Context: an optimization exercise on an open-source flow, tuned for small area, a short achievable clock period and few clock cycles. The choices shown serve that exercise and are no tape-out recipe. Where RTL was checked, it was by simulation tests only, not by an equivalence proof against the original. Not every run is shown, and edits may drop behaviour that the tests do not exercise. The RTL of runs 5 to 12 was laid out without a check of its function.

$ cat design.v
module MyDesign(
  input wire reset_n                      ,  
  input wire clk                          ,
  input wire dut_valid                    , 
  output wire dut_ready                   ,
  output wire                           dut__tb__sram_input_write_enable  ,
  output wire [16-1 : 0     ]   dut__tb__sram_input_write_address ,
  output wire [32-1 : 0     ]   dut__tb__sram_input_write_data    ,
  output wire [16-1 : 0     ]   dut__tb__sram_input_read_address  , 
  input  wire signed [32-1 : 0     ]   tb__dut__sram_input_read_data     ,     
  output wire                           dut__tb__sram_weight_write_enable  ,
  output wire [16-1 : 0     ]   dut__tb__sram_weight_write_address ,
  output wire [32-1 : 0     ]   dut__tb__sram_weight_write_data    ,
  output wire [16-1 : 0     ]   dut__tb__sram_weight_read_address  , 
  input  wire signed [32-1 : 0     ]   tb__dut__sram_weight_read_data     ,     
  output wire                           dut__tb__sram_result_write_enable  ,
  output wire [16-1 : 0     ]   dut__tb__sram_result_write_address ,
  output wire signed [32-1 : 0     ]   dut__tb__sram_result_write_data    ,
  output wire [16-1 : 0     ]   dut__tb__sram_result_read_address  , 
  input  wire signed [32-1 : 0     ]   tb__dut__sram_result_read_data     ,     
  output wire                           dut__tb__sram_scratchpad_write_enable  ,
  output wire [16-1 : 0     ]   dut__tb__sram_scratchpad_write_address ,
  output wire signed [32-1 : 0     ]   dut__tb__sram_scratchpad_write_data    ,
  output wire [16-1 : 0     ]   dut__tb__sram_scratchpad_read_address  , 
  input  wire signed [32-1 : 0     ]   tb__dut__sram_scratchpad_read_data  
);
localparam AW = 12;    
localparam [2:0] ST_IDLE = 3'd0, ST_HDR = 3'd1, ST_RUN = 3'd2, ST_WAIT = 3'd3, ST_FIN = 3'd4;
localparam [2:0] PH_Q = 3'd0, PH_K = 3'd1, PH_V = 3'd2, PH_S = 3'd3, PH_Z = 3'd4;
logic [2:0]    st;
logic          ready_r;
logic [2:0]    ph;
logic [1:0]    wcnt;
logic [4:0]    n1;         
logic [5:0]    d1;         
logic [5:0]    p1;         
logic [5:0]    k_cnt;      
logic [5:0]    j_cnt;      
logic [4:0]    i_cnt;      
logic          kfirst;
logic [9:0]    np;         
logic [AW-1:0] a_addr, a_row, b_addr, b_base, b_col;
logic f0, l0, sel0, f1, l1, f2, l2;
logic [31:0] opa, opb, s_r, c_r, acc;
logic        we_r;
logic [AW-1:0] waddr;
wire kl = (k_cnt == 6'd1);
wire jl = (j_cnt == 6'd1);
wire il = (i_cnt == 5'd1);
function automatic [5:0] klen(input [2:0] p, input [4:0] n1_, input [5:0] d1_, input [5:0] p1_);
  klen = (p == PH_S) ? p1_ : (p == PH_Z) ? {1'b0, n1_} : d1_;
endfunction
function automatic [5:0] jlen(input [2:0] p, input [4:0] n1_, input [5:0] p1_);
  jlen = (p == PH_S) ? {1'b0, n1_} : p1_;
endfunction
wire [AW-1:0] np2 = {1'b0, np, 1'b0};
wire [AW-1:0] np3 = {2'b0, np} + np2;
wire [AW-1:0] a_inc = a_addr + 1'b1;
wire [AW-1:0] b_inc = b_addr + 1'b1;
wire [AW-1:0] b_step = b_addr + ((ph == PH_Z) ? {{(AW-6){1'b0}}, p1} : {{(AW-1){1'b0}}, 1'b1});
wire          n_is1 = (n1 == 5'd1);
wire issue     = (st == ST_RUN);
wire phase_end = issue && kl && jl && il;
always_ff @(posedge clk) begin
  if (!reset_n) begin
    st      <= ST_IDLE;
    ready_r <= 1'b1;
    f0      <= 1'b0;
    l0      <= 1'b0;
  end else begin
    f0 <= issue && kfirst;
    l0 <= issue && kl;
    case (st)
      ST_IDLE: if (dut_valid) begin
        st      <= ST_HDR;
        ready_r <= 1'b0;
      end
      ST_HDR: st <= ST_RUN;
      ST_RUN: if (phase_end) begin
        if (ph == PH_Z)                            st <= ST_FIN;
        else if ((ph == PH_V || ph == PH_S) && n_is1) st <= ST_WAIT;
      end
      ST_WAIT: if (wcnt == 2'd3) st <= ST_RUN;
      ST_FIN: if (wcnt == 2'd3) begin
        st      <= ST_IDLE;
        ready_r <= 1'b1;
      end
      default: st <= ST_IDLE;
    endcase
  end
end
always_ff @(posedge clk) begin
  wcnt <= issue ? 2'd0 : wcnt + 2'd1;
  case (st)
    ST_IDLE: begin
      a_addr <= '0;
      b_addr <= '0;
    end
    ST_HDR: begin
      n1     <= tb__dut__sram_input_read_data[20:16];
      d1     <= tb__dut__sram_input_read_data[5:0];
      p1     <= tb__dut__sram_weight_read_data[5:0];
      k_cnt  <= tb__dut__sram_input_read_data[5:0];
      j_cnt  <= tb__dut__sram_weight_read_data[5:0];
      i_cnt  <= tb__dut__sram_input_read_data[20:16];
      ph     <= PH_Q;
      np     <= '0;
      a_addr <= 1; a_row <= 1;
      b_addr <= 1; b_base <= 1;
      kfirst <= 1'b1;
    end
    ST_RUN: begin
      sel0   <= (ph == PH_S) || (ph == PH_Z);
      kfirst <= kl;
      if (ph == PH_Q && kl) np <= np + 1'b1;
      if (!kl) begin
        k_cnt  <= k_cnt - 1'b1;
        a_addr <= a_inc;
        b_addr <= b_step;
      end else begin
        k_cnt <= klen(ph, n1, d1, p1);
        if (!jl) begin
          j_cnt  <= j_cnt - 1'b1;
          a_addr <= a_row;
          if (ph == PH_Z) begin
            b_addr <= b_col + 1'b1;
            b_col  <= b_col + 1'b1;
          end else begin
            b_addr <= b_inc;
          end
        end else begin
          j_cnt <= jlen(ph, n1, p1);
          if (!il) begin
            i_cnt  <= i_cnt - 1'b1;
            a_addr <= a_inc;
            a_row  <= a_inc;
            b_addr <= b_base;
            b_col  <= b_base;
          end else begin
            i_cnt <= n1;
            ph    <= ph + 3'd1;
            k_cnt <= klen(ph + 3'd1, n1, d1, p1);
            j_cnt <= jlen(ph + 3'd1, n1, p1);
            case (ph)
              PH_Q, PH_K: begin
                a_addr <= 1; a_row <= 1;
                b_addr <= b_inc; b_base <= b_inc;
              end
              PH_V: begin
                a_addr <= '0; a_row <= '0;
                b_addr <= {2'b0, np}; b_base <= {2'b0, np};
              end
              PH_S: begin
                a_addr <= np3; a_row <= np3;
                b_addr <= np2; b_base <= np2; b_col <= np2;
              end
              default: begin
                a_addr <= '0;
                b_addr <= '0;
              end
            endcase
          end
        end
      end
    end
    default: ;
  endcase
end
wire [31:0] mt_s, mt_c;
mul_tree u_mul (.a(opa), .b(opb), .s(mt_s), .c(mt_c));
always_ff @(posedge clk) begin
  if (!reset_n) begin
    f1 <= 1'b0; l1 <= 1'b0; f2 <= 1'b0; l2 <= 1'b0;
    we_r <= 1'b0;
  end else begin
    f1 <= f0; l1 <= l0;
    f2 <= f1; l2 <= l1;
    we_r <= l2;
  end
end
always_ff @(posedge clk) begin
  opa <= sel0 ? tb__dut__sram_result_read_data : tb__dut__sram_input_read_data;
  opb <= sel0 ? tb__dut__sram_scratchpad_read_data : tb__dut__sram_weight_read_data;
  s_r <= mt_s;
  c_r <= mt_c;
  acc <= (f2 ? 32'd0 : acc) + s_r + c_r;
end
always_ff @(posedge clk) begin
  if (st == ST_HDR) waddr <= '0;
  else if (we_r)    waddr <= waddr + 1'b1;
end
assign dut_ready = ready_r;
assign dut__tb__sram_input_write_enable  = 1'b0;
assign dut__tb__sram_input_write_address = 16'b0;
assign dut__tb__sram_input_write_data    = 32'b0;
assign dut__tb__sram_input_read_address  = {{(16-AW){1'b0}}, a_addr};
assign dut__tb__sram_weight_write_enable  = 1'b0;
assign dut__tb__sram_weight_write_address = 16'b0;
assign dut__tb__sram_weight_write_data    = 32'b0;
assign dut__tb__sram_weight_read_address  = {{(16-AW){1'b0}}, b_addr};
assign dut__tb__sram_result_write_enable  = we_r;
assign dut__tb__sram_result_write_address = {{(16-AW){1'b0}}, waddr};
assign dut__tb__sram_result_write_data    = acc;
assign dut__tb__sram_result_read_address  = {{(16-AW){1'b0}}, a_addr};
assign dut__tb__sram_scratchpad_write_enable  = we_r;
assign dut__tb__sram_scratchpad_write_address = {{(16-AW){1'b0}}, waddr};
assign dut__tb__sram_scratchpad_write_data    = acc;
assign dut__tb__sram_scratchpad_read_address  = {{(16-AW){1'b0}}, b_addr};
endmodule
module mul_tree(input wire [31:0] a, input wire [31:0] b, output wire [31:0] s, output wire [31:0] c);
  wire neg0 = a[1] & ~(a[0] & 1'b0);
  wire one0 = a[0] ^ 1'b0;
  wire two0 = (a[1] & ~a[0] & ~1'b0) | (~a[1] & a[0] & 1'b0);
  wire [31:0] xb0 = b[31:0] ^ {32{neg0}};
  wire pp0_0 = (one0 & xb0[0]) | (two0 & neg0);
  wire pp0_1 = (one0 & xb0[1]) | (two0 & xb0[0]);
  wire pp0_2 = (one0 & xb0[2]) | (two0 & xb0[1]);
  wire pp0_3 = (one0 & xb0[3]) | (two0 & xb0[2]);
  wire pp0_4 = (one0 & xb0[4]) | (two0 & xb0[3]);
  wire pp0_5 = (one0 & xb0[5]) | (two0 & xb0[4]);
  wire pp0_6 = (one0 & xb0[6]) | (two0 & xb0[5]);
  wire pp0_7 = (one0 & xb0[7]) | (two0 & xb0[6]);
  wire pp0_8 = (one0 & xb0[8]) | (two0 & xb0[7]);
  wire pp0_9 = (one0 & xb0[9]) | (two0 & xb0[8]);
  wire pp0_10 = (one0 & xb0[10]) | (two0 & xb0[9]);
  wire pp0_11 = (one0 & xb0[11]) | (two0 & xb0[10]);
  wire pp0_12 = (one0 & xb0[12]) | (two0 & xb0[11]);
  wire pp0_13 = (one0 & xb0[13]) | (two0 & xb0[12]);
  wire pp0_14 = (one0 & xb0[14]) | (two0 & xb0[13]);
  wire pp0_15 = (one0 & xb0[15]) | (two0 & xb0[14]);
  wire pp0_16 = (one0 & xb0[16]) | (two0 & xb0[15]);
  wire pp0_17 = (one0 & xb0[17]) | (two0 & xb0[16]);
  wire pp0_18 = (one0 & xb0[18]) | (two0 & xb0[17]);
  wire pp0_19 = (one0 & xb0[19]) | (two0 & xb0[18]);
  wire pp0_20 = (one0 & xb0[20]) | (two0 & xb0[19]);
  wire pp0_21 = (one0 & xb0[21]) | (two0 & xb0[20]);
  wire pp0_22 = (one0 & xb0[22]) | (two0 & xb0[21]);
  wire pp0_23 = (one0 & xb0[23]) | (two0 & xb0[22]);
  wire pp0_24 = (one0 & xb0[24]) | (two0 & xb0[23]);
  wire pp0_25 = (one0 & xb0[25]) | (two0 & xb0[24]);
  wire pp0_26 = (one0 & xb0[26]) | (two0 & xb0[25]);
  wire pp0_27 = (one0 & xb0[27]) | (two0 & xb0[26]);
  wire pp0_28 = (one0 & xb0[28]) | (two0 & xb0[27]);
  wire pp0_29 = (one0 & xb0[29]) | (two0 & xb0[28]);
  wire pp0_30 = (one0 & xb0[30]) | (two0 & xb0[29]);
  wire pp0_31 = (one0 & xb0[31]) | (two0 & xb0[30]);
  wire neg1 = a[3] & ~(a[2] & a[1]);
  wire one1 = a[2] ^ a[1];
  wire two1 = (a[3] & ~a[2] & ~a[1]) | (~a[3] & a[2] & a[1]);
  wire [29:0] xb1 = b[29:0] ^ {30{neg1}};
  wire pp1_0 = (one1 & xb1[0]) | (two1 & neg1);
  wire pp1_1 = (one1 & xb1[1]) | (two1 & xb1[0]);
  wire pp1_2 = (one1 & xb1[2]) | (two1 & xb1[1]);
  wire pp1_3 = (one1 & xb1[3]) | (two1 & xb1[2]);
  wire pp1_4 = (one1 & xb1[4]) | (two1 & xb1[3]);
  wire pp1_5 = (one1 & xb1[5]) | (two1 & xb1[4]);
  wire pp1_6 = (one1 & xb1[6]) | (two1 & xb1[5]);
  wire pp1_7 = (one1 & xb1[7]) | (two1 & xb1[6]);
  wire pp1_8 = (one1 & xb1[8]) | (two1 & xb1[7]);
  wire pp1_9 = (one1 & xb1[9]) | (two1 & xb1[8]);
  wire pp1_10 = (one1 & xb1[10]) | (two1 & xb1[9]);
  wire pp1_11 = (one1 & xb1[11]) | (two1 & xb1[10]);
  wire pp1_12 = (one1 & xb1[12]) | (two1 & xb1[11]);
  wire pp1_13 = (one1 & xb1[13]) | (two1 & xb1[12]);
  wire pp1_14 = (one1 & xb1[14]) | (two1 & xb1[13]);
  wire pp1_15 = (one1 & xb1[15]) | (two1 & xb1[14]);
  wire pp1_16 = (one1 & xb1[16]) | (two1 & xb1[15]);
  wire pp1_17 = (one1 & xb1[17]) | (two1 & xb1[16]);
  wire pp1_18 = (one1 & xb1[18]) | (two1 & xb1[17]);
  wire pp1_19 = (one1 & xb1[19]) | (two1 & xb1[18]);
  wire pp1_20 = (one1 & xb1[20]) | (two1 & xb1[19]);
  wire pp1_21 = (one1 & xb1[21]) | (two1 & xb1[20]);
  wire pp1_22 = (one1 & xb1[22]) | (two1 & xb1[21]);
  wire pp1_23 = (one1 & xb1[23]) | (two1 & xb1[22]);
  wire pp1_24 = (one1 & xb1[24]) | (two1 & xb1[23]);
  wire pp1_25 = (one1 & xb1[25]) | (two1 & xb1[24]);
  wire pp1_26 = (one1 & xb1[26]) | (two1 & xb1[25]);
  wire pp1_27 = (one1 & xb1[27]) | (two1 & xb1[26]);
  wire pp1_28 = (one1 & xb1[28]) | (two1 & xb1[27]);
  wire pp1_29 = (one1 & xb1[29]) | (two1 & xb1[28]);
  wire neg2 = a[5] & ~(a[4] & a[3]);
  wire one2 = a[4] ^ a[3];
  wire two2 = (a[5] & ~a[4] & ~a[3]) | (~a[5] & a[4] & a[3]);
  wire [27:0] xb2 = b[27:0] ^ {28{neg2}};
  wire pp2_0 = (one2 & xb2[0]) | (two2 & neg2);
  wire pp2_1 = (one2 & xb2[1]) | (two2 & xb2[0]);
  wire pp2_2 = (one2 & xb2[2]) | (two2 & xb2[1]);
  wire pp2_3 = (one2 & xb2[3]) | (two2 & xb2[2]);
  wire pp2_4 = (one2 & xb2[4]) | (two2 & xb2[3]);
  wire pp2_5 = (one2 & xb2[5]) | (two2 & xb2[4]);
  wire pp2_6 = (one2 & xb2[6]) | (two2 & xb2[5]);
  wire pp2_7 = (one2 & xb2[7]) | (two2 & xb2[6]);
  wire pp2_8 = (one2 & xb2[8]) | (two2 & xb2[7]);
  wire pp2_9 = (one2 & xb2[9]) | (two2 & xb2[8]);
  wire pp2_10 = (one2 & xb2[10]) | (two2 & xb2[9]);
  wire pp2_11 = (one2 & xb2[11]) | (two2 & xb2[10]);
  wire pp2_12 = (one2 & xb2[12]) | (two2 & xb2[11]);
  wire pp2_13 = (one2 & xb2[13]) | (two2 & xb2[12]);
  wire pp2_14 = (one2 & xb2[14]) | (two2 & xb2[13]);
  wire pp2_15 = (one2 & xb2[15]) | (two2 & xb2[14]);
  wire pp2_16 = (one2 & xb2[16]) | (two2 & xb2[15]);
  wire pp2_17 = (one2 & xb2[17]) | (two2 & xb2[16]);
  wire pp2_18 = (one2 & xb2[18]) | (two2 & xb2[17]);
  wire pp2_19 = (one2 & xb2[19]) | (two2 & xb2[18]);
  wire pp2_20 = (one2 & xb2[20]) | (two2 & xb2[19]);
  wire pp2_21 = (one2 & xb2[21]) | (two2 & xb2[20]);
  wire pp2_22 = (one2 & xb2[22]) | (two2 & xb2[21]);
  wire pp2_23 = (one2 & xb2[23]) | (two2 & xb2[22]);
  wire pp2_24 = (one2 & xb2[24]) | (two2 & xb2[23]);
  wire pp2_25 = (one2 & xb2[25]) | (two2 & xb2[24]);
  wire pp2_26 = (one2 & xb2[26]) | (two2 & xb2[25]);
  wire pp2_27 = (one2 & xb2[27]) | (two2 & xb2[26]);
  wire neg3 = a[7] & ~(a[6] & a[5]);
  wire one3 = a[6] ^ a[5];
  wire two3 = (a[7] & ~a[6] & ~a[5]) | (~a[7] & a[6] & a[5]);
  wire [25:0] xb3 = b[25:0] ^ {26{neg3}};
  wire pp3_0 = (one3 & xb3[0]) | (two3 & neg3);
  wire pp3_1 = (one3 & xb3[1]) | (two3 & xb3[0]);
  wire pp3_2 = (one3 & xb3[2]) | (two3 & xb3[1]);
  wire pp3_3 = (one3 & xb3[3]) | (two3 & xb3[2]);
  wire pp3_4 = (one3 & xb3[4]) | (two3 & xb3[3]);
  wire pp3_5 = (one3 & xb3[5]) | (two3 & xb3[4]);
  wire pp3_6 = (one3 & xb3[6]) | (two3 & xb3[5]);
  wire pp3_7 = (one3 & xb3[7]) | (two3 & xb3[6]);
  wire pp3_8 = (one3 & xb3[8]) | (two3 & xb3[7]);
  wire pp3_9 = (one3 & xb3[9]) | (two3 & xb3[8]);
  wire pp3_10 = (one3 & xb3[10]) | (two3 & xb3[9]);
  wire pp3_11 = (one3 & xb3[11]) | (two3 & xb3[10]);
  wire pp3_12 = (one3 & xb3[12]) | (two3 & xb3[11]);
  wire pp3_13 = (one3 & xb3[13]) | (two3 & xb3[12]);
  wire pp3_14 = (one3 & xb3[14]) | (two3 & xb3[13]);
  wire pp3_15 = (one3 & xb3[15]) | (two3 & xb3[14]);
  wire pp3_16 = (one3 & xb3[16]) | (two3 & xb3[15]);
  wire pp3_17 = (one3 & xb3[17]) | (two3 & xb3[16]);
  wire pp3_18 = (one3 & xb3[18]) | (two3 & xb3[17]);
  wire pp3_19 = (one3 & xb3[19]) | (two3 & xb3[18]);
  wire pp3_20 = (one3 & xb3[20]) | (two3 & xb3[19]);
  wire pp3_21 = (one3 & xb3[21]) | (two3 & xb3[20]);
  wire pp3_22 = (one3 & xb3[22]) | (two3 & xb3[21]);
  wire pp3_23 = (one3 & xb3[23]) | (two3 & xb3[22]);
  wire pp3_24 = (one3 & xb3[24]) | (two3 & xb3[23]);
  wire pp3_25 = (one3 & xb3[25]) | (two3 & xb3[24]);
  wire neg4 = a[9] & ~(a[8] & a[7]);
  wire one4 = a[8] ^ a[7];
  wire two4 = (a[9] & ~a[8] & ~a[7]) | (~a[9] & a[8] & a[7]);
  wire [23:0] xb4 = b[23:0] ^ {24{neg4}};
  wire pp4_0 = (one4 & xb4[0]) | (two4 & neg4);
  wire pp4_1 = (one4 & xb4[1]) | (two4 & xb4[0]);
  wire pp4_2 = (one4 & xb4[2]) | (two4 & xb4[1]);
  wire pp4_3 = (one4 & xb4[3]) | (two4 & xb4[2]);
  wire pp4_4 = (one4 & xb4[4]) | (two4 & xb4[3]);
  wire pp4_5 = (one4 & xb4[5]) | (two4 & xb4[4]);
  wire pp4_6 = (one4 & xb4[6]) | (two4 & xb4[5]);
  wire pp4_7 = (one4 & xb4[7]) | (two4 & xb4[6]);
  wire pp4_8 = (one4 & xb4[8]) | (two4 & xb4[7]);
  wire pp4_9 = (one4 & xb4[9]) | (two4 & xb4[8]);
  wire pp4_10 = (one4 & xb4[10]) | (two4 & xb4[9]);
  wire pp4_11 = (one4 & xb4[11]) | (two4 & xb4[10]);
  wire pp4_12 = (one4 & xb4[12]) | (two4 & xb4[11]);
  wire pp4_13 = (one4 & xb4[13]) | (two4 & xb4[12]);
  wire pp4_14 = (one4 & xb4[14]) | (two4 & xb4[13]);
  wire pp4_15 = (one4 & xb4[15]) | (two4 & xb4[14]);
  wire pp4_16 = (one4 & xb4[16]) | (two4 & xb4[15]);
  wire pp4_17 = (one4 & xb4[17]) | (two4 & xb4[16]);
  wire pp4_18 = (one4 & xb4[18]) | (two4 & xb4[17]);
  wire pp4_19 = (one4 & xb4[19]) | (two4 & xb4[18]);
  wire pp4_20 = (one4 & xb4[20]) | (two4 & xb4[19]);
  wire pp4_21 = (one4 & xb4[21]) | (two4 & xb4[20]);
  wire pp4_22 = (one4 & xb4[22]) | (two4 & xb4[21]);
  wire pp4_23 = (one4 & xb4[23]) | (two4 & xb4[22]);
  wire neg5 = a[11] & ~(a[10] & a[9]);
  wire one5 = a[10] ^ a[9];
  wire two5 = (a[11] & ~a[10] & ~a[9]) | (~a[11] & a[10] & a[9]);
  wire [21:0] xb5 = b[21:0] ^ {22{neg5}};
  wire pp5_0 = (one5 & xb5[0]) | (two5 & neg5);
  wire pp5_1 = (one5 & xb5[1]) | (two5 & xb5[0]);
  wire pp5_2 = (one5 & xb5[2]) | (two5 & xb5[1]);
  wire pp5_3 = (one5 & xb5[3]) | (two5 & xb5[2]);
  wire pp5_4 = (one5 & xb5[4]) | (two5 & xb5[3]);
  wire pp5_5 = (one5 & xb5[5]) | (two5 & xb5[4]);
  wire pp5_6 = (one5 & xb5[6]) | (two5 & xb5[5]);
  wire pp5_7 = (one5 & xb5[7]) | (two5 & xb5[6]);
  wire pp5_8 = (one5 & xb5[8]) | (two5 & xb5[7]);
  wire pp5_9 = (one5 & xb5[9]) | (two5 & xb5[8]);
  wire pp5_10 = (one5 & xb5[10]) | (two5 & xb5[9]);
  wire pp5_11 = (one5 & xb5[11]) | (two5 & xb5[10]);
  wire pp5_12 = (one5 & xb5[12]) | (two5 & xb5[11]);
  wire pp5_13 = (one5 & xb5[13]) | (two5 & xb5[12]);
  wire pp5_14 = (one5 & xb5[14]) | (two5 & xb5[13]);
  wire pp5_15 = (one5 & xb5[15]) | (two5 & xb5[14]);
  wire pp5_16 = (one5 & xb5[16]) | (two5 & xb5[15]);
  wire pp5_17 = (one5 & xb5[17]) | (two5 & xb5[16]);
  wire pp5_18 = (one5 & xb5[18]) | (two5 & xb5[17]);
  wire pp5_19 = (one5 & xb5[19]) | (two5 & xb5[18]);
  wire pp5_20 = (one5 & xb5[20]) | (two5 & xb5[19]);
  wire pp5_21 = (one5 & xb5[21]) | (two5 & xb5[20]);
  wire neg6 = a[13] & ~(a[12] & a[11]);
  wire one6 = a[12] ^ a[11];
  wire two6 = (a[13] & ~a[12] & ~a[11]) | (~a[13] & a[12] & a[11]);
  wire [19:0] xb6 = b[19:0] ^ {20{neg6}};
  wire pp6_0 = (one6 & xb6[0]) | (two6 & neg6);
  wire pp6_1 = (one6 & xb6[1]) | (two6 & xb6[0]);
  wire pp6_2 = (one6 & xb6[2]) | (two6 & xb6[1]);
  wire pp6_3 = (one6 & xb6[3]) | (two6 & xb6[2]);
  wire pp6_4 = (one6 & xb6[4]) | (two6 & xb6[3]);
  wire pp6_5 = (one6 & xb6[5]) | (two6 & xb6[4]);
  wire pp6_6 = (one6 & xb6[6]) | (two6 & xb6[5]);
  wire pp6_7 = (one6 & xb6[7]) | (two6 & xb6[6]);
  wire pp6_8 = (one6 & xb6[8]) | (two6 & xb6[7]);
  wire pp6_9 = (one6 & xb6[9]) | (two6 & xb6[8]);
  wire pp6_10 = (one6 & xb6[10]) | (two6 & xb6[9]);
  wire pp6_11 = (one6 & xb6[11]) | (two6 & xb6[10]);
  wire pp6_12 = (one6 & xb6[12]) | (two6 & xb6[11]);
  wire pp6_13 = (one6 & xb6[13]) | (two6 & xb6[12]);
  wire pp6_14 = (one6 & xb6[14]) | (two6 & xb6[13]);
  wire pp6_15 = (one6 & xb6[15]) | (two6 & xb6[14]);
  wire pp6_16 = (one6 & xb6[16]) | (two6 & xb6[15]);
  wire pp6_17 = (one6 & xb6[17]) | (two6 & xb6[16]);
  wire pp6_18 = (one6 & xb6[18]) | (two6 & xb6[17]);
  wire pp6_19 = (one6 & xb6[19]) | (two6 & xb6[18]);
  wire neg7 = a[15] & ~(a[14] & a[13]);
  wire one7 = a[14] ^ a[13];
  wire two7 = (a[15] & ~a[14] & ~a[13]) | (~a[15] & a[14] & a[13]);
  wire [17:0] xb7 = b[17:0] ^ {18{neg7}};
  wire pp7_0 = (one7 & xb7[0]) | (two7 & neg7);
  wire pp7_1 = (one7 & xb7[1]) | (two7 & xb7[0]);
  wire pp7_2 = (one7 & xb7[2]) | (two7 & xb7[1]);
  wire pp7_3 = (one7 & xb7[3]) | (two7 & xb7[2]);
  wire pp7_4 = (one7 & xb7[4]) | (two7 & xb7[3]);
  wire pp7_5 = (one7 & xb7[5]) | (two7 & xb7[4]);
  wire pp7_6 = (one7 & xb7[6]) | (two7 & xb7[5]);
  wire pp7_7 = (one7 & xb7[7]) | (two7 & xb7[6]);
  wire pp7_8 = (one7 & xb7[8]) | (two7 & xb7[7]);
  wire pp7_9 = (one7 & xb7[9]) | (two7 & xb7[8]);
  wire pp7_10 = (one7 & xb7[10]) | (two7 & xb7[9]);
  wire pp7_11 = (one7 & xb7[11]) | (two7 & xb7[10]);
  wire pp7_12 = (one7 & xb7[12]) | (two7 & xb7[11]);
  wire pp7_13 = (one7 & xb7[13]) | (two7 & xb7[12]);
  wire pp7_14 = (one7 & xb7[14]) | (two7 & xb7[13]);
  wire pp7_15 = (one7 & xb7[15]) | (two7 & xb7[14]);
  wire pp7_16 = (one7 & xb7[16]) | (two7 & xb7[15]);
  wire pp7_17 = (one7 & xb7[17]) | (two7 & xb7[16]);
  wire neg8 = a[17] & ~(a[16] & a[15]);
  wire one8 = a[16] ^ a[15];
  wire two8 = (a[17] & ~a[16] & ~a[15]) | (~a[17] & a[16] & a[15]);
  wire [15:0] xb8 = b[15:0] ^ {16{neg8}};
  wire pp8_0 = (one8 & xb8[0]) | (two8 & neg8);
  wire pp8_1 = (one8 & xb8[1]) | (two8 & xb8[0]);
  wire pp8_2 = (one8 & xb8[2]) | (two8 & xb8[1]);
  wire pp8_3 = (one8 & xb8[3]) | (two8 & xb8[2]);
  wire pp8_4 = (one8 & xb8[4]) | (two8 & xb8[3]);
  wire pp8_5 = (one8 & xb8[5]) | (two8 & xb8[4]);
  wire pp8_6 = (one8 & xb8[6]) | (two8 & xb8[5]);
  wire pp8_7 = (one8 & xb8[7]) | (two8 & xb8[6]);
  wire pp8_8 = (one8 & xb8[8]) | (two8 & xb8[7]);
  wire pp8_9 = (one8 & xb8[9]) | (two8 & xb8[8]);
  wire pp8_10 = (one8 & xb8[10]) | (two8 & xb8[9]);
  wire pp8_11 = (one8 & xb8[11]) | (two8 & xb8[10]);
  wire pp8_12 = (one8 & xb8[12]) | (two8 & xb8[11]);
  wire pp8_13 = (one8 & xb8[13]) | (two8 & xb8[12]);
  wire pp8_14 = (one8 & xb8[14]) | (two8 & xb8[13]);
  wire pp8_15 = (one8 & xb8[15]) | (two8 & xb8[14]);
  wire neg9 = a[19] & ~(a[18] & a[17]);
  wire one9 = a[18] ^ a[17];
  wire two9 = (a[19] & ~a[18] & ~a[17]) | (~a[19] & a[18] & a[17]);
  wire [13:0] xb9 = b[13:0] ^ {14{neg9}};
  wire pp9_0 = (one9 & xb9[0]) | (two9 & neg9);
  wire pp9_1 = (one9 & xb9[1]) | (two9 & xb9[0]);
  wire pp9_2 = (one9 & xb9[2]) | (two9 & xb9[1]);
  wire pp9_3 = (one9 & xb9[3]) | (two9 & xb9[2]);
  wire pp9_4 = (one9 & xb9[4]) | (two9 & xb9[3]);
  wire pp9_5 = (one9 & xb9[5]) | (two9 & xb9[4]);
  wire pp9_6 = (one9 & xb9[6]) | (two9 & xb9[5]);
  wire pp9_7 = (one9 & xb9[7]) | (two9 & xb9[6]);
  wire pp9_8 = (one9 & xb9[8]) | (two9 & xb9[7]);
  wire pp9_9 = (one9 & xb9[9]) | (two9 & xb9[8]);
  wire pp9_10 = (one9 & xb9[10]) | (two9 & xb9[9]);
  wire pp9_11 = (one9 & xb9[11]) | (two9 & xb9[10]);
  wire pp9_12 = (one9 & xb9[12]) | (two9 & xb9[11]);
  wire pp9_13 = (one9 & xb9[13]) | (two9 & xb9[12]);
  wire neg10 = a[21] & ~(a[20] & a[19]);
  wire one10 = a[20] ^ a[19];
  wire two10 = (a[21] & ~a[20] & ~a[19]) | (~a[21] & a[20] & a[19]);
  wire [11:0] xb10 = b[11:0] ^ {12{neg10}};
  wire pp10_0 = (one10 & xb10[0]) | (two10 & neg10);
  wire pp10_1 = (one10 & xb10[1]) | (two10 & xb10[0]);
  wire pp10_2 = (one10 & xb10[2]) | (two10 & xb10[1]);
  wire pp10_3 = (one10 & xb10[3]) | (two10 & xb10[2]);
  wire pp10_4 = (one10 & xb10[4]) | (two10 & xb10[3]);
  wire pp10_5 = (one10 & xb10[5]) | (two10 & xb10[4]);
  wire pp10_6 = (one10 & xb10[6]) | (two10 & xb10[5]);
  wire pp10_7 = (one10 & xb10[7]) | (two10 & xb10[6]);
  wire pp10_8 = (one10 & xb10[8]) | (two10 & xb10[7]);
  wire pp10_9 = (one10 & xb10[9]) | (two10 & xb10[8]);
  wire pp10_10 = (one10 & xb10[10]) | (two10 & xb10[9]);
  wire pp10_11 = (one10 & xb10[11]) | (two10 & xb10[10]);
  wire neg11 = a[23] & ~(a[22] & a[21]);
  wire one11 = a[22] ^ a[21];
  wire two11 = (a[23] & ~a[22] & ~a[21]) | (~a[23] & a[22] & a[21]);
  wire [9:0] xb11 = b[9:0] ^ {10{neg11}};
  wire pp11_0 = (one11 & xb11[0]) | (two11 & neg11);
  wire pp11_1 = (one11 & xb11[1]) | (two11 & xb11[0]);
  wire pp11_2 = (one11 & xb11[2]) | (two11 & xb11[1]);
  wire pp11_3 = (one11 & xb11[3]) | (two11 & xb11[2]);
  wire pp11_4 = (one11 & xb11[4]) | (two11 & xb11[3]);
  wire pp11_5 = (one11 & xb11[5]) | (two11 & xb11[4]);
  wire pp11_6 = (one11 & xb11[6]) | (two11 & xb11[5]);
  wire pp11_7 = (one11 & xb11[7]) | (two11 & xb11[6]);
  wire pp11_8 = (one11 & xb11[8]) | (two11 & xb11[7]);
  wire pp11_9 = (one11 & xb11[9]) | (two11 & xb11[8]);
  wire neg12 = a[25] & ~(a[24] & a[23]);
  wire one12 = a[24] ^ a[23];
  wire two12 = (a[25] & ~a[24] & ~a[23]) | (~a[25] & a[24] & a[23]);
  wire [7:0] xb12 = b[7:0] ^ {8{neg12}};
  wire pp12_0 = (one12 & xb12[0]) | (two12 & neg12);
  wire pp12_1 = (one12 & xb12[1]) | (two12 & xb12[0]);
  wire pp12_2 = (one12 & xb12[2]) | (two12 & xb12[1]);
  wire pp12_3 = (one12 & xb12[3]) | (two12 & xb12[2]);
  wire pp12_4 = (one12 & xb12[4]) | (two12 & xb12[3]);
  wire pp12_5 = (one12 & xb12[5]) | (two12 & xb12[4]);
  wire pp12_6 = (one12 & xb12[6]) | (two12 & xb12[5]);
  wire pp12_7 = (one12 & xb12[7]) | (two12 & xb12[6]);
  wire neg13 = a[27] & ~(a[26] & a[25]);
  wire one13 = a[26] ^ a[25];
  wire two13 = (a[27] & ~a[26] & ~a[25]) | (~a[27] & a[26] & a[25]);
  wire [5:0] xb13 = b[5:0] ^ {6{neg13}};
  wire pp13_0 = (one13 & xb13[0]) | (two13 & neg13);
  wire pp13_1 = (one13 & xb13[1]) | (two13 & xb13[0]);
  wire pp13_2 = (one13 & xb13[2]) | (two13 & xb13[1]);
  wire pp13_3 = (one13 & xb13[3]) | (two13 & xb13[2]);
  wire pp13_4 = (one13 & xb13[4]) | (two13 & xb13[3]);
  wire pp13_5 = (one13 & xb13[5]) | (two13 & xb13[4]);
  wire neg14 = a[29] & ~(a[28] & a[27]);
  wire one14 = a[28] ^ a[27];
  wire two14 = (a[29] & ~a[28] & ~a[27]) | (~a[29] & a[28] & a[27]);
  wire [3:0] xb14 = b[3:0] ^ {4{neg14}};
  wire pp14_0 = (one14 & xb14[0]) | (two14 & neg14);
  wire pp14_1 = (one14 & xb14[1]) | (two14 & xb14[0]);
  wire pp14_2 = (one14 & xb14[2]) | (two14 & xb14[1]);
  wire pp14_3 = (one14 & xb14[3]) | (two14 & xb14[2]);
  wire neg15 = a[31] & ~(a[30] & a[29]);
  wire one15 = a[30] ^ a[29];
  wire two15 = (a[31] & ~a[30] & ~a[29]) | (~a[31] & a[30] & a[29]);
  wire [1:0] xb15 = b[1:0] ^ {2{neg15}};
  wire pp15_0 = (one15 & xb15[0]) | (two15 & neg15);
  wire pp15_1 = (one15 & xb15[1]) | (two15 & xb15[0]);
  wire hs1, hc2;
  ha_cell u_hs1 (.a(neg12), .b(pp0_24), .s(hs1), .co(hc2));
  wire hs3, hc4;
  ha_cell u_hs3 (.a(pp0_25), .b(pp1_23), .s(hs3), .co(hc4));
  wire fs5, fc6;
  fa_cell u_fs5 (.a(neg13), .b(pp0_26), .c(pp1_24), .s(fs5), .co(fc6));
  wire hs7, hc8;
  ha_cell u_hs7 (.a(pp2_22), .b(pp3_20), .s(hs7), .co(hc8));
  wire fs9, fc10;
  fa_cell u_fs9 (.a(pp0_27), .b(pp1_25), .c(pp2_23), .s(fs9), .co(fc10));
  wire hs11, hc12;
  ha_cell u_hs11 (.a(pp3_21), .b(pp4_19), .s(hs11), .co(hc12));
  wire fs13, fc14;
  fa_cell u_fs13 (.a(neg14), .b(pp0_28), .c(pp1_26), .s(fs13), .co(fc14));
  wire fs15, fc16;
  fa_cell u_fs15 (.a(pp2_24), .b(pp3_22), .c(pp4_20), .s(fs15), .co(fc16));
  wire hs17, hc18;
  ha_cell u_hs17 (.a(pp5_18), .b(pp6_16), .s(hs17), .co(hc18));
  wire fs19, fc20;
  fa_cell u_fs19 (.a(pp0_29), .b(pp1_27), .c(pp2_25), .s(fs19), .co(fc20));
  wire fs21, fc22;
  fa_cell u_fs21 (.a(pp3_23), .b(pp4_21), .c(pp5_19), .s(fs21), .co(fc22));
  wire hs23, hc24;
  ha_cell u_hs23 (.a(pp6_17), .b(pp7_15), .s(hs23), .co(hc24));
  wire fs25, fc26;
  fa_cell u_fs25 (.a(neg15), .b(pp0_30), .c(pp1_28), .s(fs25), .co(fc26));
  wire fs27, fc28;
  fa_cell u_fs27 (.a(pp2_26), .b(pp3_24), .c(pp4_22), .s(fs27), .co(fc28));
  wire fs29, fc30;
  fa_cell u_fs29 (.a(pp5_20), .b(pp6_18), .c(pp7_16), .s(fs29), .co(fc30));
  wire hs31, hc32;
  ha_cell u_hs31 (.a(pp8_14), .b(pp9_12), .s(hs31), .co(hc32));
  wire fs33, fc34;
  fa_cell u_fs33 (.a(pp0_31), .b(pp1_29), .c(pp2_27), .s(fs33), .co(fc34));
  wire fs35, fc36;
  fa_cell u_fs35 (.a(pp3_25), .b(pp4_23), .c(pp5_21), .s(fs35), .co(fc36));
  wire fs37, fc38;
  fa_cell u_fs37 (.a(pp6_19), .b(pp7_17), .c(pp8_15), .s(fs37), .co(fc38));
  wire hs39, hc40;
  ha_cell u_hs39 (.a(pp9_13), .b(pp10_11), .s(hs39), .co(hc40));
  wire hs41, hc42;
  ha_cell u_hs41 (.a(neg8), .b(pp0_16), .s(hs41), .co(hc42));
  wire hs43, hc44;
  ha_cell u_hs43 (.a(pp0_17), .b(pp1_15), .s(hs43), .co(hc44));
  wire fs45, fc46;
  fa_cell u_fs45 (.a(neg9), .b(pp0_18), .c(pp1_16), .s(fs45), .co(fc46));
  wire hs47, hc48;
  ha_cell u_hs47 (.a(pp2_14), .b(pp3_12), .s(hs47), .co(hc48));
  wire fs49, fc50;
  fa_cell u_fs49 (.a(pp0_19), .b(pp1_17), .c(pp2_15), .s(fs49), .co(fc50));
  wire hs51, hc52;
  ha_cell u_hs51 (.a(pp3_13), .b(pp4_11), .s(hs51), .co(hc52));
  wire fs53, fc54;
  fa_cell u_fs53 (.a(neg10), .b(pp0_20), .c(pp1_18), .s(fs53), .co(fc54));
  wire fs55, fc56;
  fa_cell u_fs55 (.a(pp2_16), .b(pp3_14), .c(pp4_12), .s(fs55), .co(fc56));
  wire hs57, hc58;
  ha_cell u_hs57 (.a(pp5_10), .b(pp6_8), .s(hs57), .co(hc58));
  wire fs59, fc60;
  fa_cell u_fs59 (.a(pp0_21), .b(pp1_19), .c(pp2_17), .s(fs59), .co(fc60));
  wire fs61, fc62;
  fa_cell u_fs61 (.a(pp3_15), .b(pp4_13), .c(pp5_11), .s(fs61), .co(fc62));
  wire hs63, hc64;
  ha_cell u_hs63 (.a(pp6_9), .b(pp7_7), .s(hs63), .co(hc64));
  wire fs65, fc66;
  fa_cell u_fs65 (.a(neg11), .b(pp0_22), .c(pp1_20), .s(fs65), .co(fc66));
  wire fs67, fc68;
  fa_cell u_fs67 (.a(pp2_18), .b(pp3_16), .c(pp4_14), .s(fs67), .co(fc68));
  wire fs69, fc70;
  fa_cell u_fs69 (.a(pp5_12), .b(pp6_10), .c(pp7_8), .s(fs69), .co(fc70));
  wire hs71, hc72;
  ha_cell u_hs71 (.a(pp8_6), .b(pp9_4), .s(hs71), .co(hc72));
  wire fs73, fc74;
  fa_cell u_fs73 (.a(pp0_23), .b(pp1_21), .c(pp2_19), .s(fs73), .co(fc74));
  wire fs75, fc76;
  fa_cell u_fs75 (.a(pp3_17), .b(pp4_15), .c(pp5_13), .s(fs75), .co(fc76));
  wire fs77, fc78;
  fa_cell u_fs77 (.a(pp6_11), .b(pp7_9), .c(pp8_7), .s(fs77), .co(fc78));
  wire hs79, hc80;
  ha_cell u_hs79 (.a(pp9_5), .b(pp10_3), .s(hs79), .co(hc80));
  wire fs81, fc82;
  fa_cell u_fs81 (.a(pp1_22), .b(pp2_20), .c(pp3_18), .s(fs81), .co(fc82));
  wire fs83, fc84;
  fa_cell u_fs83 (.a(pp4_16), .b(pp5_14), .c(pp6_12), .s(fs83), .co(fc84));
  wire fs85, fc86;
  fa_cell u_fs85 (.a(pp7_10), .b(pp8_8), .c(pp9_6), .s(fs85), .co(fc86));
  wire fs87, fc88;
  fa_cell u_fs87 (.a(pp10_4), .b(pp11_2), .c(pp12_0), .s(fs87), .co(fc88));
  wire fs89, fc90;
  fa_cell u_fs89 (.a(pp2_21), .b(pp3_19), .c(pp4_17), .s(fs89), .co(fc90));
  wire fs91, fc92;
  fa_cell u_fs91 (.a(pp5_15), .b(pp6_13), .c(pp7_11), .s(fs91), .co(fc92));
  wire fs93, fc94;
  fa_cell u_fs93 (.a(pp8_9), .b(pp9_7), .c(pp10_5), .s(fs93), .co(fc94));
  wire fs95, fc96;
  fa_cell u_fs95 (.a(pp11_3), .b(pp12_1), .c(hc2), .s(fs95), .co(fc96));
  wire fs97, fc98;
  fa_cell u_fs97 (.a(pp4_18), .b(pp5_16), .c(pp6_14), .s(fs97), .co(fc98));
  wire fs99, fc100;
  fa_cell u_fs99 (.a(pp7_12), .b(pp8_10), .c(pp9_8), .s(fs99), .co(fc100));
  wire fs101, fc102;
  fa_cell u_fs101 (.a(pp10_6), .b(pp11_4), .c(pp12_2), .s(fs101), .co(fc102));
  wire fs103, fc104;
  fa_cell u_fs103 (.a(pp13_0), .b(hc4), .c(hs7), .s(fs103), .co(fc104));
  wire fs105, fc106;
  fa_cell u_fs105 (.a(pp5_17), .b(pp6_15), .c(pp7_13), .s(fs105), .co(fc106));
  wire fs107, fc108;
  fa_cell u_fs107 (.a(pp8_11), .b(pp9_9), .c(pp10_7), .s(fs107), .co(fc108));
  wire fs109, fc110;
  fa_cell u_fs109 (.a(pp11_5), .b(pp12_3), .c(pp13_1), .s(fs109), .co(fc110));
  wire fs111, fc112;
  fa_cell u_fs111 (.a(hc8), .b(hs11), .c(fc6), .s(fs111), .co(fc112));
  wire fs113, fc114;
  fa_cell u_fs113 (.a(pp7_14), .b(pp8_12), .c(pp9_10), .s(fs113), .co(fc114));
  wire fs115, fc116;
  fa_cell u_fs115 (.a(pp10_8), .b(pp11_6), .c(pp12_4), .s(fs115), .co(fc116));
  wire fs117, fc118;
  fa_cell u_fs117 (.a(pp13_2), .b(pp14_0), .c(hc12), .s(fs117), .co(fc118));
  wire fs119, fc120;
  fa_cell u_fs119 (.a(hs17), .b(fc10), .c(fs13), .s(fs119), .co(fc120));
  wire fs121, fc122;
  fa_cell u_fs121 (.a(pp8_13), .b(pp9_11), .c(pp10_9), .s(fs121), .co(fc122));
  wire fs123, fc124;
  fa_cell u_fs123 (.a(pp11_7), .b(pp12_5), .c(pp13_3), .s(fs123), .co(fc124));
  wire fs125, fc126;
  fa_cell u_fs125 (.a(pp14_1), .b(hc18), .c(hs23), .s(fs125), .co(fc126));
  wire fs127, fc128;
  fa_cell u_fs127 (.a(fc14), .b(fc16), .c(fs19), .s(fs127), .co(fc128));
  wire fs129, fc130;
  fa_cell u_fs129 (.a(pp10_10), .b(pp11_8), .c(pp12_6), .s(fs129), .co(fc130));
  wire fs131, fc132;
  fa_cell u_fs131 (.a(pp13_4), .b(pp14_2), .c(pp15_0), .s(fs131), .co(fc132));
  wire fs133, fc134;
  fa_cell u_fs133 (.a(hc24), .b(hs31), .c(fc20), .s(fs133), .co(fc134));
  wire fs135, fc136;
  fa_cell u_fs135 (.a(fc22), .b(fs25), .c(fs27), .s(fs135), .co(fc136));
  wire fs137, fc138;
  fa_cell u_fs137 (.a(pp11_9), .b(pp12_7), .c(pp13_5), .s(fs137), .co(fc138));
  wire fs139, fc140;
  fa_cell u_fs139 (.a(pp14_3), .b(pp15_1), .c(hc32), .s(fs139), .co(fc140));
  wire fs141, fc142;
  fa_cell u_fs141 (.a(hs39), .b(fc26), .c(fc28), .s(fs141), .co(fc142));
  wire fs143, fc144;
  fa_cell u_fs143 (.a(fc30), .b(fs33), .c(fs35), .s(fs143), .co(fc144));
  wire hs145, hc146;
  ha_cell u_hs145 (.a(neg5), .b(pp0_10), .s(hs145), .co(hc146));
  wire hs147, hc148;
  ha_cell u_hs147 (.a(pp0_11), .b(pp1_9), .s(hs147), .co(hc148));
  wire fs149, fc150;
  fa_cell u_fs149 (.a(neg6), .b(pp0_12), .c(pp1_10), .s(fs149), .co(fc150));
  wire hs151, hc152;
  ha_cell u_hs151 (.a(pp2_8), .b(pp3_6), .s(hs151), .co(hc152));
  wire fs153, fc154;
  fa_cell u_fs153 (.a(pp0_13), .b(pp1_11), .c(pp2_9), .s(fs153), .co(fc154));
  wire hs155, hc156;
  ha_cell u_hs155 (.a(pp3_7), .b(pp4_5), .s(hs155), .co(hc156));
  wire fs157, fc158;
  fa_cell u_fs157 (.a(neg7), .b(pp0_14), .c(pp1_12), .s(fs157), .co(fc158));
  wire fs159, fc160;
  fa_cell u_fs159 (.a(pp2_10), .b(pp3_8), .c(pp4_6), .s(fs159), .co(fc160));
  wire hs161, hc162;
  ha_cell u_hs161 (.a(pp5_4), .b(pp6_2), .s(hs161), .co(hc162));
  wire fs163, fc164;
  fa_cell u_fs163 (.a(pp0_15), .b(pp1_13), .c(pp2_11), .s(fs163), .co(fc164));
  wire fs165, fc166;
  fa_cell u_fs165 (.a(pp3_9), .b(pp4_7), .c(pp5_5), .s(fs165), .co(fc166));
  wire hs167, hc168;
  ha_cell u_hs167 (.a(pp6_3), .b(pp7_1), .s(hs167), .co(hc168));
  wire fs169, fc170;
  fa_cell u_fs169 (.a(pp1_14), .b(pp2_12), .c(pp3_10), .s(fs169), .co(fc170));
  wire fs171, fc172;
  fa_cell u_fs171 (.a(pp4_8), .b(pp5_6), .c(pp6_4), .s(fs171), .co(fc172));
  wire fs173, fc174;
  fa_cell u_fs173 (.a(pp7_2), .b(pp8_0), .c(hs41), .s(fs173), .co(fc174));
  wire fs175, fc176;
  fa_cell u_fs175 (.a(pp2_13), .b(pp3_11), .c(pp4_9), .s(fs175), .co(fc176));
  wire fs177, fc178;
  fa_cell u_fs177 (.a(pp5_7), .b(pp6_5), .c(pp7_3), .s(fs177), .co(fc178));
  wire fs179, fc180;
  fa_cell u_fs179 (.a(pp8_1), .b(hc42), .c(hs43), .s(fs179), .co(fc180));
  wire fs181, fc182;
  fa_cell u_fs181 (.a(pp4_10), .b(pp5_8), .c(pp6_6), .s(fs181), .co(fc182));
  wire fs183, fc184;
  fa_cell u_fs183 (.a(pp7_4), .b(pp8_2), .c(pp9_0), .s(fs183), .co(fc184));
  wire fs185, fc186;
  fa_cell u_fs185 (.a(hc44), .b(hs47), .c(fs45), .s(fs185), .co(fc186));
  wire fs187, fc188;
  fa_cell u_fs187 (.a(pp5_9), .b(pp6_7), .c(pp7_5), .s(fs187), .co(fc188));
  wire fs189, fc190;
  fa_cell u_fs189 (.a(pp8_3), .b(pp9_1), .c(hc48), .s(fs189), .co(fc190));
  wire fs191, fc192;
  fa_cell u_fs191 (.a(hs51), .b(fc46), .c(fs49), .s(fs191), .co(fc192));
  wire fs193, fc194;
  fa_cell u_fs193 (.a(pp7_6), .b(pp8_4), .c(pp9_2), .s(fs193), .co(fc194));
  wire fs195, fc196;
  fa_cell u_fs195 (.a(pp10_0), .b(hc52), .c(hs57), .s(fs195), .co(fc196));
  wire fs197, fc198;
  fa_cell u_fs197 (.a(fc50), .b(fs53), .c(fs55), .s(fs197), .co(fc198));
  wire fs199, fc200;
  fa_cell u_fs199 (.a(pp8_5), .b(pp9_3), .c(pp10_1), .s(fs199), .co(fc200));
  wire fs201, fc202;
  fa_cell u_fs201 (.a(hc58), .b(hs63), .c(fc54), .s(fs201), .co(fc202));
  wire fs203, fc204;
  fa_cell u_fs203 (.a(fc56), .b(fs59), .c(fs61), .s(fs203), .co(fc204));
  wire fs205, fc206;
  fa_cell u_fs205 (.a(pp10_2), .b(pp11_0), .c(hc64), .s(fs205), .co(fc206));
  wire fs207, fc208;
  fa_cell u_fs207 (.a(hs71), .b(fc60), .c(fc62), .s(fs207), .co(fc208));
  wire fs209, fc210;
  fa_cell u_fs209 (.a(fs65), .b(fs67), .c(fs69), .s(fs209), .co(fc210));
  wire fs211, fc212;
  fa_cell u_fs211 (.a(pp11_1), .b(hc72), .c(hs79), .s(fs211), .co(fc212));
  wire fs213, fc214;
  fa_cell u_fs213 (.a(fc66), .b(fc68), .c(fc70), .s(fs213), .co(fc214));
  wire fs215, fc216;
  fa_cell u_fs215 (.a(fs73), .b(fs75), .c(fs77), .s(fs215), .co(fc216));
  wire fs217, fc218;
  fa_cell u_fs217 (.a(hc80), .b(hs1), .c(fc74), .s(fs217), .co(fc218));
  wire fs219, fc220;
  fa_cell u_fs219 (.a(fc76), .b(fc78), .c(fs81), .s(fs219), .co(fc220));
  wire fs221, fc222;
  fa_cell u_fs221 (.a(fs83), .b(fs85), .c(fs87), .s(fs221), .co(fc222));
  wire fs223, fc224;
  fa_cell u_fs223 (.a(hs3), .b(fc82), .c(fc84), .s(fs223), .co(fc224));
  wire fs225, fc226;
  fa_cell u_fs225 (.a(fc86), .b(fc88), .c(fs89), .s(fs225), .co(fc226));
  wire fs227, fc228;
  fa_cell u_fs227 (.a(fs91), .b(fs93), .c(fs95), .s(fs227), .co(fc228));
  wire fs229, fc230;
  fa_cell u_fs229 (.a(fc90), .b(fc92), .c(fc94), .s(fs229), .co(fc230));
  wire fs231, fc232;
  fa_cell u_fs231 (.a(fs97), .b(fs99), .c(fs101), .s(fs231), .co(fc232));
  wire fs233, fc234;
  fa_cell u_fs233 (.a(fs5), .b(fc96), .c(fs103), .s(fs233), .co(fc234));
  wire fs235, fc236;
  fa_cell u_fs235 (.a(fc98), .b(fc100), .c(fc102), .s(fs235), .co(fc236));
  wire fs237, fc238;
  fa_cell u_fs237 (.a(fs105), .b(fs107), .c(fs109), .s(fs237), .co(fc238));
  wire fs239, fc240;
  fa_cell u_fs239 (.a(fs9), .b(fc104), .c(fs111), .s(fs239), .co(fc240));
  wire fs241, fc242;
  fa_cell u_fs241 (.a(fc106), .b(fc108), .c(fc110), .s(fs241), .co(fc242));
  wire fs243, fc244;
  fa_cell u_fs243 (.a(fs113), .b(fs115), .c(fs15), .s(fs243), .co(fc244));
  wire fs245, fc246;
  fa_cell u_fs245 (.a(fs117), .b(fc112), .c(fs119), .s(fs245), .co(fc246));
  wire fs247, fc248;
  fa_cell u_fs247 (.a(fc114), .b(fc116), .c(fs121), .s(fs247), .co(fc248));
  wire fs249, fc250;
  fa_cell u_fs249 (.a(fs123), .b(fs21), .c(fc118), .s(fs249), .co(fc250));
  wire fs251, fc252;
  fa_cell u_fs251 (.a(fs125), .b(fc120), .c(fs127), .s(fs251), .co(fc252));
  wire fs253, fc254;
  fa_cell u_fs253 (.a(fc122), .b(fc124), .c(fs129), .s(fs253), .co(fc254));
  wire fs255, fc256;
  fa_cell u_fs255 (.a(fs131), .b(fs29), .c(fc126), .s(fs255), .co(fc256));
  wire fs257, fc258;
  fa_cell u_fs257 (.a(fc128), .b(fs133), .c(fs135), .s(fs257), .co(fc258));
  wire fs259, fc260;
  fa_cell u_fs259 (.a(fc130), .b(fc132), .c(fs137), .s(fs259), .co(fc260));
  wire fs261, fc262;
  fa_cell u_fs261 (.a(fs37), .b(fs139), .c(fc134), .s(fs261), .co(fc262));
  wire fs263, fc264;
  fa_cell u_fs263 (.a(fc136), .b(fs141), .c(fs143), .s(fs263), .co(fc264));
  wire hs265, hc266;
  ha_cell u_hs265 (.a(neg3), .b(pp0_6), .s(hs265), .co(hc266));
  wire hs267, hc268;
  ha_cell u_hs267 (.a(pp0_7), .b(pp1_5), .s(hs267), .co(hc268));
  wire fs269, fc270;
  fa_cell u_fs269 (.a(neg4), .b(pp0_8), .c(pp1_6), .s(fs269), .co(fc270));
  wire hs271, hc272;
  ha_cell u_hs271 (.a(pp2_4), .b(pp3_2), .s(hs271), .co(hc272));
  wire fs273, fc274;
  fa_cell u_fs273 (.a(pp0_9), .b(pp1_7), .c(pp2_5), .s(fs273), .co(fc274));
  wire hs275, hc276;
  ha_cell u_hs275 (.a(pp3_3), .b(pp4_1), .s(hs275), .co(hc276));
  wire fs277, fc278;
  fa_cell u_fs277 (.a(pp1_8), .b(pp2_6), .c(pp3_4), .s(fs277), .co(fc278));
  wire fs279, fc280;
  fa_cell u_fs279 (.a(pp4_2), .b(pp5_0), .c(hs145), .s(fs279), .co(fc280));
  wire fs281, fc282;
  fa_cell u_fs281 (.a(pp2_7), .b(pp3_5), .c(pp4_3), .s(fs281), .co(fc282));
  wire fs283, fc284;
  fa_cell u_fs283 (.a(pp5_1), .b(hc146), .c(hs147), .s(fs283), .co(fc284));
  wire fs285, fc286;
  fa_cell u_fs285 (.a(pp4_4), .b(pp5_2), .c(pp6_0), .s(fs285), .co(fc286));
  wire fs287, fc288;
  fa_cell u_fs287 (.a(hc148), .b(hs151), .c(fs149), .s(fs287), .co(fc288));
  wire fs289, fc290;
  fa_cell u_fs289 (.a(pp5_3), .b(pp6_1), .c(hc152), .s(fs289), .co(fc290));
  wire fs291, fc292;
  fa_cell u_fs291 (.a(hs155), .b(fc150), .c(fs153), .s(fs291), .co(fc292));
  wire fs293, fc294;
  fa_cell u_fs293 (.a(pp7_0), .b(hc156), .c(hs161), .s(fs293), .co(fc294));
  wire fs295, fc296;
  fa_cell u_fs295 (.a(fc154), .b(fs157), .c(fs159), .s(fs295), .co(fc296));
  wire fs297, fc298;
  fa_cell u_fs297 (.a(hc162), .b(hs167), .c(fc158), .s(fs297), .co(fc298));
  wire fs299, fc300;
  fa_cell u_fs299 (.a(fc160), .b(fs163), .c(fs165), .s(fs299), .co(fc300));
  wire fs301, fc302;
  fa_cell u_fs301 (.a(hc168), .b(fc164), .c(fc166), .s(fs301), .co(fc302));
  wire fs303, fc304;
  fa_cell u_fs303 (.a(fs169), .b(fs171), .c(fs173), .s(fs303), .co(fc304));
  wire fs305, fc306;
  fa_cell u_fs305 (.a(fc170), .b(fc172), .c(fs175), .s(fs305), .co(fc306));
  wire fs307, fc308;
  fa_cell u_fs307 (.a(fs177), .b(fc174), .c(fs179), .s(fs307), .co(fc308));
  wire fs309, fc310;
  fa_cell u_fs309 (.a(fc176), .b(fc178), .c(fs181), .s(fs309), .co(fc310));
  wire fs311, fc312;
  fa_cell u_fs311 (.a(fs183), .b(fc180), .c(fs185), .s(fs311), .co(fc312));
  wire fs313, fc314;
  fa_cell u_fs313 (.a(fc182), .b(fc184), .c(fs187), .s(fs313), .co(fc314));
  wire fs315, fc316;
  fa_cell u_fs315 (.a(fs189), .b(fc186), .c(fs191), .s(fs315), .co(fc316));
  wire fs317, fc318;
  fa_cell u_fs317 (.a(fc188), .b(fs193), .c(fc190), .s(fs317), .co(fc318));
  wire fs319, fc320;
  fa_cell u_fs319 (.a(fs195), .b(fc192), .c(fs197), .s(fs319), .co(fc320));
  wire fs321, fc322;
  fa_cell u_fs321 (.a(fc194), .b(fs199), .c(fc196), .s(fs321), .co(fc322));
  wire fs323, fc324;
  fa_cell u_fs323 (.a(fc198), .b(fs201), .c(fs203), .s(fs323), .co(fc324));
  wire fs325, fc326;
  fa_cell u_fs325 (.a(fc200), .b(fs205), .c(fc202), .s(fs325), .co(fc326));
  wire fs327, fc328;
  fa_cell u_fs327 (.a(fc204), .b(fs207), .c(fs209), .s(fs327), .co(fc328));
  wire fs329, fc330;
  fa_cell u_fs329 (.a(fc206), .b(fs211), .c(fc208), .s(fs329), .co(fc330));
  wire fs331, fc332;
  fa_cell u_fs331 (.a(fc210), .b(fs213), .c(fs215), .s(fs331), .co(fc332));
  wire fs333, fc334;
  fa_cell u_fs333 (.a(fc212), .b(fc214), .c(fc216), .s(fs333), .co(fc334));
  wire fs335, fc336;
  fa_cell u_fs335 (.a(fs217), .b(fs219), .c(fs221), .s(fs335), .co(fc336));
  wire fs337, fc338;
  fa_cell u_fs337 (.a(fc218), .b(fc220), .c(fc222), .s(fs337), .co(fc338));
  wire fs339, fc340;
  fa_cell u_fs339 (.a(fs223), .b(fs225), .c(fs227), .s(fs339), .co(fc340));
  wire fs341, fc342;
  fa_cell u_fs341 (.a(fc224), .b(fc226), .c(fs229), .s(fs341), .co(fc342));
  wire fs343, fc344;
  fa_cell u_fs343 (.a(fs231), .b(fc228), .c(fs233), .s(fs343), .co(fc344));
  wire fs345, fc346;
  fa_cell u_fs345 (.a(fc230), .b(fc232), .c(fs235), .s(fs345), .co(fc346));
  wire fs347, fc348;
  fa_cell u_fs347 (.a(fs237), .b(fc234), .c(fs239), .s(fs347), .co(fc348));
  wire fs349, fc350;
  fa_cell u_fs349 (.a(fc236), .b(fc238), .c(fs241), .s(fs349), .co(fc350));
  wire fs351, fc352;
  fa_cell u_fs351 (.a(fs243), .b(fc240), .c(fs245), .s(fs351), .co(fc352));
  wire fs353, fc354;
  fa_cell u_fs353 (.a(fc242), .b(fc244), .c(fs247), .s(fs353), .co(fc354));
  wire fs355, fc356;
  fa_cell u_fs355 (.a(fs249), .b(fc246), .c(fs251), .s(fs355), .co(fc356));
  wire fs357, fc358;
  fa_cell u_fs357 (.a(fc248), .b(fs253), .c(fc250), .s(fs357), .co(fc358));
  wire fs359, fc360;
  fa_cell u_fs359 (.a(fs255), .b(fc252), .c(fs257), .s(fs359), .co(fc360));
  wire fs361, fc362;
  fa_cell u_fs361 (.a(fc254), .b(fs259), .c(fc256), .s(fs361), .co(fc362));
  wire fs363, fc364;
  fa_cell u_fs363 (.a(fc258), .b(fs261), .c(fs263), .s(fs363), .co(fc364));
  wire hs365, hc366;
  ha_cell u_hs365 (.a(neg2), .b(pp0_4), .s(hs365), .co(hc366));
  wire hs367, hc368;
  ha_cell u_hs367 (.a(pp0_5), .b(pp1_3), .s(hs367), .co(hc368));
  wire fs369, fc370;
  fa_cell u_fs369 (.a(pp1_4), .b(pp2_2), .c(pp3_0), .s(fs369), .co(fc370));
  wire fs371, fc372;
  fa_cell u_fs371 (.a(pp2_3), .b(pp3_1), .c(hc266), .s(fs371), .co(fc372));
  wire fs373, fc374;
  fa_cell u_fs373 (.a(pp4_0), .b(hc268), .c(hs271), .s(fs373), .co(fc374));
  wire fs375, fc376;
  fa_cell u_fs375 (.a(hc272), .b(hs275), .c(fc270), .s(fs375), .co(fc376));
  wire fs377, fc378;
  fa_cell u_fs377 (.a(hc276), .b(fc274), .c(fs277), .s(fs377), .co(fc378));
  wire fs379, fc380;
  fa_cell u_fs379 (.a(fc278), .b(fs281), .c(fc280), .s(fs379), .co(fc380));
  wire fs381, fc382;
  fa_cell u_fs381 (.a(fc282), .b(fs285), .c(fc284), .s(fs381), .co(fc382));
  wire fs383, fc384;
  fa_cell u_fs383 (.a(fc286), .b(fs289), .c(fc288), .s(fs383), .co(fc384));
  wire fs385, fc386;
  fa_cell u_fs385 (.a(fc290), .b(fs293), .c(fc292), .s(fs385), .co(fc386));
  wire fs387, fc388;
  fa_cell u_fs387 (.a(fc294), .b(fc296), .c(fs297), .s(fs387), .co(fc388));
  wire fs389, fc390;
  fa_cell u_fs389 (.a(fc298), .b(fc300), .c(fs301), .s(fs389), .co(fc390));
  wire fs391, fc392;
  fa_cell u_fs391 (.a(fc302), .b(fs305), .c(fc304), .s(fs391), .co(fc392));
  wire fs393, fc394;
  fa_cell u_fs393 (.a(fc306), .b(fs309), .c(fc308), .s(fs393), .co(fc394));
  wire fs395, fc396;
  fa_cell u_fs395 (.a(fc310), .b(fs313), .c(fc312), .s(fs395), .co(fc396));
  wire fs397, fc398;
  fa_cell u_fs397 (.a(fc314), .b(fs317), .c(fc316), .s(fs397), .co(fc398));
  wire fs399, fc400;
  fa_cell u_fs399 (.a(fc318), .b(fs321), .c(fc320), .s(fs399), .co(fc400));
  wire fs401, fc402;
  fa_cell u_fs401 (.a(fc322), .b(fc324), .c(fs325), .s(fs401), .co(fc402));
  wire fs403, fc404;
  fa_cell u_fs403 (.a(fc326), .b(fc328), .c(fs329), .s(fs403), .co(fc404));
  wire fs405, fc406;
  fa_cell u_fs405 (.a(fc330), .b(fc332), .c(fs333), .s(fs405), .co(fc406));
  wire fs407, fc408;
  fa_cell u_fs407 (.a(fc334), .b(fc336), .c(fs337), .s(fs407), .co(fc408));
  wire fs409, fc410;
  fa_cell u_fs409 (.a(fc338), .b(fs341), .c(fc340), .s(fs409), .co(fc410));
  wire fs411, fc412;
  fa_cell u_fs411 (.a(fc342), .b(fs345), .c(fc344), .s(fs411), .co(fc412));
  wire fs413, fc414;
  fa_cell u_fs413 (.a(fc346), .b(fs349), .c(fc348), .s(fs413), .co(fc414));
  wire fs415, fc416;
  fa_cell u_fs415 (.a(fc350), .b(fs353), .c(fc352), .s(fs415), .co(fc416));
  wire fs417, fc418;
  fa_cell u_fs417 (.a(fc354), .b(fs357), .c(fc356), .s(fs417), .co(fc418));
  wire fs419, fc420;
  fa_cell u_fs419 (.a(fc358), .b(fs361), .c(fc360), .s(fs419), .co(fc420));
  wire hs421, hc422;
  ha_cell u_hs421 (.a(neg1), .b(pp0_2), .s(hs421), .co(hc422));
  wire hs423, hc424;
  ha_cell u_hs423 (.a(pp0_3), .b(pp1_1), .s(hs423), .co(hc424));
  wire fs425, fc426;
  fa_cell u_fs425 (.a(pp1_2), .b(pp2_0), .c(hs365), .s(fs425), .co(fc426));
  wire fs427, fc428;
  fa_cell u_fs427 (.a(pp2_1), .b(hc366), .c(hs367), .s(fs427), .co(fc428));
  wire fs429, fc430;
  fa_cell u_fs429 (.a(hc368), .b(hs265), .c(fs369), .s(fs429), .co(fc430));
  wire fs431, fc432;
  fa_cell u_fs431 (.a(hs267), .b(fc370), .c(fs371), .s(fs431), .co(fc432));
  wire fs433, fc434;
  fa_cell u_fs433 (.a(fs269), .b(fc372), .c(fs373), .s(fs433), .co(fc434));
  wire fs435, fc436;
  fa_cell u_fs435 (.a(fs273), .b(fc374), .c(fs375), .s(fs435), .co(fc436));
  wire fs437, fc438;
  fa_cell u_fs437 (.a(fs279), .b(fc376), .c(fs377), .s(fs437), .co(fc438));
  wire fs439, fc440;
  fa_cell u_fs439 (.a(fs283), .b(fc378), .c(fs379), .s(fs439), .co(fc440));
  wire fs441, fc442;
  fa_cell u_fs441 (.a(fs287), .b(fc380), .c(fs381), .s(fs441), .co(fc442));
  wire fs443, fc444;
  fa_cell u_fs443 (.a(fs291), .b(fc382), .c(fs383), .s(fs443), .co(fc444));
  wire fs445, fc446;
  fa_cell u_fs445 (.a(fs295), .b(fc384), .c(fs385), .s(fs445), .co(fc446));
  wire fs447, fc448;
  fa_cell u_fs447 (.a(fs299), .b(fc386), .c(fs387), .s(fs447), .co(fc448));
  wire fs449, fc450;
  fa_cell u_fs449 (.a(fs303), .b(fc388), .c(fs389), .s(fs449), .co(fc450));
  wire fs451, fc452;
  fa_cell u_fs451 (.a(fs307), .b(fc390), .c(fs391), .s(fs451), .co(fc452));
  wire fs453, fc454;
  fa_cell u_fs453 (.a(fs311), .b(fc392), .c(fs393), .s(fs453), .co(fc454));
  wire fs455, fc456;
  fa_cell u_fs455 (.a(fs315), .b(fc394), .c(fs395), .s(fs455), .co(fc456));
  wire fs457, fc458;
  fa_cell u_fs457 (.a(fs319), .b(fc396), .c(fs397), .s(fs457), .co(fc458));
  wire fs459, fc460;
  fa_cell u_fs459 (.a(fs323), .b(fc398), .c(fs399), .s(fs459), .co(fc460));
  wire fs461, fc462;
  fa_cell u_fs461 (.a(fs327), .b(fc400), .c(fs401), .s(fs461), .co(fc462));
  wire fs463, fc464;
  fa_cell u_fs463 (.a(fs331), .b(fc402), .c(fs403), .s(fs463), .co(fc464));
  wire fs465, fc466;
  fa_cell u_fs465 (.a(fs335), .b(fc404), .c(fs405), .s(fs465), .co(fc466));
  wire fs467, fc468;
  fa_cell u_fs467 (.a(fs339), .b(fc406), .c(fs407), .s(fs467), .co(fc468));
  wire fs469, fc470;
  fa_cell u_fs469 (.a(fs343), .b(fc408), .c(fs409), .s(fs469), .co(fc470));
  wire fs471, fc472;
  fa_cell u_fs471 (.a(fs347), .b(fc410), .c(fs411), .s(fs471), .co(fc472));
  wire fs473, fc474;
  fa_cell u_fs473 (.a(fs351), .b(fc412), .c(fs413), .s(fs473), .co(fc474));
  wire fs475, fc476;
  fa_cell u_fs475 (.a(fs355), .b(fc414), .c(fs415), .s(fs475), .co(fc476));
  wire fs477, fc478;
  fa_cell u_fs477 (.a(fs359), .b(fc416), .c(fs417), .s(fs477), .co(fc478));
  wire fs479, fc480;
  fa_cell u_fs479 (.a(fs363), .b(fc418), .c(fs419), .s(fs479), .co(fc480));
  assign s[0] = neg0;
  assign c[0] = pp0_0;
  assign s[1] = pp0_1;
  assign c[1] = 1'b0;
  assign s[2] = hs421;
  assign c[2] = pp1_0;
  assign s[3] = hc422;
  assign c[3] = hs423;
  assign s[4] = hc424;
  assign c[4] = fs425;
  assign s[5] = fc426;
  assign c[5] = fs427;
  assign s[6] = fc428;
  assign c[6] = fs429;
  assign s[7] = fc430;
  assign c[7] = fs431;
  assign s[8] = fc432;
  assign c[8] = fs433;
  assign s[9] = fc434;
  assign c[9] = fs435;
  assign s[10] = fc436;
  assign c[10] = fs437;
  assign s[11] = fc438;
  assign c[11] = fs439;
  assign s[12] = fc440;
  assign c[12] = fs441;
  assign s[13] = fc442;
  assign c[13] = fs443;
  assign s[14] = fc444;
  assign c[14] = fs445;
  assign s[15] = fc446;
  assign c[15] = fs447;
  assign s[16] = fc448;
  assign c[16] = fs449;
  assign s[17] = fc450;
  assign c[17] = fs451;
  assign s[18] = fc452;
  assign c[18] = fs453;
  assign s[19] = fc454;
  assign c[19] = fs455;
  assign s[20] = fc456;
  assign c[20] = fs457;
  assign s[21] = fc458;
  assign c[21] = fs459;
  assign s[22] = fc460;
  assign c[22] = fs461;
  assign s[23] = fc462;
  assign c[23] = fs463;
  assign s[24] = fc464;
  assign c[24] = fs465;
  assign s[25] = fc466;
  assign c[25] = fs467;
  assign s[26] = fc468;
  assign c[26] = fs469;
  assign s[27] = fc470;
  assign c[27] = fs471;
  assign s[28] = fc472;
  assign c[28] = fs473;
  assign s[29] = fc474;
  assign c[29] = fs475;
  assign s[30] = fc476;
  assign c[30] = fs477;
  assign s[31] = fc478;
  assign c[31] = fs479;
endmodule
module fa_cell(input wire a, input wire b, input wire c, output wire s, output wire co);
  assign s = a ^ b ^ c;
  assign co = (a & b) | (a & c) | (b & c);
endmodule
module bsel_cell(input wire one, input wire two, input wire neg, input wire b0, input wire b1, output wire p);
  assign p = ((one & b0) | (two & b1)) ^ neg;
endmodule
module ha_cell(input wire a, input wire b, output wire s, output wire co);
  assign s = a ^ b;
  assign co = a & b;
endmodule
$ cat flow/run.sh
#!/bin/bash
# Layout flow: the standard flow (standard.sh) with two changes to how the
# layout is made: port buffers use the small sky130_fd_sc_hd__buf_1 cell, and
# timing repair aims for extra setup slack so that the achieved period shrinks.
# The clock period and constraints are the standard flow's own (constraint.sdc).
set -euo pipefail
bash standard.sh finish \
  "BUFFER_PORTS_ARGS=-buffer_cell sky130_fd_sc_hd__buf_1" \
  "SETUP_SLACK_MARGIN=11" \
  > standard.log 2>&1
$ cat standard.sh
#!/bin/bash
# synth_recipe.tcl (not shown) runs the flow's synth.tcl, then flattens the netlist and writes it again
# the make line also repeats each setting of config.mk as NAME=value (left out here)
make -C /OpenROAD-flow-scripts/flow DESIGN_CONFIG=/design/flow/config.mk WORK_HOME=/design/flow/orfs CLKGATE_MAP_FILE= SYNTH_SCRIPT=/design/flow/synth_recipe.tcl "${@:-finish}"
$ cat config.mk
export PLATFORM = sky130hd
export DESIGN_NAME = MyDesign
export DESIGN_NICKNAME = MyDesign
export VERILOG_FILES = /design/flow/design.v
export SDC_FILE = /design/flow/constraint.sdc
export NUM_CORES = 4
export LEC_CHECK = 0
export CAP_MARGIN = 20
export CORE_MARGIN = 2
export CORE_UTILIZATION = 40
export SLEW_MARGIN = 20
export SYNTH_HIERARCHICAL = 1
export SYNTH_MINIMUM_KEEP_SIZE = 0
$ cat constraint.sdc
create_clock -name core_clock -period 16.0 [get_ports {clk}]
set_input_delay 3.2000 -clock core_clock [delete_from_list [all_inputs] [get_ports {clk}]]
set_output_delay 3.2000 -clock core_clock [all_outputs]
set_load 0.01 [all_outputs]
Run 1, placement by cell class:
Scale: 2 px per µm.
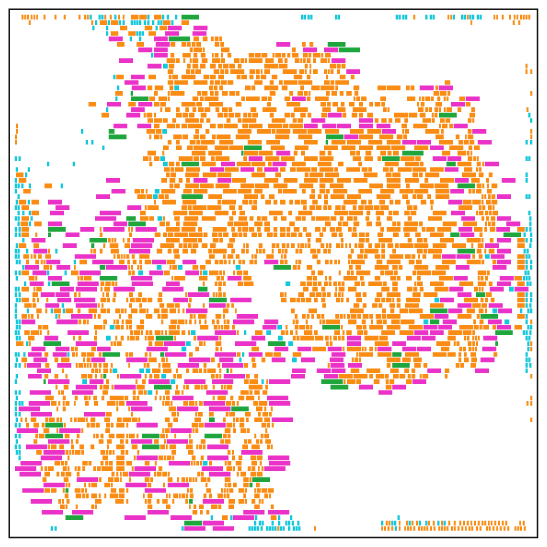
legend:
  magenta:
    class: sequential cells
    cells: 294
    share_of_their_area: 26%
  cyan:
    class: remaining buffers and delay cells
    cells: 307
    share_of_their_area: 4.8%
  green:
    class: clock drivers and dummy loads
    cells: 67
    share_of_their_area: 4.8%
  orange:
    class: remaining logic cells
    cells: 2159
    share_of_their_area: 65%
Std-Cell Rows: 95
Seq/total area: 0.247
Final Instance Area: 0.0283 mm²

Run 1, cell area per tile:
Scale: 1.5 px per µm. 26 x 26 tiles, from black (low) to pale yellow (high), 0 to 100% covered.
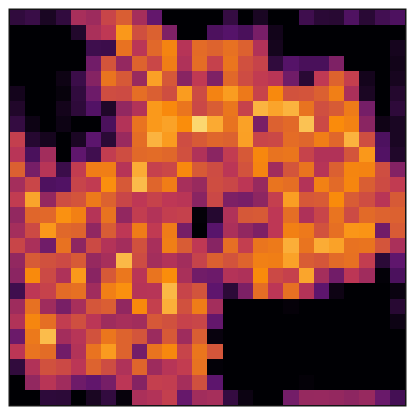
emptiest ninth of the die: lower right
tiles over 75% full: 6.2%
nearly empty tiles: 21%
fullest tile: 91%
densest ninth of the die: middle right
Starting Density: 0.402
core area: 0.0669 mm²
Util after Layout: 0.423

==> summary.txt, run 1 <==
Outcome
  • Status: complete, no violations

Worst setup path
  • Crit Reg-Reg Startpoint: opa[1]
  • Worst r2r path cells: 10
  • CP max FO: 67
  • Critical path class: flip-flop to flip-flop
  • Crit path launch type: flip-flop
  • Worst R2R End: c_r[31]
  • CP Capture Point: c_r[31]
  • CP max stage delay: between 0.5 and 0.6 ns
  • Cell mode on critical path: fa_1
  • CP bufs+invs: 0
  • Cell family with most CP delay: adder cells
  • Critical-path top delay cell: fa_1

Clocking
  • Clk sinks: just under 300
  • Post-CTS Hold Buffers: 0
  • Post-CTS sizing: 1
  • CTS Buf Count: 37
  • TritonCTS clock tree: done
  • Worst-path clk slew: 0.06 ns
  • H-tree Lvls: 2

Synthesis
  • Most frequent cell after synthesis: xnor2_1
  • Synth top cells by count: xnor2_1, buf_4, o22ai_1
  • Synthesized flop and latch total: approximately 290
  • Synth unique cells: 81
  • Leading area contributor after synthesis: fa_1
  • Multiplexer share of the synthesized area: 0.0340
  • Top FF cell, synth: dfxtp_1
  • EDFF count, synth: 109
  • Post-synthesis compound-gate area fraction: 0.144
  • Synth Area per Inst: a little under 10 µm²
  • Seq/Total Area, Yosys: 0.259
  • Cells after Synth: ~2800
  • Top cells by area, synth: fa_1, dfxtp_1, edfxtp_1, xnor2_1, buf_4

Floorplan
  • Floorplan die width: 263 µm
  • Die Y: roughly 260 µm
  • Boundary Pins: 392

Final layout
  • Fill cells: between 6000 and 7000
  • Area grow syn2layout: 5.19%

Timing
  • Max transition margin: 0.247
  • Final Worst Setup Slack: ~11 ns
  • Final setup viols: 0
  • Final Hold Vio Count: 0
  • RSZ-0062 raised after global routing: false
  • Setup TNS: 0 ns

Detailed routing
  • Routed len/inst: 19.3 µm
  • Post-route ant nets: 0
  • Met2 routed WL: 31400 µm
  • Vias per Instance: 5.28
  • DRC errors left: 0
  • M1 WL: about 33000 µm
  • Met3 WL: 5210 µm

Min path
  • Hold-critical path depth: 1

Global route
  • M2 GR Usage: 0.312
  • Vias in the first global route: 18900
  • GRT Total Usage: 0.203
  • Largest net degree at the start of global routing: 80
  • Grt peak-use layer: met2
  • GRT met3 Usage: 0.0389
  • GR Overflow Total: 0

Placement
  • GP Congestion: 0.852
  • Setup WS pre-CTS: 10.76 ns
  • Dpl hpwl: 55600 µm
  • Port buffer count: 269
Testbench counts for the RTL of run 1, summed over its fixed seeds: cycles 88,723.
Run 1, the routed nets:
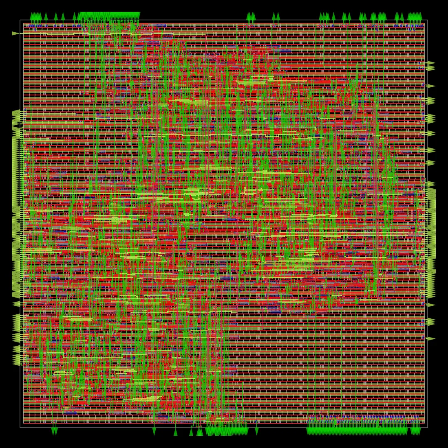
top sig layer: met4
routed via count: 19600

[run 1: worst min-delay path by stage]
stage,from,to,slack [ns]
5_1_grt,f0,f1,0.44
3_5_place_dp,l2,we_r,0.41
3_3_place_gp,wcnt[0],wcnt[0],0.41
6_report,f0,f1,0.42
2_1_floorplan,wcnt[0],wcnt[0],0.40
4_1_cts,f0,f1,0.42
[run 1: metrics by stage]
stage	instances	hold WS [ns]	cell area, µm²
floorplan	2885	0.399	27400
global placement	3631	0.412	26900
detailed placement	3631	0.415	26900
CTS	3699	0.415	28300
global route	3702	0.444	28300
finish	3702	0.419	28300
[run 1: layout make-up]
cell class              instances  area share
clock buffers                  49      0.0383
repair buffers                307      0.0458
flip-flops and latches        294       0.247
inverters                      72     0.00968
well taps                     873      0.0386
diodes                          2    0.000177
clock inverters                18     0.00800
multi-input cells            2087       0.613
--- run 2 (diff from run 1) ---
--- a/flow/run.sh
+++ b/flow/run.sh
@@ -6,5 +6,5 @@
 set -euo pipefail
 bash standard.sh finish \
   "BUFFER_PORTS_ARGS=-buffer_cell sky130_fd_sc_hd__buf_1" \
-  "SETUP_SLACK_MARGIN=11" \
+  "SETUP_SLACK_MARGIN=12" \
   > standard.log 2>&1
==> run 2 against run 1 <==
Worst setup slack better by 0.24 ns. Non-clock buffer count rose by 127. Cell area increased by 9.7%. Largest cell class unchanged. Worst hold slack better by 0.0071 ns. Global-route usage is 1.8 points higher. First-iteration DRC count is 0.88% higher. Critical path depth decreased by 8. Synthesized cell count is the same. Highest routed layer is now met5. Die area stayed put. Cell count grew 3.4%.
==> summary.txt, run 2 <==
Worst setup path
  • CP max FO: 2 (-97%)
  • Critical path class: flip-flop to primary output
  • Critical-path top delay cell: edfxtp_1
  • CP arrival: around 1.3 ns
  • Worst R2R End: c_r[31]
  • Crit path launch type: flip-flop
  • Cell mode on critical path: buf_6
  • Worst setup path startpoint: b_addr[0]
  • CP max stage delay: 0.42 ns (-0.11 ns)
  • Worst r2r path cells: 9 (-1)
  • R2R Setup Slk: 11.93 ns
  • CP bufs+invs: 2 (+2)
  • Cell family with most CP delay: flip-flops
  • Crit Reg-Reg Startpoint: opa[19]
  • Data required, critical path: 12.80 ns

Detailed routing
  • Routed via count: 20900 (+6.8%)
  • DRC errors left: 0 (unchanged)
  • Routed WL: 79300 µm
  • Met2 routed WL: 36500 µm (+16%)
  • Met3 WL: 5700 µm (+9.4%)
  • Router iterations before antenna repair: 7
  • Top sig layer: met5
  • Post-route ant nets: 0 (unchanged)
  • M1 WL: 34300 µm (+4.9%)
  • Vias per Instance: 5.46 (+3.3%)

Final layout
  • NonClk Buf Share: 0.107 (+0.0617)
  • Seq/total area: 0.230 (-0.0163)
  • Area grow syn2layout: 15.4%
  • Logic inverters: 76 (+5.6%)
  • FF/Latch Area: 0.00716 mm²
  • CLK BUF: 48 (-2.0%)
  • Final clock-cell share: 0.0410 (-0.00524)
  • Number of diodes: 0 (-2)
  • Largest cell class by area: multi-input gates
  • Fill cells: 6240 (-5.1%)
  • Util after Layout: 0.464 (+0.0412)
  • Multi-input comb cells: 2087 (unchanged)
  • Layout cells sized above 1: 0.205
  • Non-CTS buffers: 434 (+41%)
  • Seq_cells: 294 (unchanged)
  • Layout net count: 3411
  • Final Instance Area: 0.0311 mm² (+9.7%)

Timing
  • Setup TNS: 0 ns (unchanged)
  • RSZ-0062 raised after global routing: true
  • FMAX: 0.223 GHz
  • Final Hold Vio Count: 0 (unchanged)
  • Final Worst Setup Slack: 11.51 ns (+0.242 ns)
  • Final setup viols: 0 (unchanged)
  • Worst-Margin Slew: 0.930 ns
  • Tmin final: 4.49 ns
  • Hold WS: 0.426 ns (+0.00709 ns)
  • Max Slew Vio Count: 0
  • Max transition margin: 0.378 (+0.131)
  • Period utilization: 0.281

Global route
  • Largest net degree at the start of global routing: 65 (-19%)
  • GR Overflow Total: 0 (unchanged)
  • Vias in the first global route: 21000 (+11%)
  • Grt peak-use layer: met2
  • M2 GR Usage: 0.358 (+0.0456)
  • GRT met3 Usage: 0.0315 (-0.00739)
  • First-pass GRT wire length: around 120000 µm

Placement
  • DP Area: 0.0270 mm² (+0.18%)
  • Port buffer count: 269 (unchanged)
  • Placed cells: 3631 (unchanged)
  • GP Congestion: 0.864 (+1.4%)
  • Dpl hpwl: 58300 µm (+4.8%)
  • Setup WS pre-CTS: 10.79 ns (+0.0334 ns)

Synthesis
  • Synth top cells by count: xnor2_1, buf_4, o22ai_1
  • Leading area contributor after synthesis: fa_1
  • EDFF count, synth: 109 (unchanged)
  • Synthesized flop and latch total: 294 (unchanged)
  • Most frequent cell after synthesis: xnor2_1
  • Seq/Total Area, Yosys: 0.259 (unchanged)
  • Synthesized cell area: 0.0269 mm²
  • Synth Area per Inst: 9.73 µm² (unchanged)
  • Async set-reset flop share out of synthesis: 0
  • Synth unique cells: 81 (unchanged)
  • Top cell type's share of synthesized area: 0.182
  • Top FF cell, synth: dfxtp_1
  • Top cells by area, synth: fa_1, dfxtp_1, edfxtp_1, xnor2_1, buf_4
  • Cells after Synth: 2764 (unchanged)

Floorplan
  • Boundary Pins: 392 (unchanged)
  • Starting Density: 0.402 (unchanged)
  • Floorplan die width: 263 µm (unchanged)
  • Die Y: 263 µm (unchanged)
  • DIE AREA: 0.0694 mm²
  • Tap cell count: 873 (unchanged)
  • Std-Cell Rows: 95 (unchanged)
  • Core area: 0.0669 mm² (unchanged)

Outcome
  • Status: complete, no violations

Min path
  • Hold Path Sink: wcnt[0]
  • Hold-critical path depth: 1 (unchanged)
  • Hold Startpoint: wcnt[0]
  • Hold Crit Class: flip-flop to flip-flop

Clocking
  • Root Buffer: clkbuf_16
  • CTS Buffer Depth: 3
  • Clk sinks: 294 (unchanged)
  • H-tree Lvls: 2 (unchanged)
  • Worst-path clk slew: 0.06 ns (about the same)
  • Worst-skew pair later-pin latency: 0.60 ns
  • Post-CTS Hold Buffers: 0 (unchanged)
  • TritonCTS clock tree: done
  • CTS Buf Count: 36 (-2.7%)

Run
  • Maxcap violations: 0
==> run 2: how the worst max path moves through the flow <==
| stage | endpoint | slack (ns) | depth (start not counted) |
|---|---|---|---|
| after floorplan | c_r[31] | 11.98 | 12 |
| after global placement | c_r[31] | 10.86 | 10 |
| after detailed placement | c_r[30] | 10.79 | 10 |
| after CTS | dut__tb__sram_weight_read_address[0] | 11.50 | 2 |
| after global routing | dut__tb__sram_weight_read_address[0] | 11.48 | 2 |
| final | dut__tb__sram_weight_read_address[0] | 11.51 | 2 |
==> run 2: what timing repair did <==
action	CTS	global route
gates resized for setup	322	138
pin swaps	14	25
setup buffers	82	40
cloned	9	2
setup endpoints to repair	182	162
==> run 2: logic make-up after synthesis <==
group,after synthesis,synth area share
and+or+nand+nor,568,0.104
adders and majority gates,351,0.231
buffers and inverters,506,0.116
xor gates and xnor gates,340,0.111
DFF,294,0.259
other,2,0.000279
AOI/OAI and AO/OA,620,0.144
muxes,83,0.0340
Run 2, selected gate families:
Scale: 2 px per µm.
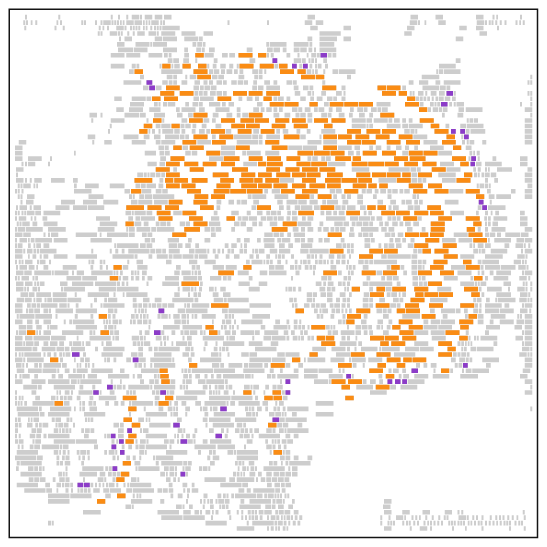
legend:
  orange:
    family: fa/ha/maj cells
    cells: 351
  purple:
    family: non-inverting ao/oa cells
    cells: 44
    where: spread over the die
fin cells: 3828
most common cell after layout, fill and taps aside: xnor2_1
fraction of area in multi-input gates: 0.576

Run 2, metal layers overlaid:
Scale: 2 px per µm.
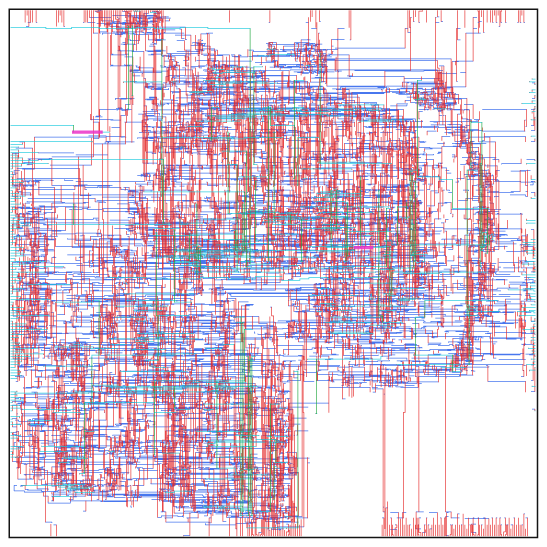
legend:
  blue:
    layer: M1
    wire_length: 34.3 mm
  magenta:
    layer: M5
    wire_length: 22.1 µm
  green:
    layer: M4
    wire_length: 2720 µm
  cyan:
    layer: M3
    wire_length: 5700 µm
  red:
    layer: M2
    wire_length: 36.5 mm
GRT Total Usage: 0.221
routed len/inst: 20.7 µm

--- run 3 (diff from run 2) ---
--- a/config.mk
+++ b/config.mk
@@ -8,6 +8,7 @@
 export CAP_MARGIN = 20
 export CORE_MARGIN = 2
 export CORE_UTILIZATION = 40
+export CTS_BUF_LIST = sky130_fd_sc_hd__clkbuf_4 sky130_fd_sc_hd__clkbuf_8
 export SLEW_MARGIN = 20
 export SYNTH_HIERARCHICAL = 1
 export SYNTH_MINIMUM_KEEP_SIZE = 0
==> run 3 against run 2 <==
Maximum frequency is 2.4% lower. Sequential share of layout area is 0.064 points higher. Synthesized area stayed put. Sequential cell count stayed put. Non-clock buffer count is 13 lower. Largest cell class unchanged. Synthesized cell count stayed put. Highest routed layer unchanged. Cell area is 0.26% lower. First-iteration DRC count is 0.63% higher. Utilization is 0.12 points lower. Clock skew is 0.0060 ns higher. Cell count is 0.65% higher.
==> summary.txt, run 3 <==
Outcome
  • Status: complete, no violations

Worst setup path
  • Critical-path top delay cell: edfxtp_1
  • Data required, critical path: 12.80 ns (about the same)
  • Critical path class: flip-flop to primary output
  • CP max stage delay: 0.42 ns (about the same)
  • CP arrival: 1.40 ns (+0.11 ns)
  • Crit path launch type: flip-flop

Timing
  • FMAX: 0.217 GHz (-2.4%)
  • Final setup viols: 0 (unchanged)
  • Hold WS: 0.423 ns (-0.00295 ns)
  • Final Worst Setup Slack: 11.40 ns (-0.112 ns)
  • Max Slew Vio Count: 0 (unchanged)
  • Setup TNS: 0 ns (unchanged)
  • Final Hold Vio Count: 0 (unchanged)
  • Worst-Margin Slew: 0.926 ns (-0.00475 ns)
  • Max transition margin: 0.383 (+0.00455)
  • Period utilization: 0.288 (+0.00700)
  • Tmin final: 4.60 ns (+0.112 ns)

Final layout
  • Layout net count: 3415 (+0.12%)
  • CLK BUF: 80 (+67%)
  • Seq_cells: 294 (unchanged)
  • Fill cells: 6259 (+0.30%)
  • NonClk Buf Share: 0.104 (-0.00299)
  • Final Instance Area: 0.0310 mm² (-0.26%)
  • Final clock-cell share: 0.0415 (+0.000429)
  • Largest cell class by area: multi-input gates
  • FF/Latch Area: 0.00716 mm² (about the same)
  • Fraction of area in multi-input gates: 0.577 (+0.00157)
  • Seq/total area: 0.231 (+0.000636)
  • Area grow syn2layout: 15.1%
  • Non-CTS buffers: 421 (-3.0%)

Floorplan
  • Boundary Pins: 392 (unchanged)
  • Core area: 0.0669 mm² (unchanged)
  • DIE AREA: 0.0694 mm² (unchanged)
  • Die Y: 263 µm (unchanged)
  • Starting Density: 0.402 (unchanged)

Synthesis
  • Top FF cell, synth: dfxtp_1
  • Async set-reset flop share out of synthesis: 0 (unchanged)
  • Most frequent cell after synthesis: xnor2_1
  • Synth Area per Inst: 9.73 µm² (unchanged)
  • Synthesized flop and latch total: 294 (unchanged)
  • Top cell type's share of synthesized area: 0.182 (unchanged)
  • Top cells by area, synth: fa_1, dfxtp_1, edfxtp_1, xnor2_1, buf_4
  • EDFF count, synth: 109 (unchanged)
  • Synth top cells by count: xnor2_1, buf_4, o22ai_1
  • Leading area contributor after synthesis: fa_1
  • Synthesized cell area: 0.0269 mm² (unchanged)

Detailed routing
  • Routed WL: 79400 µm (+0.14%)
  • Top sig layer: met5
  • Vias per Instance: 5.43 (-0.40%)
  • Routed via count: 20900 (+0.25%)
  • Met2 routed WL: 36200 µm (-0.70%)
  • DRC errors left: 0 (unchanged)
  • Post-route ant nets: 0 (unchanged)

Clocking
  • CTS Buffer Depth: 3 (unchanged)
  • Worst-skew pair later-pin latency: 0.70 ns (+0.10 ns)
  • Root Buffer: clkbuf_8
  • Clk sinks: 294 (unchanged)
  • Worst-path clk slew: 0.06 ns (about the same)
  • H-tree Lvls: 2 (unchanged)
  • CTS Buf Count: 53 (+47%)
  • Post-CTS Hold Buffers: 0 (unchanged)

Placement
  • Placed cells: 3631 (unchanged)
  • DP Area: 0.0270 mm² (unchanged)
  • Setup WS pre-CTS: 10.79 ns (unchanged)
  • Port buffer count: 269 (unchanged)

Global route
  • GRT Total Usage: 0.222 (+0.000369)
  • First-pass GRT wire length: 121000 µm (+0.11%)
  • GR Overflow Total: 0 (unchanged)
  • Largest net degree at the start of global routing: 65 (unchanged)
  • GRT met3 Usage: 0.0355 (+0.00393)

Min path
  • Hold Crit Class: flip-flop to flip-flop

Run
  • Maxcap violations: 0 (unchanged)
run 3: cell counts after synthesis:
Identical to the previous run, type by type.
run 3: cells by family (layout without fill, tap and decap cells):
group / count (synthesis) / in the layout / synth area share
AND/OR/NAND/NOR: 568 / 570 / 0.104
other: 2 / 125 / 0.000279
adder cells (fa/ha/maj): 351 / 351 / 0.231
buffers and inverters: 506 / 597 / 0.116
multiplexers: 83 / 83 / 0.0340
XOR/XNOR: 340 / 340 / 0.111
AO/OA/AOI/OAI: 620 / 620 / 0.144
flip-flops: 294 / 294 / 0.259
run 3: what timing repair did:
item,4_1_cts,5_1_grt
pin swaps,8,24
setup buffers,78,31
endpoints found under the setup margin,181,165
gates resized for setup,318,143
gates cloned,9,2
run 3: critical path, delay by kind of cell, from the launching register on:
kind	cells	cell delay, ns
buffers and inverters	2	0.27
flip-flops	1	0.42
run 3: final timing paths:
check / startpoint / endpoint / slack [ns] / cells past startpoint
setup / recovery: b_addr[0] / dut__tb__sram_weight_read_address[0] / 11.40 / 2
hold reg to reg: wcnt[0] / wcnt[0] / 0.42 / 1
hold / removal: wcnt[0] / wcnt[0] / 0.42 / 1
setup reg to reg: opa[7] / c_r[31] / 11.93 / 11
Run 3, cell area per tile:
Scale: 1.5 px per µm. 26 x 26 tiles, from black (low) to pale yellow (high), 0 to 100% covered.
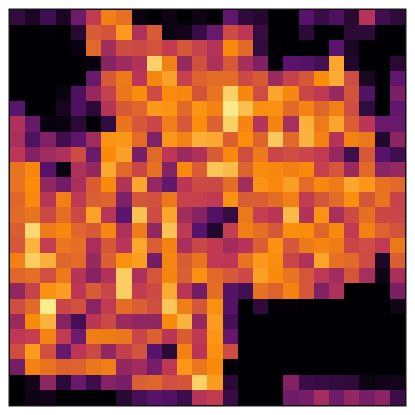
tiles over 75% full: 11%
mean over tiles: 43%
nearly empty tiles: 17%
fullest tile: 96%
emptiest ninth of the die: lower right
Util after Layout: 0.463

Run 3, the routed nets:
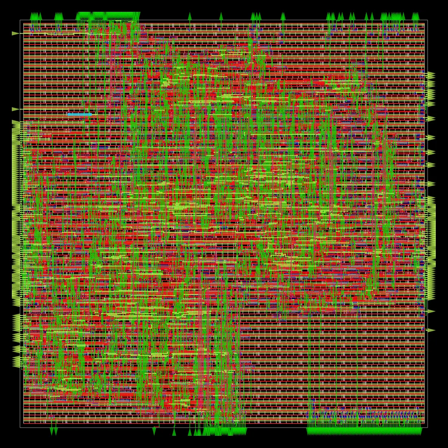
M1 WL: 34800 µm
met3 WL: 5660 µm
routed len/inst: 20.6 µm

--- run 4 (diff from run 3) ---
==> run.sh (new file) <==
#!/bin/bash
# synth_recipe.tcl (not shown) runs the flow's synth.tcl, then flattens the netlist and writes it again
# the make line also repeats each setting of config.mk as NAME=value (left out here)
make -C /OpenROAD-flow-scripts/flow DESIGN_CONFIG=/design/flow/config.mk WORK_HOME=/design/flow/orfs CLKGATE_MAP_FILE= SYNTH_SCRIPT=/design/flow/synth_recipe.tcl finish
--- a/config.mk
+++ b/config.mk
@@ -8,7 +8,6 @@
 export CAP_MARGIN = 20
 export CORE_MARGIN = 2
 export CORE_UTILIZATION = 40
-export CTS_BUF_LIST = sky130_fd_sc_hd__clkbuf_4 sky130_fd_sc_hd__clkbuf_8
 export SLEW_MARGIN = 20
 export SYNTH_HIERARCHICAL = 1
 export SYNTH_MINIMUM_KEEP_SIZE = 0
removed: flow/run.sh
removed: standard.sh
==> run 4 against run 3 <==
Synthesized cell count is the same. Count of clock-buffer cells in the layout shrank 31. Register-to-register slack lost 1.2 ns. Cell area shrank 3.5%. Critical endpoint is now c_r[31]. Highest routed layer is now met4.
==> summary.txt, run 4 <==
Outcome
  • Status: complete, no violations

Final layout
  • Fraction of area in multi-input gates: 0.580 (+0.00295)
  • CLK BUF: 49 (-39%)
  • Fill cells: 6353 (+1.5%)
  • Seq/total area: 0.233 (+0.00243)
  • Final clock-cell share: 0.0416 (+0.000136)
  • Fin cells: around 3700
  • Multi-input comb cells: 2085
  • Seq_cells: 294 (unchanged)
  • Layout net count: 3277 (-4.0%)
  • FF/Latch Area: 0.00698 mm² (-2.5%)
  • Largest cell class by area: multi-input gates
  • Area grow syn2layout: 11.1%
  • Non-CTS buffers: 305 (-28%)
  • NonClk Buf Share: 0.0991 (-0.00535)
  • Final Instance Area: 0.0299 mm² (-3.5%)

Floorplan
  • DIE AREA: 0.0694 mm² (unchanged)
  • Starting Density: 0.402 (unchanged)
  • Boundary Pins: 392 (unchanged)
  • Floorplan die width: 263 µm
  • Die Y: 263 µm (unchanged)
  • Core area: 0.0669 mm² (unchanged)

Timing
  • Hold WS: 0.425 ns (+0.00186 ns)
  • Final setup viols: 0 (unchanged)
  • Max Slew Vio Count: 0 (unchanged)
  • FMAX: 0.191 GHz (-12%)
  • Period utilization: 0.327 (+0.0394)
  • Setup TNS: 0 ns (unchanged)
  • Final Worst Setup Slack: 10.77 ns (-0.631 ns)
  • Worst-Margin Slew: 1.07 ns (+0.146 ns)

Synthesis
  • Synth top cells by count: xnor2_1, buf_4, o22ai_1
  • Synth unique cells: around 80
  • Leading area contributor after synthesis: fa_1
  • Top FF cell, synth: dfxtp_1
  • Synth Area per Inst: 9.73 µm² (unchanged)
  • Top cell type's share of synthesized area: 0.182 (unchanged)
  • Async set-reset flop share out of synthesis: 0 (unchanged)
  • Top cells by area, synth: fa_1, dfxtp_1, edfxtp_1, xnor2_1, buf_4
  • Synthesized cell area: 0.0269 mm² (unchanged)
  • EDFF count, synth: 109 (unchanged)
  • Synthesized flop and latch total: 294 (unchanged)

Detailed routing
  • Met2 routed WL: 34700 µm (-4.4%)
  • Top sig layer: met4
  • Post-route ant nets: 0 (unchanged)
  • Routed WL: 75200 µm (-5.3%)
  • Vias per Instance: 5.47 (+0.73%)
  • DRC errors left: 0 (unchanged)
  • M1 WL: 33000 µm (-5.2%)

Clocking
  • Worst-path clk slew: 0.06 ns (about the same)
  • H-tree Lvls: 2 (unchanged)
  • CTS Buf Count: 37 (-30%)
  • Clk sinks: 294 (unchanged)
  • Post-CTS Hold Buffers: 0 (unchanged)
  • Post-CTS sizing: 0 (-100%)
  • CTS Buffer Depth: 3 (unchanged)
  • Post-CTS setup buffers: 0 (-100%)
  • Worst-skew pair later-pin latency: 0.58 ns (-0.12 ns)

Run
  • Maxcap violations: 0 (unchanged)

Worst setup path
  • CP max stage delay: 0.84 ns (+0.42 ns)
  • Critical path class: flip-flop to flip-flop
  • Critical-path top delay cell: nor2b_4
  • CP arrival: 5.68 ns (+4.28 ns)
  • Data required, critical path: 16.45 ns (+3.65 ns)

Global route
  • GRT met3 Usage: 0.0386 (+0.00318)
  • Largest net degree at the start of global routing: 80 (+23%)
  • GR Overflow Total: 0 (unchanged)

Placement
  • Port buffer count: 269 (unchanged)
  • Setup WS pre-CTS: 10.79 ns (-0.00850 ns)
  • DP Area: 0.0286 mm² (+6.1%)
  • Dpl hpwl: just under 60000 µm
  • Placed cells: 3629 (-0.055%)

Min path
  • Hold Crit Class: flip-flop to flip-flop
[run 4: cell families (layout without fill, tap and decap cells)]
family                   count (synthesis)  after routing  share of synthesized area
AO/OA/AOI/OAI                          620            620                      0.144
XOR/XNOR                               340            340                      0.111
adder cells (fa/ha/maj)                351            351                      0.231
buffers and inverters                  506            444                      0.116
flip-flops                             294            294                      0.259
multiplexers                            83             83                     0.0340
other                                    2            123                   0.000279
AND/OR/NAND/NOR                        568            568                      0.104
[run 4: critical path: cells and delay by family, from the launching register on]
kind                       cells  cell delay (ns)
AOI/OAI and AO/OA              1             0.28
xor gates and xnor gates       1             0.19
DFF                            1             0.62
and+or+nand+nor                1             0.84
adders and majority gates      7             3.18
[run 4: modules after synthesis, one instance, submodules excluded]
module,flops+latches,cell area (µm²),copies in the design
fa_cell,0,20.0,210
ha_cell,0,12.5,30
mul_tree,0,6080,1
MyDesign,294,16200,1
[run 4: final timing paths]
check	from	endpoint	slack [ns]	depth (start not counted)
setup / recovery	opa[1]	c_r[31]	10.77	10
hold / removal	wcnt[0]	wcnt[0]	0.42	1
setup reg to reg	opa[1]	c_r[31]	10.77	10
hold reg to reg	wcnt[0]	wcnt[0]	0.42	1
Run 4, the routed nets:
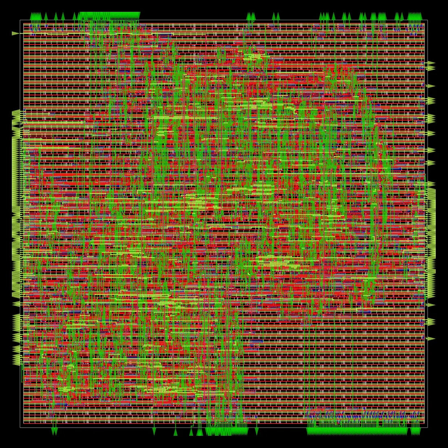
routed len/inst: 20.4 µm
routed via count: 20200
met3 WL: 5540 µm
GRT Total Usage: 0.212

Run 4, cell area per tile:
Scale: 1.5 px per µm. 26 x 26 tiles, from black (low) to pale yellow (high), 0 to 100% covered.
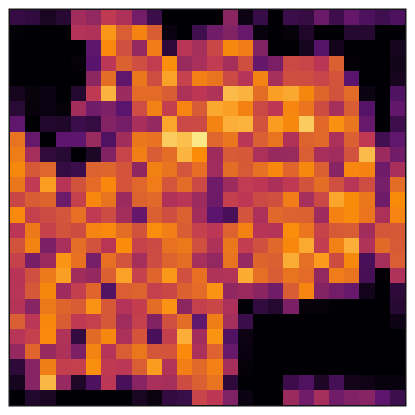
emptiest ninth of the die: lower right
tiles over 75% full: 6.4%
fullest tile: 95%
nearly empty tiles: 16%
mean over tiles: 42%
Util after Layout: 0.447

==> run 5: a larger rewrite; changed files in full <==
removed: run.sh
==> design.v <==
module MyDesign(
  input wire reset_n                      ,  
  input wire clk                          ,
  input wire dut_valid                    , 
  output wire dut_ready                   ,
  output wire                           dut__tb__sram_input_write_enable  ,
  output wire [16-1 : 0     ]   dut__tb__sram_input_write_address ,
  output wire [32-1 : 0     ]   dut__tb__sram_input_write_data    ,
  output wire [16-1 : 0     ]   dut__tb__sram_input_read_address  , 
  input  wire signed [32-1 : 0     ]   tb__dut__sram_input_read_data     ,     
  output wire                           dut__tb__sram_weight_write_enable  ,
  output wire [16-1 : 0     ]   dut__tb__sram_weight_write_address ,
  output wire [32-1 : 0     ]   dut__tb__sram_weight_write_data    ,
  output wire [16-1 : 0     ]   dut__tb__sram_weight_read_address  , 
  input  wire signed [32-1 : 0     ]   tb__dut__sram_weight_read_data     ,     
  output wire                           dut__tb__sram_result_write_enable  ,
  output wire [16-1 : 0     ]   dut__tb__sram_result_write_address ,
  output wire signed [32-1 : 0     ]   dut__tb__sram_result_write_data    ,
  output wire [16-1 : 0     ]   dut__tb__sram_result_read_address  , 
  input  wire signed [32-1 : 0     ]   tb__dut__sram_result_read_data     ,     
  output wire                           dut__tb__sram_scratchpad_write_enable  ,
  output wire [16-1 : 0     ]   dut__tb__sram_scratchpad_write_address ,
  output wire signed [32-1 : 0     ]   dut__tb__sram_scratchpad_write_data    ,
  output wire [16-1 : 0     ]   dut__tb__sram_scratchpad_read_address  , 
  input  wire signed [32-1 : 0     ]   tb__dut__sram_scratchpad_read_data  
);
localparam AW = 12;    
localparam [2:0] ST_IDLE = 3'd0, ST_HDR = 3'd1, ST_RUN = 3'd2, ST_WAIT = 3'd3, ST_FIN = 3'd4;
localparam [2:0] PH_Q = 3'd0, PH_K = 3'd1, PH_V = 3'd2, PH_S = 3'd3, PH_Z = 3'd4;
logic [2:0]    st;
logic          ready_r;
logic [2:0]    ph;
logic [1:0]    wcnt;
logic [4:0]    n1;         
logic [5:0]    d1;         
logic [5:0]    p1;         
logic [5:0]    k_cnt;      
logic [5:0]    j_cnt;      
logic [4:0]    i_cnt;      
logic          kfirst;
logic [9:0]    np;         
logic [AW-1:0] a_addr, a_row, b_addr, b_base, b_col;
logic f0, l0, sel0, f1, l1, f2, l2;
logic [15:0] bone, btwo, bneg;    
logic [31:0] opb, s_r, c_r, acc;
logic        we_r;
logic [AW-1:0] waddr;
wire kl = (k_cnt == 6'd1);
wire jl = (j_cnt == 6'd1);
wire il = (i_cnt == 5'd1);
function automatic [5:0] klen(input [2:0] p, input [4:0] n1_, input [5:0] d1_, input [5:0] p1_);
  klen = (p == PH_S) ? p1_ : (p == PH_Z) ? {1'b0, n1_} : d1_;
endfunction
function automatic [5:0] jlen(input [2:0] p, input [4:0] n1_, input [5:0] p1_);
  jlen = (p == PH_S) ? {1'b0, n1_} : p1_;
endfunction
wire [AW-1:0] np2 = {1'b0, np, 1'b0};
wire [AW-1:0] np3 = {2'b0, np} + np2;
wire [AW-1:0] a_inc = a_addr + 1'b1;
wire [AW-1:0] b_inc = b_addr + 1'b1;
wire [AW-1:0] b_step = b_addr + ((ph == PH_Z) ? {{(AW-6){1'b0}}, p1} : {{(AW-1){1'b0}}, 1'b1});
wire          n_is1 = (n1 == 5'd1);
wire issue     = (st == ST_RUN);
wire phase_end = issue && kl && jl && il;
always_ff @(posedge clk) begin
  if (!reset_n) begin
    st      <= ST_IDLE;
    ready_r <= 1'b1;
    f0      <= 1'b0;
    l0      <= 1'b0;
  end else begin
    f0 <= issue && kfirst;
    l0 <= issue && kl;
    case (st)
      ST_IDLE: if (dut_valid) begin
        st      <= ST_HDR;
        ready_r <= 1'b0;
      end
      ST_HDR: st <= ST_RUN;
      ST_RUN: if (phase_end) begin
        if (ph == PH_Z)                            st <= ST_FIN;
        else if ((ph == PH_V || ph == PH_S) && n_is1) st <= ST_WAIT;
      end
      ST_WAIT: if (wcnt == 2'd3) st <= ST_RUN;
      ST_FIN: if (wcnt == 2'd3) begin
        st      <= ST_IDLE;
        ready_r <= 1'b1;
      end
      default: st <= ST_IDLE;
    endcase
  end
end
always_ff @(posedge clk) begin
  wcnt <= issue ? 2'd0 : wcnt + 2'd1;
  case (st)
    ST_IDLE: begin
      a_addr <= '0;
      b_addr <= '0;
    end
    ST_HDR: begin
      n1     <= tb__dut__sram_input_read_data[20:16];
      d1     <= tb__dut__sram_input_read_data[5:0];
      p1     <= tb__dut__sram_weight_read_data[5:0];
      k_cnt  <= tb__dut__sram_input_read_data[5:0];
      j_cnt  <= tb__dut__sram_weight_read_data[5:0];
      i_cnt  <= tb__dut__sram_input_read_data[20:16];
      ph     <= PH_Q;
      np     <= '0;
      a_addr <= 1; a_row <= 1;
      b_addr <= 1; b_base <= 1;
      kfirst <= 1'b1;
    end
    ST_RUN: begin
      sel0   <= (ph == PH_S) || (ph == PH_Z);
      kfirst <= kl;
      if (ph == PH_Q && kl) np <= np + 1'b1;
      if (!kl) begin
        k_cnt  <= k_cnt - 1'b1;
        a_addr <= a_inc;
        b_addr <= b_step;
      end else begin
        k_cnt <= klen(ph, n1, d1, p1);
        if (!jl) begin
          j_cnt  <= j_cnt - 1'b1;
          a_addr <= a_row;
          if (ph == PH_Z) begin
            b_addr <= b_col + 1'b1;
            b_col  <= b_col + 1'b1;
          end else begin
            b_addr <= b_inc;
          end
        end else begin
          j_cnt <= jlen(ph, n1, p1);
          if (!il) begin
            i_cnt  <= i_cnt - 1'b1;
            a_addr <= a_inc;
            a_row  <= a_inc;
            b_addr <= b_base;
            b_col  <= b_base;
          end else begin
            i_cnt <= n1;
            ph    <= ph + 3'd1;
            k_cnt <= klen(ph + 3'd1, n1, d1, p1);
            j_cnt <= jlen(ph + 3'd1, n1, p1);
            case (ph)
              PH_Q, PH_K: begin
                a_addr <= 1; a_row <= 1;
                b_addr <= b_inc; b_base <= b_inc;
              end
              PH_V: begin
                a_addr <= '0; a_row <= '0;
                b_addr <= {2'b0, np}; b_base <= {2'b0, np};
              end
              PH_S: begin
                a_addr <= np3; a_row <= np3;
                b_addr <= np2; b_base <= np2; b_col <= np2;
              end
              default: begin
                a_addr <= '0;
                b_addr <= '0;
              end
            endcase
          end
        end
      end
    end
    default: ;
  endcase
end
wire [31:0] a_in = sel0 ? tb__dut__sram_result_read_data : tb__dut__sram_input_read_data;
wire [15:0] enc_one, enc_two, enc_neg;
booth_enc u_enc (.a(a_in), .one(enc_one), .two(enc_two), .neg(enc_neg));
wire [31:0] mt_s, mt_c;
mul_tree u_mul (.one(bone), .two(btwo), .neg(bneg), .b(opb), .s(mt_s), .c(mt_c));
always_ff @(posedge clk) begin
  if (!reset_n) begin
    f1 <= 1'b0; l1 <= 1'b0; f2 <= 1'b0; l2 <= 1'b0;
    we_r <= 1'b0;
  end else begin
    f1 <= f0; l1 <= l0;
    f2 <= f1; l2 <= l1;
    we_r <= l2;
  end
end
always_ff @(posedge clk) begin
  bone <= enc_one;
  btwo <= enc_two;
  bneg <= enc_neg;
  opb <= sel0 ? tb__dut__sram_scratchpad_read_data : tb__dut__sram_weight_read_data;
  s_r <= mt_s;
  c_r <= mt_c;
  acc <= (f2 ? 32'd0 : acc) + s_r + c_r;
end
always_ff @(posedge clk) begin
  if (st == ST_HDR) waddr <= '0;
  else if (we_r)    waddr <= waddr + 1'b1;
end
assign dut_ready = ready_r;
assign dut__tb__sram_input_write_enable  = 1'b0;
assign dut__tb__sram_input_write_address = 16'b0;
assign dut__tb__sram_input_write_data    = 32'b0;
assign dut__tb__sram_input_read_address  = {{(16-AW){1'b0}}, a_addr};
assign dut__tb__sram_weight_write_enable  = 1'b0;
assign dut__tb__sram_weight_write_address = 16'b0;
assign dut__tb__sram_weight_write_data    = 32'b0;
assign dut__tb__sram_weight_read_address  = {{(16-AW){1'b0}}, b_addr};
assign dut__tb__sram_result_write_enable  = we_r;
assign dut__tb__sram_result_write_address = {{(16-AW){1'b0}}, waddr};
assign dut__tb__sram_result_write_data    = acc;
assign dut__tb__sram_result_read_address  = {{(16-AW){1'b0}}, a_addr};
assign dut__tb__sram_scratchpad_write_enable  = we_r;
assign dut__tb__sram_scratchpad_write_address = {{(16-AW){1'b0}}, waddr};
assign dut__tb__sram_scratchpad_write_data    = acc;
assign dut__tb__sram_scratchpad_read_address  = {{(16-AW){1'b0}}, b_addr};
endmodule
module booth_enc(input wire [31:0] a, output wire [15:0] one, output wire [15:0] two, output wire [15:0] neg);
  wire [32:0] ax = {a, 1'b0};
  genvar i;
  for (i = 0; i < 16; i = i + 1) begin : g_enc
    assign neg[i] = ax[2*i+2] & ~(ax[2*i+1] & ax[2*i]);
    assign one[i] = ax[2*i+1] ^ ax[2*i];
    assign two[i] = (ax[2*i+2] & ~ax[2*i+1] & ~ax[2*i]) | (~ax[2*i+2] & ax[2*i+1] & ax[2*i]);
  end
endmodule
module mul_tree(input wire [15:0] one, input wire [15:0] two, input wire [15:0] neg, input wire [31:0] b, output wire [31:0] s, output wire [31:0] c);
  wire [31:0] xb0 = b[31:0] ^ {32{neg[0]}};
  wire pp0_0 = (one[0] & xb0[0]) | (two[0] & neg[0]);
  wire pp0_1 = (one[0] & xb0[1]) | (two[0] & xb0[0]);
  wire pp0_2 = (one[0] & xb0[2]) | (two[0] & xb0[1]);
  wire pp0_3 = (one[0] & xb0[3]) | (two[0] & xb0[2]);
  wire pp0_4 = (one[0] & xb0[4]) | (two[0] & xb0[3]);
  wire pp0_5 = (one[0] & xb0[5]) | (two[0] & xb0[4]);
  wire pp0_6 = (one[0] & xb0[6]) | (two[0] & xb0[5]);
  wire pp0_7 = (one[0] & xb0[7]) | (two[0] & xb0[6]);
  wire pp0_8 = (one[0] & xb0[8]) | (two[0] & xb0[7]);
  wire pp0_9 = (one[0] & xb0[9]) | (two[0] & xb0[8]);
  wire pp0_10 = (one[0] & xb0[10]) | (two[0] & xb0[9]);
  wire pp0_11 = (one[0] & xb0[11]) | (two[0] & xb0[10]);
  wire pp0_12 = (one[0] & xb0[12]) | (two[0] & xb0[11]);
  wire pp0_13 = (one[0] & xb0[13]) | (two[0] & xb0[12]);
  wire pp0_14 = (one[0] & xb0[14]) | (two[0] & xb0[13]);
  wire pp0_15 = (one[0] & xb0[15]) | (two[0] & xb0[14]);
  wire pp0_16 = (one[0] & xb0[16]) | (two[0] & xb0[15]);
  wire pp0_17 = (one[0] & xb0[17]) | (two[0] & xb0[16]);
  wire pp0_18 = (one[0] & xb0[18]) | (two[0] & xb0[17]);
  wire pp0_19 = (one[0] & xb0[19]) | (two[0] & xb0[18]);
  wire pp0_20 = (one[0] & xb0[20]) | (two[0] & xb0[19]);
  wire pp0_21 = (one[0] & xb0[21]) | (two[0] & xb0[20]);
  wire pp0_22 = (one[0] & xb0[22]) | (two[0] & xb0[21]);
  wire pp0_23 = (one[0] & xb0[23]) | (two[0] & xb0[22]);
  wire pp0_24 = (one[0] & xb0[24]) | (two[0] & xb0[23]);
  wire pp0_25 = (one[0] & xb0[25]) | (two[0] & xb0[24]);
  wire pp0_26 = (one[0] & xb0[26]) | (two[0] & xb0[25]);
  wire pp0_27 = (one[0] & xb0[27]) | (two[0] & xb0[26]);
  wire pp0_28 = (one[0] & xb0[28]) | (two[0] & xb0[27]);
  wire pp0_29 = (one[0] & xb0[29]) | (two[0] & xb0[28]);
  wire pp0_30 = (one[0] & xb0[30]) | (two[0] & xb0[29]);
  wire pp0_31 = (one[0] & xb0[31]) | (two[0] & xb0[30]);
  wire [29:0] xb1 = b[29:0] ^ {30{neg[1]}};
  wire pp1_0 = (one[1] & xb1[0]) | (two[1] & neg[1]);
  wire pp1_1 = (one[1] & xb1[1]) | (two[1] & xb1[0]);
  wire pp1_2 = (one[1] & xb1[2]) | (two[1] & xb1[1]);
  wire pp1_3 = (one[1] & xb1[3]) | (two[1] & xb1[2]);
  wire pp1_4 = (one[1] & xb1[4]) | (two[1] & xb1[3]);
  wire pp1_5 = (one[1] & xb1[5]) | (two[1] & xb1[4]);
  wire pp1_6 = (one[1] & xb1[6]) | (two[1] & xb1[5]);
  wire pp1_7 = (one[1] & xb1[7]) | (two[1] & xb1[6]);
  wire pp1_8 = (one[1] & xb1[8]) | (two[1] & xb1[7]);
  wire pp1_9 = (one[1] & xb1[9]) | (two[1] & xb1[8]);
  wire pp1_10 = (one[1] & xb1[10]) | (two[1] & xb1[9]);
  wire pp1_11 = (one[1] & xb1[11]) | (two[1] & xb1[10]);
  wire pp1_12 = (one[1] & xb1[12]) | (two[1] & xb1[11]);
  wire pp1_13 = (one[1] & xb1[13]) | (two[1] & xb1[12]);
  wire pp1_14 = (one[1] & xb1[14]) | (two[1] & xb1[13]);
  wire pp1_15 = (one[1] & xb1[15]) | (two[1] & xb1[14]);
  wire pp1_16 = (one[1] & xb1[16]) | (two[1] & xb1[15]);
  wire pp1_17 = (one[1] & xb1[17]) | (two[1] & xb1[16]);
  wire pp1_18 = (one[1] & xb1[18]) | (two[1] & xb1[17]);
  wire pp1_19 = (one[1] & xb1[19]) | (two[1] & xb1[18]);
  wire pp1_20 = (one[1] & xb1[20]) | (two[1] & xb1[19]);
  wire pp1_21 = (one[1] & xb1[21]) | (two[1] & xb1[20]);
  wire pp1_22 = (one[1] & xb1[22]) | (two[1] & xb1[21]);
  wire pp1_23 = (one[1] & xb1[23]) | (two[1] & xb1[22]);
  wire pp1_24 = (one[1] & xb1[24]) | (two[1] & xb1[23]);
  wire pp1_25 = (one[1] & xb1[25]) | (two[1] & xb1[24]);
  wire pp1_26 = (one[1] & xb1[26]) | (two[1] & xb1[25]);
  wire pp1_27 = (one[1] & xb1[27]) | (two[1] & xb1[26]);
  wire pp1_28 = (one[1] & xb1[28]) | (two[1] & xb1[27]);
  wire pp1_29 = (one[1] & xb1[29]) | (two[1] & xb1[28]);
  wire [27:0] xb2 = b[27:0] ^ {28{neg[2]}};
  wire pp2_0 = (one[2] & xb2[0]) | (two[2] & neg[2]);
  wire pp2_1 = (one[2] & xb2[1]) | (two[2] & xb2[0]);
  wire pp2_2 = (one[2] & xb2[2]) | (two[2] & xb2[1]);
  wire pp2_3 = (one[2] & xb2[3]) | (two[2] & xb2[2]);
  wire pp2_4 = (one[2] & xb2[4]) | (two[2] & xb2[3]);
  wire pp2_5 = (one[2] & xb2[5]) | (two[2] & xb2[4]);
  wire pp2_6 = (one[2] & xb2[6]) | (two[2] & xb2[5]);
  wire pp2_7 = (one[2] & xb2[7]) | (two[2] & xb2[6]);
  wire pp2_8 = (one[2] & xb2[8]) | (two[2] & xb2[7]);
  wire pp2_9 = (one[2] & xb2[9]) | (two[2] & xb2[8]);
  wire pp2_10 = (one[2] & xb2[10]) | (two[2] & xb2[9]);
  wire pp2_11 = (one[2] & xb2[11]) | (two[2] & xb2[10]);
  wire pp2_12 = (one[2] & xb2[12]) | (two[2] & xb2[11]);
  wire pp2_13 = (one[2] & xb2[13]) | (two[2] & xb2[12]);
  wire pp2_14 = (one[2] & xb2[14]) | (two[2] & xb2[13]);
  wire pp2_15 = (one[2] & xb2[15]) | (two[2] & xb2[14]);
  wire pp2_16 = (one[2] & xb2[16]) | (two[2] & xb2[15]);
  wire pp2_17 = (one[2] & xb2[17]) | (two[2] & xb2[16]);
  wire pp2_18 = (one[2] & xb2[18]) | (two[2] & xb2[17]);
  wire pp2_19 = (one[2] & xb2[19]) | (two[2] & xb2[18]);
  wire pp2_20 = (one[2] & xb2[20]) | (two[2] & xb2[19]);
  wire pp2_21 = (one[2] & xb2[21]) | (two[2] & xb2[20]);
  wire pp2_22 = (one[2] & xb2[22]) | (two[2] & xb2[21]);
  wire pp2_23 = (one[2] & xb2[23]) | (two[2] & xb2[22]);
  wire pp2_24 = (one[2] & xb2[24]) | (two[2] & xb2[23]);
  wire pp2_25 = (one[2] & xb2[25]) | (two[2] & xb2[24]);
  wire pp2_26 = (one[2] & xb2[26]) | (two[2] & xb2[25]);
  wire pp2_27 = (one[2] & xb2[27]) | (two[2] & xb2[26]);
  wire [25:0] xb3 = b[25:0] ^ {26{neg[3]}};
  wire pp3_0 = (one[3] & xb3[0]) | (two[3] & neg[3]);
  wire pp3_1 = (one[3] & xb3[1]) | (two[3] & xb3[0]);
  wire pp3_2 = (one[3] & xb3[2]) | (two[3] & xb3[1]);
  wire pp3_3 = (one[3] & xb3[3]) | (two[3] & xb3[2]);
  wire pp3_4 = (one[3] & xb3[4]) | (two[3] & xb3[3]);
  wire pp3_5 = (one[3] & xb3[5]) | (two[3] & xb3[4]);
  wire pp3_6 = (one[3] & xb3[6]) | (two[3] & xb3[5]);
  wire pp3_7 = (one[3] & xb3[7]) | (two[3] & xb3[6]);
  wire pp3_8 = (one[3] & xb3[8]) | (two[3] & xb3[7]);
  wire pp3_9 = (one[3] & xb3[9]) | (two[3] & xb3[8]);
  wire pp3_10 = (one[3] & xb3[10]) | (two[3] & xb3[9]);
  wire pp3_11 = (one[3] & xb3[11]) | (two[3] & xb3[10]);
  wire pp3_12 = (one[3] & xb3[12]) | (two[3] & xb3[11]);
  wire pp3_13 = (one[3] & xb3[13]) | (two[3] & xb3[12]);
  wire pp3_14 = (one[3] & xb3[14]) | (two[3] & xb3[13]);
  wire pp3_15 = (one[3] & xb3[15]) | (two[3] & xb3[14]);
  wire pp3_16 = (one[3] & xb3[16]) | (two[3] & xb3[15]);
  wire pp3_17 = (one[3] & xb3[17]) | (two[3] & xb3[16]);
  wire pp3_18 = (one[3] & xb3[18]) | (two[3] & xb3[17]);
  wire pp3_19 = (one[3] & xb3[19]) | (two[3] & xb3[18]);
  wire pp3_20 = (one[3] & xb3[20]) | (two[3] & xb3[19]);
  wire pp3_21 = (one[3] & xb3[21]) | (two[3] & xb3[20]);
  wire pp3_22 = (one[3] & xb3[22]) | (two[3] & xb3[21]);
  wire pp3_23 = (one[3] & xb3[23]) | (two[3] & xb3[22]);
  wire pp3_24 = (one[3] & xb3[24]) | (two[3] & xb3[23]);
  wire pp3_25 = (one[3] & xb3[25]) | (two[3] & xb3[24]);
  wire [23:0] xb4 = b[23:0] ^ {24{neg[4]}};
  wire pp4_0 = (one[4] & xb4[0]) | (two[4] & neg[4]);
  wire pp4_1 = (one[4] & xb4[1]) | (two[4] & xb4[0]);
  wire pp4_2 = (one[4] & xb4[2]) | (two[4] & xb4[1]);
  wire pp4_3 = (one[4] & xb4[3]) | (two[4] & xb4[2]);
  wire pp4_4 = (one[4] & xb4[4]) | (two[4] & xb4[3]);
  wire pp4_5 = (one[4] & xb4[5]) | (two[4] & xb4[4]);
  wire pp4_6 = (one[4] & xb4[6]) | (two[4] & xb4[5]);
  wire pp4_7 = (one[4] & xb4[7]) | (two[4] & xb4[6]);
  wire pp4_8 = (one[4] & xb4[8]) | (two[4] & xb4[7]);
  wire pp4_9 = (one[4] & xb4[9]) | (two[4] & xb4[8]);
  wire pp4_10 = (one[4] & xb4[10]) | (two[4] & xb4[9]);
  wire pp4_11 = (one[4] & xb4[11]) | (two[4] & xb4[10]);
  wire pp4_12 = (one[4] & xb4[12]) | (two[4] & xb4[11]);
  wire pp4_13 = (one[4] & xb4[13]) | (two[4] & xb4[12]);
  wire pp4_14 = (one[4] & xb4[14]) | (two[4] & xb4[13]);
  wire pp4_15 = (one[4] & xb4[15]) | (two[4] & xb4[14]);
  wire pp4_16 = (one[4] & xb4[16]) | (two[4] & xb4[15]);
  wire pp4_17 = (one[4] & xb4[17]) | (two[4] & xb4[16]);
  wire pp4_18 = (one[4] & xb4[18]) | (two[4] & xb4[17]);
  wire pp4_19 = (one[4] & xb4[19]) | (two[4] & xb4[18]);
  wire pp4_20 = (one[4] & xb4[20]) | (two[4] & xb4[19]);
  wire pp4_21 = (one[4] & xb4[21]) | (two[4] & xb4[20]);
  wire pp4_22 = (one[4] & xb4[22]) | (two[4] & xb4[21]);
  wire pp4_23 = (one[4] & xb4[23]) | (two[4] & xb4[22]);
  wire [21:0] xb5 = b[21:0] ^ {22{neg[5]}};
  wire pp5_0 = (one[5] & xb5[0]) | (two[5] & neg[5]);
  wire pp5_1 = (one[5] & xb5[1]) | (two[5] & xb5[0]);
  wire pp5_2 = (one[5] & xb5[2]) | (two[5] & xb5[1]);
  wire pp5_3 = (one[5] & xb5[3]) | (two[5] & xb5[2]);
  wire pp5_4 = (one[5] & xb5[4]) | (two[5] & xb5[3]);
  wire pp5_5 = (one[5] & xb5[5]) | (two[5] & xb5[4]);
  wire pp5_6 = (one[5] & xb5[6]) | (two[5] & xb5[5]);
  wire pp5_7 = (one[5] & xb5[7]) | (two[5] & xb5[6]);
  wire pp5_8 = (one[5] & xb5[8]) | (two[5] & xb5[7]);
  wire pp5_9 = (one[5] & xb5[9]) | (two[5] & xb5[8]);
  wire pp5_10 = (one[5] & xb5[10]) | (two[5] & xb5[9]);
  wire pp5_11 = (one[5] & xb5[11]) | (two[5] & xb5[10]);
  wire pp5_12 = (one[5] & xb5[12]) | (two[5] & xb5[11]);
  wire pp5_13 = (one[5] & xb5[13]) | (two[5] & xb5[12]);
  wire pp5_14 = (one[5] & xb5[14]) | (two[5] & xb5[13]);
  wire pp5_15 = (one[5] & xb5[15]) | (two[5] & xb5[14]);
  wire pp5_16 = (one[5] & xb5[16]) | (two[5] & xb5[15]);
  wire pp5_17 = (one[5] & xb5[17]) | (two[5] & xb5[16]);
  wire pp5_18 = (one[5] & xb5[18]) | (two[5] & xb5[17]);
  wire pp5_19 = (one[5] & xb5[19]) | (two[5] & xb5[18]);
  wire pp5_20 = (one[5] & xb5[20]) | (two[5] & xb5[19]);
  wire pp5_21 = (one[5] & xb5[21]) | (two[5] & xb5[20]);
  wire [19:0] xb6 = b[19:0] ^ {20{neg[6]}};
  wire pp6_0 = (one[6] & xb6[0]) | (two[6] & neg[6]);
  wire pp6_1 = (one[6] & xb6[1]) | (two[6] & xb6[0]);
  wire pp6_2 = (one[6] & xb6[2]) | (two[6] & xb6[1]);
  wire pp6_3 = (one[6] & xb6[3]) | (two[6] & xb6[2]);
  wire pp6_4 = (one[6] & xb6[4]) | (two[6] & xb6[3]);
  wire pp6_5 = (one[6] & xb6[5]) | (two[6] & xb6[4]);
  wire pp6_6 = (one[6] & xb6[6]) | (two[6] & xb6[5]);
  wire pp6_7 = (one[6] & xb6[7]) | (two[6] & xb6[6]);
  wire pp6_8 = (one[6] & xb6[8]) | (two[6] & xb6[7]);
  wire pp6_9 = (one[6] & xb6[9]) | (two[6] & xb6[8]);
  wire pp6_10 = (one[6] & xb6[10]) | (two[6] & xb6[9]);
  wire pp6_11 = (one[6] & xb6[11]) | (two[6] & xb6[10]);
  wire pp6_12 = (one[6] & xb6[12]) | (two[6] & xb6[11]);
  wire pp6_13 = (one[6] & xb6[13]) | (two[6] & xb6[12]);
  wire pp6_14 = (one[6] & xb6[14]) | (two[6] & xb6[13]);
  wire pp6_15 = (one[6] & xb6[15]) | (two[6] & xb6[14]);
  wire pp6_16 = (one[6] & xb6[16]) | (two[6] & xb6[15]);
  wire pp6_17 = (one[6] & xb6[17]) | (two[6] & xb6[16]);
  wire pp6_18 = (one[6] & xb6[18]) | (two[6] & xb6[17]);
  wire pp6_19 = (one[6] & xb6[19]) | (two[6] & xb6[18]);
  wire [17:0] xb7 = b[17:0] ^ {18{neg[7]}};
  wire pp7_0 = (one[7] & xb7[0]) | (two[7] & neg[7]);
  wire pp7_1 = (one[7] & xb7[1]) | (two[7] & xb7[0]);
  wire pp7_2 = (one[7] & xb7[2]) | (two[7] & xb7[1]);
  wire pp7_3 = (one[7] & xb7[3]) | (two[7] & xb7[2]);
  wire pp7_4 = (one[7] & xb7[4]) | (two[7] & xb7[3]);
  wire pp7_5 = (one[7] & xb7[5]) | (two[7] & xb7[4]);
  wire pp7_6 = (one[7] & xb7[6]) | (two[7] & xb7[5]);
  wire pp7_7 = (one[7] & xb7[7]) | (two[7] & xb7[6]);
  wire pp7_8 = (one[7] & xb7[8]) | (two[7] & xb7[7]);
  wire pp7_9 = (one[7] & xb7[9]) | (two[7] & xb7[8]);
  wire pp7_10 = (one[7] & xb7[10]) | (two[7] & xb7[9]);
  wire pp7_11 = (one[7] & xb7[11]) | (two[7] & xb7[10]);
  wire pp7_12 = (one[7] & xb7[12]) | (two[7] & xb7[11]);
  wire pp7_13 = (one[7] & xb7[13]) | (two[7] & xb7[12]);
  wire pp7_14 = (one[7] & xb7[14]) | (two[7] & xb7[13]);
  wire pp7_15 = (one[7] & xb7[15]) | (two[7] & xb7[14]);
  wire pp7_16 = (one[7] & xb7[16]) | (two[7] & xb7[15]);
  wire pp7_17 = (one[7] & xb7[17]) | (two[7] & xb7[16]);
  wire [15:0] xb8 = b[15:0] ^ {16{neg[8]}};
  wire pp8_0 = (one[8] & xb8[0]) | (two[8] & neg[8]);
  wire pp8_1 = (one[8] & xb8[1]) | (two[8] & xb8[0]);
  wire pp8_2 = (one[8] & xb8[2]) | (two[8] & xb8[1]);
  wire pp8_3 = (one[8] & xb8[3]) | (two[8] & xb8[2]);
  wire pp8_4 = (one[8] & xb8[4]) | (two[8] & xb8[3]);
  wire pp8_5 = (one[8] & xb8[5]) | (two[8] & xb8[4]);
  wire pp8_6 = (one[8] & xb8[6]) | (two[8] & xb8[5]);
  wire pp8_7 = (one[8] & xb8[7]) | (two[8] & xb8[6]);
  wire pp8_8 = (one[8] & xb8[8]) | (two[8] & xb8[7]);
  wire pp8_9 = (one[8] & xb8[9]) | (two[8] & xb8[8]);
  wire pp8_10 = (one[8] & xb8[10]) | (two[8] & xb8[9]);
  wire pp8_11 = (one[8] & xb8[11]) | (two[8] & xb8[10]);
  wire pp8_12 = (one[8] & xb8[12]) | (two[8] & xb8[11]);
  wire pp8_13 = (one[8] & xb8[13]) | (two[8] & xb8[12]);
  wire pp8_14 = (one[8] & xb8[14]) | (two[8] & xb8[13]);
  wire pp8_15 = (one[8] & xb8[15]) | (two[8] & xb8[14]);
  wire [13:0] xb9 = b[13:0] ^ {14{neg[9]}};
  wire pp9_0 = (one[9] & xb9[0]) | (two[9] & neg[9]);
  wire pp9_1 = (one[9] & xb9[1]) | (two[9] & xb9[0]);
  wire pp9_2 = (one[9] & xb9[2]) | (two[9] & xb9[1]);
  wire pp9_3 = (one[9] & xb9[3]) | (two[9] & xb9[2]);
  wire pp9_4 = (one[9] & xb9[4]) | (two[9] & xb9[3]);
  wire pp9_5 = (one[9] & xb9[5]) | (two[9] & xb9[4]);
  wire pp9_6 = (one[9] & xb9[6]) | (two[9] & xb9[5]);
  wire pp9_7 = (one[9] & xb9[7]) | (two[9] & xb9[6]);
  wire pp9_8 = (one[9] & xb9[8]) | (two[9] & xb9[7]);
  wire pp9_9 = (one[9] & xb9[9]) | (two[9] & xb9[8]);
  wire pp9_10 = (one[9] & xb9[10]) | (two[9] & xb9[9]);
  wire pp9_11 = (one[9] & xb9[11]) | (two[9] & xb9[10]);
  wire pp9_12 = (one[9] & xb9[12]) | (two[9] & xb9[11]);
  wire pp9_13 = (one[9] & xb9[13]) | (two[9] & xb9[12]);
  wire [11:0] xb10 = b[11:0] ^ {12{neg[10]}};
  wire pp10_0 = (one[10] & xb10[0]) | (two[10] & neg[10]);
  wire pp10_1 = (one[10] & xb10[1]) | (two[10] & xb10[0]);
  wire pp10_2 = (one[10] & xb10[2]) | (two[10] & xb10[1]);
  wire pp10_3 = (one[10] & xb10[3]) | (two[10] & xb10[2]);
  wire pp10_4 = (one[10] & xb10[4]) | (two[10] & xb10[3]);
  wire pp10_5 = (one[10] & xb10[5]) | (two[10] & xb10[4]);
  wire pp10_6 = (one[10] & xb10[6]) | (two[10] & xb10[5]);
  wire pp10_7 = (one[10] & xb10[7]) | (two[10] & xb10[6]);
  wire pp10_8 = (one[10] & xb10[8]) | (two[10] & xb10[7]);
  wire pp10_9 = (one[10] & xb10[9]) | (two[10] & xb10[8]);
  wire pp10_10 = (one[10] & xb10[10]) | (two[10] & xb10[9]);
  wire pp10_11 = (one[10] & xb10[11]) | (two[10] & xb10[10]);
  wire [9:0] xb11 = b[9:0] ^ {10{neg[11]}};
  wire pp11_0 = (one[11] & xb11[0]) | (two[11] & neg[11]);
  wire pp11_1 = (one[11] & xb11[1]) | (two[11] & xb11[0]);
  wire pp11_2 = (one[11] & xb11[2]) | (two[11] & xb11[1]);
  wire pp11_3 = (one[11] & xb11[3]) | (two[11] & xb11[2]);
  wire pp11_4 = (one[11] & xb11[4]) | (two[11] & xb11[3]);
  wire pp11_5 = (one[11] & xb11[5]) | (two[11] & xb11[4]);
  wire pp11_6 = (one[11] & xb11[6]) | (two[11] & xb11[5]);
  wire pp11_7 = (one[11] & xb11[7]) | (two[11] & xb11[6]);
  wire pp11_8 = (one[11] & xb11[8]) | (two[11] & xb11[7]);
  wire pp11_9 = (one[11] & xb11[9]) | (two[11] & xb11[8]);
  wire [7:0] xb12 = b[7:0] ^ {8{neg[12]}};
  wire pp12_0 = (one[12] & xb12[0]) | (two[12] & neg[12]);
  wire pp12_1 = (one[12] & xb12[1]) | (two[12] & xb12[0]);
  wire pp12_2 = (one[12] & xb12[2]) | (two[12] & xb12[1]);
  wire pp12_3 = (one[12] & xb12[3]) | (two[12] & xb12[2]);
  wire pp12_4 = (one[12] & xb12[4]) | (two[12] & xb12[3]);
  wire pp12_5 = (one[12] & xb12[5]) | (two[12] & xb12[4]);
  wire pp12_6 = (one[12] & xb12[6]) | (two[12] & xb12[5]);
  wire pp12_7 = (one[12] & xb12[7]) | (two[12] & xb12[6]);
  wire [5:0] xb13 = b[5:0] ^ {6{neg[13]}};
  wire pp13_0 = (one[13] & xb13[0]) | (two[13] & neg[13]);
  wire pp13_1 = (one[13] & xb13[1]) | (two[13] & xb13[0]);
  wire pp13_2 = (one[13] & xb13[2]) | (two[13] & xb13[1]);
  wire pp13_3 = (one[13] & xb13[3]) | (two[13] & xb13[2]);
  wire pp13_4 = (one[13] & xb13[4]) | (two[13] & xb13[3]);
  wire pp13_5 = (one[13] & xb13[5]) | (two[13] & xb13[4]);
  wire [3:0] xb14 = b[3:0] ^ {4{neg[14]}};
  wire pp14_0 = (one[14] & xb14[0]) | (two[14] & neg[14]);
  wire pp14_1 = (one[14] & xb14[1]) | (two[14] & xb14[0]);
  wire pp14_2 = (one[14] & xb14[2]) | (two[14] & xb14[1]);
  wire pp14_3 = (one[14] & xb14[3]) | (two[14] & xb14[2]);
  wire [1:0] xb15 = b[1:0] ^ {2{neg[15]}};
  wire pp15_0 = (one[15] & xb15[0]) | (two[15] & neg[15]);
  wire pp15_1 = (one[15] & xb15[1]) | (two[15] & xb15[0]);
  wire hs1, hc2;
  ha_cell u_hs1 (.a(neg[12]), .b(pp0_24), .s(hs1), .co(hc2));
  wire hs3, hc4;
  ha_cell u_hs3 (.a(pp0_25), .b(pp1_23), .s(hs3), .co(hc4));
  wire fs5, fc6;
  fa_cell u_fs5 (.a(neg[13]), .b(pp0_26), .c(pp1_24), .s(fs5), .co(fc6));
  wire hs7, hc8;
  ha_cell u_hs7 (.a(pp2_22), .b(pp3_20), .s(hs7), .co(hc8));
  wire fs9, fc10;
  fa_cell u_fs9 (.a(pp0_27), .b(pp1_25), .c(pp2_23), .s(fs9), .co(fc10));
  wire hs11, hc12;
  ha_cell u_hs11 (.a(pp3_21), .b(pp4_19), .s(hs11), .co(hc12));
  wire fs13, fc14;
  fa_cell u_fs13 (.a(neg[14]), .b(pp0_28), .c(pp1_26), .s(fs13), .co(fc14));
  wire fs15, fc16;
  fa_cell u_fs15 (.a(pp2_24), .b(pp3_22), .c(pp4_20), .s(fs15), .co(fc16));
  wire hs17, hc18;
  ha_cell u_hs17 (.a(pp5_18), .b(pp6_16), .s(hs17), .co(hc18));
  wire fs19, fc20;
  fa_cell u_fs19 (.a(pp0_29), .b(pp1_27), .c(pp2_25), .s(fs19), .co(fc20));
  wire fs21, fc22;
  fa_cell u_fs21 (.a(pp3_23), .b(pp4_21), .c(pp5_19), .s(fs21), .co(fc22));
  wire hs23, hc24;
  ha_cell u_hs23 (.a(pp6_17), .b(pp7_15), .s(hs23), .co(hc24));
  wire fs25, fc26;
  fa_cell u_fs25 (.a(neg[15]), .b(pp0_30), .c(pp1_28), .s(fs25), .co(fc26));
  wire fs27, fc28;
  fa_cell u_fs27 (.a(pp2_26), .b(pp3_24), .c(pp4_22), .s(fs27), .co(fc28));
  wire fs29, fc30;
  fa_cell u_fs29 (.a(pp5_20), .b(pp6_18), .c(pp7_16), .s(fs29), .co(fc30));
  wire hs31, hc32;
  ha_cell u_hs31 (.a(pp8_14), .b(pp9_12), .s(hs31), .co(hc32));
  wire fs33, fc34;
  fa_cell u_fs33 (.a(pp0_31), .b(pp1_29), .c(pp2_27), .s(fs33), .co(fc34));
  wire fs35, fc36;
  fa_cell u_fs35 (.a(pp3_25), .b(pp4_23), .c(pp5_21), .s(fs35), .co(fc36));
  wire fs37, fc38;
  fa_cell u_fs37 (.a(pp6_19), .b(pp7_17), .c(pp8_15), .s(fs37), .co(fc38));
  wire hs39, hc40;
  ha_cell u_hs39 (.a(pp9_13), .b(pp10_11), .s(hs39), .co(hc40));
  wire hs41, hc42;
  ha_cell u_hs41 (.a(neg[8]), .b(pp0_16), .s(hs41), .co(hc42));
  wire hs43, hc44;
  ha_cell u_hs43 (.a(pp0_17), .b(pp1_15), .s(hs43), .co(hc44));
  wire fs45, fc46;
  fa_cell u_fs45 (.a(neg[9]), .b(pp0_18), .c(pp1_16), .s(fs45), .co(fc46));
  wire hs47, hc48;
  ha_cell u_hs47 (.a(pp2_14), .b(pp3_12), .s(hs47), .co(hc48));
  wire fs49, fc50;
  fa_cell u_fs49 (.a(pp0_19), .b(pp1_17), .c(pp2_15), .s(fs49), .co(fc50));
  wire hs51, hc52;
  ha_cell u_hs51 (.a(pp3_13), .b(pp4_11), .s(hs51), .co(hc52));
  wire fs53, fc54;
  fa_cell u_fs53 (.a(neg[10]), .b(pp0_20), .c(pp1_18), .s(fs53), .co(fc54));
  wire fs55, fc56;
  fa_cell u_fs55 (.a(pp2_16), .b(pp3_14), .c(pp4_12), .s(fs55), .co(fc56));
  wire hs57, hc58;
  ha_cell u_hs57 (.a(pp5_10), .b(pp6_8), .s(hs57), .co(hc58));
  wire fs59, fc60;
  fa_cell u_fs59 (.a(pp0_21), .b(pp1_19), .c(pp2_17), .s(fs59), .co(fc60));
  wire fs61, fc62;
  fa_cell u_fs61 (.a(pp3_15), .b(pp4_13), .c(pp5_11), .s(fs61), .co(fc62));
  wire hs63, hc64;
  ha_cell u_hs63 (.a(pp6_9), .b(pp7_7), .s(hs63), .co(hc64));
  wire fs65, fc66;
  fa_cell u_fs65 (.a(neg[11]), .b(pp0_22), .c(pp1_20), .s(fs65), .co(fc66));
  wire fs67, fc68;
  fa_cell u_fs67 (.a(pp2_18), .b(pp3_16), .c(pp4_14), .s(fs67), .co(fc68));
  wire fs69, fc70;
  fa_cell u_fs69 (.a(pp5_12), .b(pp6_10), .c(pp7_8), .s(fs69), .co(fc70));
  wire hs71, hc72;
  ha_cell u_hs71 (.a(pp8_6), .b(pp9_4), .s(hs71), .co(hc72));
  wire fs73, fc74;
  fa_cell u_fs73 (.a(pp0_23), .b(pp1_21), .c(pp2_19), .s(fs73), .co(fc74));
  wire fs75, fc76;
  fa_cell u_fs75 (.a(pp3_17), .b(pp4_15), .c(pp5_13), .s(fs75), .co(fc76));
  wire fs77, fc78;
  fa_cell u_fs77 (.a(pp6_11), .b(pp7_9), .c(pp8_7), .s(fs77), .co(fc78));
  wire hs79, hc80;
  ha_cell u_hs79 (.a(pp9_5), .b(pp10_3), .s(hs79), .co(hc80));
  wire fs81, fc82;
  fa_cell u_fs81 (.a(pp1_22), .b(pp2_20), .c(pp3_18), .s(fs81), .co(fc82));
  wire fs83, fc84;
  fa_cell u_fs83 (.a(pp4_16), .b(pp5_14), .c(pp6_12), .s(fs83), .co(fc84));
  wire fs85, fc86;
  fa_cell u_fs85 (.a(pp7_10), .b(pp8_8), .c(pp9_6), .s(fs85), .co(fc86));
  wire fs87, fc88;
  fa_cell u_fs87 (.a(pp10_4), .b(pp11_2), .c(pp12_0), .s(fs87), .co(fc88));
  wire fs89, fc90;
  fa_cell u_fs89 (.a(pp2_21), .b(pp3_19), .c(pp4_17), .s(fs89), .co(fc90));
  wire fs91, fc92;
  fa_cell u_fs91 (.a(pp5_15), .b(pp6_13), .c(pp7_11), .s(fs91), .co(fc92));
  wire fs93, fc94;
  fa_cell u_fs93 (.a(pp8_9), .b(pp9_7), .c(pp10_5), .s(fs93), .co(fc94));
  wire fs95, fc96;
  fa_cell u_fs95 (.a(pp11_3), .b(pp12_1), .c(hc2), .s(fs95), .co(fc96));
  wire fs97, fc98;
  fa_cell u_fs97 (.a(pp4_18), .b(pp5_16), .c(pp6_14), .s(fs97), .co(fc98));
  wire fs99, fc100;
  fa_cell u_fs99 (.a(pp7_12), .b(pp8_10), .c(pp9_8), .s(fs99), .co(fc100));
  wire fs101, fc102;
  fa_cell u_fs101 (.a(pp10_6), .b(pp11_4), .c(pp12_2), .s(fs101), .co(fc102));
  wire fs103, fc104;
  fa_cell u_fs103 (.a(pp13_0), .b(hc4), .c(hs7), .s(fs103), .co(fc104));
  wire fs105, fc106;
  fa_cell u_fs105 (.a(pp5_17), .b(pp6_15), .c(pp7_13), .s(fs105), .co(fc106));
  wire fs107, fc108;
  fa_cell u_fs107 (.a(pp8_11), .b(pp9_9), .c(pp10_7), .s(fs107), .co(fc108));
  wire fs109, fc110;
  fa_cell u_fs109 (.a(pp11_5), .b(pp12_3), .c(pp13_1), .s(fs109), .co(fc110));
  wire fs111, fc112;
  fa_cell u_fs111 (.a(hc8), .b(hs11), .c(fc6), .s(fs111), .co(fc112));
  wire fs113, fc114;
  fa_cell u_fs113 (.a(pp7_14), .b(pp8_12), .c(pp9_10), .s(fs113), .co(fc114));
  wire fs115, fc116;
  fa_cell u_fs115 (.a(pp10_8), .b(pp11_6), .c(pp12_4), .s(fs115), .co(fc116));
  wire fs117, fc118;
  fa_cell u_fs117 (.a(pp13_2), .b(pp14_0), .c(hc12), .s(fs117), .co(fc118));
  wire fs119, fc120;
  fa_cell u_fs119 (.a(hs17), .b(fc10), .c(fs13), .s(fs119), .co(fc120));
  wire fs121, fc122;
  fa_cell u_fs121 (.a(pp8_13), .b(pp9_11), .c(pp10_9), .s(fs121), .co(fc122));
  wire fs123, fc124;
  fa_cell u_fs123 (.a(pp11_7), .b(pp12_5), .c(pp13_3), .s(fs123), .co(fc124));
  wire fs125, fc126;
  fa_cell u_fs125 (.a(pp14_1), .b(hc18), .c(hs23), .s(fs125), .co(fc126));
  wire fs127, fc128;
  fa_cell u_fs127 (.a(fc14), .b(fc16), .c(fs19), .s(fs127), .co(fc128));
  wire fs129, fc130;
  fa_cell u_fs129 (.a(pp10_10), .b(pp11_8), .c(pp12_6), .s(fs129), .co(fc130));
  wire fs131, fc132;
  fa_cell u_fs131 (.a(pp13_4), .b(pp14_2), .c(pp15_0), .s(fs131), .co(fc132));
  wire fs133, fc134;
  fa_cell u_fs133 (.a(hc24), .b(hs31), .c(fc20), .s(fs133), .co(fc134));
  wire fs135, fc136;
  fa_cell u_fs135 (.a(fc22), .b(fs25), .c(fs27), .s(fs135), .co(fc136));
  wire fs137, fc138;
  fa_cell u_fs137 (.a(pp11_9), .b(pp12_7), .c(pp13_5), .s(fs137), .co(fc138));
  wire fs139, fc140;
  fa_cell u_fs139 (.a(pp14_3), .b(pp15_1), .c(hc32), .s(fs139), .co(fc140));
  wire fs141, fc142;
  fa_cell u_fs141 (.a(hs39), .b(fc26), .c(fc28), .s(fs141), .co(fc142));
  wire fs143, fc144;
  fa_cell u_fs143 (.a(fc30), .b(fs33), .c(fs35), .s(fs143), .co(fc144));
  wire hs145, hc146;
  ha_cell u_hs145 (.a(neg[5]), .b(pp0_10), .s(hs145), .co(hc146));
  wire hs147, hc148;
  ha_cell u_hs147 (.a(pp0_11), .b(pp1_9), .s(hs147), .co(hc148));
  wire fs149, fc150;
  fa_cell u_fs149 (.a(neg[6]), .b(pp0_12), .c(pp1_10), .s(fs149), .co(fc150));
  wire hs151, hc152;
  ha_cell u_hs151 (.a(pp2_8), .b(pp3_6), .s(hs151), .co(hc152));
  wire fs153, fc154;
  fa_cell u_fs153 (.a(pp0_13), .b(pp1_11), .c(pp2_9), .s(fs153), .co(fc154));
  wire hs155, hc156;
  ha_cell u_hs155 (.a(pp3_7), .b(pp4_5), .s(hs155), .co(hc156));
  wire fs157, fc158;
  fa_cell u_fs157 (.a(neg[7]), .b(pp0_14), .c(pp1_12), .s(fs157), .co(fc158));
  wire fs159, fc160;
  fa_cell u_fs159 (.a(pp2_10), .b(pp3_8), .c(pp4_6), .s(fs159), .co(fc160));
  wire hs161, hc162;
  ha_cell u_hs161 (.a(pp5_4), .b(pp6_2), .s(hs161), .co(hc162));
  wire fs163, fc164;
  fa_cell u_fs163 (.a(pp0_15), .b(pp1_13), .c(pp2_11), .s(fs163), .co(fc164));
  wire fs165, fc166;
  fa_cell u_fs165 (.a(pp3_9), .b(pp4_7), .c(pp5_5), .s(fs165), .co(fc166));
  wire hs167, hc168;
  ha_cell u_hs167 (.a(pp6_3), .b(pp7_1), .s(hs167), .co(hc168));
  wire fs169, fc170;
  fa_cell u_fs169 (.a(pp1_14), .b(pp2_12), .c(pp3_10), .s(fs169), .co(fc170));
  wire fs171, fc172;
  fa_cell u_fs171 (.a(pp4_8), .b(pp5_6), .c(pp6_4), .s(fs171), .co(fc172));
  wire fs173, fc174;
  fa_cell u_fs173 (.a(pp7_2), .b(pp8_0), .c(hs41), .s(fs173), .co(fc174));
  wire fs175, fc176;
  fa_cell u_fs175 (.a(pp2_13), .b(pp3_11), .c(pp4_9), .s(fs175), .co(fc176));
  wire fs177, fc178;
  fa_cell u_fs177 (.a(pp5_7), .b(pp6_5), .c(pp7_3), .s(fs177), .co(fc178));
  wire fs179, fc180;
  fa_cell u_fs179 (.a(pp8_1), .b(hc42), .c(hs43), .s(fs179), .co(fc180));
  wire fs181, fc182;
  fa_cell u_fs181 (.a(pp4_10), .b(pp5_8), .c(pp6_6), .s(fs181), .co(fc182));
  wire fs183, fc184;
  fa_cell u_fs183 (.a(pp7_4), .b(pp8_2), .c(pp9_0), .s(fs183), .co(fc184));
  wire fs185, fc186;
  fa_cell u_fs185 (.a(hc44), .b(hs47), .c(fs45), .s(fs185), .co(fc186));
  wire fs187, fc188;
  fa_cell u_fs187 (.a(pp5_9), .b(pp6_7), .c(pp7_5), .s(fs187), .co(fc188));
  wire fs189, fc190;
  fa_cell u_fs189 (.a(pp8_3), .b(pp9_1), .c(hc48), .s(fs189), .co(fc190));
  wire fs191, fc192;
  fa_cell u_fs191 (.a(hs51), .b(fc46), .c(fs49), .s(fs191), .co(fc192));
  wire fs193, fc194;
  fa_cell u_fs193 (.a(pp7_6), .b(pp8_4), .c(pp9_2), .s(fs193), .co(fc194));
  wire fs195, fc196;
  fa_cell u_fs195 (.a(pp10_0), .b(hc52), .c(hs57), .s(fs195), .co(fc196));
  wire fs197, fc198;
  fa_cell u_fs197 (.a(fc50), .b(fs53), .c(fs55), .s(fs197), .co(fc198));
  wire fs199, fc200;
  fa_cell u_fs199 (.a(pp8_5), .b(pp9_3), .c(pp10_1), .s(fs199), .co(fc200));
  wire fs201, fc202;
  fa_cell u_fs201 (.a(hc58), .b(hs63), .c(fc54), .s(fs201), .co(fc202));
  wire fs203, fc204;
  fa_cell u_fs203 (.a(fc56), .b(fs59), .c(fs61), .s(fs203), .co(fc204));
  wire fs205, fc206;
  fa_cell u_fs205 (.a(pp10_2), .b(pp11_0), .c(hc64), .s(fs205), .co(fc206));
  wire fs207, fc208;
  fa_cell u_fs207 (.a(hs71), .b(fc60), .c(fc62), .s(fs207), .co(fc208));
  wire fs209, fc210;
  fa_cell u_fs209 (.a(fs65), .b(fs67), .c(fs69), .s(fs209), .co(fc210));
  wire fs211, fc212;
  fa_cell u_fs211 (.a(pp11_1), .b(hc72), .c(hs79), .s(fs211), .co(fc212));
  wire fs213, fc214;
  fa_cell u_fs213 (.a(fc66), .b(fc68), .c(fc70), .s(fs213), .co(fc214));
  wire fs215, fc216;
  fa_cell u_fs215 (.a(fs73), .b(fs75), .c(fs77), .s(fs215), .co(fc216));
  wire fs217, fc218;
  fa_cell u_fs217 (.a(hc80), .b(hs1), .c(fc74), .s(fs217), .co(fc218));
  wire fs219, fc220;
  fa_cell u_fs219 (.a(fc76), .b(fc78), .c(fs81), .s(fs219), .co(fc220));
  wire fs221, fc222;
  fa_cell u_fs221 (.a(fs83), .b(fs85), .c(fs87), .s(fs221), .co(fc222));
  wire fs223, fc224;
  fa_cell u_fs223 (.a(hs3), .b(fc82), .c(fc84), .s(fs223), .co(fc224));
  wire fs225, fc226;
  fa_cell u_fs225 (.a(fc86), .b(fc88), .c(fs89), .s(fs225), .co(fc226));
  wire fs227, fc228;
  fa_cell u_fs227 (.a(fs91), .b(fs93), .c(fs95), .s(fs227), .co(fc228));
  wire fs229, fc230;
  fa_cell u_fs229 (.a(fc90), .b(fc92), .c(fc94), .s(fs229), .co(fc230));
  wire fs231, fc232;
  fa_cell u_fs231 (.a(fs97), .b(fs99), .c(fs101), .s(fs231), .co(fc232));
  wire fs233, fc234;
  fa_cell u_fs233 (.a(fs5), .b(fc96), .c(fs103), .s(fs233), .co(fc234));
  wire fs235, fc236;
  fa_cell u_fs235 (.a(fc98), .b(fc100), .c(fc102), .s(fs235), .co(fc236));
  wire fs237, fc238;
  fa_cell u_fs237 (.a(fs105), .b(fs107), .c(fs109), .s(fs237), .co(fc238));
  wire fs239, fc240;
  fa_cell u_fs239 (.a(fs9), .b(fc104), .c(fs111), .s(fs239), .co(fc240));
  wire fs241, fc242;
  fa_cell u_fs241 (.a(fc106), .b(fc108), .c(fc110), .s(fs241), .co(fc242));
  wire fs243, fc244;
  fa_cell u_fs243 (.a(fs113), .b(fs115), .c(fs15), .s(fs243), .co(fc244));
  wire fs245, fc246;
  fa_cell u_fs245 (.a(fs117), .b(fc112), .c(fs119), .s(fs245), .co(fc246));
  wire fs247, fc248;
  fa_cell u_fs247 (.a(fc114), .b(fc116), .c(fs121), .s(fs247), .co(fc248));
  wire fs249, fc250;
  fa_cell u_fs249 (.a(fs123), .b(fs21), .c(fc118), .s(fs249), .co(fc250));
  wire fs251, fc252;
  fa_cell u_fs251 (.a(fs125), .b(fc120), .c(fs127), .s(fs251), .co(fc252));
  wire fs253, fc254;
  fa_cell u_fs253 (.a(fc122), .b(fc124), .c(fs129), .s(fs253), .co(fc254));
  wire fs255, fc256;
  fa_cell u_fs255 (.a(fs131), .b(fs29), .c(fc126), .s(fs255), .co(fc256));
  wire fs257, fc258;
  fa_cell u_fs257 (.a(fc128), .b(fs133), .c(fs135), .s(fs257), .co(fc258));
  wire fs259, fc260;
  fa_cell u_fs259 (.a(fc130), .b(fc132), .c(fs137), .s(fs259), .co(fc260));
  wire fs261, fc262;
  fa_cell u_fs261 (.a(fs37), .b(fs139), .c(fc134), .s(fs261), .co(fc262));
  wire fs263, fc264;
  fa_cell u_fs263 (.a(fc136), .b(fs141), .c(fs143), .s(fs263), .co(fc264));
  wire hs265, hc266;
  ha_cell u_hs265 (.a(neg[3]), .b(pp0_6), .s(hs265), .co(hc266));
  wire hs267, hc268;
  ha_cell u_hs267 (.a(pp0_7), .b(pp1_5), .s(hs267), .co(hc268));
  wire fs269, fc270;
  fa_cell u_fs269 (.a(neg[4]), .b(pp0_8), .c(pp1_6), .s(fs269), .co(fc270));
  wire hs271, hc272;
  ha_cell u_hs271 (.a(pp2_4), .b(pp3_2), .s(hs271), .co(hc272));
  wire fs273, fc274;
  fa_cell u_fs273 (.a(pp0_9), .b(pp1_7), .c(pp2_5), .s(fs273), .co(fc274));
  wire hs275, hc276;
  ha_cell u_hs275 (.a(pp3_3), .b(pp4_1), .s(hs275), .co(hc276));
  wire fs277, fc278;
  fa_cell u_fs277 (.a(pp1_8), .b(pp2_6), .c(pp3_4), .s(fs277), .co(fc278));
  wire fs279, fc280;
  fa_cell u_fs279 (.a(pp4_2), .b(pp5_0), .c(hs145), .s(fs279), .co(fc280));
  wire fs281, fc282;
  fa_cell u_fs281 (.a(pp2_7), .b(pp3_5), .c(pp4_3), .s(fs281), .co(fc282));
  wire fs283, fc284;
  fa_cell u_fs283 (.a(pp5_1), .b(hc146), .c(hs147), .s(fs283), .co(fc284));
  wire fs285, fc286;
  fa_cell u_fs285 (.a(pp4_4), .b(pp5_2), .c(pp6_0), .s(fs285), .co(fc286));
  wire fs287, fc288;
  fa_cell u_fs287 (.a(hc148), .b(hs151), .c(fs149), .s(fs287), .co(fc288));
  wire fs289, fc290;
  fa_cell u_fs289 (.a(pp5_3), .b(pp6_1), .c(hc152), .s(fs289), .co(fc290));
  wire fs291, fc292;
  fa_cell u_fs291 (.a(hs155), .b(fc150), .c(fs153), .s(fs291), .co(fc292));
  wire fs293, fc294;
  fa_cell u_fs293 (.a(pp7_0), .b(hc156), .c(hs161), .s(fs293), .co(fc294));
  wire fs295, fc296;
  fa_cell u_fs295 (.a(fc154), .b(fs157), .c(fs159), .s(fs295), .co(fc296));
  wire fs297, fc298;
  fa_cell u_fs297 (.a(hc162), .b(hs167), .c(fc158), .s(fs297), .co(fc298));
  wire fs299, fc300;
  fa_cell u_fs299 (.a(fc160), .b(fs163), .c(fs165), .s(fs299), .co(fc300));
  wire fs301, fc302;
  fa_cell u_fs301 (.a(hc168), .b(fc164), .c(fc166), .s(fs301), .co(fc302));
  wire fs303, fc304;
  fa_cell u_fs303 (.a(fs169), .b(fs171), .c(fs173), .s(fs303), .co(fc304));
  wire fs305, fc306;
  fa_cell u_fs305 (.a(fc170), .b(fc172), .c(fs175), .s(fs305), .co(fc306));
  wire fs307, fc308;
  fa_cell u_fs307 (.a(fs177), .b(fc174), .c(fs179), .s(fs307), .co(fc308));
  wire fs309, fc310;
  fa_cell u_fs309 (.a(fc176), .b(fc178), .c(fs181), .s(fs309), .co(fc310));
  wire fs311, fc312;
  fa_cell u_fs311 (.a(fs183), .b(fc180), .c(fs185), .s(fs311), .co(fc312));
  wire fs313, fc314;
  fa_cell u_fs313 (.a(fc182), .b(fc184), .c(fs187), .s(fs313), .co(fc314));
  wire fs315, fc316;
  fa_cell u_fs315 (.a(fs189), .b(fc186), .c(fs191), .s(fs315), .co(fc316));
  wire fs317, fc318;
  fa_cell u_fs317 (.a(fc188), .b(fs193), .c(fc190), .s(fs317), .co(fc318));
  wire fs319, fc320;
  fa_cell u_fs319 (.a(fs195), .b(fc192), .c(fs197), .s(fs319), .co(fc320));
  wire fs321, fc322;
  fa_cell u_fs321 (.a(fc194), .b(fs199), .c(fc196), .s(fs321), .co(fc322));
  wire fs323, fc324;
  fa_cell u_fs323 (.a(fc198), .b(fs201), .c(fs203), .s(fs323), .co(fc324));
  wire fs325, fc326;
  fa_cell u_fs325 (.a(fc200), .b(fs205), .c(fc202), .s(fs325), .co(fc326));
  wire fs327, fc328;
  fa_cell u_fs327 (.a(fc204), .b(fs207), .c(fs209), .s(fs327), .co(fc328));
  wire fs329, fc330;
  fa_cell u_fs329 (.a(fc206), .b(fs211), .c(fc208), .s(fs329), .co(fc330));
  wire fs331, fc332;
  fa_cell u_fs331 (.a(fc210), .b(fs213), .c(fs215), .s(fs331), .co(fc332));
  wire fs333, fc334;
  fa_cell u_fs333 (.a(fc212), .b(fc214), .c(fc216), .s(fs333), .co(fc334));
  wire fs335, fc336;
  fa_cell u_fs335 (.a(fs217), .b(fs219), .c(fs221), .s(fs335), .co(fc336));
  wire fs337, fc338;
  fa_cell u_fs337 (.a(fc218), .b(fc220), .c(fc222), .s(fs337), .co(fc338));
  wire fs339, fc340;
  fa_cell u_fs339 (.a(fs223), .b(fs225), .c(fs227), .s(fs339), .co(fc340));
  wire fs341, fc342;
  fa_cell u_fs341 (.a(fc224), .b(fc226), .c(fs229), .s(fs341), .co(fc342));
  wire fs343, fc344;
  fa_cell u_fs343 (.a(fs231), .b(fc228), .c(fs233), .s(fs343), .co(fc344));
  wire fs345, fc346;
  fa_cell u_fs345 (.a(fc230), .b(fc232), .c(fs235), .s(fs345), .co(fc346));
  wire fs347, fc348;
  fa_cell u_fs347 (.a(fs237), .b(fc234), .c(fs239), .s(fs347), .co(fc348));
  wire fs349, fc350;
  fa_cell u_fs349 (.a(fc236), .b(fc238), .c(fs241), .s(fs349), .co(fc350));
  wire fs351, fc352;
  fa_cell u_fs351 (.a(fs243), .b(fc240), .c(fs245), .s(fs351), .co(fc352));
  wire fs353, fc354;
  fa_cell u_fs353 (.a(fc242), .b(fc244), .c(fs247), .s(fs353), .co(fc354));
  wire fs355, fc356;
  fa_cell u_fs355 (.a(fs249), .b(fc246), .c(fs251), .s(fs355), .co(fc356));
  wire fs357, fc358;
  fa_cell u_fs357 (.a(fc248), .b(fs253), .c(fc250), .s(fs357), .co(fc358));
  wire fs359, fc360;
  fa_cell u_fs359 (.a(fs255), .b(fc252), .c(fs257), .s(fs359), .co(fc360));
  wire fs361, fc362;
  fa_cell u_fs361 (.a(fc254), .b(fs259), .c(fc256), .s(fs361), .co(fc362));
  wire fs363, fc364;
  fa_cell u_fs363 (.a(fc258), .b(fs261), .c(fs263), .s(fs363), .co(fc364));
  wire hs365, hc366;
  ha_cell u_hs365 (.a(neg[2]), .b(pp0_4), .s(hs365), .co(hc366));
  wire hs367, hc368;
  ha_cell u_hs367 (.a(pp0_5), .b(pp1_3), .s(hs367), .co(hc368));
  wire fs369, fc370;
  fa_cell u_fs369 (.a(pp1_4), .b(pp2_2), .c(pp3_0), .s(fs369), .co(fc370));
  wire fs371, fc372;
  fa_cell u_fs371 (.a(pp2_3), .b(pp3_1), .c(hc266), .s(fs371), .co(fc372));
  wire fs373, fc374;
  fa_cell u_fs373 (.a(pp4_0), .b(hc268), .c(hs271), .s(fs373), .co(fc374));
  wire fs375, fc376;
  fa_cell u_fs375 (.a(hc272), .b(hs275), .c(fc270), .s(fs375), .co(fc376));
  wire fs377, fc378;
  fa_cell u_fs377 (.a(hc276), .b(fc274), .c(fs277), .s(fs377), .co(fc378));
  wire fs379, fc380;
  fa_cell u_fs379 (.a(fc278), .b(fs281), .c(fc280), .s(fs379), .co(fc380));
  wire fs381, fc382;
  fa_cell u_fs381 (.a(fc282), .b(fs285), .c(fc284), .s(fs381), .co(fc382));
  wire fs383, fc384;
  fa_cell u_fs383 (.a(fc286), .b(fs289), .c(fc288), .s(fs383), .co(fc384));
  wire fs385, fc386;
  fa_cell u_fs385 (.a(fc290), .b(fs293), .c(fc292), .s(fs385), .co(fc386));
  wire fs387, fc388;
  fa_cell u_fs387 (.a(fc294), .b(fc296), .c(fs297), .s(fs387), .co(fc388));
  wire fs389, fc390;
  fa_cell u_fs389 (.a(fc298), .b(fc300), .c(fs301), .s(fs389), .co(fc390));
  wire fs391, fc392;
  fa_cell u_fs391 (.a(fc302), .b(fs305), .c(fc304), .s(fs391), .co(fc392));
  wire fs393, fc394;
  fa_cell u_fs393 (.a(fc306), .b(fs309), .c(fc308), .s(fs393), .co(fc394));
  wire fs395, fc396;
  fa_cell u_fs395 (.a(fc310), .b(fs313), .c(fc312), .s(fs395), .co(fc396));
  wire fs397, fc398;
  fa_cell u_fs397 (.a(fc314), .b(fs317), .c(fc316), .s(fs397), .co(fc398));
  wire fs399, fc400;
  fa_cell u_fs399 (.a(fc318), .b(fs321), .c(fc320), .s(fs399), .co(fc400));
  wire fs401, fc402;
  fa_cell u_fs401 (.a(fc322), .b(fc324), .c(fs325), .s(fs401), .co(fc402));
  wire fs403, fc404;
  fa_cell u_fs403 (.a(fc326), .b(fc328), .c(fs329), .s(fs403), .co(fc404));
  wire fs405, fc406;
  fa_cell u_fs405 (.a(fc330), .b(fc332), .c(fs333), .s(fs405), .co(fc406));
  wire fs407, fc408;
  fa_cell u_fs407 (.a(fc334), .b(fc336), .c(fs337), .s(fs407), .co(fc408));
  wire fs409, fc410;
  fa_cell u_fs409 (.a(fc338), .b(fs341), .c(fc340), .s(fs409), .co(fc410));
  wire fs411, fc412;
  fa_cell u_fs411 (.a(fc342), .b(fs345), .c(fc344), .s(fs411), .co(fc412));
  wire fs413, fc414;
  fa_cell u_fs413 (.a(fc346), .b(fs349), .c(fc348), .s(fs413), .co(fc414));
  wire fs415, fc416;
  fa_cell u_fs415 (.a(fc350), .b(fs353), .c(fc352), .s(fs415), .co(fc416));
  wire fs417, fc418;
  fa_cell u_fs417 (.a(fc354), .b(fs357), .c(fc356), .s(fs417), .co(fc418));
  wire fs419, fc420;
  fa_cell u_fs419 (.a(fc358), .b(fs361), .c(fc360), .s(fs419), .co(fc420));
  wire hs421, hc422;
  ha_cell u_hs421 (.a(neg[1]), .b(pp0_2), .s(hs421), .co(hc422));
  wire hs423, hc424;
  ha_cell u_hs423 (.a(pp0_3), .b(pp1_1), .s(hs423), .co(hc424));
  wire fs425, fc426;
  fa_cell u_fs425 (.a(pp1_2), .b(pp2_0), .c(hs365), .s(fs425), .co(fc426));
  wire fs427, fc428;
  fa_cell u_fs427 (.a(pp2_1), .b(hc366), .c(hs367), .s(fs427), .co(fc428));
  wire fs429, fc430;
  fa_cell u_fs429 (.a(hc368), .b(hs265), .c(fs369), .s(fs429), .co(fc430));
  wire fs431, fc432;
  fa_cell u_fs431 (.a(hs267), .b(fc370), .c(fs371), .s(fs431), .co(fc432));
  wire fs433, fc434;
  fa_cell u_fs433 (.a(fs269), .b(fc372), .c(fs373), .s(fs433), .co(fc434));
  wire fs435, fc436;
  fa_cell u_fs435 (.a(fs273), .b(fc374), .c(fs375), .s(fs435), .co(fc436));
  wire fs437, fc438;
  fa_cell u_fs437 (.a(fs279), .b(fc376), .c(fs377), .s(fs437), .co(fc438));
  wire fs439, fc440;
  fa_cell u_fs439 (.a(fs283), .b(fc378), .c(fs379), .s(fs439), .co(fc440));
  wire fs441, fc442;
  fa_cell u_fs441 (.a(fs287), .b(fc380), .c(fs381), .s(fs441), .co(fc442));
  wire fs443, fc444;
  fa_cell u_fs443 (.a(fs291), .b(fc382), .c(fs383), .s(fs443), .co(fc444));
  wire fs445, fc446;
  fa_cell u_fs445 (.a(fs295), .b(fc384), .c(fs385), .s(fs445), .co(fc446));
  wire fs447, fc448;
  fa_cell u_fs447 (.a(fs299), .b(fc386), .c(fs387), .s(fs447), .co(fc448));
  wire fs449, fc450;
  fa_cell u_fs449 (.a(fs303), .b(fc388), .c(fs389), .s(fs449), .co(fc450));
  wire fs451, fc452;
  fa_cell u_fs451 (.a(fs307), .b(fc390), .c(fs391), .s(fs451), .co(fc452));
  wire fs453, fc454;
  fa_cell u_fs453 (.a(fs311), .b(fc392), .c(fs393), .s(fs453), .co(fc454));
  wire fs455, fc456;
  fa_cell u_fs455 (.a(fs315), .b(fc394), .c(fs395), .s(fs455), .co(fc456));
  wire fs457, fc458;
  fa_cell u_fs457 (.a(fs319), .b(fc396), .c(fs397), .s(fs457), .co(fc458));
  wire fs459, fc460;
  fa_cell u_fs459 (.a(fs323), .b(fc398), .c(fs399), .s(fs459), .co(fc460));
  wire fs461, fc462;
  fa_cell u_fs461 (.a(fs327), .b(fc400), .c(fs401), .s(fs461), .co(fc462));
  wire fs463, fc464;
  fa_cell u_fs463 (.a(fs331), .b(fc402), .c(fs403), .s(fs463), .co(fc464));
  wire fs465, fc466;
  fa_cell u_fs465 (.a(fs335), .b(fc404), .c(fs405), .s(fs465), .co(fc466));
  wire fs467, fc468;
  fa_cell u_fs467 (.a(fs339), .b(fc406), .c(fs407), .s(fs467), .co(fc468));
  wire fs469, fc470;
  fa_cell u_fs469 (.a(fs343), .b(fc408), .c(fs409), .s(fs469), .co(fc470));
  wire fs471, fc472;
  fa_cell u_fs471 (.a(fs347), .b(fc410), .c(fs411), .s(fs471), .co(fc472));
  wire fs473, fc474;
  fa_cell u_fs473 (.a(fs351), .b(fc412), .c(fs413), .s(fs473), .co(fc474));
  wire fs475, fc476;
  fa_cell u_fs475 (.a(fs355), .b(fc414), .c(fs415), .s(fs475), .co(fc476));
  wire fs477, fc478;
  fa_cell u_fs477 (.a(fs359), .b(fc416), .c(fs417), .s(fs477), .co(fc478));
  wire fs479, fc480;
  fa_cell u_fs479 (.a(fs363), .b(fc418), .c(fs419), .s(fs479), .co(fc480));
  assign s[0] = neg[0];
  assign c[0] = pp0_0;
  assign s[1] = pp0_1;
  assign c[1] = 1'b0;
  assign s[2] = hs421;
  assign c[2] = pp1_0;
  assign s[3] = hc422;
  assign c[3] = hs423;
  assign s[4] = hc424;
  assign c[4] = fs425;
  assign s[5] = fc426;
  assign c[5] = fs427;
  assign s[6] = fc428;
  assign c[6] = fs429;
  assign s[7] = fc430;
  assign c[7] = fs431;
  assign s[8] = fc432;
  assign c[8] = fs433;
  assign s[9] = fc434;
  assign c[9] = fs435;
  assign s[10] = fc436;
  assign c[10] = fs437;
  assign s[11] = fc438;
  assign c[11] = fs439;
  assign s[12] = fc440;
  assign c[12] = fs441;
  assign s[13] = fc442;
  assign c[13] = fs443;
  assign s[14] = fc444;
  assign c[14] = fs445;
  assign s[15] = fc446;
  assign c[15] = fs447;
  assign s[16] = fc448;
  assign c[16] = fs449;
  assign s[17] = fc450;
  assign c[17] = fs451;
  assign s[18] = fc452;
  assign c[18] = fs453;
  assign s[19] = fc454;
  assign c[19] = fs455;
  assign s[20] = fc456;
  assign c[20] = fs457;
  assign s[21] = fc458;
  assign c[21] = fs459;
  assign s[22] = fc460;
  assign c[22] = fs461;
  assign s[23] = fc462;
  assign c[23] = fs463;
  assign s[24] = fc464;
  assign c[24] = fs465;
  assign s[25] = fc466;
  assign c[25] = fs467;
  assign s[26] = fc468;
  assign c[26] = fs469;
  assign s[27] = fc470;
  assign c[27] = fs471;
  assign s[28] = fc472;
  assign c[28] = fs473;
  assign s[29] = fc474;
  assign c[29] = fs475;
  assign s[30] = fc476;
  assign c[30] = fs477;
  assign s[31] = fc478;
  assign c[31] = fs479;
endmodule
module fa_cell(input wire a, input wire b, input wire c, output wire s, output wire co);
  assign s = a ^ b ^ c;
  assign co = (a & b) | (a & c) | (b & c);
endmodule
module ha_cell(input wire a, input wire b, output wire s, output wire co);
  assign s = a ^ b;
  assign co = a & b;
endmodule
==> flow/run.sh <==
#!/bin/bash
# Layout flow: the standard flow (standard.sh) with two changes to how the
# layout is made: port buffers use the small sky130_fd_sc_hd__buf_1 cell, and
# timing repair aims for extra setup slack so that the achieved period shrinks.
# The clock period and constraints are the standard flow's own (constraint.sdc).
set -euo pipefail
bash standard.sh finish \
  "BUFFER_PORTS_ARGS=-buffer_cell sky130_fd_sc_hd__buf_1" \
  "SETUP_SLACK_MARGIN=11.5" \
  > standard.log 2>&1
==> standard.sh <==
#!/bin/bash
# synth_recipe.tcl (not shown) runs the flow's synth.tcl, then flattens the netlist and writes it again
# the make line also repeats each setting of config.mk as NAME=value (left out here)
make -C /OpenROAD-flow-scripts/flow DESIGN_CONFIG=/design/flow/config.mk WORK_HOME=/design/flow/orfs CLKGATE_MAP_FILE= SYNTH_SCRIPT=/design/flow/synth_recipe.tcl "${@:-finish}"
==> run 5 against run 4 <==
Die area grew 15%. Global-route usage rose by 0.54 points. Still clean. Clock skew increased by 0.0093 ns. Sequential cell count grew 16. Synthesized area grew 16%. Routed wire length is 18% higher. First-iteration DRC count rose by 52%. Via count increased by 24%.
==> summary.txt, run 5 <==
Timing
  • Setup TNS: 0 ns (unchanged)
  • Final setup viols: 0 (unchanged)
  • Max Slew Vio Count: 0 (unchanged)
  • FMAX: 0.224 GHz (+17%)
  • Period utilization: 0.280 (-0.0476)
  • Worst-Margin Slew: 0.998 ns (-0.0746 ns)

Detailed routing
  • DRC errors left: 0 (unchanged)
  • Met3 WL: 6240 µm (+13%)
  • Met2 routed WL: 41400 µm (+20%)
  • Top sig layer: met4
  • Post-route ant nets: 0 (unchanged)
  • Routed via count: 25100 (+24%)
  • M1 WL: 39100 µm (+18%)
  • Routed WL: 88900 µm (+18%)
  • Routed len/inst: 20.2 µm (-0.60%)
  • Vias per Instance: 5.71 (+4.4%)

Final layout
  • Non-CTS buffers: 343 (+12%)
  • Largest cell class by area: multi-input gates
  • Layout net count: 3809 (+16%)
  • Area grow syn2layout: 3.58%
  • Fill cells: 7656 (+21%)
  • NonClk Buf Share: 0.0487 (-0.0504)
  • Multi-input comb cells: 2587 (+24%)
  • CLK BUF: 53 (+8.2%)
  • FF/Latch Area: 0.00731 mm² (+4.8%)
  • Final clock-cell share: 0.0401 (-0.00154)
  • Seq_cells: 310 (+5.4%)

Worst setup path
  • CP Capture Point: dut__tb__sram_weight_read_address[5]
  • Cell family with most CP delay: flip-flops
  • CP bufs+invs: 1 (+1)
  • Critical-path top delay cell: edfxtp_1
  • R2R Setup Slk: 11.71 ns (+0.94 ns)
  • CP arrival: 1.27 ns (-4.41 ns)
  • Critical path class: flip-flop to primary output
  • Worst r2r path cells: 9 (-1)
  • Worst R2R End: c_r[29]
  • Critical path depth: 1 (-9)
  • Crit Reg-Reg Startpoint: btwo[0]

Synthesis
  • Async set-reset flop share out of synthesis: 0 (unchanged)
  • Post-synthesis simple-gate area fraction: 0.187 (+0.0832)
  • Top FF cell, synth: dfxtp_1
  • Synthesized cell area: 0.0311 mm² (+16%)
  • Largest family of logic cells by synthesized area: adder cells
  • Synth unique cells: 73 (-9.9%)
  • Post-Synth Adder-Cell Area: 0.200 (-0.0311)
  • Top cell type's share of synthesized area: 0.157 (-0.0244)
  • EDFF count, synth: 109 (unchanged)
  • Synthesized flop and latch total: 310 (+5.4%)
  • Top cells by area, synth: fa_1, dfxtp_1, nand2b_1, edfxtp_1, a221oi_1
  • Synth Area per Inst: 9.10 µm² (-6.6%)
  • Leading area contributor after synthesis: fa_1

Clocking
  • CTS Buf Count: 38 (+2.7%)
  • CTS Buffer Depth: 3 (unchanged)
  • H-tree Lvls: 2 (unchanged)
  • Clk sinks: 310 (+5.4%)
  • Worst-skew pair later-pin latency: 0.59 ns (about the same)
  • Post-CTS Hold Buffers: 0 (unchanged)
  • Worst-path clk slew: 0.06 ns (about the same)

Placement
  • Dpl hpwl: 61000 µm (+4.6%)
  • Port buffer count: 269 (unchanged)

Global route
  • GRT met3 Usage: 0.0268 (-0.0119)
  • Largest net degree at the start of global routing: 78 (-2.5%)

Floorplan
  • Die Y: 283 µm (+7.4%)
  • Starting Density: 0.403 (+0.000474)
  • Boundary Pins: 392 (unchanged)
  • DIE AREA: 0.0799 mm² (+15%)

Min path
  • Hold-critical path depth: 1 (unchanged)
  • Hold Startpoint: wcnt[0]

Outcome
  • Status: complete, no violations
-- run 5: cell count changes after synthesis, moves of 20 or more --
| cell | before | now |
|---|---|---|
| a221oi_1 | 8 | 264 |
| a31oi_1 | 10 | 265 |
| buf_2 | 50 | 163 |
| clkbuf_1 | 87 | 141 |
| nand2b_1 | 41 | 535 |
| nand3_1 | 63 | 36 |
| nor2_1 | 120 | 93 |
| nor2b_1 | 52 | 72 |
| o21ai_0 | 95 | 126 |
| o22ai_1 | 245 | 7 |
| xnor2_1 | 292 | 53 |
-- run 5: per-stage QoR --
step / instances / util / hold slack [ns] / worst slack, ns / instance area, µm²
5_1_grt: 4395 / 0.417 / 0.434 / 11.50 / 32200
4_1_cts: 4394 / 0.417 / 0.424 / 11.50 / 32200
3_3_place_gp: 4315 / 0.399 / 0.413 / 11.81 / 30800
6_report: 4395 / 0.417 / 0.421 / 11.53 / 32200
3_5_place_dp: 4315 / 0.399 / 0.412 / 11.78 / 30800
2_1_floorplan: 3538 / - / 0.399 / 12.09 / 31500
-- run 5: timing repair --
action                     in CTS  in global routing
setup endpoints to repair      18                  8
setup buffers                  11                  1
gates resized for setup         0                  5
Run 5, placement by cell class:
Scale: 2 px per µm.
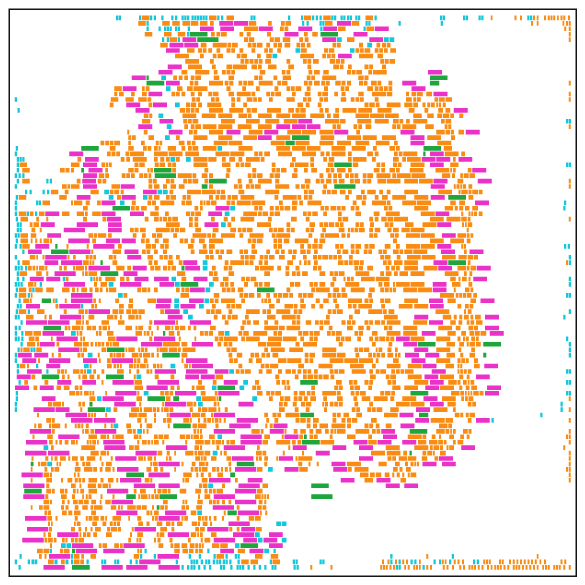
legend:
  green:
    class: clock drivers and dummy loads
    cells: 68
    share_of_their_area: 4.2%
  cyan:
    class: remaining buffers and delay cells
    cells: 343
    share_of_their_area: 5.1%
  magenta:
    class: sequential cells
    cells: 310
    share_of_their_area: 24%
  orange:
    class: remaining logic cells
    cells: 2634
    share_of_their_area: 67%
core area: 0.0772 mm²
Seq/total area: 0.227
Std-Cell Rows: 102
Final Instance Area: 0.0322 mm²
Util after Layout: 0.417

Run 5, selected gate families:
Scale: 2 px per µm.
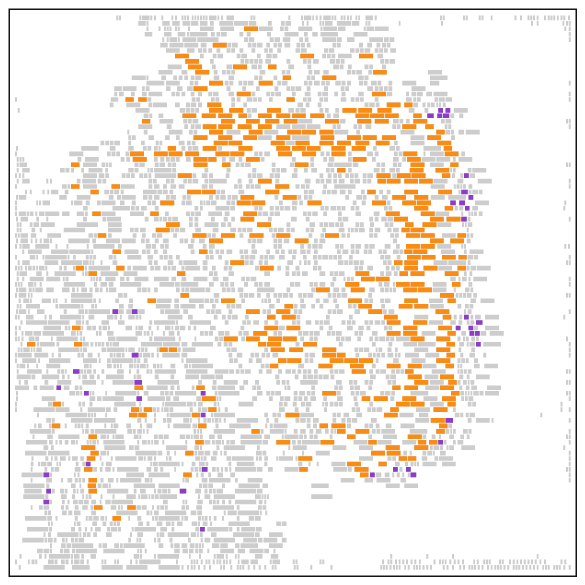
legend:
  purple:
    family: non-inverting ao/oa cells
    cells: 42
    where: spread over the die
  orange:
    family: fa/ha/maj cells
    cells: 351
most common cell after layout, fill and taps aside: nand2b_1
fin cells: 4395
fraction of area in multi-input gates: 0.638

--- run 6 (diff from run 5) ---
--- a/flow/run.sh
+++ b/flow/run.sh
@@ -6,5 +6,5 @@
 set -euo pipefail
 bash standard.sh finish \
   "BUFFER_PORTS_ARGS=-buffer_cell sky130_fd_sc_hd__buf_1" \
-  "SETUP_SLACK_MARGIN=11.5" \
+  "SETUP_SLACK_MARGIN=11" \
   > standard.log 2>&1
==> run 6 against run 5 <==
Still clean on timing, DRC and antenna. Cell area is 0.30% lower. Critical path depth stayed put. Maximum frequency is 4.1% lower. Largest cell class unchanged.
==> summary.txt, run 6 <==
Outcome
  • Status: complete, no violations

Synthesis
  • Leading area contributor after synthesis: fa_1
  • Post-Synth Adder-Cell Area: 0.200 (unchanged)
  • Synth unique cells: 73 (unchanged)
  • Synth Area per Inst: 9.10 µm² (unchanged)
  • Post-synthesis compound-gate area fraction: 0.200
  • Top FF cell, synth: dfxtp_1
  • EDFF count, synth: 109 (unchanged)
  • Largest family of logic cells by synthesized area: adder cells
  • Post-synthesis simple-gate area fraction: 0.187 (unchanged)
  • Top cell type's share of synthesized area: 0.157 (unchanged)
  • Synthesized cell area: 0.0311 mm² (unchanged)
  • Synth top cells by count: nand2b_1, buf_4, a31oi_1
  • Top cells by area, synth: fa_1, dfxtp_1, nand2b_1, edfxtp_1, a221oi_1
  • Async set-reset flop share out of synthesis: 0 (unchanged)
  • Synthesized flop and latch total: 310 (unchanged)

Timing
  • Max transition margin: 0.329
  • Setup TNS: 0 ns (unchanged)
  • Fin Clk Skew: 0.0418 ns
  • Final setup viols: 0 (unchanged)
  • Max Slew Vio Count: 0 (unchanged)
  • FMAX: 0.214 GHz (-4.1%)
  • Worst-Margin Slew: 1.00 ns (+0.00702 ns)
  • RSZ-0062 raised after global routing: false
  • Hold WS: 0.421 ns (+0.0000890 ns)
  • Period utilization: 0.291 (+0.0118)

Clocking
  • Worst-path clk slew: 0.06 ns (about the same)
  • Worst-skew pair later-pin latency: 0.59 ns (about the same)
  • Post-CTS Hold Buffers: 0 (unchanged)
  • CTS Buf Count: 38 (unchanged)
  • CTS Buffer Depth: 3 (unchanged)
  • Root Buffer: clkbuf_16
  • H-tree Lvls: 2 (unchanged)
  • Post-CTS sizing: 0 (unchanged)
  • Clk sinks: 310 (unchanged)
  • Post-CTS setup buffers: 0 (-11)

Final layout
  • Most common cell after layout, fill and taps aside: nand2b_1
  • Fin cells: 4383 (-0.27%)
  • Fill cells: 7665 (+0.12%)
  • Number of diodes: 0
  • Layout net count: 3797 (-0.32%)
  • Area grow syn2layout: 3.27%
  • Commonest non-fill, non-tap cells in the layout: nand2b_1, buf_1, a221oi_1, a31oi_1, fa_1

Detailed routing
  • Met3 WL: 6220 µm (-0.29%)
  • DRC errors left: 0 (unchanged)
  • DRT iter0 DRCs: around 2300
  • Post-route ant nets: 0 (unchanged)
  • Met2 routed WL: 41100 µm (-0.86%)
  • M1 WL: 39100 µm (+0.13%)
  • Top sig layer: met4
  • Vias per Instance: 5.71 (-0.14%)

Worst setup path
  • CP arrival: 1.46 ns (+0.19 ns)
  • Critical path class: flip-flop to primary output
  • CP max stage delay: 0.66 ns
  • CP max FO: 10
  • Critical-path top delay cell: edfxtp_1
  • Cell family with most CP delay: flip-flops
  • Data required, critical path: roughly 13 ns
  • CP bufs+invs: 1 (unchanged)

Floorplan
  • Starting Density: 0.403 (unchanged)
  • Std-Cell Rows: 102 (unchanged)
  • Die Y: 283 µm (unchanged)
  • Boundary Pins: 392 (unchanged)
  • Core area: 0.0772 mm² (unchanged)
  • DIE AREA: 0.0799 mm² (unchanged)

Global route
  • GR Overflow Total: 0
  • GRT met3 Usage: 0.0268 (unchanged)
  • M2 GR Usage: 0.349
  • Largest net degree at the start of global routing: 78 (unchanged)

Placement
  • Placed cells: 4315 (unchanged)
  • Port buffer count: 269 (unchanged)
  • Dpl hpwl: 61000 µm (unchanged)
==> run 6: cell counts after synthesis <==
No cell type changed its count.
==> run 6: layout make-up <==
type | count | area, µm² | share of cell area
clock buffers | 53 | 1090 | 0.0340
multi-input cells | 2587 | 20500 | 0.640
repair buffers | 331 | 1480 | 0.0460
flip-flops and latches | 310 | 7310 | 0.228
inverters | 47 | 176 | 0.00550
well taps | 1040 | 1300 | 0.0405
clock inverters | 15 | 198 | 0.00616
==> run 6: final timing paths <==
path	start	end	slack (ns)	cells past startpoint
worst max-delay path	b_addr[0]	dut__tb__sram_weight_read_address[0]	11.34	1
worst min-delay path	wcnt[0]	wcnt[0]	0.42	1
worst max register to register	btwo[0]	c_r[29]	11.68	9
worst min register to register	wcnt[0]	wcnt[0]	0.42	1
==> run 6: per-stage QoR <==
stage	setup slack [ns]	area [µm²]	util
after floorplan	12.09	31500	-
after global placement	11.81	30800	0.399
after detailed placement	11.78	30800	0.399
after CTS	11.33	32100	0.416
after global routing	11.30	32100	0.416
final	11.34	32100	0.416
Run 6, the routed nets:
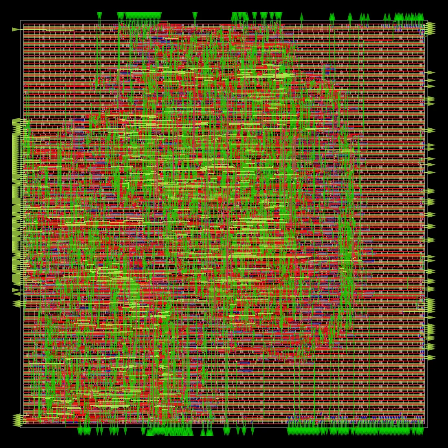
routed len/inst: 20.2 µm
Routed WL: 88600 µm

Run 6, metal layers overlaid:
Scale: 1.5 px per µm.
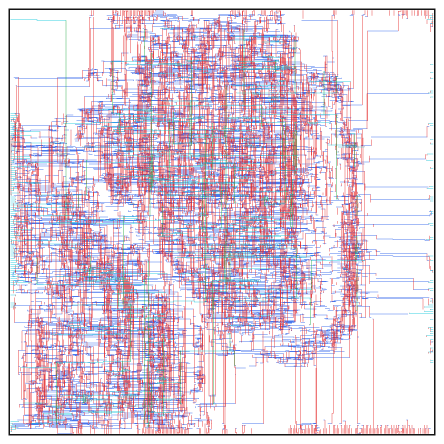
legend:
  cyan:
    layer: M3
    wire_length: 6220 µm
  green:
    layer: M4
    wire_length: 2190 µm
  red:
    layer: M2
    wire_length: 41.1 mm
  blue:
    layer: M1
    wire_length: 39.1 mm
routed via count: 25000
GRT Total Usage: 0.217

--- run 7 (changed files replaced; the others as in run 6) ---
removed: flow/run.sh
removed: standard.sh
==> design.v <==
module MyDesign(
  input wire reset_n                      ,  
  input wire clk                          ,
  input wire dut_valid                    , 
  output wire dut_ready                   ,
  output wire                           dut__tb__sram_input_write_enable  ,
  output wire [16-1 : 0     ]   dut__tb__sram_input_write_address ,
  output wire [32-1 : 0     ]   dut__tb__sram_input_write_data    ,
  output wire [16-1 : 0     ]   dut__tb__sram_input_read_address  , 
  input  wire signed [32-1 : 0     ]   tb__dut__sram_input_read_data     ,     
  output wire                           dut__tb__sram_weight_write_enable  ,
  output wire [16-1 : 0     ]   dut__tb__sram_weight_write_address ,
  output wire [32-1 : 0     ]   dut__tb__sram_weight_write_data    ,
  output wire [16-1 : 0     ]   dut__tb__sram_weight_read_address  , 
  input  wire signed [32-1 : 0     ]   tb__dut__sram_weight_read_data     ,     
  output wire                           dut__tb__sram_result_write_enable  ,
  output wire [16-1 : 0     ]   dut__tb__sram_result_write_address ,
  output wire signed [32-1 : 0     ]   dut__tb__sram_result_write_data    ,
  output wire [16-1 : 0     ]   dut__tb__sram_result_read_address  , 
  input  wire signed [32-1 : 0     ]   tb__dut__sram_result_read_data     ,     
  output wire                           dut__tb__sram_scratchpad_write_enable  ,
  output wire [16-1 : 0     ]   dut__tb__sram_scratchpad_write_address ,
  output wire signed [32-1 : 0     ]   dut__tb__sram_scratchpad_write_data    ,
  output wire [16-1 : 0     ]   dut__tb__sram_scratchpad_read_address  , 
  input  wire signed [32-1 : 0     ]   tb__dut__sram_scratchpad_read_data  
);
typedef enum bit[2:0] {
  IDLE              = 3'd0, 
  INITIAL           = 3'd1,   
  READ_ADDRESS      = 3'd2,
  MATRIX_COMPLETED  = 3'd3} states;
states current_state, next_state; 
logic signed [32-1 : 0     ]   A_matrix_read_data;
logic signed [32-1 : 0     ]   B_matrix_read_data;
logic [16-1 : 0     ]   A_matrix_read_addr;
logic [16-1 : 0     ]   B_matrix_read_addr;
logic [16-1 : 0     ]   C_matrix_write_addr;
logic [16-1 : 0] dut__tb__sram_scratchpad_write_address_r ;
logic dut_ready_r;
logic write_flag;
logic reset_transpose;
logic matrix_change_flag;
logic [1:0] initial_flag;
logic [15:0] rows_A; 
logic [15:0] columns_A; 
logic [15:0] rows_B; 
logic [15:0] columns_B; 
logic [15:0] A_row_counter; 
logic [15:0] A_column_counter; 
logic [3:0] matrix_mult_count;
logic [3:0] delayed_matrix_change;
logic [15:0] result_counter; 
logic [15:0] write_counter;  
logic [15:0] QKV_matrix_size;
logic signed [32-1 : 0     ] accum_result_r;
logic signed [32-1 : 0     ] mult_res;
always_ff @(posedge clk) begin
  if (!reset_n)
    current_state <= IDLE;
  else
    current_state <= next_state;
end
always_comb begin
  case (current_state)
    IDLE: begin
      dut_ready_r <= 1; 
      if (dut_valid==1) begin
        next_state <= INITIAL;
      end
      else begin
        next_state <= IDLE;
      end
    end
    INITIAL: begin
      dut_ready_r <= 0; 
      next_state <= READ_ADDRESS;
    end
    READ_ADDRESS: begin
      dut_ready_r <= 0;
      if ((write_counter == ((rows_A*columns_B)-1)) && (A_column_counter == columns_A)) begin
        next_state <= MATRIX_COMPLETED;
      end
      else begin
        next_state <= READ_ADDRESS;
      end
    end
    MATRIX_COMPLETED: begin
      dut_ready_r <= 0; 
      if (matrix_mult_count == 4) begin  
        next_state <= IDLE;
      end
      else if (matrix_mult_count > 1) begin   
        next_state <= INITIAL;
      end
      else begin
        next_state <= READ_ADDRESS;
      end
    end
    default: begin
      dut_ready_r <= 0; 
      next_state <= IDLE;
    end
  endcase
end
assign dut_ready = dut_ready_r;
always_ff @(posedge clk) begin
  if(current_state == IDLE) begin
    rows_A <= 16'b0;
    columns_A <= 16'b0;
    rows_B <= 16'b0;
    columns_B <= 16'b0; 
  end 
  else if (current_state == INITIAL) begin
    if (matrix_mult_count == 3) begin
      rows_A <= rows_A;  
      columns_A <= columns_B;  
      rows_B <= columns_B;  
      columns_B <= rows_A;  
    end
    else if (matrix_mult_count == 4) begin
      rows_A <= rows_A;  
      columns_A <= columns_B;  
      rows_B <= rows_A;  
      columns_B <= columns_A;  
    end
    else begin
      rows_A <= A_matrix_read_data[31:16];  
      columns_A <= A_matrix_read_data[15:0];  
      rows_B <= B_matrix_read_data[31:16];  
      columns_B <= B_matrix_read_data[15:0];  
    end
  end
end
always_ff @(posedge clk) begin
  if(current_state == IDLE) begin
    A_matrix_read_addr <= 16'b0;
    B_matrix_read_addr <= 16'b0;
    matrix_mult_count <= 0;
    A_row_counter <= 0;
    A_column_counter <= 0;
    result_counter <= 0;
    matrix_change_flag <= 0;
  end
  else if(current_state == READ_ADDRESS && next_state != MATRIX_COMPLETED) begin
  matrix_change_flag <= 0;
    if (matrix_change_flag == 1) begin
      case (matrix_mult_count)
        1:  
        begin 
          A_matrix_read_addr <= 16'b1;
          B_matrix_read_addr <= (rows_B*columns_B) + 16'b1;
          QKV_matrix_size <= (rows_A*columns_B);   
        end     
        2:  
        begin
          A_matrix_read_addr <= 16'b1;
          B_matrix_read_addr <= (rows_B*columns_B) + (rows_B*columns_B) + 16'b1; 
        end
        3:  
        begin
          A_matrix_read_addr <= 16'b0;
          B_matrix_read_addr <= 16'b0;
        end
        4:  
        begin
          A_matrix_read_addr <= QKV_matrix_size + QKV_matrix_size + QKV_matrix_size;
          B_matrix_read_addr <= QKV_matrix_size; 
        end
        default:  
        begin
          A_matrix_read_addr <= 16'b0;
          B_matrix_read_addr <= 16'b0;
        end
      endcase
      A_column_counter <= A_column_counter + 1;
    end
    else begin
      if((A_column_counter == columns_A) && (result_counter == (columns_B-1))) begin 
        A_matrix_read_addr <= A_matrix_read_addr + 16'b1;
        B_matrix_read_addr <= (B_matrix_read_addr - (rows_B*columns_B)) + 16'b1;
        result_counter <= 0;
        A_column_counter <= 1;
        A_row_counter <= A_row_counter + 1;
      end
      else if ((A_column_counter == columns_A)) begin
        A_matrix_read_addr <= A_matrix_read_addr - columns_A + 16'b1;
        B_matrix_read_addr <= B_matrix_read_addr + 16'b1;
        A_column_counter <= 1;
        result_counter <= result_counter + 1;   
      end
      else begin
        A_matrix_read_addr <= A_matrix_read_addr + 16'b1;
        B_matrix_read_addr <= B_matrix_read_addr + 16'b1;
        A_column_counter <= A_column_counter + 1;
      end
    end
  end
  else if(current_state == MATRIX_COMPLETED) begin
      A_column_counter <= 0;
      result_counter <= 0;
      A_row_counter <= 0;    
      matrix_change_flag <= 1;
      matrix_mult_count <= matrix_mult_count+1;
  end
end
always_ff @(posedge clk) begin
  if(current_state == IDLE) begin
    C_matrix_write_addr <= 16'b0;
    dut__tb__sram_scratchpad_write_address_r <= 16'b0;
    write_flag <= 0;
    reset_transpose <= 0;
    write_counter <= 0;
  end
  if(current_state == INITIAL) begin
    write_flag <= 0;
    write_counter <= 0;
  end
  else if(current_state == READ_ADDRESS) begin
    if (matrix_change_flag == 1) begin
      write_flag <= 1'b0;
      reset_transpose <= 1;
    end
    else begin
      if((A_column_counter == columns_A) && (result_counter == (columns_B-1))) begin 
        write_flag <= 1'b1;
        write_counter <= write_counter + 1'b1;
        C_matrix_write_addr <= C_matrix_write_addr + 1;
        reset_transpose <= 1;
        if(matrix_mult_count == 1) 
        begin
          dut__tb__sram_scratchpad_write_address_r <= dut__tb__sram_scratchpad_write_address_r + 16'b1;
        end
        else if (matrix_mult_count == 2)
        begin
          dut__tb__sram_scratchpad_write_address_r <= dut__tb__sram_scratchpad_write_address_r + rows_A;
        end
      end
      else if ((A_column_counter == columns_A)) begin      
        write_flag <= 1'b1;
        write_counter <= write_counter + 1'b1;
        C_matrix_write_addr <= C_matrix_write_addr + 1;
        if(matrix_mult_count == 1) 
        begin
          dut__tb__sram_scratchpad_write_address_r <= dut__tb__sram_scratchpad_write_address_r + 16'b1;
        end
        else if (matrix_mult_count == 2)
        begin
          if(reset_transpose == 1) 
          begin 
            dut__tb__sram_scratchpad_write_address_r <= (rows_A*columns_B) + A_row_counter + 1;
            reset_transpose <= 0;
          end
          else
          begin
            dut__tb__sram_scratchpad_write_address_r <= dut__tb__sram_scratchpad_write_address_r + rows_A;
          end
        end
      end
      else begin
        write_flag <= 1'b0;
      end
    end
  end
  else if(current_state == MATRIX_COMPLETED) begin
    write_flag <= 1'b0;
    write_counter <= 0;
  end
end
always_ff @(posedge clk) begin
  if(current_state == IDLE || current_state == INITIAL) begin
    accum_result_r <= 32'b0;  
    initial_flag <= 2;
  end
  else if(initial_flag > 0) begin
    initial_flag <= initial_flag - 1;
    accum_result_r <= 32'b0; 
  end
  else if(write_flag == 1'b1) begin
    accum_result_r <= 32'b0; 
  end
  else if(matrix_change_flag == 1'b1) begin
    accum_result_r <= 32'b0; 
    initial_flag <= 1;
  end  
  else begin
    accum_result_r <= accum_result_r + mult_res;    
  end
end
always_ff @(posedge clk) begin
  if(current_state == IDLE) begin
    delayed_matrix_change <= 0;
  end
  else if(matrix_mult_count > 0) begin
    delayed_matrix_change <= matrix_mult_count;  
  end
  else begin
    delayed_matrix_change <= 0;  
  end
end
assign mult_res = A_matrix_read_data*B_matrix_read_data;
assign dut__tb__sram_input_write_enable = 1'b0;
assign dut__tb__sram_input_write_address = 16'b0;
assign dut__tb__sram_input_write_data = 32'b0;
assign dut__tb__sram_input_read_address = (delayed_matrix_change < 3) ? A_matrix_read_addr : 32'b0;
assign dut__tb__sram_weight_write_enable = 1'b0;
assign dut__tb__sram_weight_write_address = 16'b0;
assign dut__tb__sram_weight_write_data = 32'b0;
assign dut__tb__sram_weight_read_address = (delayed_matrix_change < 3) ? B_matrix_read_addr : 32'b0;
assign dut__tb__sram_result_read_address = (delayed_matrix_change < 3) ? 32'b0 : A_matrix_read_addr;
assign dut__tb__sram_result_write_enable = write_flag;
assign dut__tb__sram_result_write_address = C_matrix_write_addr - 1;
assign dut__tb__sram_result_write_data = accum_result_r + mult_res;
assign dut__tb__sram_scratchpad_read_address = (delayed_matrix_change < 3) ? 32'b0 : B_matrix_read_addr;
assign dut__tb__sram_scratchpad_write_enable = ((delayed_matrix_change < 1) || (delayed_matrix_change > 2)) ? 32'b0 : write_flag;
assign dut__tb__sram_scratchpad_write_address = dut__tb__sram_scratchpad_write_address_r - 1;
assign dut__tb__sram_scratchpad_write_data = ((delayed_matrix_change < 1) || (delayed_matrix_change > 2)) ? 32'b0 : accum_result_r + mult_res;
assign A_matrix_read_data = (delayed_matrix_change < 3) ? tb__dut__sram_input_read_data : tb__dut__sram_result_read_data;
assign B_matrix_read_data = (delayed_matrix_change < 3) ? tb__dut__sram_weight_read_data : tb__dut__sram_scratchpad_read_data;
endmodule
==> run.sh <==
#!/bin/bash
# synth_recipe.tcl (not shown) runs the flow's synth.tcl, then flattens the netlist and writes it again
# the make line also repeats each setting of config.mk as NAME=value (left out here)
make -C /OpenROAD-flow-scripts/flow DESIGN_CONFIG=/design/flow/config.mk WORK_HOME=/design/flow/orfs CLKGATE_MAP_FILE= SYNTH_SCRIPT=/design/flow/synth_recipe.tcl finish
==> config.mk <==
export PLATFORM = sky130hd
export DESIGN_NAME = MyDesign
export DESIGN_NICKNAME = MyDesign
export VERILOG_FILES = /design/flow/design.v
export SDC_FILE = /design/flow/constraint.sdc
export NUM_CORES = 4
export LEC_CHECK = 0
export CAP_MARGIN = 20
export CORE_MARGIN = 2
export CORE_UTILIZATION = 40
export SLEW_MARGIN = 20
==> run 7 against run 6 <==
Still clean on timing, DRC and antenna. Global-route usage is 3.3 points higher. Critical path depth increased by 32. Count of clock-buffer cells in the layout down 8. Cell area grew 75%. Via count is 72% higher. Maximum frequency is 70% lower. Non-clock buffer count grew 94. Largest cell class unchanged.
==> summary.txt, run 7 <==
Worst setup path
  • Worst setup path startpoint: tb__dut__sram_result_read_data[4]
  • Crit Reg-Reg Startpoint: delayed_matrix_change[0]
  • CP Capture Point: dut__tb__sram_scratchpad_write_data[29]
  • Data required, critical path: 12.80 ns (about the same)
  • R2R Setup Slk: 6.16 ns (-5.52 ns)
  • CP max stage delay: 0.53 ns (-0.13 ns)
  • Worst r2r path cells: 34 (+25)
  • Critical path class: primary input to primary output
  • Worst R2R End: accum_result_r[29]

Clocking
  • H-tree Lvls: 2 (unchanged)
  • Worst-skew pair later-pin latency: 0.59 ns (about the same)
  • Post-CTS Hold Buffers: 0 (unchanged)

Final layout
  • FF/Latch Area: 0.00527 mm² (-28%)
  • Area of the multi-input gates: 0.0398 mm² (+94%)
  • Fill cells: 12500 (+63%)
  • Layout net count: 7673 (+100%)
  • Util after Layout: 0.448 (+0.0326)
  • NonClk Buf Share: 0.0702 (+0.0243)

Synthesis
  • Synth top cells by count: inv_1, nand2_1, fa_1
  • Top cell type's share of synthesized area: 0.274 (+0.116)
  • Async set-reset flop share out of synthesis: 0 (unchanged)
  • Synth Area per Inst: 8.05 µm² (-11%)
  • Synthesized flop and latch total: 255 (-18%)
  • Post-synthesis compound-gate area fraction: 0.111 (-0.0892)
  • Post-Synth Adder-Cell Area: 0.386 (+0.186)
  • Leading area contributor after synthesis: fa_1
  • Largest family of logic cells by synthesized area: adder cells

Placement
  • Port buffer count: 293 (+8.9%)

Floorplan
  • Std-Cell Rows: 130 (+27%)
  • Starting Density: 0.402 (-0.000614)
  • Boundary Pins: 392 (unchanged)

Outcome
  • Status: complete, no violations

Timing
  • Max transition margin: 0.191 (-0.138)
  • Fin Clk Skew: 0.0366 ns (-0.00517 ns)

Min path
  • Hold Startpoint: initial_flag[0]
  • Hold-critical path depth: 2 (+1)

Detailed routing
  • Post-route ant nets: 0 (unchanged)
## run 7: stage by stage
| stage | area (µm²) | cells | worst slack [ns] | hold WS, ns |
|---|---|---|---|---|
| finish | 56100 | 8077 | 0.442 | 0.441 |
| global route | 56100 | 8077 | 0.000594 | 0.467 |
| CTS | 56000 | 8072 | 0.350 | 0.445 |
| detailed placement | 54800 | 8007 | 0.395 | 0.436 |
| global placement | 54800 | 8006 | 0.509 | 0.424 |
| floorplan | 50700 | 6349 | 1.69 | 0.415 |
## run 7: what timing repair did
action / in CTS / in global routing
endpoints found under the setup margin: 0 / 8
hold endpoints to repair: 0 / 0
setup buffers: 0 / 4
gates resized for setup: 0 / 18
## run 7: worst max-delay path, delay by kind of cell
kind	cells	cell delay, ns
adders and majority gates	10	4.02
AOI/OAI and AO/OA	11	2.51
and+or+nand+nor	4	0.53
muxes	1	0.48
buffers and inverters	5	1.14
xor gates and xnor gates	2	0.45
## run 7: per-layer routing
layer  up-vias  routed length [µm]  track usage
met2      1570               74100        0.416
li1      20000                   -            -
met4         4                5820       0.0798
met5         -                  27            0
met1     21200               68000        0.330
met3       277               12500       0.0430
Run 7, the routed nets:
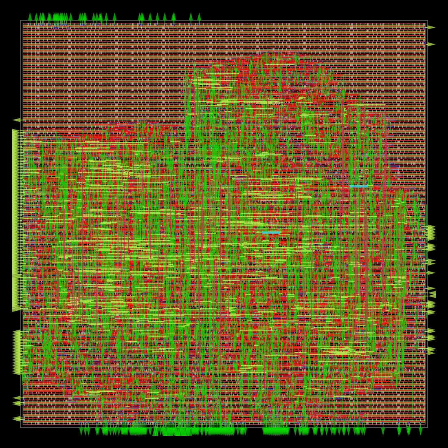
met2 routed WL: 74100 µm
met3 WL: 12500 µm
M1 WL: 68000 µm

Run 7, selected gate families:
Scale: 1.5 px per µm.
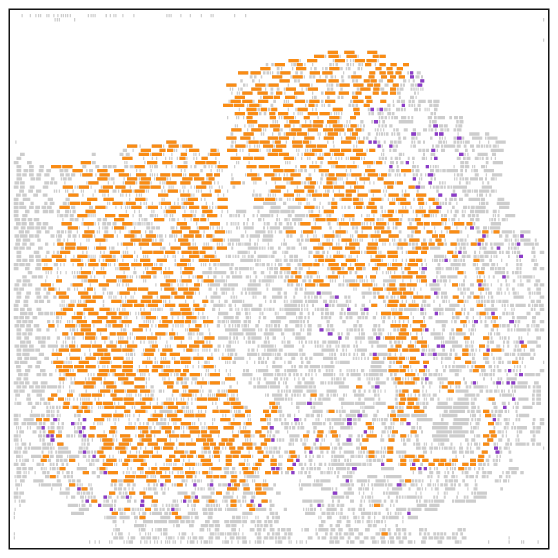
legend:
  purple:
    family: non-inverting ao/oa cells
    cells: 137
    where: spread over the die
  orange:
    family: fa/ha/maj cells
    cells: 1142
fraction of area in multi-input gates: 0.709
most common cell after layout, fill and taps aside: inv_1
fin cells: 8077

==> run 8: too many edits to list; what changed since run 7 <==
design.v: 319 -> 1076 lines; modules unchanged: 0
  MyDesign: edited, 319 -> 210 lines
  mul_tree: new, 866 lines
==> module MyDesign as of run 8 <==
module MyDesign(
  input wire reset_n                      ,  
  input wire clk                          ,
  input wire dut_valid                    , 
  output wire dut_ready                   ,
  output wire                           dut__tb__sram_input_write_enable  ,
  output wire [16-1 : 0     ]   dut__tb__sram_input_write_address ,
  output wire [32-1 : 0     ]   dut__tb__sram_input_write_data    ,
  output wire [16-1 : 0     ]   dut__tb__sram_input_read_address  , 
  input  wire signed [32-1 : 0     ]   tb__dut__sram_input_read_data     ,     
  output wire                           dut__tb__sram_weight_write_enable  ,
  output wire [16-1 : 0     ]   dut__tb__sram_weight_write_address ,
  output wire [32-1 : 0     ]   dut__tb__sram_weight_write_data    ,
  output wire [16-1 : 0     ]   dut__tb__sram_weight_read_address  , 
  input  wire signed [32-1 : 0     ]   tb__dut__sram_weight_read_data     ,     
  output wire                           dut__tb__sram_result_write_enable  ,
  output wire [16-1 : 0     ]   dut__tb__sram_result_write_address ,
  output wire signed [32-1 : 0     ]   dut__tb__sram_result_write_data    ,
  output wire [16-1 : 0     ]   dut__tb__sram_result_read_address  , 
  input  wire signed [32-1 : 0     ]   tb__dut__sram_result_read_data     ,     
  output wire                           dut__tb__sram_scratchpad_write_enable  ,
  output wire [16-1 : 0     ]   dut__tb__sram_scratchpad_write_address ,
  output wire signed [32-1 : 0     ]   dut__tb__sram_scratchpad_write_data    ,
  output wire [16-1 : 0     ]   dut__tb__sram_scratchpad_read_address  , 
  input  wire signed [32-1 : 0     ]   tb__dut__sram_scratchpad_read_data  
);
localparam AW = 12;    
localparam [2:0] ST_IDLE = 3'd0, ST_HDR = 3'd1, ST_RUN = 3'd2, ST_WAIT = 3'd3, ST_FIN = 3'd4;
localparam [2:0] PH_Q = 3'd0, PH_K = 3'd1, PH_V = 3'd2, PH_S = 3'd3, PH_Z = 3'd4;
logic [2:0]    st;
logic          ready_r;
logic [2:0]    ph;
logic [1:0]    wcnt;
logic [3:0]    n1;         
logic [4:0]    d1;         
logic [4:0]    p1;         
logic [4:0]    k_cnt;      
logic [4:0]    j_cnt;      
logic [3:0]    i_cnt;      
logic          kfirst;
logic [9:0]    np;         
logic [AW-1:0] a_addr, a_row, b_addr, b_base, b_col;
logic f0, l0, sel0, f1, l1, f2, l2;
logic [31:0] opa, opb, s_r, c_r, acc;
logic        we_r;
logic [AW-1:0] waddr;
wire kl = (k_cnt == 5'd0);
wire jl = (j_cnt == 5'd0);
wire il = (i_cnt == 4'd0);
function automatic [4:0] klen(input [2:0] p, input [3:0] n1_, input [4:0] d1_, input [4:0] p1_);
  klen = (p == PH_S) ? p1_ : (p == PH_Z) ? {1'b0, n1_} : d1_;
endfunction
function automatic [4:0] jlen(input [2:0] p, input [3:0] n1_, input [4:0] p1_);
  jlen = (p == PH_S) ? {1'b0, n1_} : p1_;
endfunction
wire [AW-1:0] np2 = {1'b0, np, 1'b0};
wire [AW-1:0] np3 = {2'b0, np} + np2;
wire [AW-1:0] a_inc = a_addr + 1'b1;
wire [AW-1:0] b_inc = b_addr + 1'b1;
wire [AW-1:0] b_step = b_addr + ((ph == PH_Z) ? {{(AW-5){1'b0}}, p1} + 1'b1 : {{(AW-1){1'b0}}, 1'b1});
wire          n_is1 = (n1 == 4'd0);
always_ff @(posedge clk) begin
  if (!reset_n) begin
    st      <= ST_IDLE;
    ready_r <= 1'b1;
    a_addr  <= '0;
    b_addr  <= '0;
    f0 <= 1'b0; l0 <= 1'b0; sel0 <= 1'b0;
    kfirst  <= 1'b1;
  end else begin
    f0 <= 1'b0; l0 <= 1'b0;
    case (st)
      ST_IDLE: begin
        a_addr <= '0;
        b_addr <= '0;
        if (dut_valid) begin
          st      <= ST_HDR;
          ready_r <= 1'b0;
        end
      end
      ST_HDR: begin
        n1     <= tb__dut__sram_input_read_data[19:16] - 4'd1;
        d1     <= tb__dut__sram_input_read_data[4:0] - 5'd1;
        p1     <= tb__dut__sram_weight_read_data[4:0] - 5'd1;
        k_cnt  <= tb__dut__sram_input_read_data[4:0] - 5'd1;
        j_cnt  <= tb__dut__sram_weight_read_data[4:0] - 5'd1;
        i_cnt  <= tb__dut__sram_input_read_data[19:16] - 4'd1;
        ph     <= PH_Q;
        np     <= '0;
        a_addr <= 1; a_row <= 1;
        b_addr <= 1; b_base <= 1;
        kfirst <= 1'b1;
        st     <= ST_RUN;
      end
      ST_WAIT: begin
        wcnt <= wcnt + 2'd1;
        if (wcnt == 2'd3) st <= ST_RUN;
      end
      ST_FIN: begin
        wcnt <= wcnt + 2'd1;
        if (wcnt == 2'd3) begin
          st      <= ST_IDLE;
          ready_r <= 1'b1;
        end
      end
      ST_RUN: begin
        f0     <= kfirst;
        l0     <= kl;
        sel0   <= (ph == PH_S) || (ph == PH_Z);
        kfirst <= kl;
        if (ph == PH_Q && kl) np <= np + 1'b1;
        if (!kl) begin
          k_cnt  <= k_cnt - 1'b1;
          a_addr <= a_inc;
          b_addr <= b_step;
        end else begin
          k_cnt <= klen(ph, n1, d1, p1);
          if (!jl) begin
            j_cnt  <= j_cnt - 1'b1;
            a_addr <= a_row;
            if (ph == PH_Z) begin
              b_addr <= b_col + 1'b1;
              b_col  <= b_col + 1'b1;
            end else begin
              b_addr <= b_inc;
            end
          end else begin
            j_cnt <= jlen(ph, n1, p1);
            if (!il) begin
              i_cnt  <= i_cnt - 1'b1;
              a_addr <= a_inc;
              a_row  <= a_inc;
              b_addr <= b_base;
              b_col  <= b_base;
            end else begin
              i_cnt <= n1;
              ph    <= ph + 3'd1;
              k_cnt <= klen(ph + 3'd1, n1, d1, p1);
              j_cnt <= jlen(ph + 3'd1, n1, p1);
              wcnt  <= 2'd0;
              case (ph)
                PH_Q, PH_K: begin
                  a_addr <= 1; a_row <= 1;
                  b_addr <= b_inc; b_base <= b_inc;
                end
                PH_V: begin
                  a_addr <= '0; a_row <= '0;
                  b_addr <= {2'b0, np}; b_base <= {2'b0, np};
                  if (n_is1) st <= ST_WAIT;
                end
                PH_S: begin
                  a_addr <= np3; a_row <= np3;
                  b_addr <= np2; b_base <= np2; b_col <= np2;
                  if (n_is1) st <= ST_WAIT;
                end
                default: begin
                  a_addr <= '0;
                  b_addr <= '0;
                  st <= ST_FIN;
                end
              endcase
            end
          end
        end
      end
      default: st <= ST_IDLE;
    endcase
  end
end
wire [31:0] mt_s, mt_c;
mul_tree u_mul (.a(opa), .b(opb), .s(mt_s), .c(mt_c));
always_ff @(posedge clk) begin
  if (!reset_n) begin
    f1 <= 1'b0; l1 <= 1'b0; f2 <= 1'b0; l2 <= 1'b0;
    we_r <= 1'b0;
  end else begin
    f1 <= f0; l1 <= l0;
    f2 <= f1; l2 <= l1;
    we_r <= l2;
  end
end
always_ff @(posedge clk) begin
  opa <= sel0 ? tb__dut__sram_result_read_data : tb__dut__sram_input_read_data;
  opb <= sel0 ? tb__dut__sram_scratchpad_read_data : tb__dut__sram_weight_read_data;
  s_r <= mt_s;
  c_r <= mt_c;
  acc <= (f2 ? 32'd0 : acc) + s_r + c_r;
end
always_ff @(posedge clk) begin
  if (st == ST_HDR) waddr <= '0;
  else if (we_r)    waddr <= waddr + 1'b1;
end
assign dut_ready = ready_r;
assign dut__tb__sram_input_write_enable  = 1'b0;
assign dut__tb__sram_input_write_address = 16'b0;
assign dut__tb__sram_input_write_data    = 32'b0;
assign dut__tb__sram_input_read_address  = {{(16-AW){1'b0}}, a_addr};
assign dut__tb__sram_weight_write_enable  = 1'b0;
assign dut__tb__sram_weight_write_address = 16'b0;
assign dut__tb__sram_weight_write_data    = 32'b0;
assign dut__tb__sram_weight_read_address  = {{(16-AW){1'b0}}, b_addr};
assign dut__tb__sram_result_write_enable  = we_r;
assign dut__tb__sram_result_write_address = {{(16-AW){1'b0}}, waddr};
assign dut__tb__sram_result_write_data    = acc;
assign dut__tb__sram_result_read_address  = {{(16-AW){1'b0}}, a_addr};
assign dut__tb__sram_scratchpad_write_enable  = we_r;
assign dut__tb__sram_scratchpad_write_address = {{(16-AW){1'b0}}, waddr};
assign dut__tb__sram_scratchpad_write_data    = acc;
assign dut__tb__sram_scratchpad_read_address  = {{(16-AW){1'b0}}, b_addr};
endmodule
==> run 8 against run 7 <==
Still clean on timing, DRC and antenna. Utilization shrank 0.27 points. Critical endpoint is now c_r[31]. Highest routed layer is now met4.
==> summary.txt, run 8 <==
Clocking
  • Post-CTS Hold Buffers: 0 (unchanged)
  • H-tree Lvls: 2 (unchanged)
  • Clk sinks: 287
  • Post-CTS setup buffers: 0 (unchanged)
  • Worst-skew pair later-pin latency: 0.58 ns (about the same)
  • CTS Buf Count: 37
  • Post-CTS sizing: 0 (unchanged)

Worst setup path
  • Critical-path top delay cell: dfxtp_2
  • Critical path class: flip-flop to flip-flop
  • Data required, critical path: 16.49 ns (+3.69 ns)
  • Cell family with most CP delay: adder cells
  • CP bufs+invs: 4 (-1)
  • CP max stage delay: 0.94 ns (+0.41 ns)
  • CP max FO: 52

Placement
  • Dpl hpwl: 72300 µm
  • DP Area: 0.0338 mm² (-38%)
  • Placed cells: 5048 (-37%)
  • Port buffer count: 269 (-8.2%)
  • Setup WS pre-CTS: 9.96 ns (+9.56 ns)

Detailed routing
  • Top sig layer: met4
  • Met3 WL: 8840 µm (-29%)
  • Met2 routed WL: 42600 µm (-43%)
  • Routed len/inst: just under 20 µm
  • Post-route ant nets: 0 (unchanged)
  • M1 WL: 45500 µm (-33%)
  • DRT iter0 DRCs: approximately 3500

Global route
  • GRT met3 Usage: 0.0382 (-0.00480)
  • GR Overflow Total: 0
  • M2 GR Usage: 0.351 (-0.0649)
  • M1 GR Usage: 0.354 (+0.0234)
  • Grt peak-use layer: met1
  • Largest net degree at the start of global routing: about 100

Timing
  • FMAX: 0.170 GHz
  • Fin Clk Skew: 0.0271 ns (-0.00950 ns)
  • Final Hold Vio Count: 0
  • Final Worst Setup Slack: 10.12 ns (+9.68 ns)
  • Max transition margin: 0.245 (+0.0532)
  • Period utilization: 0.368
  • Hold WS: 0.435 ns (-0.00650 ns)
  • Max Slew Vio Count: 0

Final layout
  • Fill cells: 7843 (-37%)
  • Layout net count: 4490 (-41%)
  • CLK BUF: 46
  • Layout cells sized above 1: 0.0527
  • NonClk Buf Share: 0.0896 (+0.0193)
  • Area of the multi-input gates: 0.0217 mm² (-45%)
  • Final clock-cell share: 0.0358
  • Non-CTS buffers: 329
  • Seq_cells: 287
  • FF/Latch Area: 0.00657 mm² (+25%)

Floorplan
  • Floorplan die width: 286 µm
  • Die Y: 286 µm
  • Boundary Pins: 392 (unchanged)
  • DIE AREA: 0.0817 mm²
  • Starting Density: 0.403 (+0.00153)

Synthesis
  • Top cell type's share of synthesized area: 0.144 (-0.129)
  • EDFF count, synth: 79
  • Synth top cells by count: nand2_1, a21oi_1, nor2_1
  • Synth Area per Inst: 7.71 µm² (-4.2%)
  • Synth unique cells: 80
  • Post-Synth Adder-Cell Area: 0.210 (-0.177)
  • Post-synthesis compound-gate area fraction: 0.223 (+0.112)
  • Leading area contributor after synthesis: fa_1
  • Seq/Total Area, Yosys: 0.206
  • Synthesized cell area: about 0.032 mm²
  • Synthesized flop and latch total: 287 (+13%)
  • Async set-reset flop share out of synthesis: 0 (unchanged)
  • Post-synthesis simple-gate area fraction: 0.151
  • Largest family of logic cells by synthesized area: compound AO/OA/AOI/OAI gates

Min path
  • Hold Crit Class: flip-flop to flip-flop

Outcome
  • Status: complete, no violations
==> run 8: changes by cell type in the layout (fill, tap and decap cells not counted), sizes merged, moves of 63 or more <==
cell	change
xor2	-67
a22oi	+79
inv	-737
ha	-361
nand2	-403
o21ai	+135
xnor2	-120
and2	-194
buf	-72
nor2	-136
edfxtp	+63
fa	-459
maj3	+91
a21oi	+122
==> run 8: path summary, 6_finish.rpt <==
| path | startpoint | to | slack (ns) | cells after the start |
|---|---|---|---|---|
| min reg2reg | l1 | l2 | 0.43 | 1 |
| max | opa[9] | c_r[31] | 10.12 | 20 |
| max reg2reg | opa[9] | c_r[31] | 10.12 | 20 |
| min | l1 | l2 | 0.43 | 1 |
==> run 8: cells by family (layout without fill, tap and decap cells) <==
family          Yosys count  after routing
compound gates         1177           1177
simple gates           1101           1101
buf+inv                 854            677
fa+ha+maj               413            413
flops                   287            287
xor+xnor                204            204
mux                      83             83
other cells               1            122
Run 8, placement by cell class:
Scale: 2 px per µm.
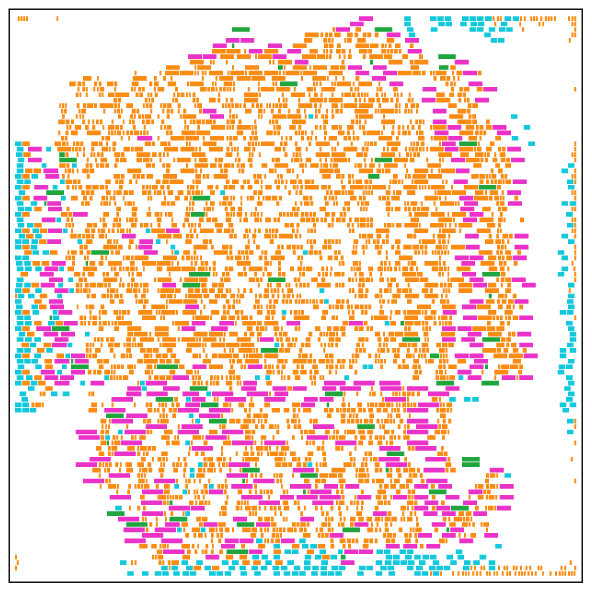
legend:
  orange:
    class: remaining logic cells
    cells: 3382
    share_of_their_area: 68%
  green:
    class: clock drivers and dummy loads
    cells: 66
    share_of_their_area: 3.7%
  magenta:
    class: sequential cells
    cells: 287
    share_of_their_area: 19%
  cyan:
    class: remaining buffers and delay cells
    cells: 329
    share_of_their_area: 9.3%
Seq/total area: 0.187
Util after Layout: 0.446
Std-Cell Rows: 103
Final Instance Area: 0.0351 mm²
core area: 0.0787 mm²

Run 8, selected gate families:
Scale: 2 px per µm.
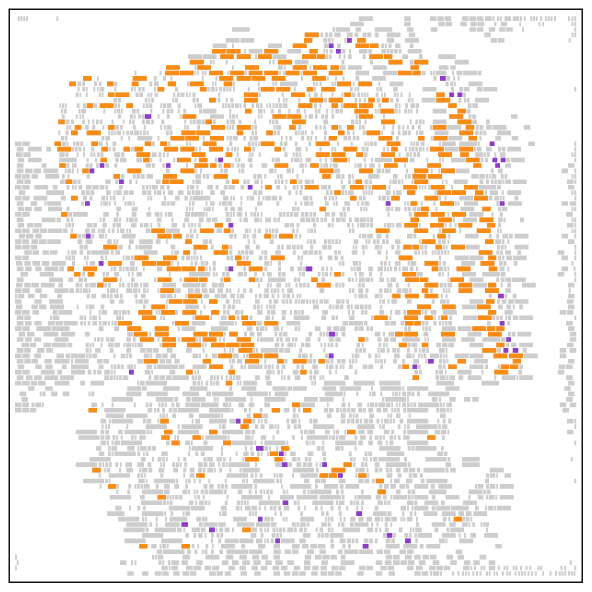
legend:
  purple:
    family: non-inverting ao/oa cells
    cells: 50
    where: spread over the die
  orange:
    family: fa/ha/maj cells
    cells: 413
fin cells: 5114
fraction of area in multi-input gates: 0.620
most common cell after layout, fill and taps aside: nand2_1

==> run 9: too many edits to list; what changed since run 8 <==
design.v: 1076 -> 1780 lines; modules unchanged: 0
  MyDesign: edited, 210 -> 226 lines
  booth_enc: new, 9 lines
  mul_tree: edited, 866 -> 1381 lines
  fa_cell: new, 4 lines
  xnor_cell: new, 3 lines
  bsel_cell: new, 3 lines
  ha_cell: new, 4 lines
  bk_add: new, 150 lines
==> module booth_enc as of run 9 <==
module booth_enc(input wire [31:0] a, output wire [15:0] one, output wire [15:0] two, output wire [15:0] neg);
  wire [32:0] ax = {a, 1'b0};
  genvar i;
  for (i = 0; i < 16; i = i + 1) begin : g_enc
    assign neg[i] = ax[2*i+2] & ~(ax[2*i+1] & ax[2*i]);
    assign one[i] = ax[2*i+1] ^ ax[2*i];
    assign two[i] = (ax[2*i+2] & ~ax[2*i+1] & ~ax[2*i]) | (~ax[2*i+2] & ax[2*i+1] & ax[2*i]);
  end
endmodule
==> module ha_cell as of run 9 <==
module ha_cell(input wire a, input wire b, output wire s, output wire co);
  assign s = a ^ b;
  assign co = a & b;
endmodule
==> module fa_cell as of run 9 <==
module fa_cell(input wire a, input wire b, input wire c, output wire s, output wire co);
  assign s = a ^ b ^ c;
  assign co = (a & b) | (a & c) | (b & c);
endmodule
==> module MyDesign as of run 9 <==
module MyDesign(
  input wire reset_n                      ,  
  input wire clk                          ,
  input wire dut_valid                    , 
  output wire dut_ready                   ,
  output wire                           dut__tb__sram_input_write_enable  ,
  output wire [16-1 : 0     ]   dut__tb__sram_input_write_address ,
  output wire [32-1 : 0     ]   dut__tb__sram_input_write_data    ,
  output wire [16-1 : 0     ]   dut__tb__sram_input_read_address  , 
  input  wire signed [32-1 : 0     ]   tb__dut__sram_input_read_data     ,     
  output wire                           dut__tb__sram_weight_write_enable  ,
  output wire [16-1 : 0     ]   dut__tb__sram_weight_write_address ,
  output wire [32-1 : 0     ]   dut__tb__sram_weight_write_data    ,
  output wire [16-1 : 0     ]   dut__tb__sram_weight_read_address  , 
  input  wire signed [32-1 : 0     ]   tb__dut__sram_weight_read_data     ,     
  output wire                           dut__tb__sram_result_write_enable  ,
  output wire [16-1 : 0     ]   dut__tb__sram_result_write_address ,
  output wire signed [32-1 : 0     ]   dut__tb__sram_result_write_data    ,
  output wire [16-1 : 0     ]   dut__tb__sram_result_read_address  , 
  input  wire signed [32-1 : 0     ]   tb__dut__sram_result_read_data     ,     
  output wire                           dut__tb__sram_scratchpad_write_enable  ,
  output wire [16-1 : 0     ]   dut__tb__sram_scratchpad_write_address ,
  output wire signed [32-1 : 0     ]   dut__tb__sram_scratchpad_write_data    ,
  output wire [16-1 : 0     ]   dut__tb__sram_scratchpad_read_address  , 
  input  wire signed [32-1 : 0     ]   tb__dut__sram_scratchpad_read_data  
);
localparam AW = 12;    
localparam [2:0] ST_IDLE = 3'd0, ST_HDR = 3'd1, ST_RUN = 3'd2, ST_WAIT = 3'd3, ST_FIN = 3'd4;
localparam [2:0] PH_Q = 3'd0, PH_K = 3'd1, PH_V = 3'd2, PH_S = 3'd3, PH_Z = 3'd4;
logic [2:0]    st;
logic          ready_r;
logic [2:0]    ph;
logic [1:0]    wcnt;
logic [4:0]    n1;         
logic [5:0]    d1;         
logic [5:0]    p1;         
logic [5:0]    k_cnt;      
logic [5:0]    j_cnt;      
logic [4:0]    i_cnt;      
logic          kfirst;
logic [9:0]    np;         
logic [AW-1:0] a_addr, a_row, b_addr, b_base;    
logic f0, l0, sel0, f1, l1, f2, l2;
logic [15:0] bone, btwo, bneg;    
logic [31:0] opb, s_r, c_r, acc;
logic        we_r;
logic [AW-1:0] waddr;
wire kl = (k_cnt == 6'd1);
wire jl = (j_cnt == 6'd1);
wire il = (i_cnt == 5'd1);
function automatic [5:0] klen(input [2:0] p, input [4:0] n1_, input [5:0] d1_, input [5:0] p1_);
  klen = (p == PH_S) ? p1_ : (p == PH_Z) ? {1'b0, n1_} : d1_;
endfunction
function automatic [5:0] jlen(input [2:0] p, input [4:0] n1_, input [5:0] p1_);
  jlen = (p == PH_S) ? {1'b0, n1_} : p1_;
endfunction
wire [AW-1:0] np2 = {1'b0, np, 1'b0};
wire [AW-1:0] np3 = {2'b0, np} + np2;
wire [AW-1:0] a_inc = a_addr + 1'b1;
wire [AW-1:0] b_nxtcol = b_base + 1'b1;
wire [AW-1:0] b_step = b_addr + ((ph == PH_Z) ? {{(AW-6){1'b0}}, p1} : {{(AW-1){1'b0}}, 1'b1});
wire          n_is1 = (n1 == 5'd1);
wire issue     = (st == ST_RUN);
wire phase_end = issue && kl && jl && il;
always_ff @(posedge clk) begin
  if (!reset_n) begin
    st      <= ST_IDLE;
    ready_r <= 1'b1;
    f0      <= 1'b0;
    l0      <= 1'b0;
  end else begin
    f0 <= issue && kfirst;
    l0 <= issue && kl;
    case (st)
      ST_IDLE: if (dut_valid) begin
        st      <= ST_HDR;
        ready_r <= 1'b0;
      end
      ST_HDR: st <= ST_RUN;
      ST_RUN: if (phase_end) begin
        if (ph == PH_Z)                            st <= ST_FIN;
        else if ((ph == PH_V || ph == PH_S) && n_is1) st <= ST_WAIT;
      end
      ST_WAIT: if (wcnt == 2'd3) st <= ST_RUN;
      ST_FIN: if (wcnt == 2'd3) begin
        st      <= ST_IDLE;
        ready_r <= 1'b1;
      end
      default: st <= ST_IDLE;
    endcase
  end
end
always_ff @(posedge clk) begin
  wcnt <= issue ? 2'd0 : wcnt + 2'd1;
  case (st)
    ST_IDLE: begin
      a_addr <= '0;
      b_addr <= '0;
    end
    ST_HDR: begin
      n1     <= tb__dut__sram_input_read_data[20:16];
      d1     <= tb__dut__sram_input_read_data[5:0];
      p1     <= tb__dut__sram_weight_read_data[5:0];
      k_cnt  <= tb__dut__sram_input_read_data[5:0];
      j_cnt  <= tb__dut__sram_weight_read_data[5:0];
      i_cnt  <= tb__dut__sram_input_read_data[20:16];
      ph     <= PH_Q;
      np     <= '0;
      a_addr <= 1; a_row <= 1;
      b_addr <= 1; b_base <= 1;
      kfirst <= 1'b1;
    end
    ST_RUN: begin
      sel0   <= (ph == PH_S) || (ph == PH_Z);
      kfirst <= kl;
      if (ph == PH_Q && kl) np <= np + 1'b1;
      if (!kl) begin
        k_cnt  <= k_cnt - 1'b1;
        a_addr <= a_inc;
        b_addr <= b_step;
      end else begin
        k_cnt <= klen(ph, n1, d1, p1);
        if (!jl) begin
          j_cnt  <= j_cnt - 1'b1;
          a_addr <= a_row;
          if (ph == PH_Z) begin
            b_addr <= b_nxtcol;
            b_base <= b_nxtcol;
          end else begin
            b_addr <= b_step;
          end
        end else begin
          j_cnt <= jlen(ph, n1, p1);
          if (!il) begin
            i_cnt  <= i_cnt - 1'b1;
            a_addr <= a_inc;
            a_row  <= a_inc;
            if (ph == PH_Z) begin
              b_addr <= np2;
              b_base <= np2;
            end else begin
              b_addr <= b_base;
            end
          end else begin
            i_cnt <= n1;
            ph    <= ph + 3'd1;
            k_cnt <= klen(ph + 3'd1, n1, d1, p1);
            j_cnt <= jlen(ph + 3'd1, n1, p1);
            case (ph)
              PH_Q, PH_K: begin
                a_addr <= 1; a_row <= 1;
                b_addr <= b_step; b_base <= b_step;
              end
              PH_V: begin
                a_addr <= '0; a_row <= '0;
                b_addr <= {2'b0, np}; b_base <= {2'b0, np};
              end
              PH_S: begin
                a_addr <= np3; a_row <= np3;
                b_addr <= np2; b_base <= np2;
              end
              default: begin
                a_addr <= '0;
                b_addr <= '0;
              end
            endcase
          end
        end
      end
    end
    default: ;
  endcase
end
wire [31:0] a_in = sel0 ? tb__dut__sram_result_read_data : tb__dut__sram_input_read_data;
wire [15:0] enc_one, enc_two, enc_neg;
booth_enc u_enc (.a(a_in), .one(enc_one), .two(enc_two), .neg(enc_neg));
wire [31:0] acc_in = f2 ? 32'd0 : acc;
wire [31:0] cs_s, cs_c, acc_nxt;
genvar gi;
for (gi = 0; gi < 32; gi = gi + 1) begin : g_csa
  fa_cell u_fa (.a(acc_in[gi]), .b(s_r[gi]), .c(c_r[gi]), .s(cs_s[gi]), .co(cs_c[gi]));
end
bk_add u_add (.x(cs_s), .y({cs_c[30:0], 1'b0}), .z(acc_nxt));
wire [31:0] mt_s, mt_c;
mul_tree u_mul (.one(bone), .two(btwo), .neg(bneg), .b(opb), .s(mt_s), .c(mt_c));
always_ff @(posedge clk) begin
  if (!reset_n) begin
    f1 <= 1'b0; l1 <= 1'b0; f2 <= 1'b0; l2 <= 1'b0;
    we_r <= 1'b0;
  end else begin
    f1 <= f0; l1 <= l0;
    f2 <= f1; l2 <= l1;
    we_r <= l2;
  end
end
always_ff @(posedge clk) begin
  bone <= enc_one;
  btwo <= enc_two;
  bneg <= enc_neg;
  opb <= sel0 ? tb__dut__sram_scratchpad_read_data : tb__dut__sram_weight_read_data;
  s_r <= mt_s;
  c_r <= mt_c;
  acc <= acc_nxt;
end
always_ff @(posedge clk) begin
  if (st == ST_HDR) waddr <= '0;
  else if (we_r)    waddr <= waddr + 1'b1;
end
assign dut_ready = ready_r;
assign dut__tb__sram_input_write_enable  = 1'b0;
assign dut__tb__sram_input_write_address = 16'b0;
assign dut__tb__sram_input_write_data    = 32'b0;
assign dut__tb__sram_input_read_address  = {{(16-AW){1'b0}}, a_addr};
assign dut__tb__sram_weight_write_enable  = 1'b0;
assign dut__tb__sram_weight_write_address = 16'b0;
assign dut__tb__sram_weight_write_data    = 32'b0;
assign dut__tb__sram_weight_read_address  = {{(16-AW){1'b0}}, b_addr};
assign dut__tb__sram_result_write_enable  = we_r;
assign dut__tb__sram_result_write_address = {{(16-AW){1'b0}}, waddr};
assign dut__tb__sram_result_write_data    = acc;
assign dut__tb__sram_result_read_address  = {{(16-AW){1'b0}}, a_addr};
assign dut__tb__sram_scratchpad_write_enable  = we_r;
assign dut__tb__sram_scratchpad_write_address = {{(16-AW){1'b0}}, waddr};
assign dut__tb__sram_scratchpad_write_data    = acc;
assign dut__tb__sram_scratchpad_read_address  = {{(16-AW){1'b0}}, b_addr};
endmodule
==> module xnor_cell as of run 9 <==
module xnor_cell(input wire a, input wire b, output wire y);
  assign y = ~(a ^ b);
endmodule
==> module bsel_cell as of run 9 <==
module bsel_cell(input wire n_one, input wire x0, input wire n_two, input wire x1, output wire p);
  assign p = ~((n_one | x0) & (n_two | x1));
endmodule
==> flow/run.sh (new file) <==
#!/bin/bash
# Layout flow: the standard flow (standard.sh) with two changes to how the
# layout is made: port buffers use the small sky130_fd_sc_hd__buf_1 cell, and
# timing repair aims for extra setup slack so that the achieved period shrinks.
# The clock period and constraints are the standard flow's own (constraint.sdc).
set -euo pipefail
bash standard.sh finish \
  "BUFFER_PORTS_ARGS=-buffer_cell sky130_fd_sc_hd__buf_1" \
  "SETUP_SLACK_MARGIN=11" \
  > standard.log 2>&1
==> standard.sh (new file) <==
#!/bin/bash
# synth_recipe.tcl (not shown) runs the flow's synth.tcl, then flattens the netlist and writes it again
# the make line also repeats each setting of config.mk as NAME=value (left out here)
make -C /OpenROAD-flow-scripts/flow DESIGN_CONFIG=/design/flow/config.mk WORK_HOME=/design/flow/orfs CLKGATE_MAP_FILE= SYNTH_SCRIPT=/design/flow/synth_recipe.tcl "${@:-finish}"
--- a/config.mk
+++ b/config.mk
@@ -9,3 +9,7 @@
 export CORE_MARGIN = 2
 export CORE_UTILIZATION = 40
+export CTS_CLUSTER_DIAMETER = 100
+export CTS_CLUSTER_SIZE = 20
 export SLEW_MARGIN = 20
+export SYNTH_HIERARCHICAL = 1
+export SYNTH_MINIMUM_KEEP_SIZE = 0
removed: run.sh
==> run 9 against run 8 <==
Still clean on timing, DRC and antenna. Sequential share of layout area increased by 6.8 points. Die area decreased by 18%. Synthesized cell count decreased by 39%. Global-route usage decreased by 2.9 points. Register-to-register slack improved by 1.5 ns. Cell count decreased by 31%. Cell area decreased by 22%. Worst hold slack got worse by 0.0035 ns. Non-clock buffer count decreased by 25. Critical path type is now flip-flop to primary output. Critical endpoint is now dut__tb__sram_scratchpad_write_enable. Highest routed layer unchanged.
==> summary.txt, run 9 <==
Outcome
  • Status: complete, no violations

Synthesis
  • Synth top cells by count: xnor2_1, o22ai_1, fa_1
  • Async set-reset flop share out of synthesis: 0 (unchanged)
  • Top cell type's share of synthesized area: 0.202 (+0.0572)
  • Seq/Total Area, Yosys: 0.269 (+0.0628)
  • Leading area contributor after synthesis: fa_1
  • Synth Area per Inst: 10.3 µm² (+34%)
  • Synthesized flop and latch total: 298 (+3.8%)
  • Synthesized cell area: 0.0258 mm² (-19%)
  • EDFF count, synth: 97 (+23%)
  • Synth unique cells: 82 (+2.5%)

Global route
  • GR Overflow Total: 0 (unchanged)
  • GRT met3 Usage: 0.0312 (-0.00698)
  • Initial antenna violation count: 4
  • Grt peak-use layer: met2
  • M2 GR Usage: 0.343 (-0.00748)
  • M1 GR Usage: 0.288 (-0.0661)
  • Largest net degree at the start of global routing: 62 (-40%)

Worst setup path
  • CP max FO: 7 (-87%)
  • Cell family with most CP delay: flip-flops
  • CP max stage delay: 0.65 ns (-0.29 ns)
  • Worst R2R End: c_r[31]
  • R2R Setup Slk: 11.57 ns (+1.45 ns)
  • Crit Reg-Reg Startpoint: bneg[0]
  • Critical-path top delay cell: dfxtp_1
  • Critical path depth: 1 (-95%)
  • Data required, critical path: 12.80 ns (-3.69 ns)
  • Critical path class: flip-flop to primary output
  • CP arrival: 1.46 ns
  • CP bufs+invs: 1 (-3)
  • Worst r2r path cells: 8 (-60%)

Detailed routing
  • M1 WL: 31000 µm (-32%)
  • Routed len/inst: 20.5 µm (+4.6%)
  • Post-route ant nets: 0 (unchanged)
  • Met2 routed WL: 33500 µm (-21%)
  • DRT iter0 DRCs: 1726 (-51%)
  • Met3 WL: 5550 µm (-37%)
  • Router iterations before antenna repair: 6
  • Top sig layer: met4

Final layout
  • Fraction of area in multi-input gates: 0.619 (-0.00123)
  • Fill cells: 6273 (-20%)
  • Final clock-cell share: 0.0268 (-0.00905)
  • Commonest non-fill, non-tap cells in the layout: xnor2_1, o22ai_1, buf_1, fa_1, dfxtp_1
  • FF/Latch Area: 0.00694 mm² (+5.6%)
  • Layout net count: 3133 (-30%)
  • Seq_cells: 298 (+3.8%)
  • Most common cell after layout, fill and taps aside: xnor2_1
  • Final Instance Area: 0.0272 mm² (-22%)
  • Non-CTS buffers: 304 (-7.6%)
  • Area of the multi-input gates: 0.0168 mm² (-23%)
  • Layout cells sized above 1: 0.0634 (+0.0107)
  • Fin cells: 3509 (-31%)
  • CLK BUF: 30 (-35%)
  • Util after Layout: 0.424 (-0.0212)
  • Seq/total area: 0.255 (+0.0678)
  • NonClk Buf Share: 0.0468 (-0.0428)

Floorplan
  • Die Y: 258 µm (-9.7%)
  • Floorplan die width: 258 µm (-9.7%)
  • Tap cell count: 855
  • DIE AREA: 0.0666 mm² (-18%)
  • Starting Density: 0.403 (-0.000642)
  • Boundary Pins: 392 (unchanged)

Placement
  • Placed cells: 3467 (-31%)
  • Port buffer count: 269 (unchanged)
  • Dpl hpwl: 55200 µm (-24%)
  • DP Area: 0.0265 mm² (-22%)
  • Setup WS pre-CTS: 11.64 ns (+1.69 ns)

Min path
  • Hold Path Sink: wcnt[0]
  • Hold Startpoint: wcnt[0]
  • Hold-critical path depth: 1 (unchanged)
  • Hold Crit Class: flip-flop to flip-flop

Timing
  • Fin Clk Skew: 0.0403 ns (+0.0132 ns)
  • FMAX: 0.215 GHz (+26%)
  • Max Slew Vio Count: 0 (unchanged)
  • Final Worst Setup Slack: 11.34 ns (+1.22 ns)
  • Setup TNS: 0 ns
  • Final setup viols: 0
  • Period utilization: 0.291 (-0.0764)
  • Final Hold Vio Count: 0 (unchanged)
  • Hold WS: 0.431 ns (-0.00347 ns)
  • Max transition margin: 0.259 (+0.0145)

Clocking
  • Post-CTS sizing: 0 (unchanged)
  • Post-CTS setup buffers: 0 (unchanged)
  • Worst-path clk slew: 0.10 ns
  • Worst-skew pair later-pin latency: 0.59 ns (about the same)
  • Post-CTS Hold Buffers: 0 (unchanged)
  • H-tree Lvls: 1 (-1)
  • Clk sinks: 298 (+3.8%)
  • CTS Buf Count: 22 (-41%)
[run 9: cell types whose count changed after synthesis, moves of 195 or more]
cell,previous run,this run
nand2_1,435,110
a21oi_1,347,75
o21ai_0,332,64
clkbuf_1,303,51
nor2_1,337,90
xnor2_1,116,311
[run 9: worst reg2reg max path, cell delays in order, from the launching register on]
cell and delay (ns):
dfxtp_2 0.99, xnor2_1 0.21, o22ai_1 0.26, fa_1 0.49, fa_1 0.57, fa_1 0.44
fa_1 0.41, fa_1 0.52, fa_1 0.41
[run 9: cells by family after synthesis]
family	synth area share
xor+xnor	0.119
other cells	0.000291
compound gates	0.144
buf+inv	0.0985
flops	0.269
fa+ha+maj	0.253
simple gates	0.0804
mux	0.0362
[run 9: worst max-delay path by stage]
stage                       start                                     to  slack (ns)
after floorplan           bneg[0]                                c_r[31]       11.34
after global placement    bneg[0]                                c_r[31]       11.67
after detailed placement  bneg[0]                                c_r[31]       11.64
after CTS                    we_r  dut__tb__sram_scratchpad_write_enable       11.27
after global routing         we_r  dut__tb__sram_scratchpad_write_enable       11.27
final                        we_r  dut__tb__sram_scratchpad_write_enable       11.34
Run 9, placement by cell class:
Scale: 2 px per µm.
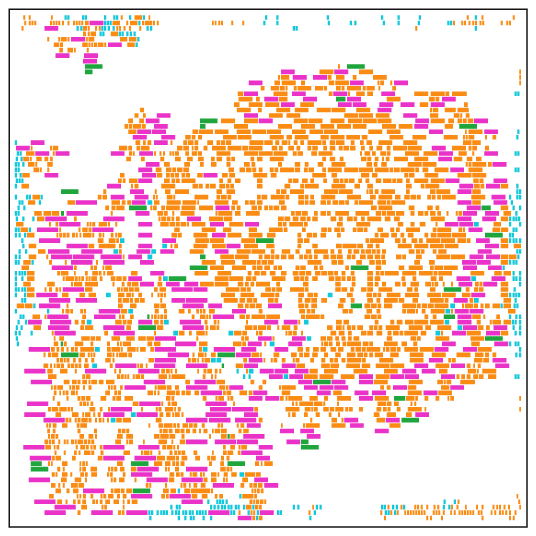
legend:
  orange:
    class: remaining logic cells
    cells: 2010
    share_of_their_area: 66%
  green:
    class: clock drivers and dummy loads
    cells: 38
    share_of_their_area: 2.8%
  magenta:
    class: sequential cells
    cells: 298
    share_of_their_area: 27%
  cyan:
    class: remaining buffers and delay cells
    cells: 304
    share_of_their_area: 4.9%
core area: 0.0641 mm²
Std-Cell Rows: 93

Run 9, metal layers overlaid:
Scale: 2 px per µm.
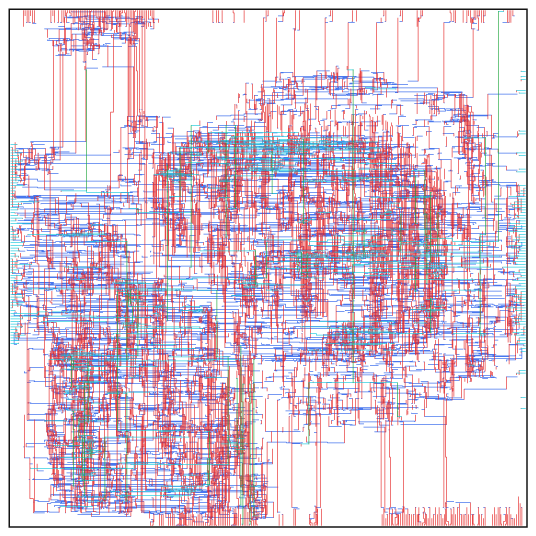
legend:
  green:
    layer: M4
    wire_length: 2020 µm
  red:
    layer: M2
    wire_length: 33.5 mm
  cyan:
    layer: M3
    wire_length: 5550 µm
  blue:
    layer: M1
    wire_length: 31.0 mm
routed via count: 19200
Routed WL: 72100 µm
GRT Total Usage: 0.210

--- run 10 (diff from run 9) ---
--- a/design.v
+++ b/design.v
@@ -62,33 +62,27 @@
 wire          n_is1 = (n1 == 5'd1);
 wire issue     = (st == ST_RUN);
 wire phase_end = issue && kl && jl && il;
+logic [2:0] st_nxt;
+always_comb begin
+  st_nxt = st;
+  case (st)
+    ST_IDLE: if (dut_valid) st_nxt = ST_HDR;
+    ST_HDR:  st_nxt = ST_RUN;
+    ST_RUN:  if (phase_end) begin
+      if (ph == PH_Z)                                st_nxt = ST_FIN;
+      else if ((ph == PH_V || ph == PH_S) && n_is1)  st_nxt = ST_WAIT;
+    end
+    ST_WAIT: if (wcnt == 2'd3) st_nxt = ST_RUN;
+    ST_FIN:  if (wcnt == 2'd3) st_nxt = ST_IDLE;
+    default: st_nxt = ST_IDLE;
+  endcase
+  if (!reset_n) st_nxt = ST_IDLE;
+end
 always_ff @(posedge clk) begin
-  if (!reset_n) begin
-    st      <= ST_IDLE;
-    ready_r <= 1'b1;
-    f0      <= 1'b0;
-    l0      <= 1'b0;
-  end else begin
-    f0 <= issue && kfirst;
-    l0 <= issue && kl;
-    case (st)
-      ST_IDLE: if (dut_valid) begin
-        st      <= ST_HDR;
-        ready_r <= 1'b0;
-      end
-      ST_HDR: st <= ST_RUN;
-      ST_RUN: if (phase_end) begin
-        if (ph == PH_Z)                            st <= ST_FIN;
-        else if ((ph == PH_V || ph == PH_S) && n_is1) st <= ST_WAIT;
-      end
-      ST_WAIT: if (wcnt == 2'd3) st <= ST_RUN;
-      ST_FIN: if (wcnt == 2'd3) begin
-        st      <= ST_IDLE;
-        ready_r <= 1'b1;
-      end
-      default: st <= ST_IDLE;
-    endcase
-  end
+  st      <= st_nxt;
+  ready_r <= (st_nxt == ST_IDLE);
+  f0      <= reset_n && issue && kfirst;
+  l0      <= reset_n && issue && kl;
 end
 always_ff @(posedge clk) begin
   wcnt <= issue ? 2'd0 : wcnt + 2'd1;
@@ -168,7 +162,14 @@
         end
       end
     end
-    default: ;
+    ST_WAIT: begin
+      a_addr <= (ph == PH_S) ? '0 : np3;
+      b_addr <= (ph == PH_S) ? {2'b0, np} : np2;
+    end
+    default: begin
+      a_addr <= '0;
+      b_addr <= '0;
+    end
   endcase
 end
 wire [31:0] a_in = sel0 ? tb__dut__sram_result_read_data : tb__dut__sram_input_read_data;
@@ -203,8 +204,7 @@
   acc <= acc_nxt;
 end
 always_ff @(posedge clk) begin
-  if (st == ST_HDR) waddr <= '0;
-  else if (we_r)    waddr <= waddr + 1'b1;
+  waddr <= (st == ST_HDR) ? '0 : waddr + {{(AW-1){1'b0}}, we_r};
 end
 assign dut_ready = ready_r;
 assign dut__tb__sram_input_write_enable  = 1'b0;
==> run 10 against run 9 <==
Still clean. Count of clock-buffer cells in the layout did not move. Via count rose by 0.78%. Sequential cell count did not move. Largest cell class unchanged.
==> summary.txt, run 10 <==
Timing
  • Hold WS: 0.430 ns (-0.00119 ns)
  • FMAX: 0.217 GHz (+1.2%)
  • Final Worst Setup Slack: 11.39 ns (+0.0551 ns)
  • Final setup viols: 0 (unchanged)
  • Setup TNS: 0 ns (unchanged)

Synthesis
  • Top cell type's share of synthesized area: 0.202 (about the same)
  • EDFF count, synth: 73 (-25%)
  • Synth unique cells: 84 (+2.4%)
  • Synthesized cell area: 0.0258 mm² (about the same)
  • Synth top cells by count: xnor2_1, o22ai_1, fa_1
  • Synthesized flop and latch total: 298 (unchanged)

Clocking
  • Post-CTS sizing: 0 (unchanged)
  • Post-CTS setup buffers: 0 (unchanged)
  • CTS Buf Count: 22 (unchanged)
  • Clk sinks: 298 (unchanged)
  • Worst-skew pair later-pin latency: 0.58 ns (about the same)

Worst setup path
  • Critical path depth: 1 (unchanged)
  • Worst r2r path cells: 8 (unchanged)
  • Crit Reg-Reg Startpoint: bneg[0]
  • R2R Setup Slk: 11.59 ns (+0.02 ns)
  • CP arrival: 1.41 ns (-0.05 ns)
  • Worst R2R End: c_r[31]
  • Data required, critical path: 12.80 ns (about the same)
  • Critical-path top delay cell: dfxtp_1
  • CP Capture Point: dut__tb__sram_input_read_address[0]

Placement
  • DP Area: 0.0264 mm² (-0.26%)
  • Setup WS pre-CTS: 11.62 ns (-0.0231 ns)

Outcome
  • Status: complete, no violations

Floorplan
  • Boundary Pins: 392 (unchanged)
  • Core area: 0.0641 mm² (unchanged)
  • Std-Cell Rows: 93 (unchanged)
  • Floorplan die width: 258 µm (about the same)
  • Starting Density: 0.402 (about the same)

Global route
  • GRT Total Usage: 0.216 (+0.00664)

Final layout
  • Commonest non-fill, non-tap cells in the layout: xnor2_1, o22ai_1, buf_1, fa_1, dfxtp_1
  • Util after Layout: 0.423 (-0.00160)
  • Layout net count: 3152 (+0.61%)

Detailed routing
  • Router iterations before antenna repair: 6 (unchanged)

Min path
  • Hold Path Sink: wcnt[0]
  • Hold Startpoint: wcnt[0]
==> run 10: per-module statistics from Yosys (local to each module, per instance) <==
module / cells / area [µm²]
booth_enc: 78 / 578
fa_cell: 1 / 20.0
bsel_cell: 1 / 6.26
xnor_cell: 1 / 8.76
ha_cell: 1 / 12.5
MyDesign: 1377 / 13900
mul_tree: 113 / 664
bk_add: 145 / 1360
==> run 10: per-layer routing <==
metal	up-vias	GRT usage
met5	-	0
met4	0	0.0750
met3	135	0.0423
met2	903	0.353
met1	9532	0.287
li1	8822	-
==> run 10: final cells by class <==
class	instances	area, µm²	area share
clock buffer	30	581	0.0214
inverter	93	349	0.0129
sequential	298	6700	0.247
multi-input combinational	1936	17000	0.628
timing repair buffer	304	1270	0.0469
clock inverter	9	115	0.00425
tap	855	1070	0.0395
antenna	2	5.00	0.000185
==> run 10: cells by family after synthesis <==
| family | share of synthesized area |
|---|---|
| fa+ha+maj | 0.253 |
| buf+inv | 0.100 |
| compound gates | 0.148 |
| mux | 0.0394 |
| simple gates | 0.0831 |
| xor+xnor | 0.117 |
| other cells | 0.000291 |
| flops | 0.259 |
Run 10, selected gate families:
Scale: 2 px per µm.
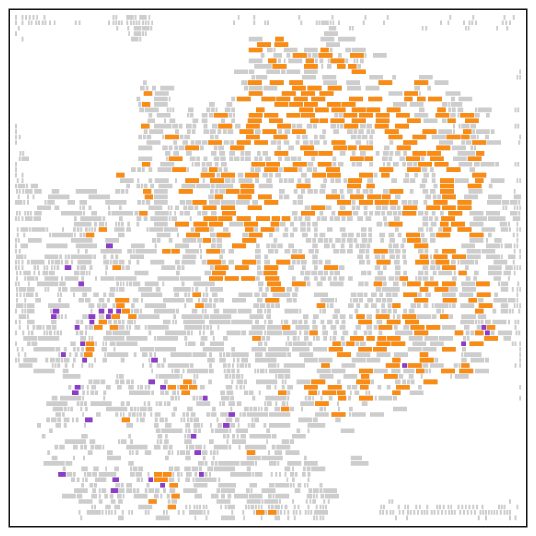
legend:
  orange:
    family: fa/ha/maj cells
    cells: 366
  purple:
    family: non-inverting ao/oa cells
    cells: 36
fraction of area in multi-input gates: 0.628
most common cell after layout, fill and taps aside: xnor2_1
fin cells: 3527

Run 10, the routed nets:
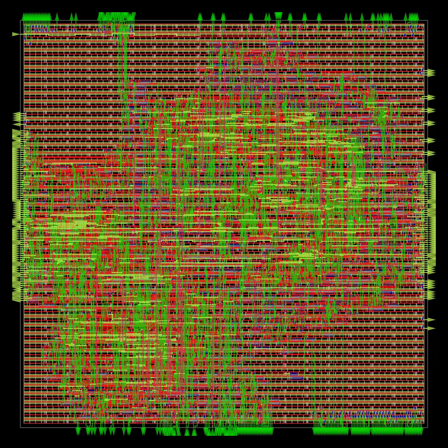
met2 routed WL: 34300 µm
routed len/inst: 20.8 µm

--- run 11 (diff from run 10) ---
--- a/flow/run.sh
+++ b/flow/run.sh
@@ -6,5 +6,5 @@
 set -euo pipefail
 bash standard.sh finish \
   "BUFFER_PORTS_ARGS=-buffer_cell sky130_fd_sc_hd__buf_1" \
-  "SETUP_SLACK_MARGIN=11" \
+  "SETUP_SLACK_MARGIN=11.6" \
   > standard.log 2>&1
==> run 11 against run 10 <==
Synthesized cell count unchanged. Non-clock buffer count rose by 2. Utilization about the same. Cell area is essentially flat. Worst setup slack gained 0.25 ns. First-iteration DRC count down 3.7%. Sequential cell count did not move. Maximum frequency increased by 5.6%. Worst hold slack better by 0.0076 ns. Critical path type unchanged.
==> summary.txt, run 11 <==
Detailed routing
  • Routed len/inst: 21.0 µm (+1.1%)
  • Vias per Instance: around 5.5
  • Met2 routed WL: 35000 µm (+2.0%)
  • DRT iter0 DRCs: approximately 1800
  • Post-route ant nets: 0
  • Top sig layer: met4
  • Router iterations before antenna repair: 5 (-1)
  • DRC errors left: 0

Run
  • Maxcap violations: 0

Synthesis
  • Ys Warns: 7
  • Cells after Synth: 2529
  • Post-synthesis compound-gate area fraction: 0.148 (unchanged)
  • Synth Area per Inst: a little over 10 µm²
  • Post-synthesis simple-gate area fraction: 0.0831 (unchanged)
  • Synth top cells by count: xnor2_1, o22ai_1, fa_1
  • Post-Synth Adder-Cell Area: 0.253 (unchanged)
  • EDFF count, synth: 73 (unchanged)
  • Leading area contributor after synthesis: fa_1
  • Synthesized flop and latch total: 298 (unchanged)
  • Synth unique cells: 84 (unchanged)
  • Largest family of logic cells by synthesized area: adder cells
  • Xor and xnor area share after synthesis: 0.117 (unchanged)
  • Top cell type's share of synthesized area: 0.202 (unchanged)
  • Multiplexer share of the synthesized area: 0.0394 (unchanged)
  • Synthesized cell area: 0.0258 mm² (unchanged)

Final layout
  • Fill cells: 6177
  • Layout net count: 3153 (+0.032%)
  • NonClk Buf Share: 0.0477 (+0.000708)
  • Seq/total area: 0.249 (+0.00155)
  • Multi-input comb cells: 1936 (unchanged)
  • Most common cell after layout, fill and taps aside: xnor2_1
  • Number of diodes: 0 (-2)
  • Largest cell class by area: multi-input gates
  • Area of the multi-input gates: 0.0170 mm² (about the same)
  • Logic inverters: 93 (unchanged)
  • CLK BUF: 30 (unchanged)
  • Commonest non-fill, non-tap cells in the layout: xnor2_1, o22ai_1, buf_1, fa_1, dfxtp_1
  • Final Instance Area: around 0.027 mm²
  • FF/Latch Area: 0.00675 mm² (+0.69%)
  • Final clock-cell share: 0.0244 (-0.00131)
  • Seq_cells: 298 (unchanged)
  • Layout cells sized above 1: 0.0742
  • Util after Layout: 0.423 (about the same)
  • Non-CTS buffers: 306 (+0.66%)

Clocking
  • Clk sinks: 298 (unchanged)
  • H-tree Lvls: 1
  • CTS Buf Count: 21 (-4.5%)
  • Worst-skew pair later-pin latency: 0.57 ns (about the same)
  • Post-CTS Hold Buffers: 0
  • Root Buffer: clkbuf_16
  • CTS Buffer Depth: 3
  • TritonCTS clock tree: done

Placement
  • Setup WS pre-CTS: 11.61 ns (-0.00840 ns)
  • DP Area: 0.0264 mm² (about the same)
  • Dpl hpwl: 56000 µm
  • Port buffer count: 269

Floorplan
  • Floorplan die width: 258 µm (unchanged)
  • Boundary Pins: 392 (unchanged)
  • Tap cell count: 855 (unchanged)
  • Starting Density: 0.402 (unchanged)
  • Std-Cell Rows: 93 (unchanged)
  • Core area: 0.0641 mm² (unchanged)

Timing
  • Tmin final: between 4 and 5 ns
  • Worst-Margin Slew: 1.11 ns
  • Setup TNS: 0 ns (unchanged)
  • Period utilization: 0.273
  • RSZ-0062 raised after global routing: true
  • Final setup viols: 0 (unchanged)
  • Hold WS: 0.438 ns (+0.00761 ns)
  • Final Worst Setup Slack: 11.64 ns (+0.245 ns)
  • FMAX: 0.229 GHz (+5.6%)

Worst setup path
  • CP bufs+invs: 1
  • CP arrival: 1.16 ns (-0.25 ns)
  • Critical path class: flip-flop to primary output
  • Critical-path top delay cell: dfxtp_2
  • Data required, critical path: 12.80 ns (about the same)
  • CP Capture Type: primary output

Global route
  • M2 GR Usage: 0.359 (+0.00620)
  • GR Overflow Total: 0
  • M1 GR Usage: 0.289 (+0.00215)
  • GRT Total Usage: 0.216 (-0.000231)
  • GRT met3 Usage: 0.0336 (-0.00874)
  • Largest net degree at the start of global routing: 69
  • Grt peak-use layer: met2

Outcome
  • Status: complete, no violations
-- run 11: changes by cell type in the layout (fill, tap and decap cells not counted), moves of 2 or more --
cell | before | now
buf_1 | 269 | 265
inv_12 | 2 | 0
buf_2 | 0 | 4
clkbuf_8 | 0 | 2
dfxtp_2 | 2 | 15
dfxtp_4 | 0 | 8
buf_4 | 35 | 37
dfxtp_1 | 223 | 202
diode_2 | 2 | 0
-- run 11: Yosys stat by module (local to each module, per instance) --
module	cells inside	copies in the design
MyDesign	1377	1
bk_add	145	1
booth_enc	78	1
bsel_cell	1	272
fa_cell	1	242
ha_cell	1	30
mul_tree	113	1
xnor_cell	1	272
-- run 11: path summary, 6_finish.rpt --
| kind | start | endpoint | slack [ns] | cells after the start |
|---|---|---|---|---|
| max reg2reg | bneg[3] | c_r[31] | 11.67 | 8 |
| min | wcnt[0] | wcnt[0] | 0.44 | 1 |
| max | a_addr[2] | dut__tb__sram_input_read_address[2] | 11.64 | 1 |
| min reg2reg | wcnt[0] | wcnt[0] | 0.44 | 1 |
-- run 11: what timing repair did --
action                                  in CTS  in global routing
resized for setup                           22                 10
pin swaps                                    0                  0
buffers inserted                             1                  0
endpoints found under the setup margin      30                 18
endpoints found under the hold margin        0                  0
Run 11, metal layers overlaid:
Scale: 2 px per µm.
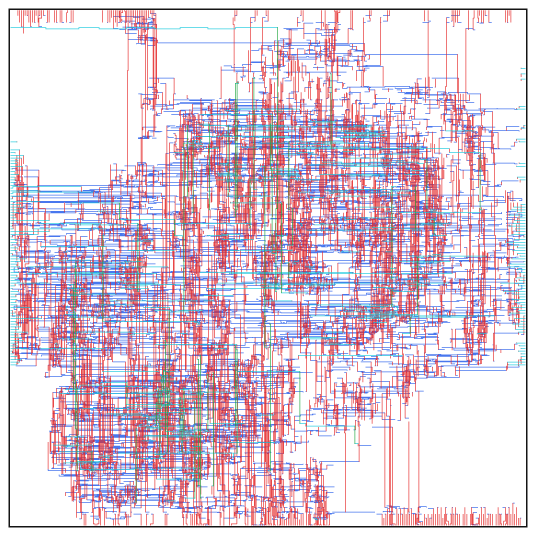
legend:
  blue:
    layer: M1
    wire_length: 31.4 mm
  green:
    layer: M4
    wire_length: 2120 µm
  cyan:
    layer: M3
    wire_length: 5570 µm
  red:
    layer: M2
    wire_length: 35.0 mm
routed via count: 19500
Routed WL: 74100 µm

Run 11, selected gate families:
Scale: 2 px per µm.
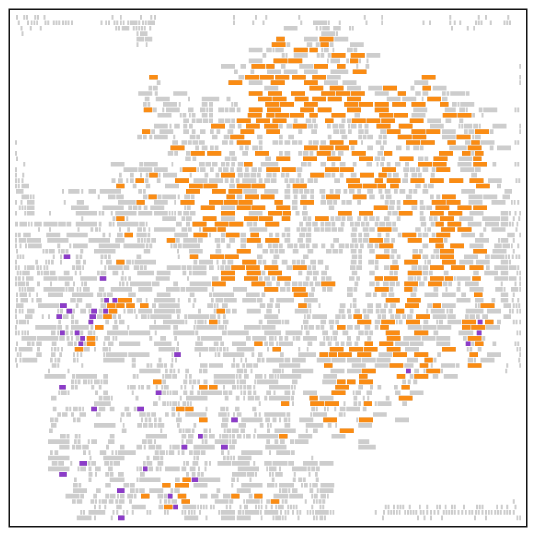
legend:
  orange:
    family: fa/ha/maj cells
    cells: 366
  purple:
    family: non-inverting ao/oa cells
    cells: 36
fin cells: 3525
fraction of area in multi-input gates: 0.627

--- run 12 (diff from run 11) ---
--- a/flow/run.sh
+++ b/flow/run.sh
@@ -6,5 +6,5 @@
 set -euo pipefail
 bash standard.sh finish \
   "BUFFER_PORTS_ARGS=-buffer_cell sky130_fd_sc_hd__buf_1" \
-  "SETUP_SLACK_MARGIN=11.6" \
+  "SETUP_SLACK_MARGIN=11.8" \
   > standard.log 2>&1
==> run 12 against run 11 <==
Cell count up 0.94%. Synthesized cell count unchanged. Worst hold slack about the same. Utilization up 2.2 points.
==> summary.txt, run 12 <==
Worst setup path
  • Critical-path top delay cell: dfxtp_4
  • Critical path class: flip-flop to primary output
  • Crit path launch type: flip-flop
  • Crit-path cells: buf_6
  • Critical path depth: 1 (unchanged)
  • Worst r2r path cells: 7 (-1)
  • Worst setup path startpoint: a_addr[1]
  • Worst R2R End: c_r[30]
  • CP Capture Point: dut__tb__sram_result_read_address[1]
  • CP max FO: 6
  • CP arrival: 1.13 ns (-0.03 ns)
  • Cell family with most CP delay: flip-flops
  • CP bufs+invs: 1 (unchanged)
  • R2R Setup Slk: 11.87 ns (+0.20 ns)
  • CP Capture Type: primary output
  • Data required, critical path: 12.80 ns (about the same)
  • Crit Reg-Reg Startpoint: opb[9]

Detailed routing
  • M1 WL: about 31000 µm
  • Routed WL: 75500 µm (+1.9%)
  • Routed via count: 19700 (+1.2%)
  • DRT iter0 DRCs: 1821 (+2.6%)
  • Post-route ant nets: 0 (unchanged)
  • Routed len/inst: 21.2 µm (+0.96%)
  • Router iterations before antenna repair: 5 (unchanged)
  • DRC errors left: 0 (unchanged)
  • Top sig layer: met4
  • Vias per Instance: 5.54 (+0.24%)
  • Met2 routed WL: 36100 µm (+3.2%)
  • Met3 WL: 5670 µm

Final layout
  • Area grow syn2layout: 10.6%
  • Most common cell after layout, fill and taps aside: xnor2_1
  • Commonest non-fill, non-tap cells in the layout: xnor2_1, o22ai_1, fa_1, dfxtp_1, buf_6
  • Layout net count: 3183 (+0.95%)
  • Final Instance Area: 0.0285 mm² (+5.2%)
  • Layout cells sized above 1: 0.155 (+0.0810)

Placement
  • Setup WS pre-CTS: 11.67 ns (+0.0568 ns)
  • DP Area: 0.0264 mm² (-0.10%)
  • Placed cells: around 3500
  • GP Congestion: 0.917
  • Dpl hpwl: 55800 µm (-0.30%)
  • Port buffer count: 269 (unchanged)

Timing
  • Worst-Margin Slew: 1.17 ns (+0.0573 ns)
  • Tmin final: 4.33 ns (-0.0319 ns)
  • FMAX: 0.231 GHz (+0.74%)
  • Max transition margin: 0.220
  • Setup TNS: 0 ns (unchanged)
  • Final setup viols: 0 (unchanged)
  • Fin Clk Skew: 0.0229 ns
  • Max Slew Vio Count: 0
  • Period utilization: 0.271 (-0.00199)
  • RSZ-0062 raised after global routing: true
  • Hold WS: 0.438 ns (+0.000221 ns)
  • Final Worst Setup Slack: 11.67 ns (+0.0319 ns)

Global route
  • Largest net degree at the start of global routing: 69 (unchanged)
  • M1 GR Usage: 0.295 (+0.00582)
  • GRT Total Usage: 0.221 (+0.00491)
  • GR Overflow Total: 0 (unchanged)
  • Initial antenna violation count: 2
  • GRT met3 Usage: 0.0309 (-0.00265)
  • First-pass GRT wire length: 116000 µm
  • Grt peak-use layer: met2
  • Vias in the first global route: 20000
  • M2 GR Usage: 0.370 (+0.0111)

Synthesis
  • Ys Warns: 7 (unchanged)
  • Top cells by area, synth: fa_1, dfxtp_1, xnor2_1, edfxtp_1, buf_4
  • Top FF cell, synth: dfxtp_1
  • Synth Area per Inst: 10.2 µm² (unchanged)
  • Async set-reset flop share out of synthesis: 0
  • Synth top cells by count: xnor2_1, o22ai_1, fa_1
  • Seq/Total Area, Yosys: 0.259
  • EDFF count, synth: 73 (unchanged)
  • Synthesized flop and latch total: 298 (unchanged)
  • Synth unique cells: 84 (unchanged)
  • Most frequent cell after synthesis: xnor2_1
  • Synthesized cell area: 0.0258 mm² (unchanged)
  • Cells after Synth: 2529 (unchanged)
  • Top cell type's share of synthesized area: 0.202 (unchanged)
  • Leading area contributor after synthesis: fa_1

Clocking
  • CTS Buffer Depth: 3 (unchanged)
  • H-tree Lvls: 1 (unchanged)
  • Worst-skew pair later-pin latency: 0.57 ns (about the same)
  • Clk sinks: 298 (unchanged)
  • Post-CTS setup buffers: 28 (+27)
  • CTS Buf Count: 21 (unchanged)
  • TritonCTS clock tree: done
  • Post-CTS sizing: 385 (+1700%)
  • Worst-path clk slew: 0.09 ns
  • Root Buffer: clkbuf_16
  • Post-CTS Hold Buffers: 0 (unchanged)

Floorplan
  • Floorplan die width: 258 µm (unchanged)
  • Core area: 0.0641 mm² (unchanged)
  • DIE AREA: 0.0666 mm²
  • Boundary Pins: 392 (unchanged)
  • Std-Cell Rows: 93 (unchanged)
  • Die Y: 258 µm

Min path
  • Hold Crit Class: flip-flop to flip-flop
  • Hold Startpoint: wcnt[0]
  • Hold Path Sink: wcnt[0]
  • Hold-critical path depth: 1 (unchanged)

Run
  • Maxcap violations: 0 (unchanged)

Outcome
  • Status: complete, no violations
-- run 12: cell counts after synthesis --
No cell type changed its count.
-- run 12: final cells by class --
cell class	count	area [µm²]
fillers	6079	35600
multi-input cells	1936	17000
flip-flops and latches	298	6920
repair buffers	334	2530
well taps	855	1070
clock buffers	30	559
inverters	93	357
clock inverters	8	82.6
repair inverters	2	10.0
diodes	2	5.00
-- run 12: cells by family after synthesis --
logic type      Yosys count  synth area share
fa+ha+maj               366             0.253
other cells               2          0.000291
xor+xnor                345             0.117
compound gates          583             0.148
simple gates            425            0.0831
buf+inv                 417             0.100
flops                   298             0.259
mux                      93            0.0394
-- run 12: worst register-to-register path, stage by stage (launching register included) --
cell and delay (ns):
dfxtp_1 1.10, xnor2_1 0.25, o22ai_1 0.16, fa_1 0.58, fa_1 0.46, fa_1 0.50, fa_1 0.54, fa_1 0.42
Run 12, cell area per tile:
Scale: 1.5 px per µm. 26 x 26 tiles, from black (low) to pale yellow (high), 0 to 100% covered.
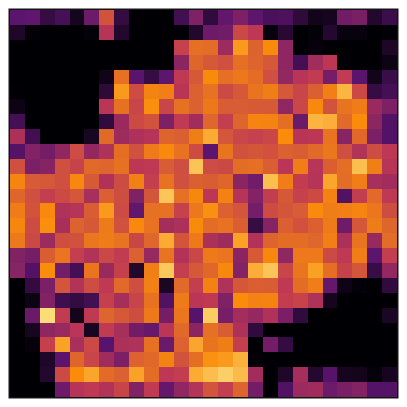
mean over tiles: 41%
fullest tile: 93%
tiles over 75% full: 5.3%
emptiest ninth of the die: upper left
nearly empty tiles: 19%
Starting Density: 0.402
Util after Layout: 0.445

Run 12, selected gate families:
Scale: 2 px per µm.
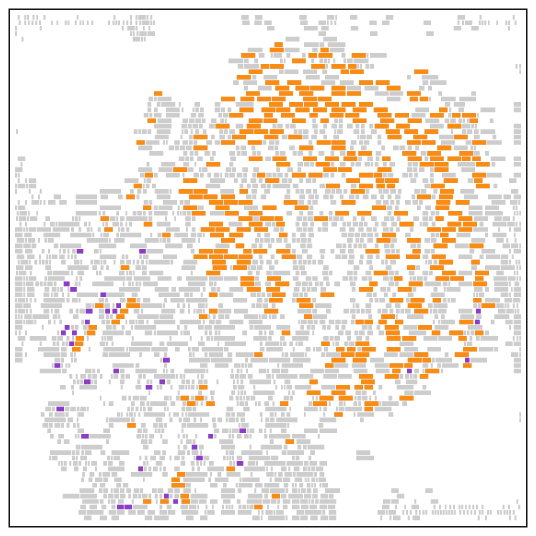
legend:
  purple:
    family: non-inverting ao/oa cells
    cells: 36
  orange:
    family: fa/ha/maj cells
    cells: 366
fin cells: 3558
fraction of area in multi-input gates: 0.596


## Gallery

Selected gate families.
Scale: 2 px per µm.
image #1
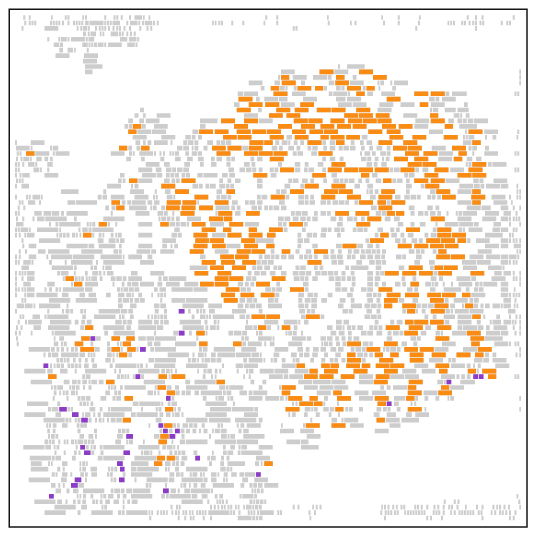
image #2
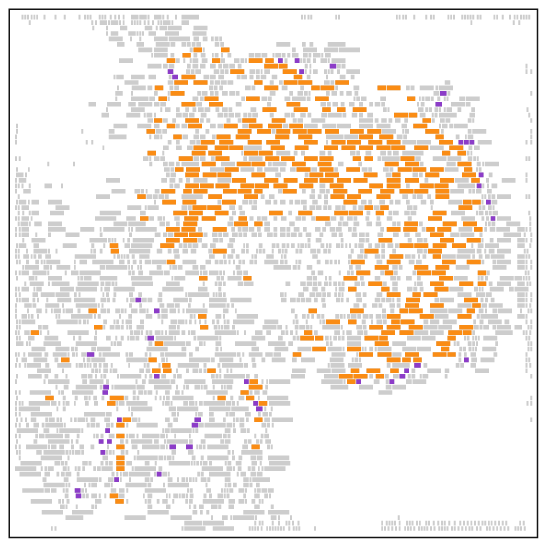
run 9 -> image #1
run 1 -> image #2

Key to image #1:
legend:
  purple:
    family: non-inverting ao/oa cells
    cells: 31
  orange:
    family: fa/ha/maj cells
    cells: 366


==> notes/layouts.md <==
Pictures saved along the way, in no particular order.

Metal layers overlaid.
shot_01.png
Scale: 2 px per µm.
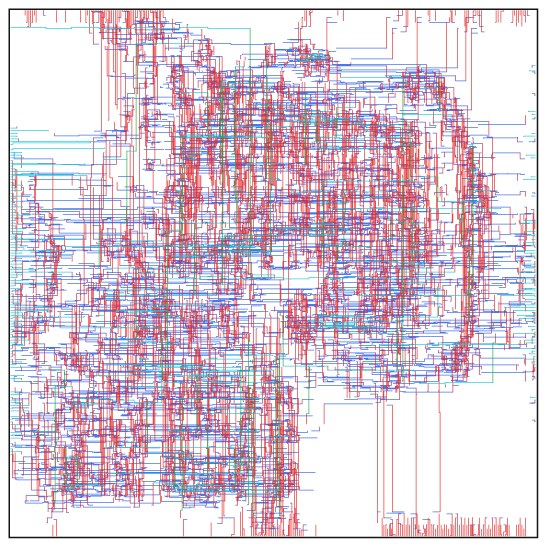
shot_02.png
Scale: 1.5 px per µm.
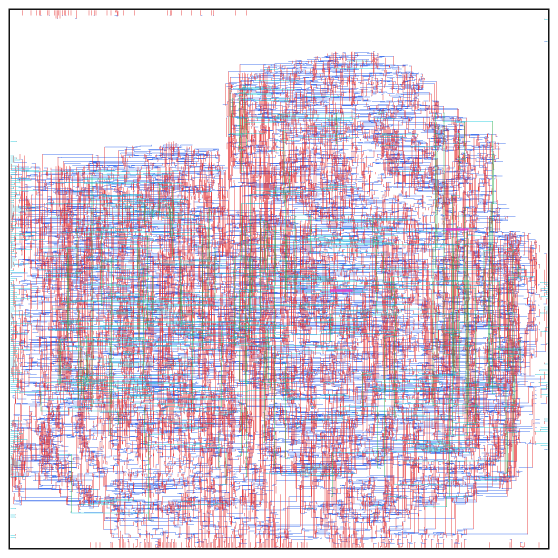
shot_03.png
Scale: 1.5 px per µm.
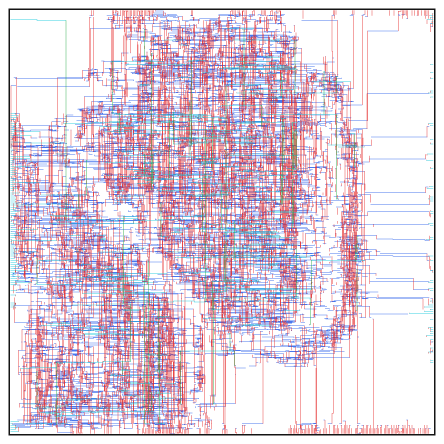
shot_04.png
Scale: 2 px per µm.
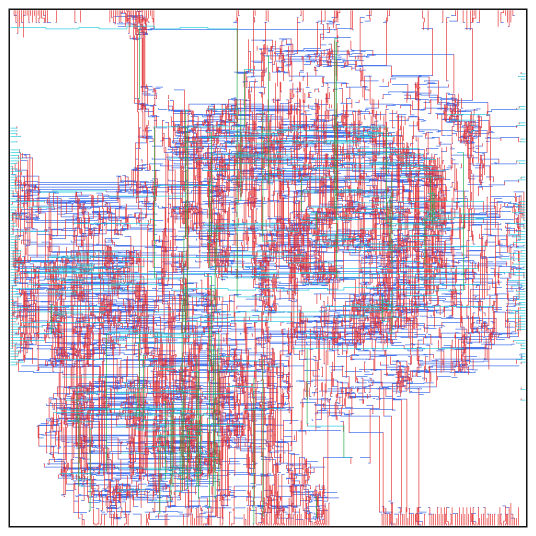
shot_03.png comes from run 5.
shot_04.png comes from run 10.
shot_01.png comes from run 4.
shot_02.png comes from run 7.
- most wire: shot_02.png
- largest die: shot_02.png

afterwards: timing with drivers on the ports:
The flow's constraints put no driver on any port. The routed layouts listed below were extracted and timed again, unchanged, in two steps. Step 1, drivers: a clkbuf_16 drives clk and a buf_2 each remaining input, both assumed. Step 2, shift: input delay + t, output delay - t, t = (earliest + latest rising clock arrival at the registers) / 2. This alone moves slack from input paths to output paths. a / b / c = ideal ports / drivers / drivers and shift; a / b = the first two.
run | shift t [ns] | setup WS [ns] | cell pins on the clock port's net
run 1 | 0.641 | 11.266 / 11.266 / 11.266 | 1
run 2 | 0.633 | 11.508 / 11.446 / 11.791 | 1
run 3 | 0.733 | 11.396 / 11.335 / 11.788 | 1
run 4 | 0.634 | 10.766 / 10.766 / 10.766 | 1
run 5 | 0.638 | 11.526 / 11.463 / 11.709 | 1
run 6 | 0.637 | 11.337 / 11.273 / 11.684 | 1
run 7 | 0.631 | 0.442 / 0.393 / 0.393 | 1
run 8 | 0.633 | 10.117 / 10.117 / 10.117 | 1
run 9 | 0.632 | 11.339 / 11.278 / 11.567 | 1
run 10 | 0.631 | 11.394 / 11.330 / 11.585 | 1
run 11 | 0.619 | 11.640 / 11.574 / 11.666 | 1
run 12 | 0.619 | 11.671 / 11.610 / 11.875 | 1
After both steps every run listed still meets setup and hold. For run 7, which loses most, drivers alone change the setup slack by -0.049 ns; drivers and shift together by -0.049 ns.
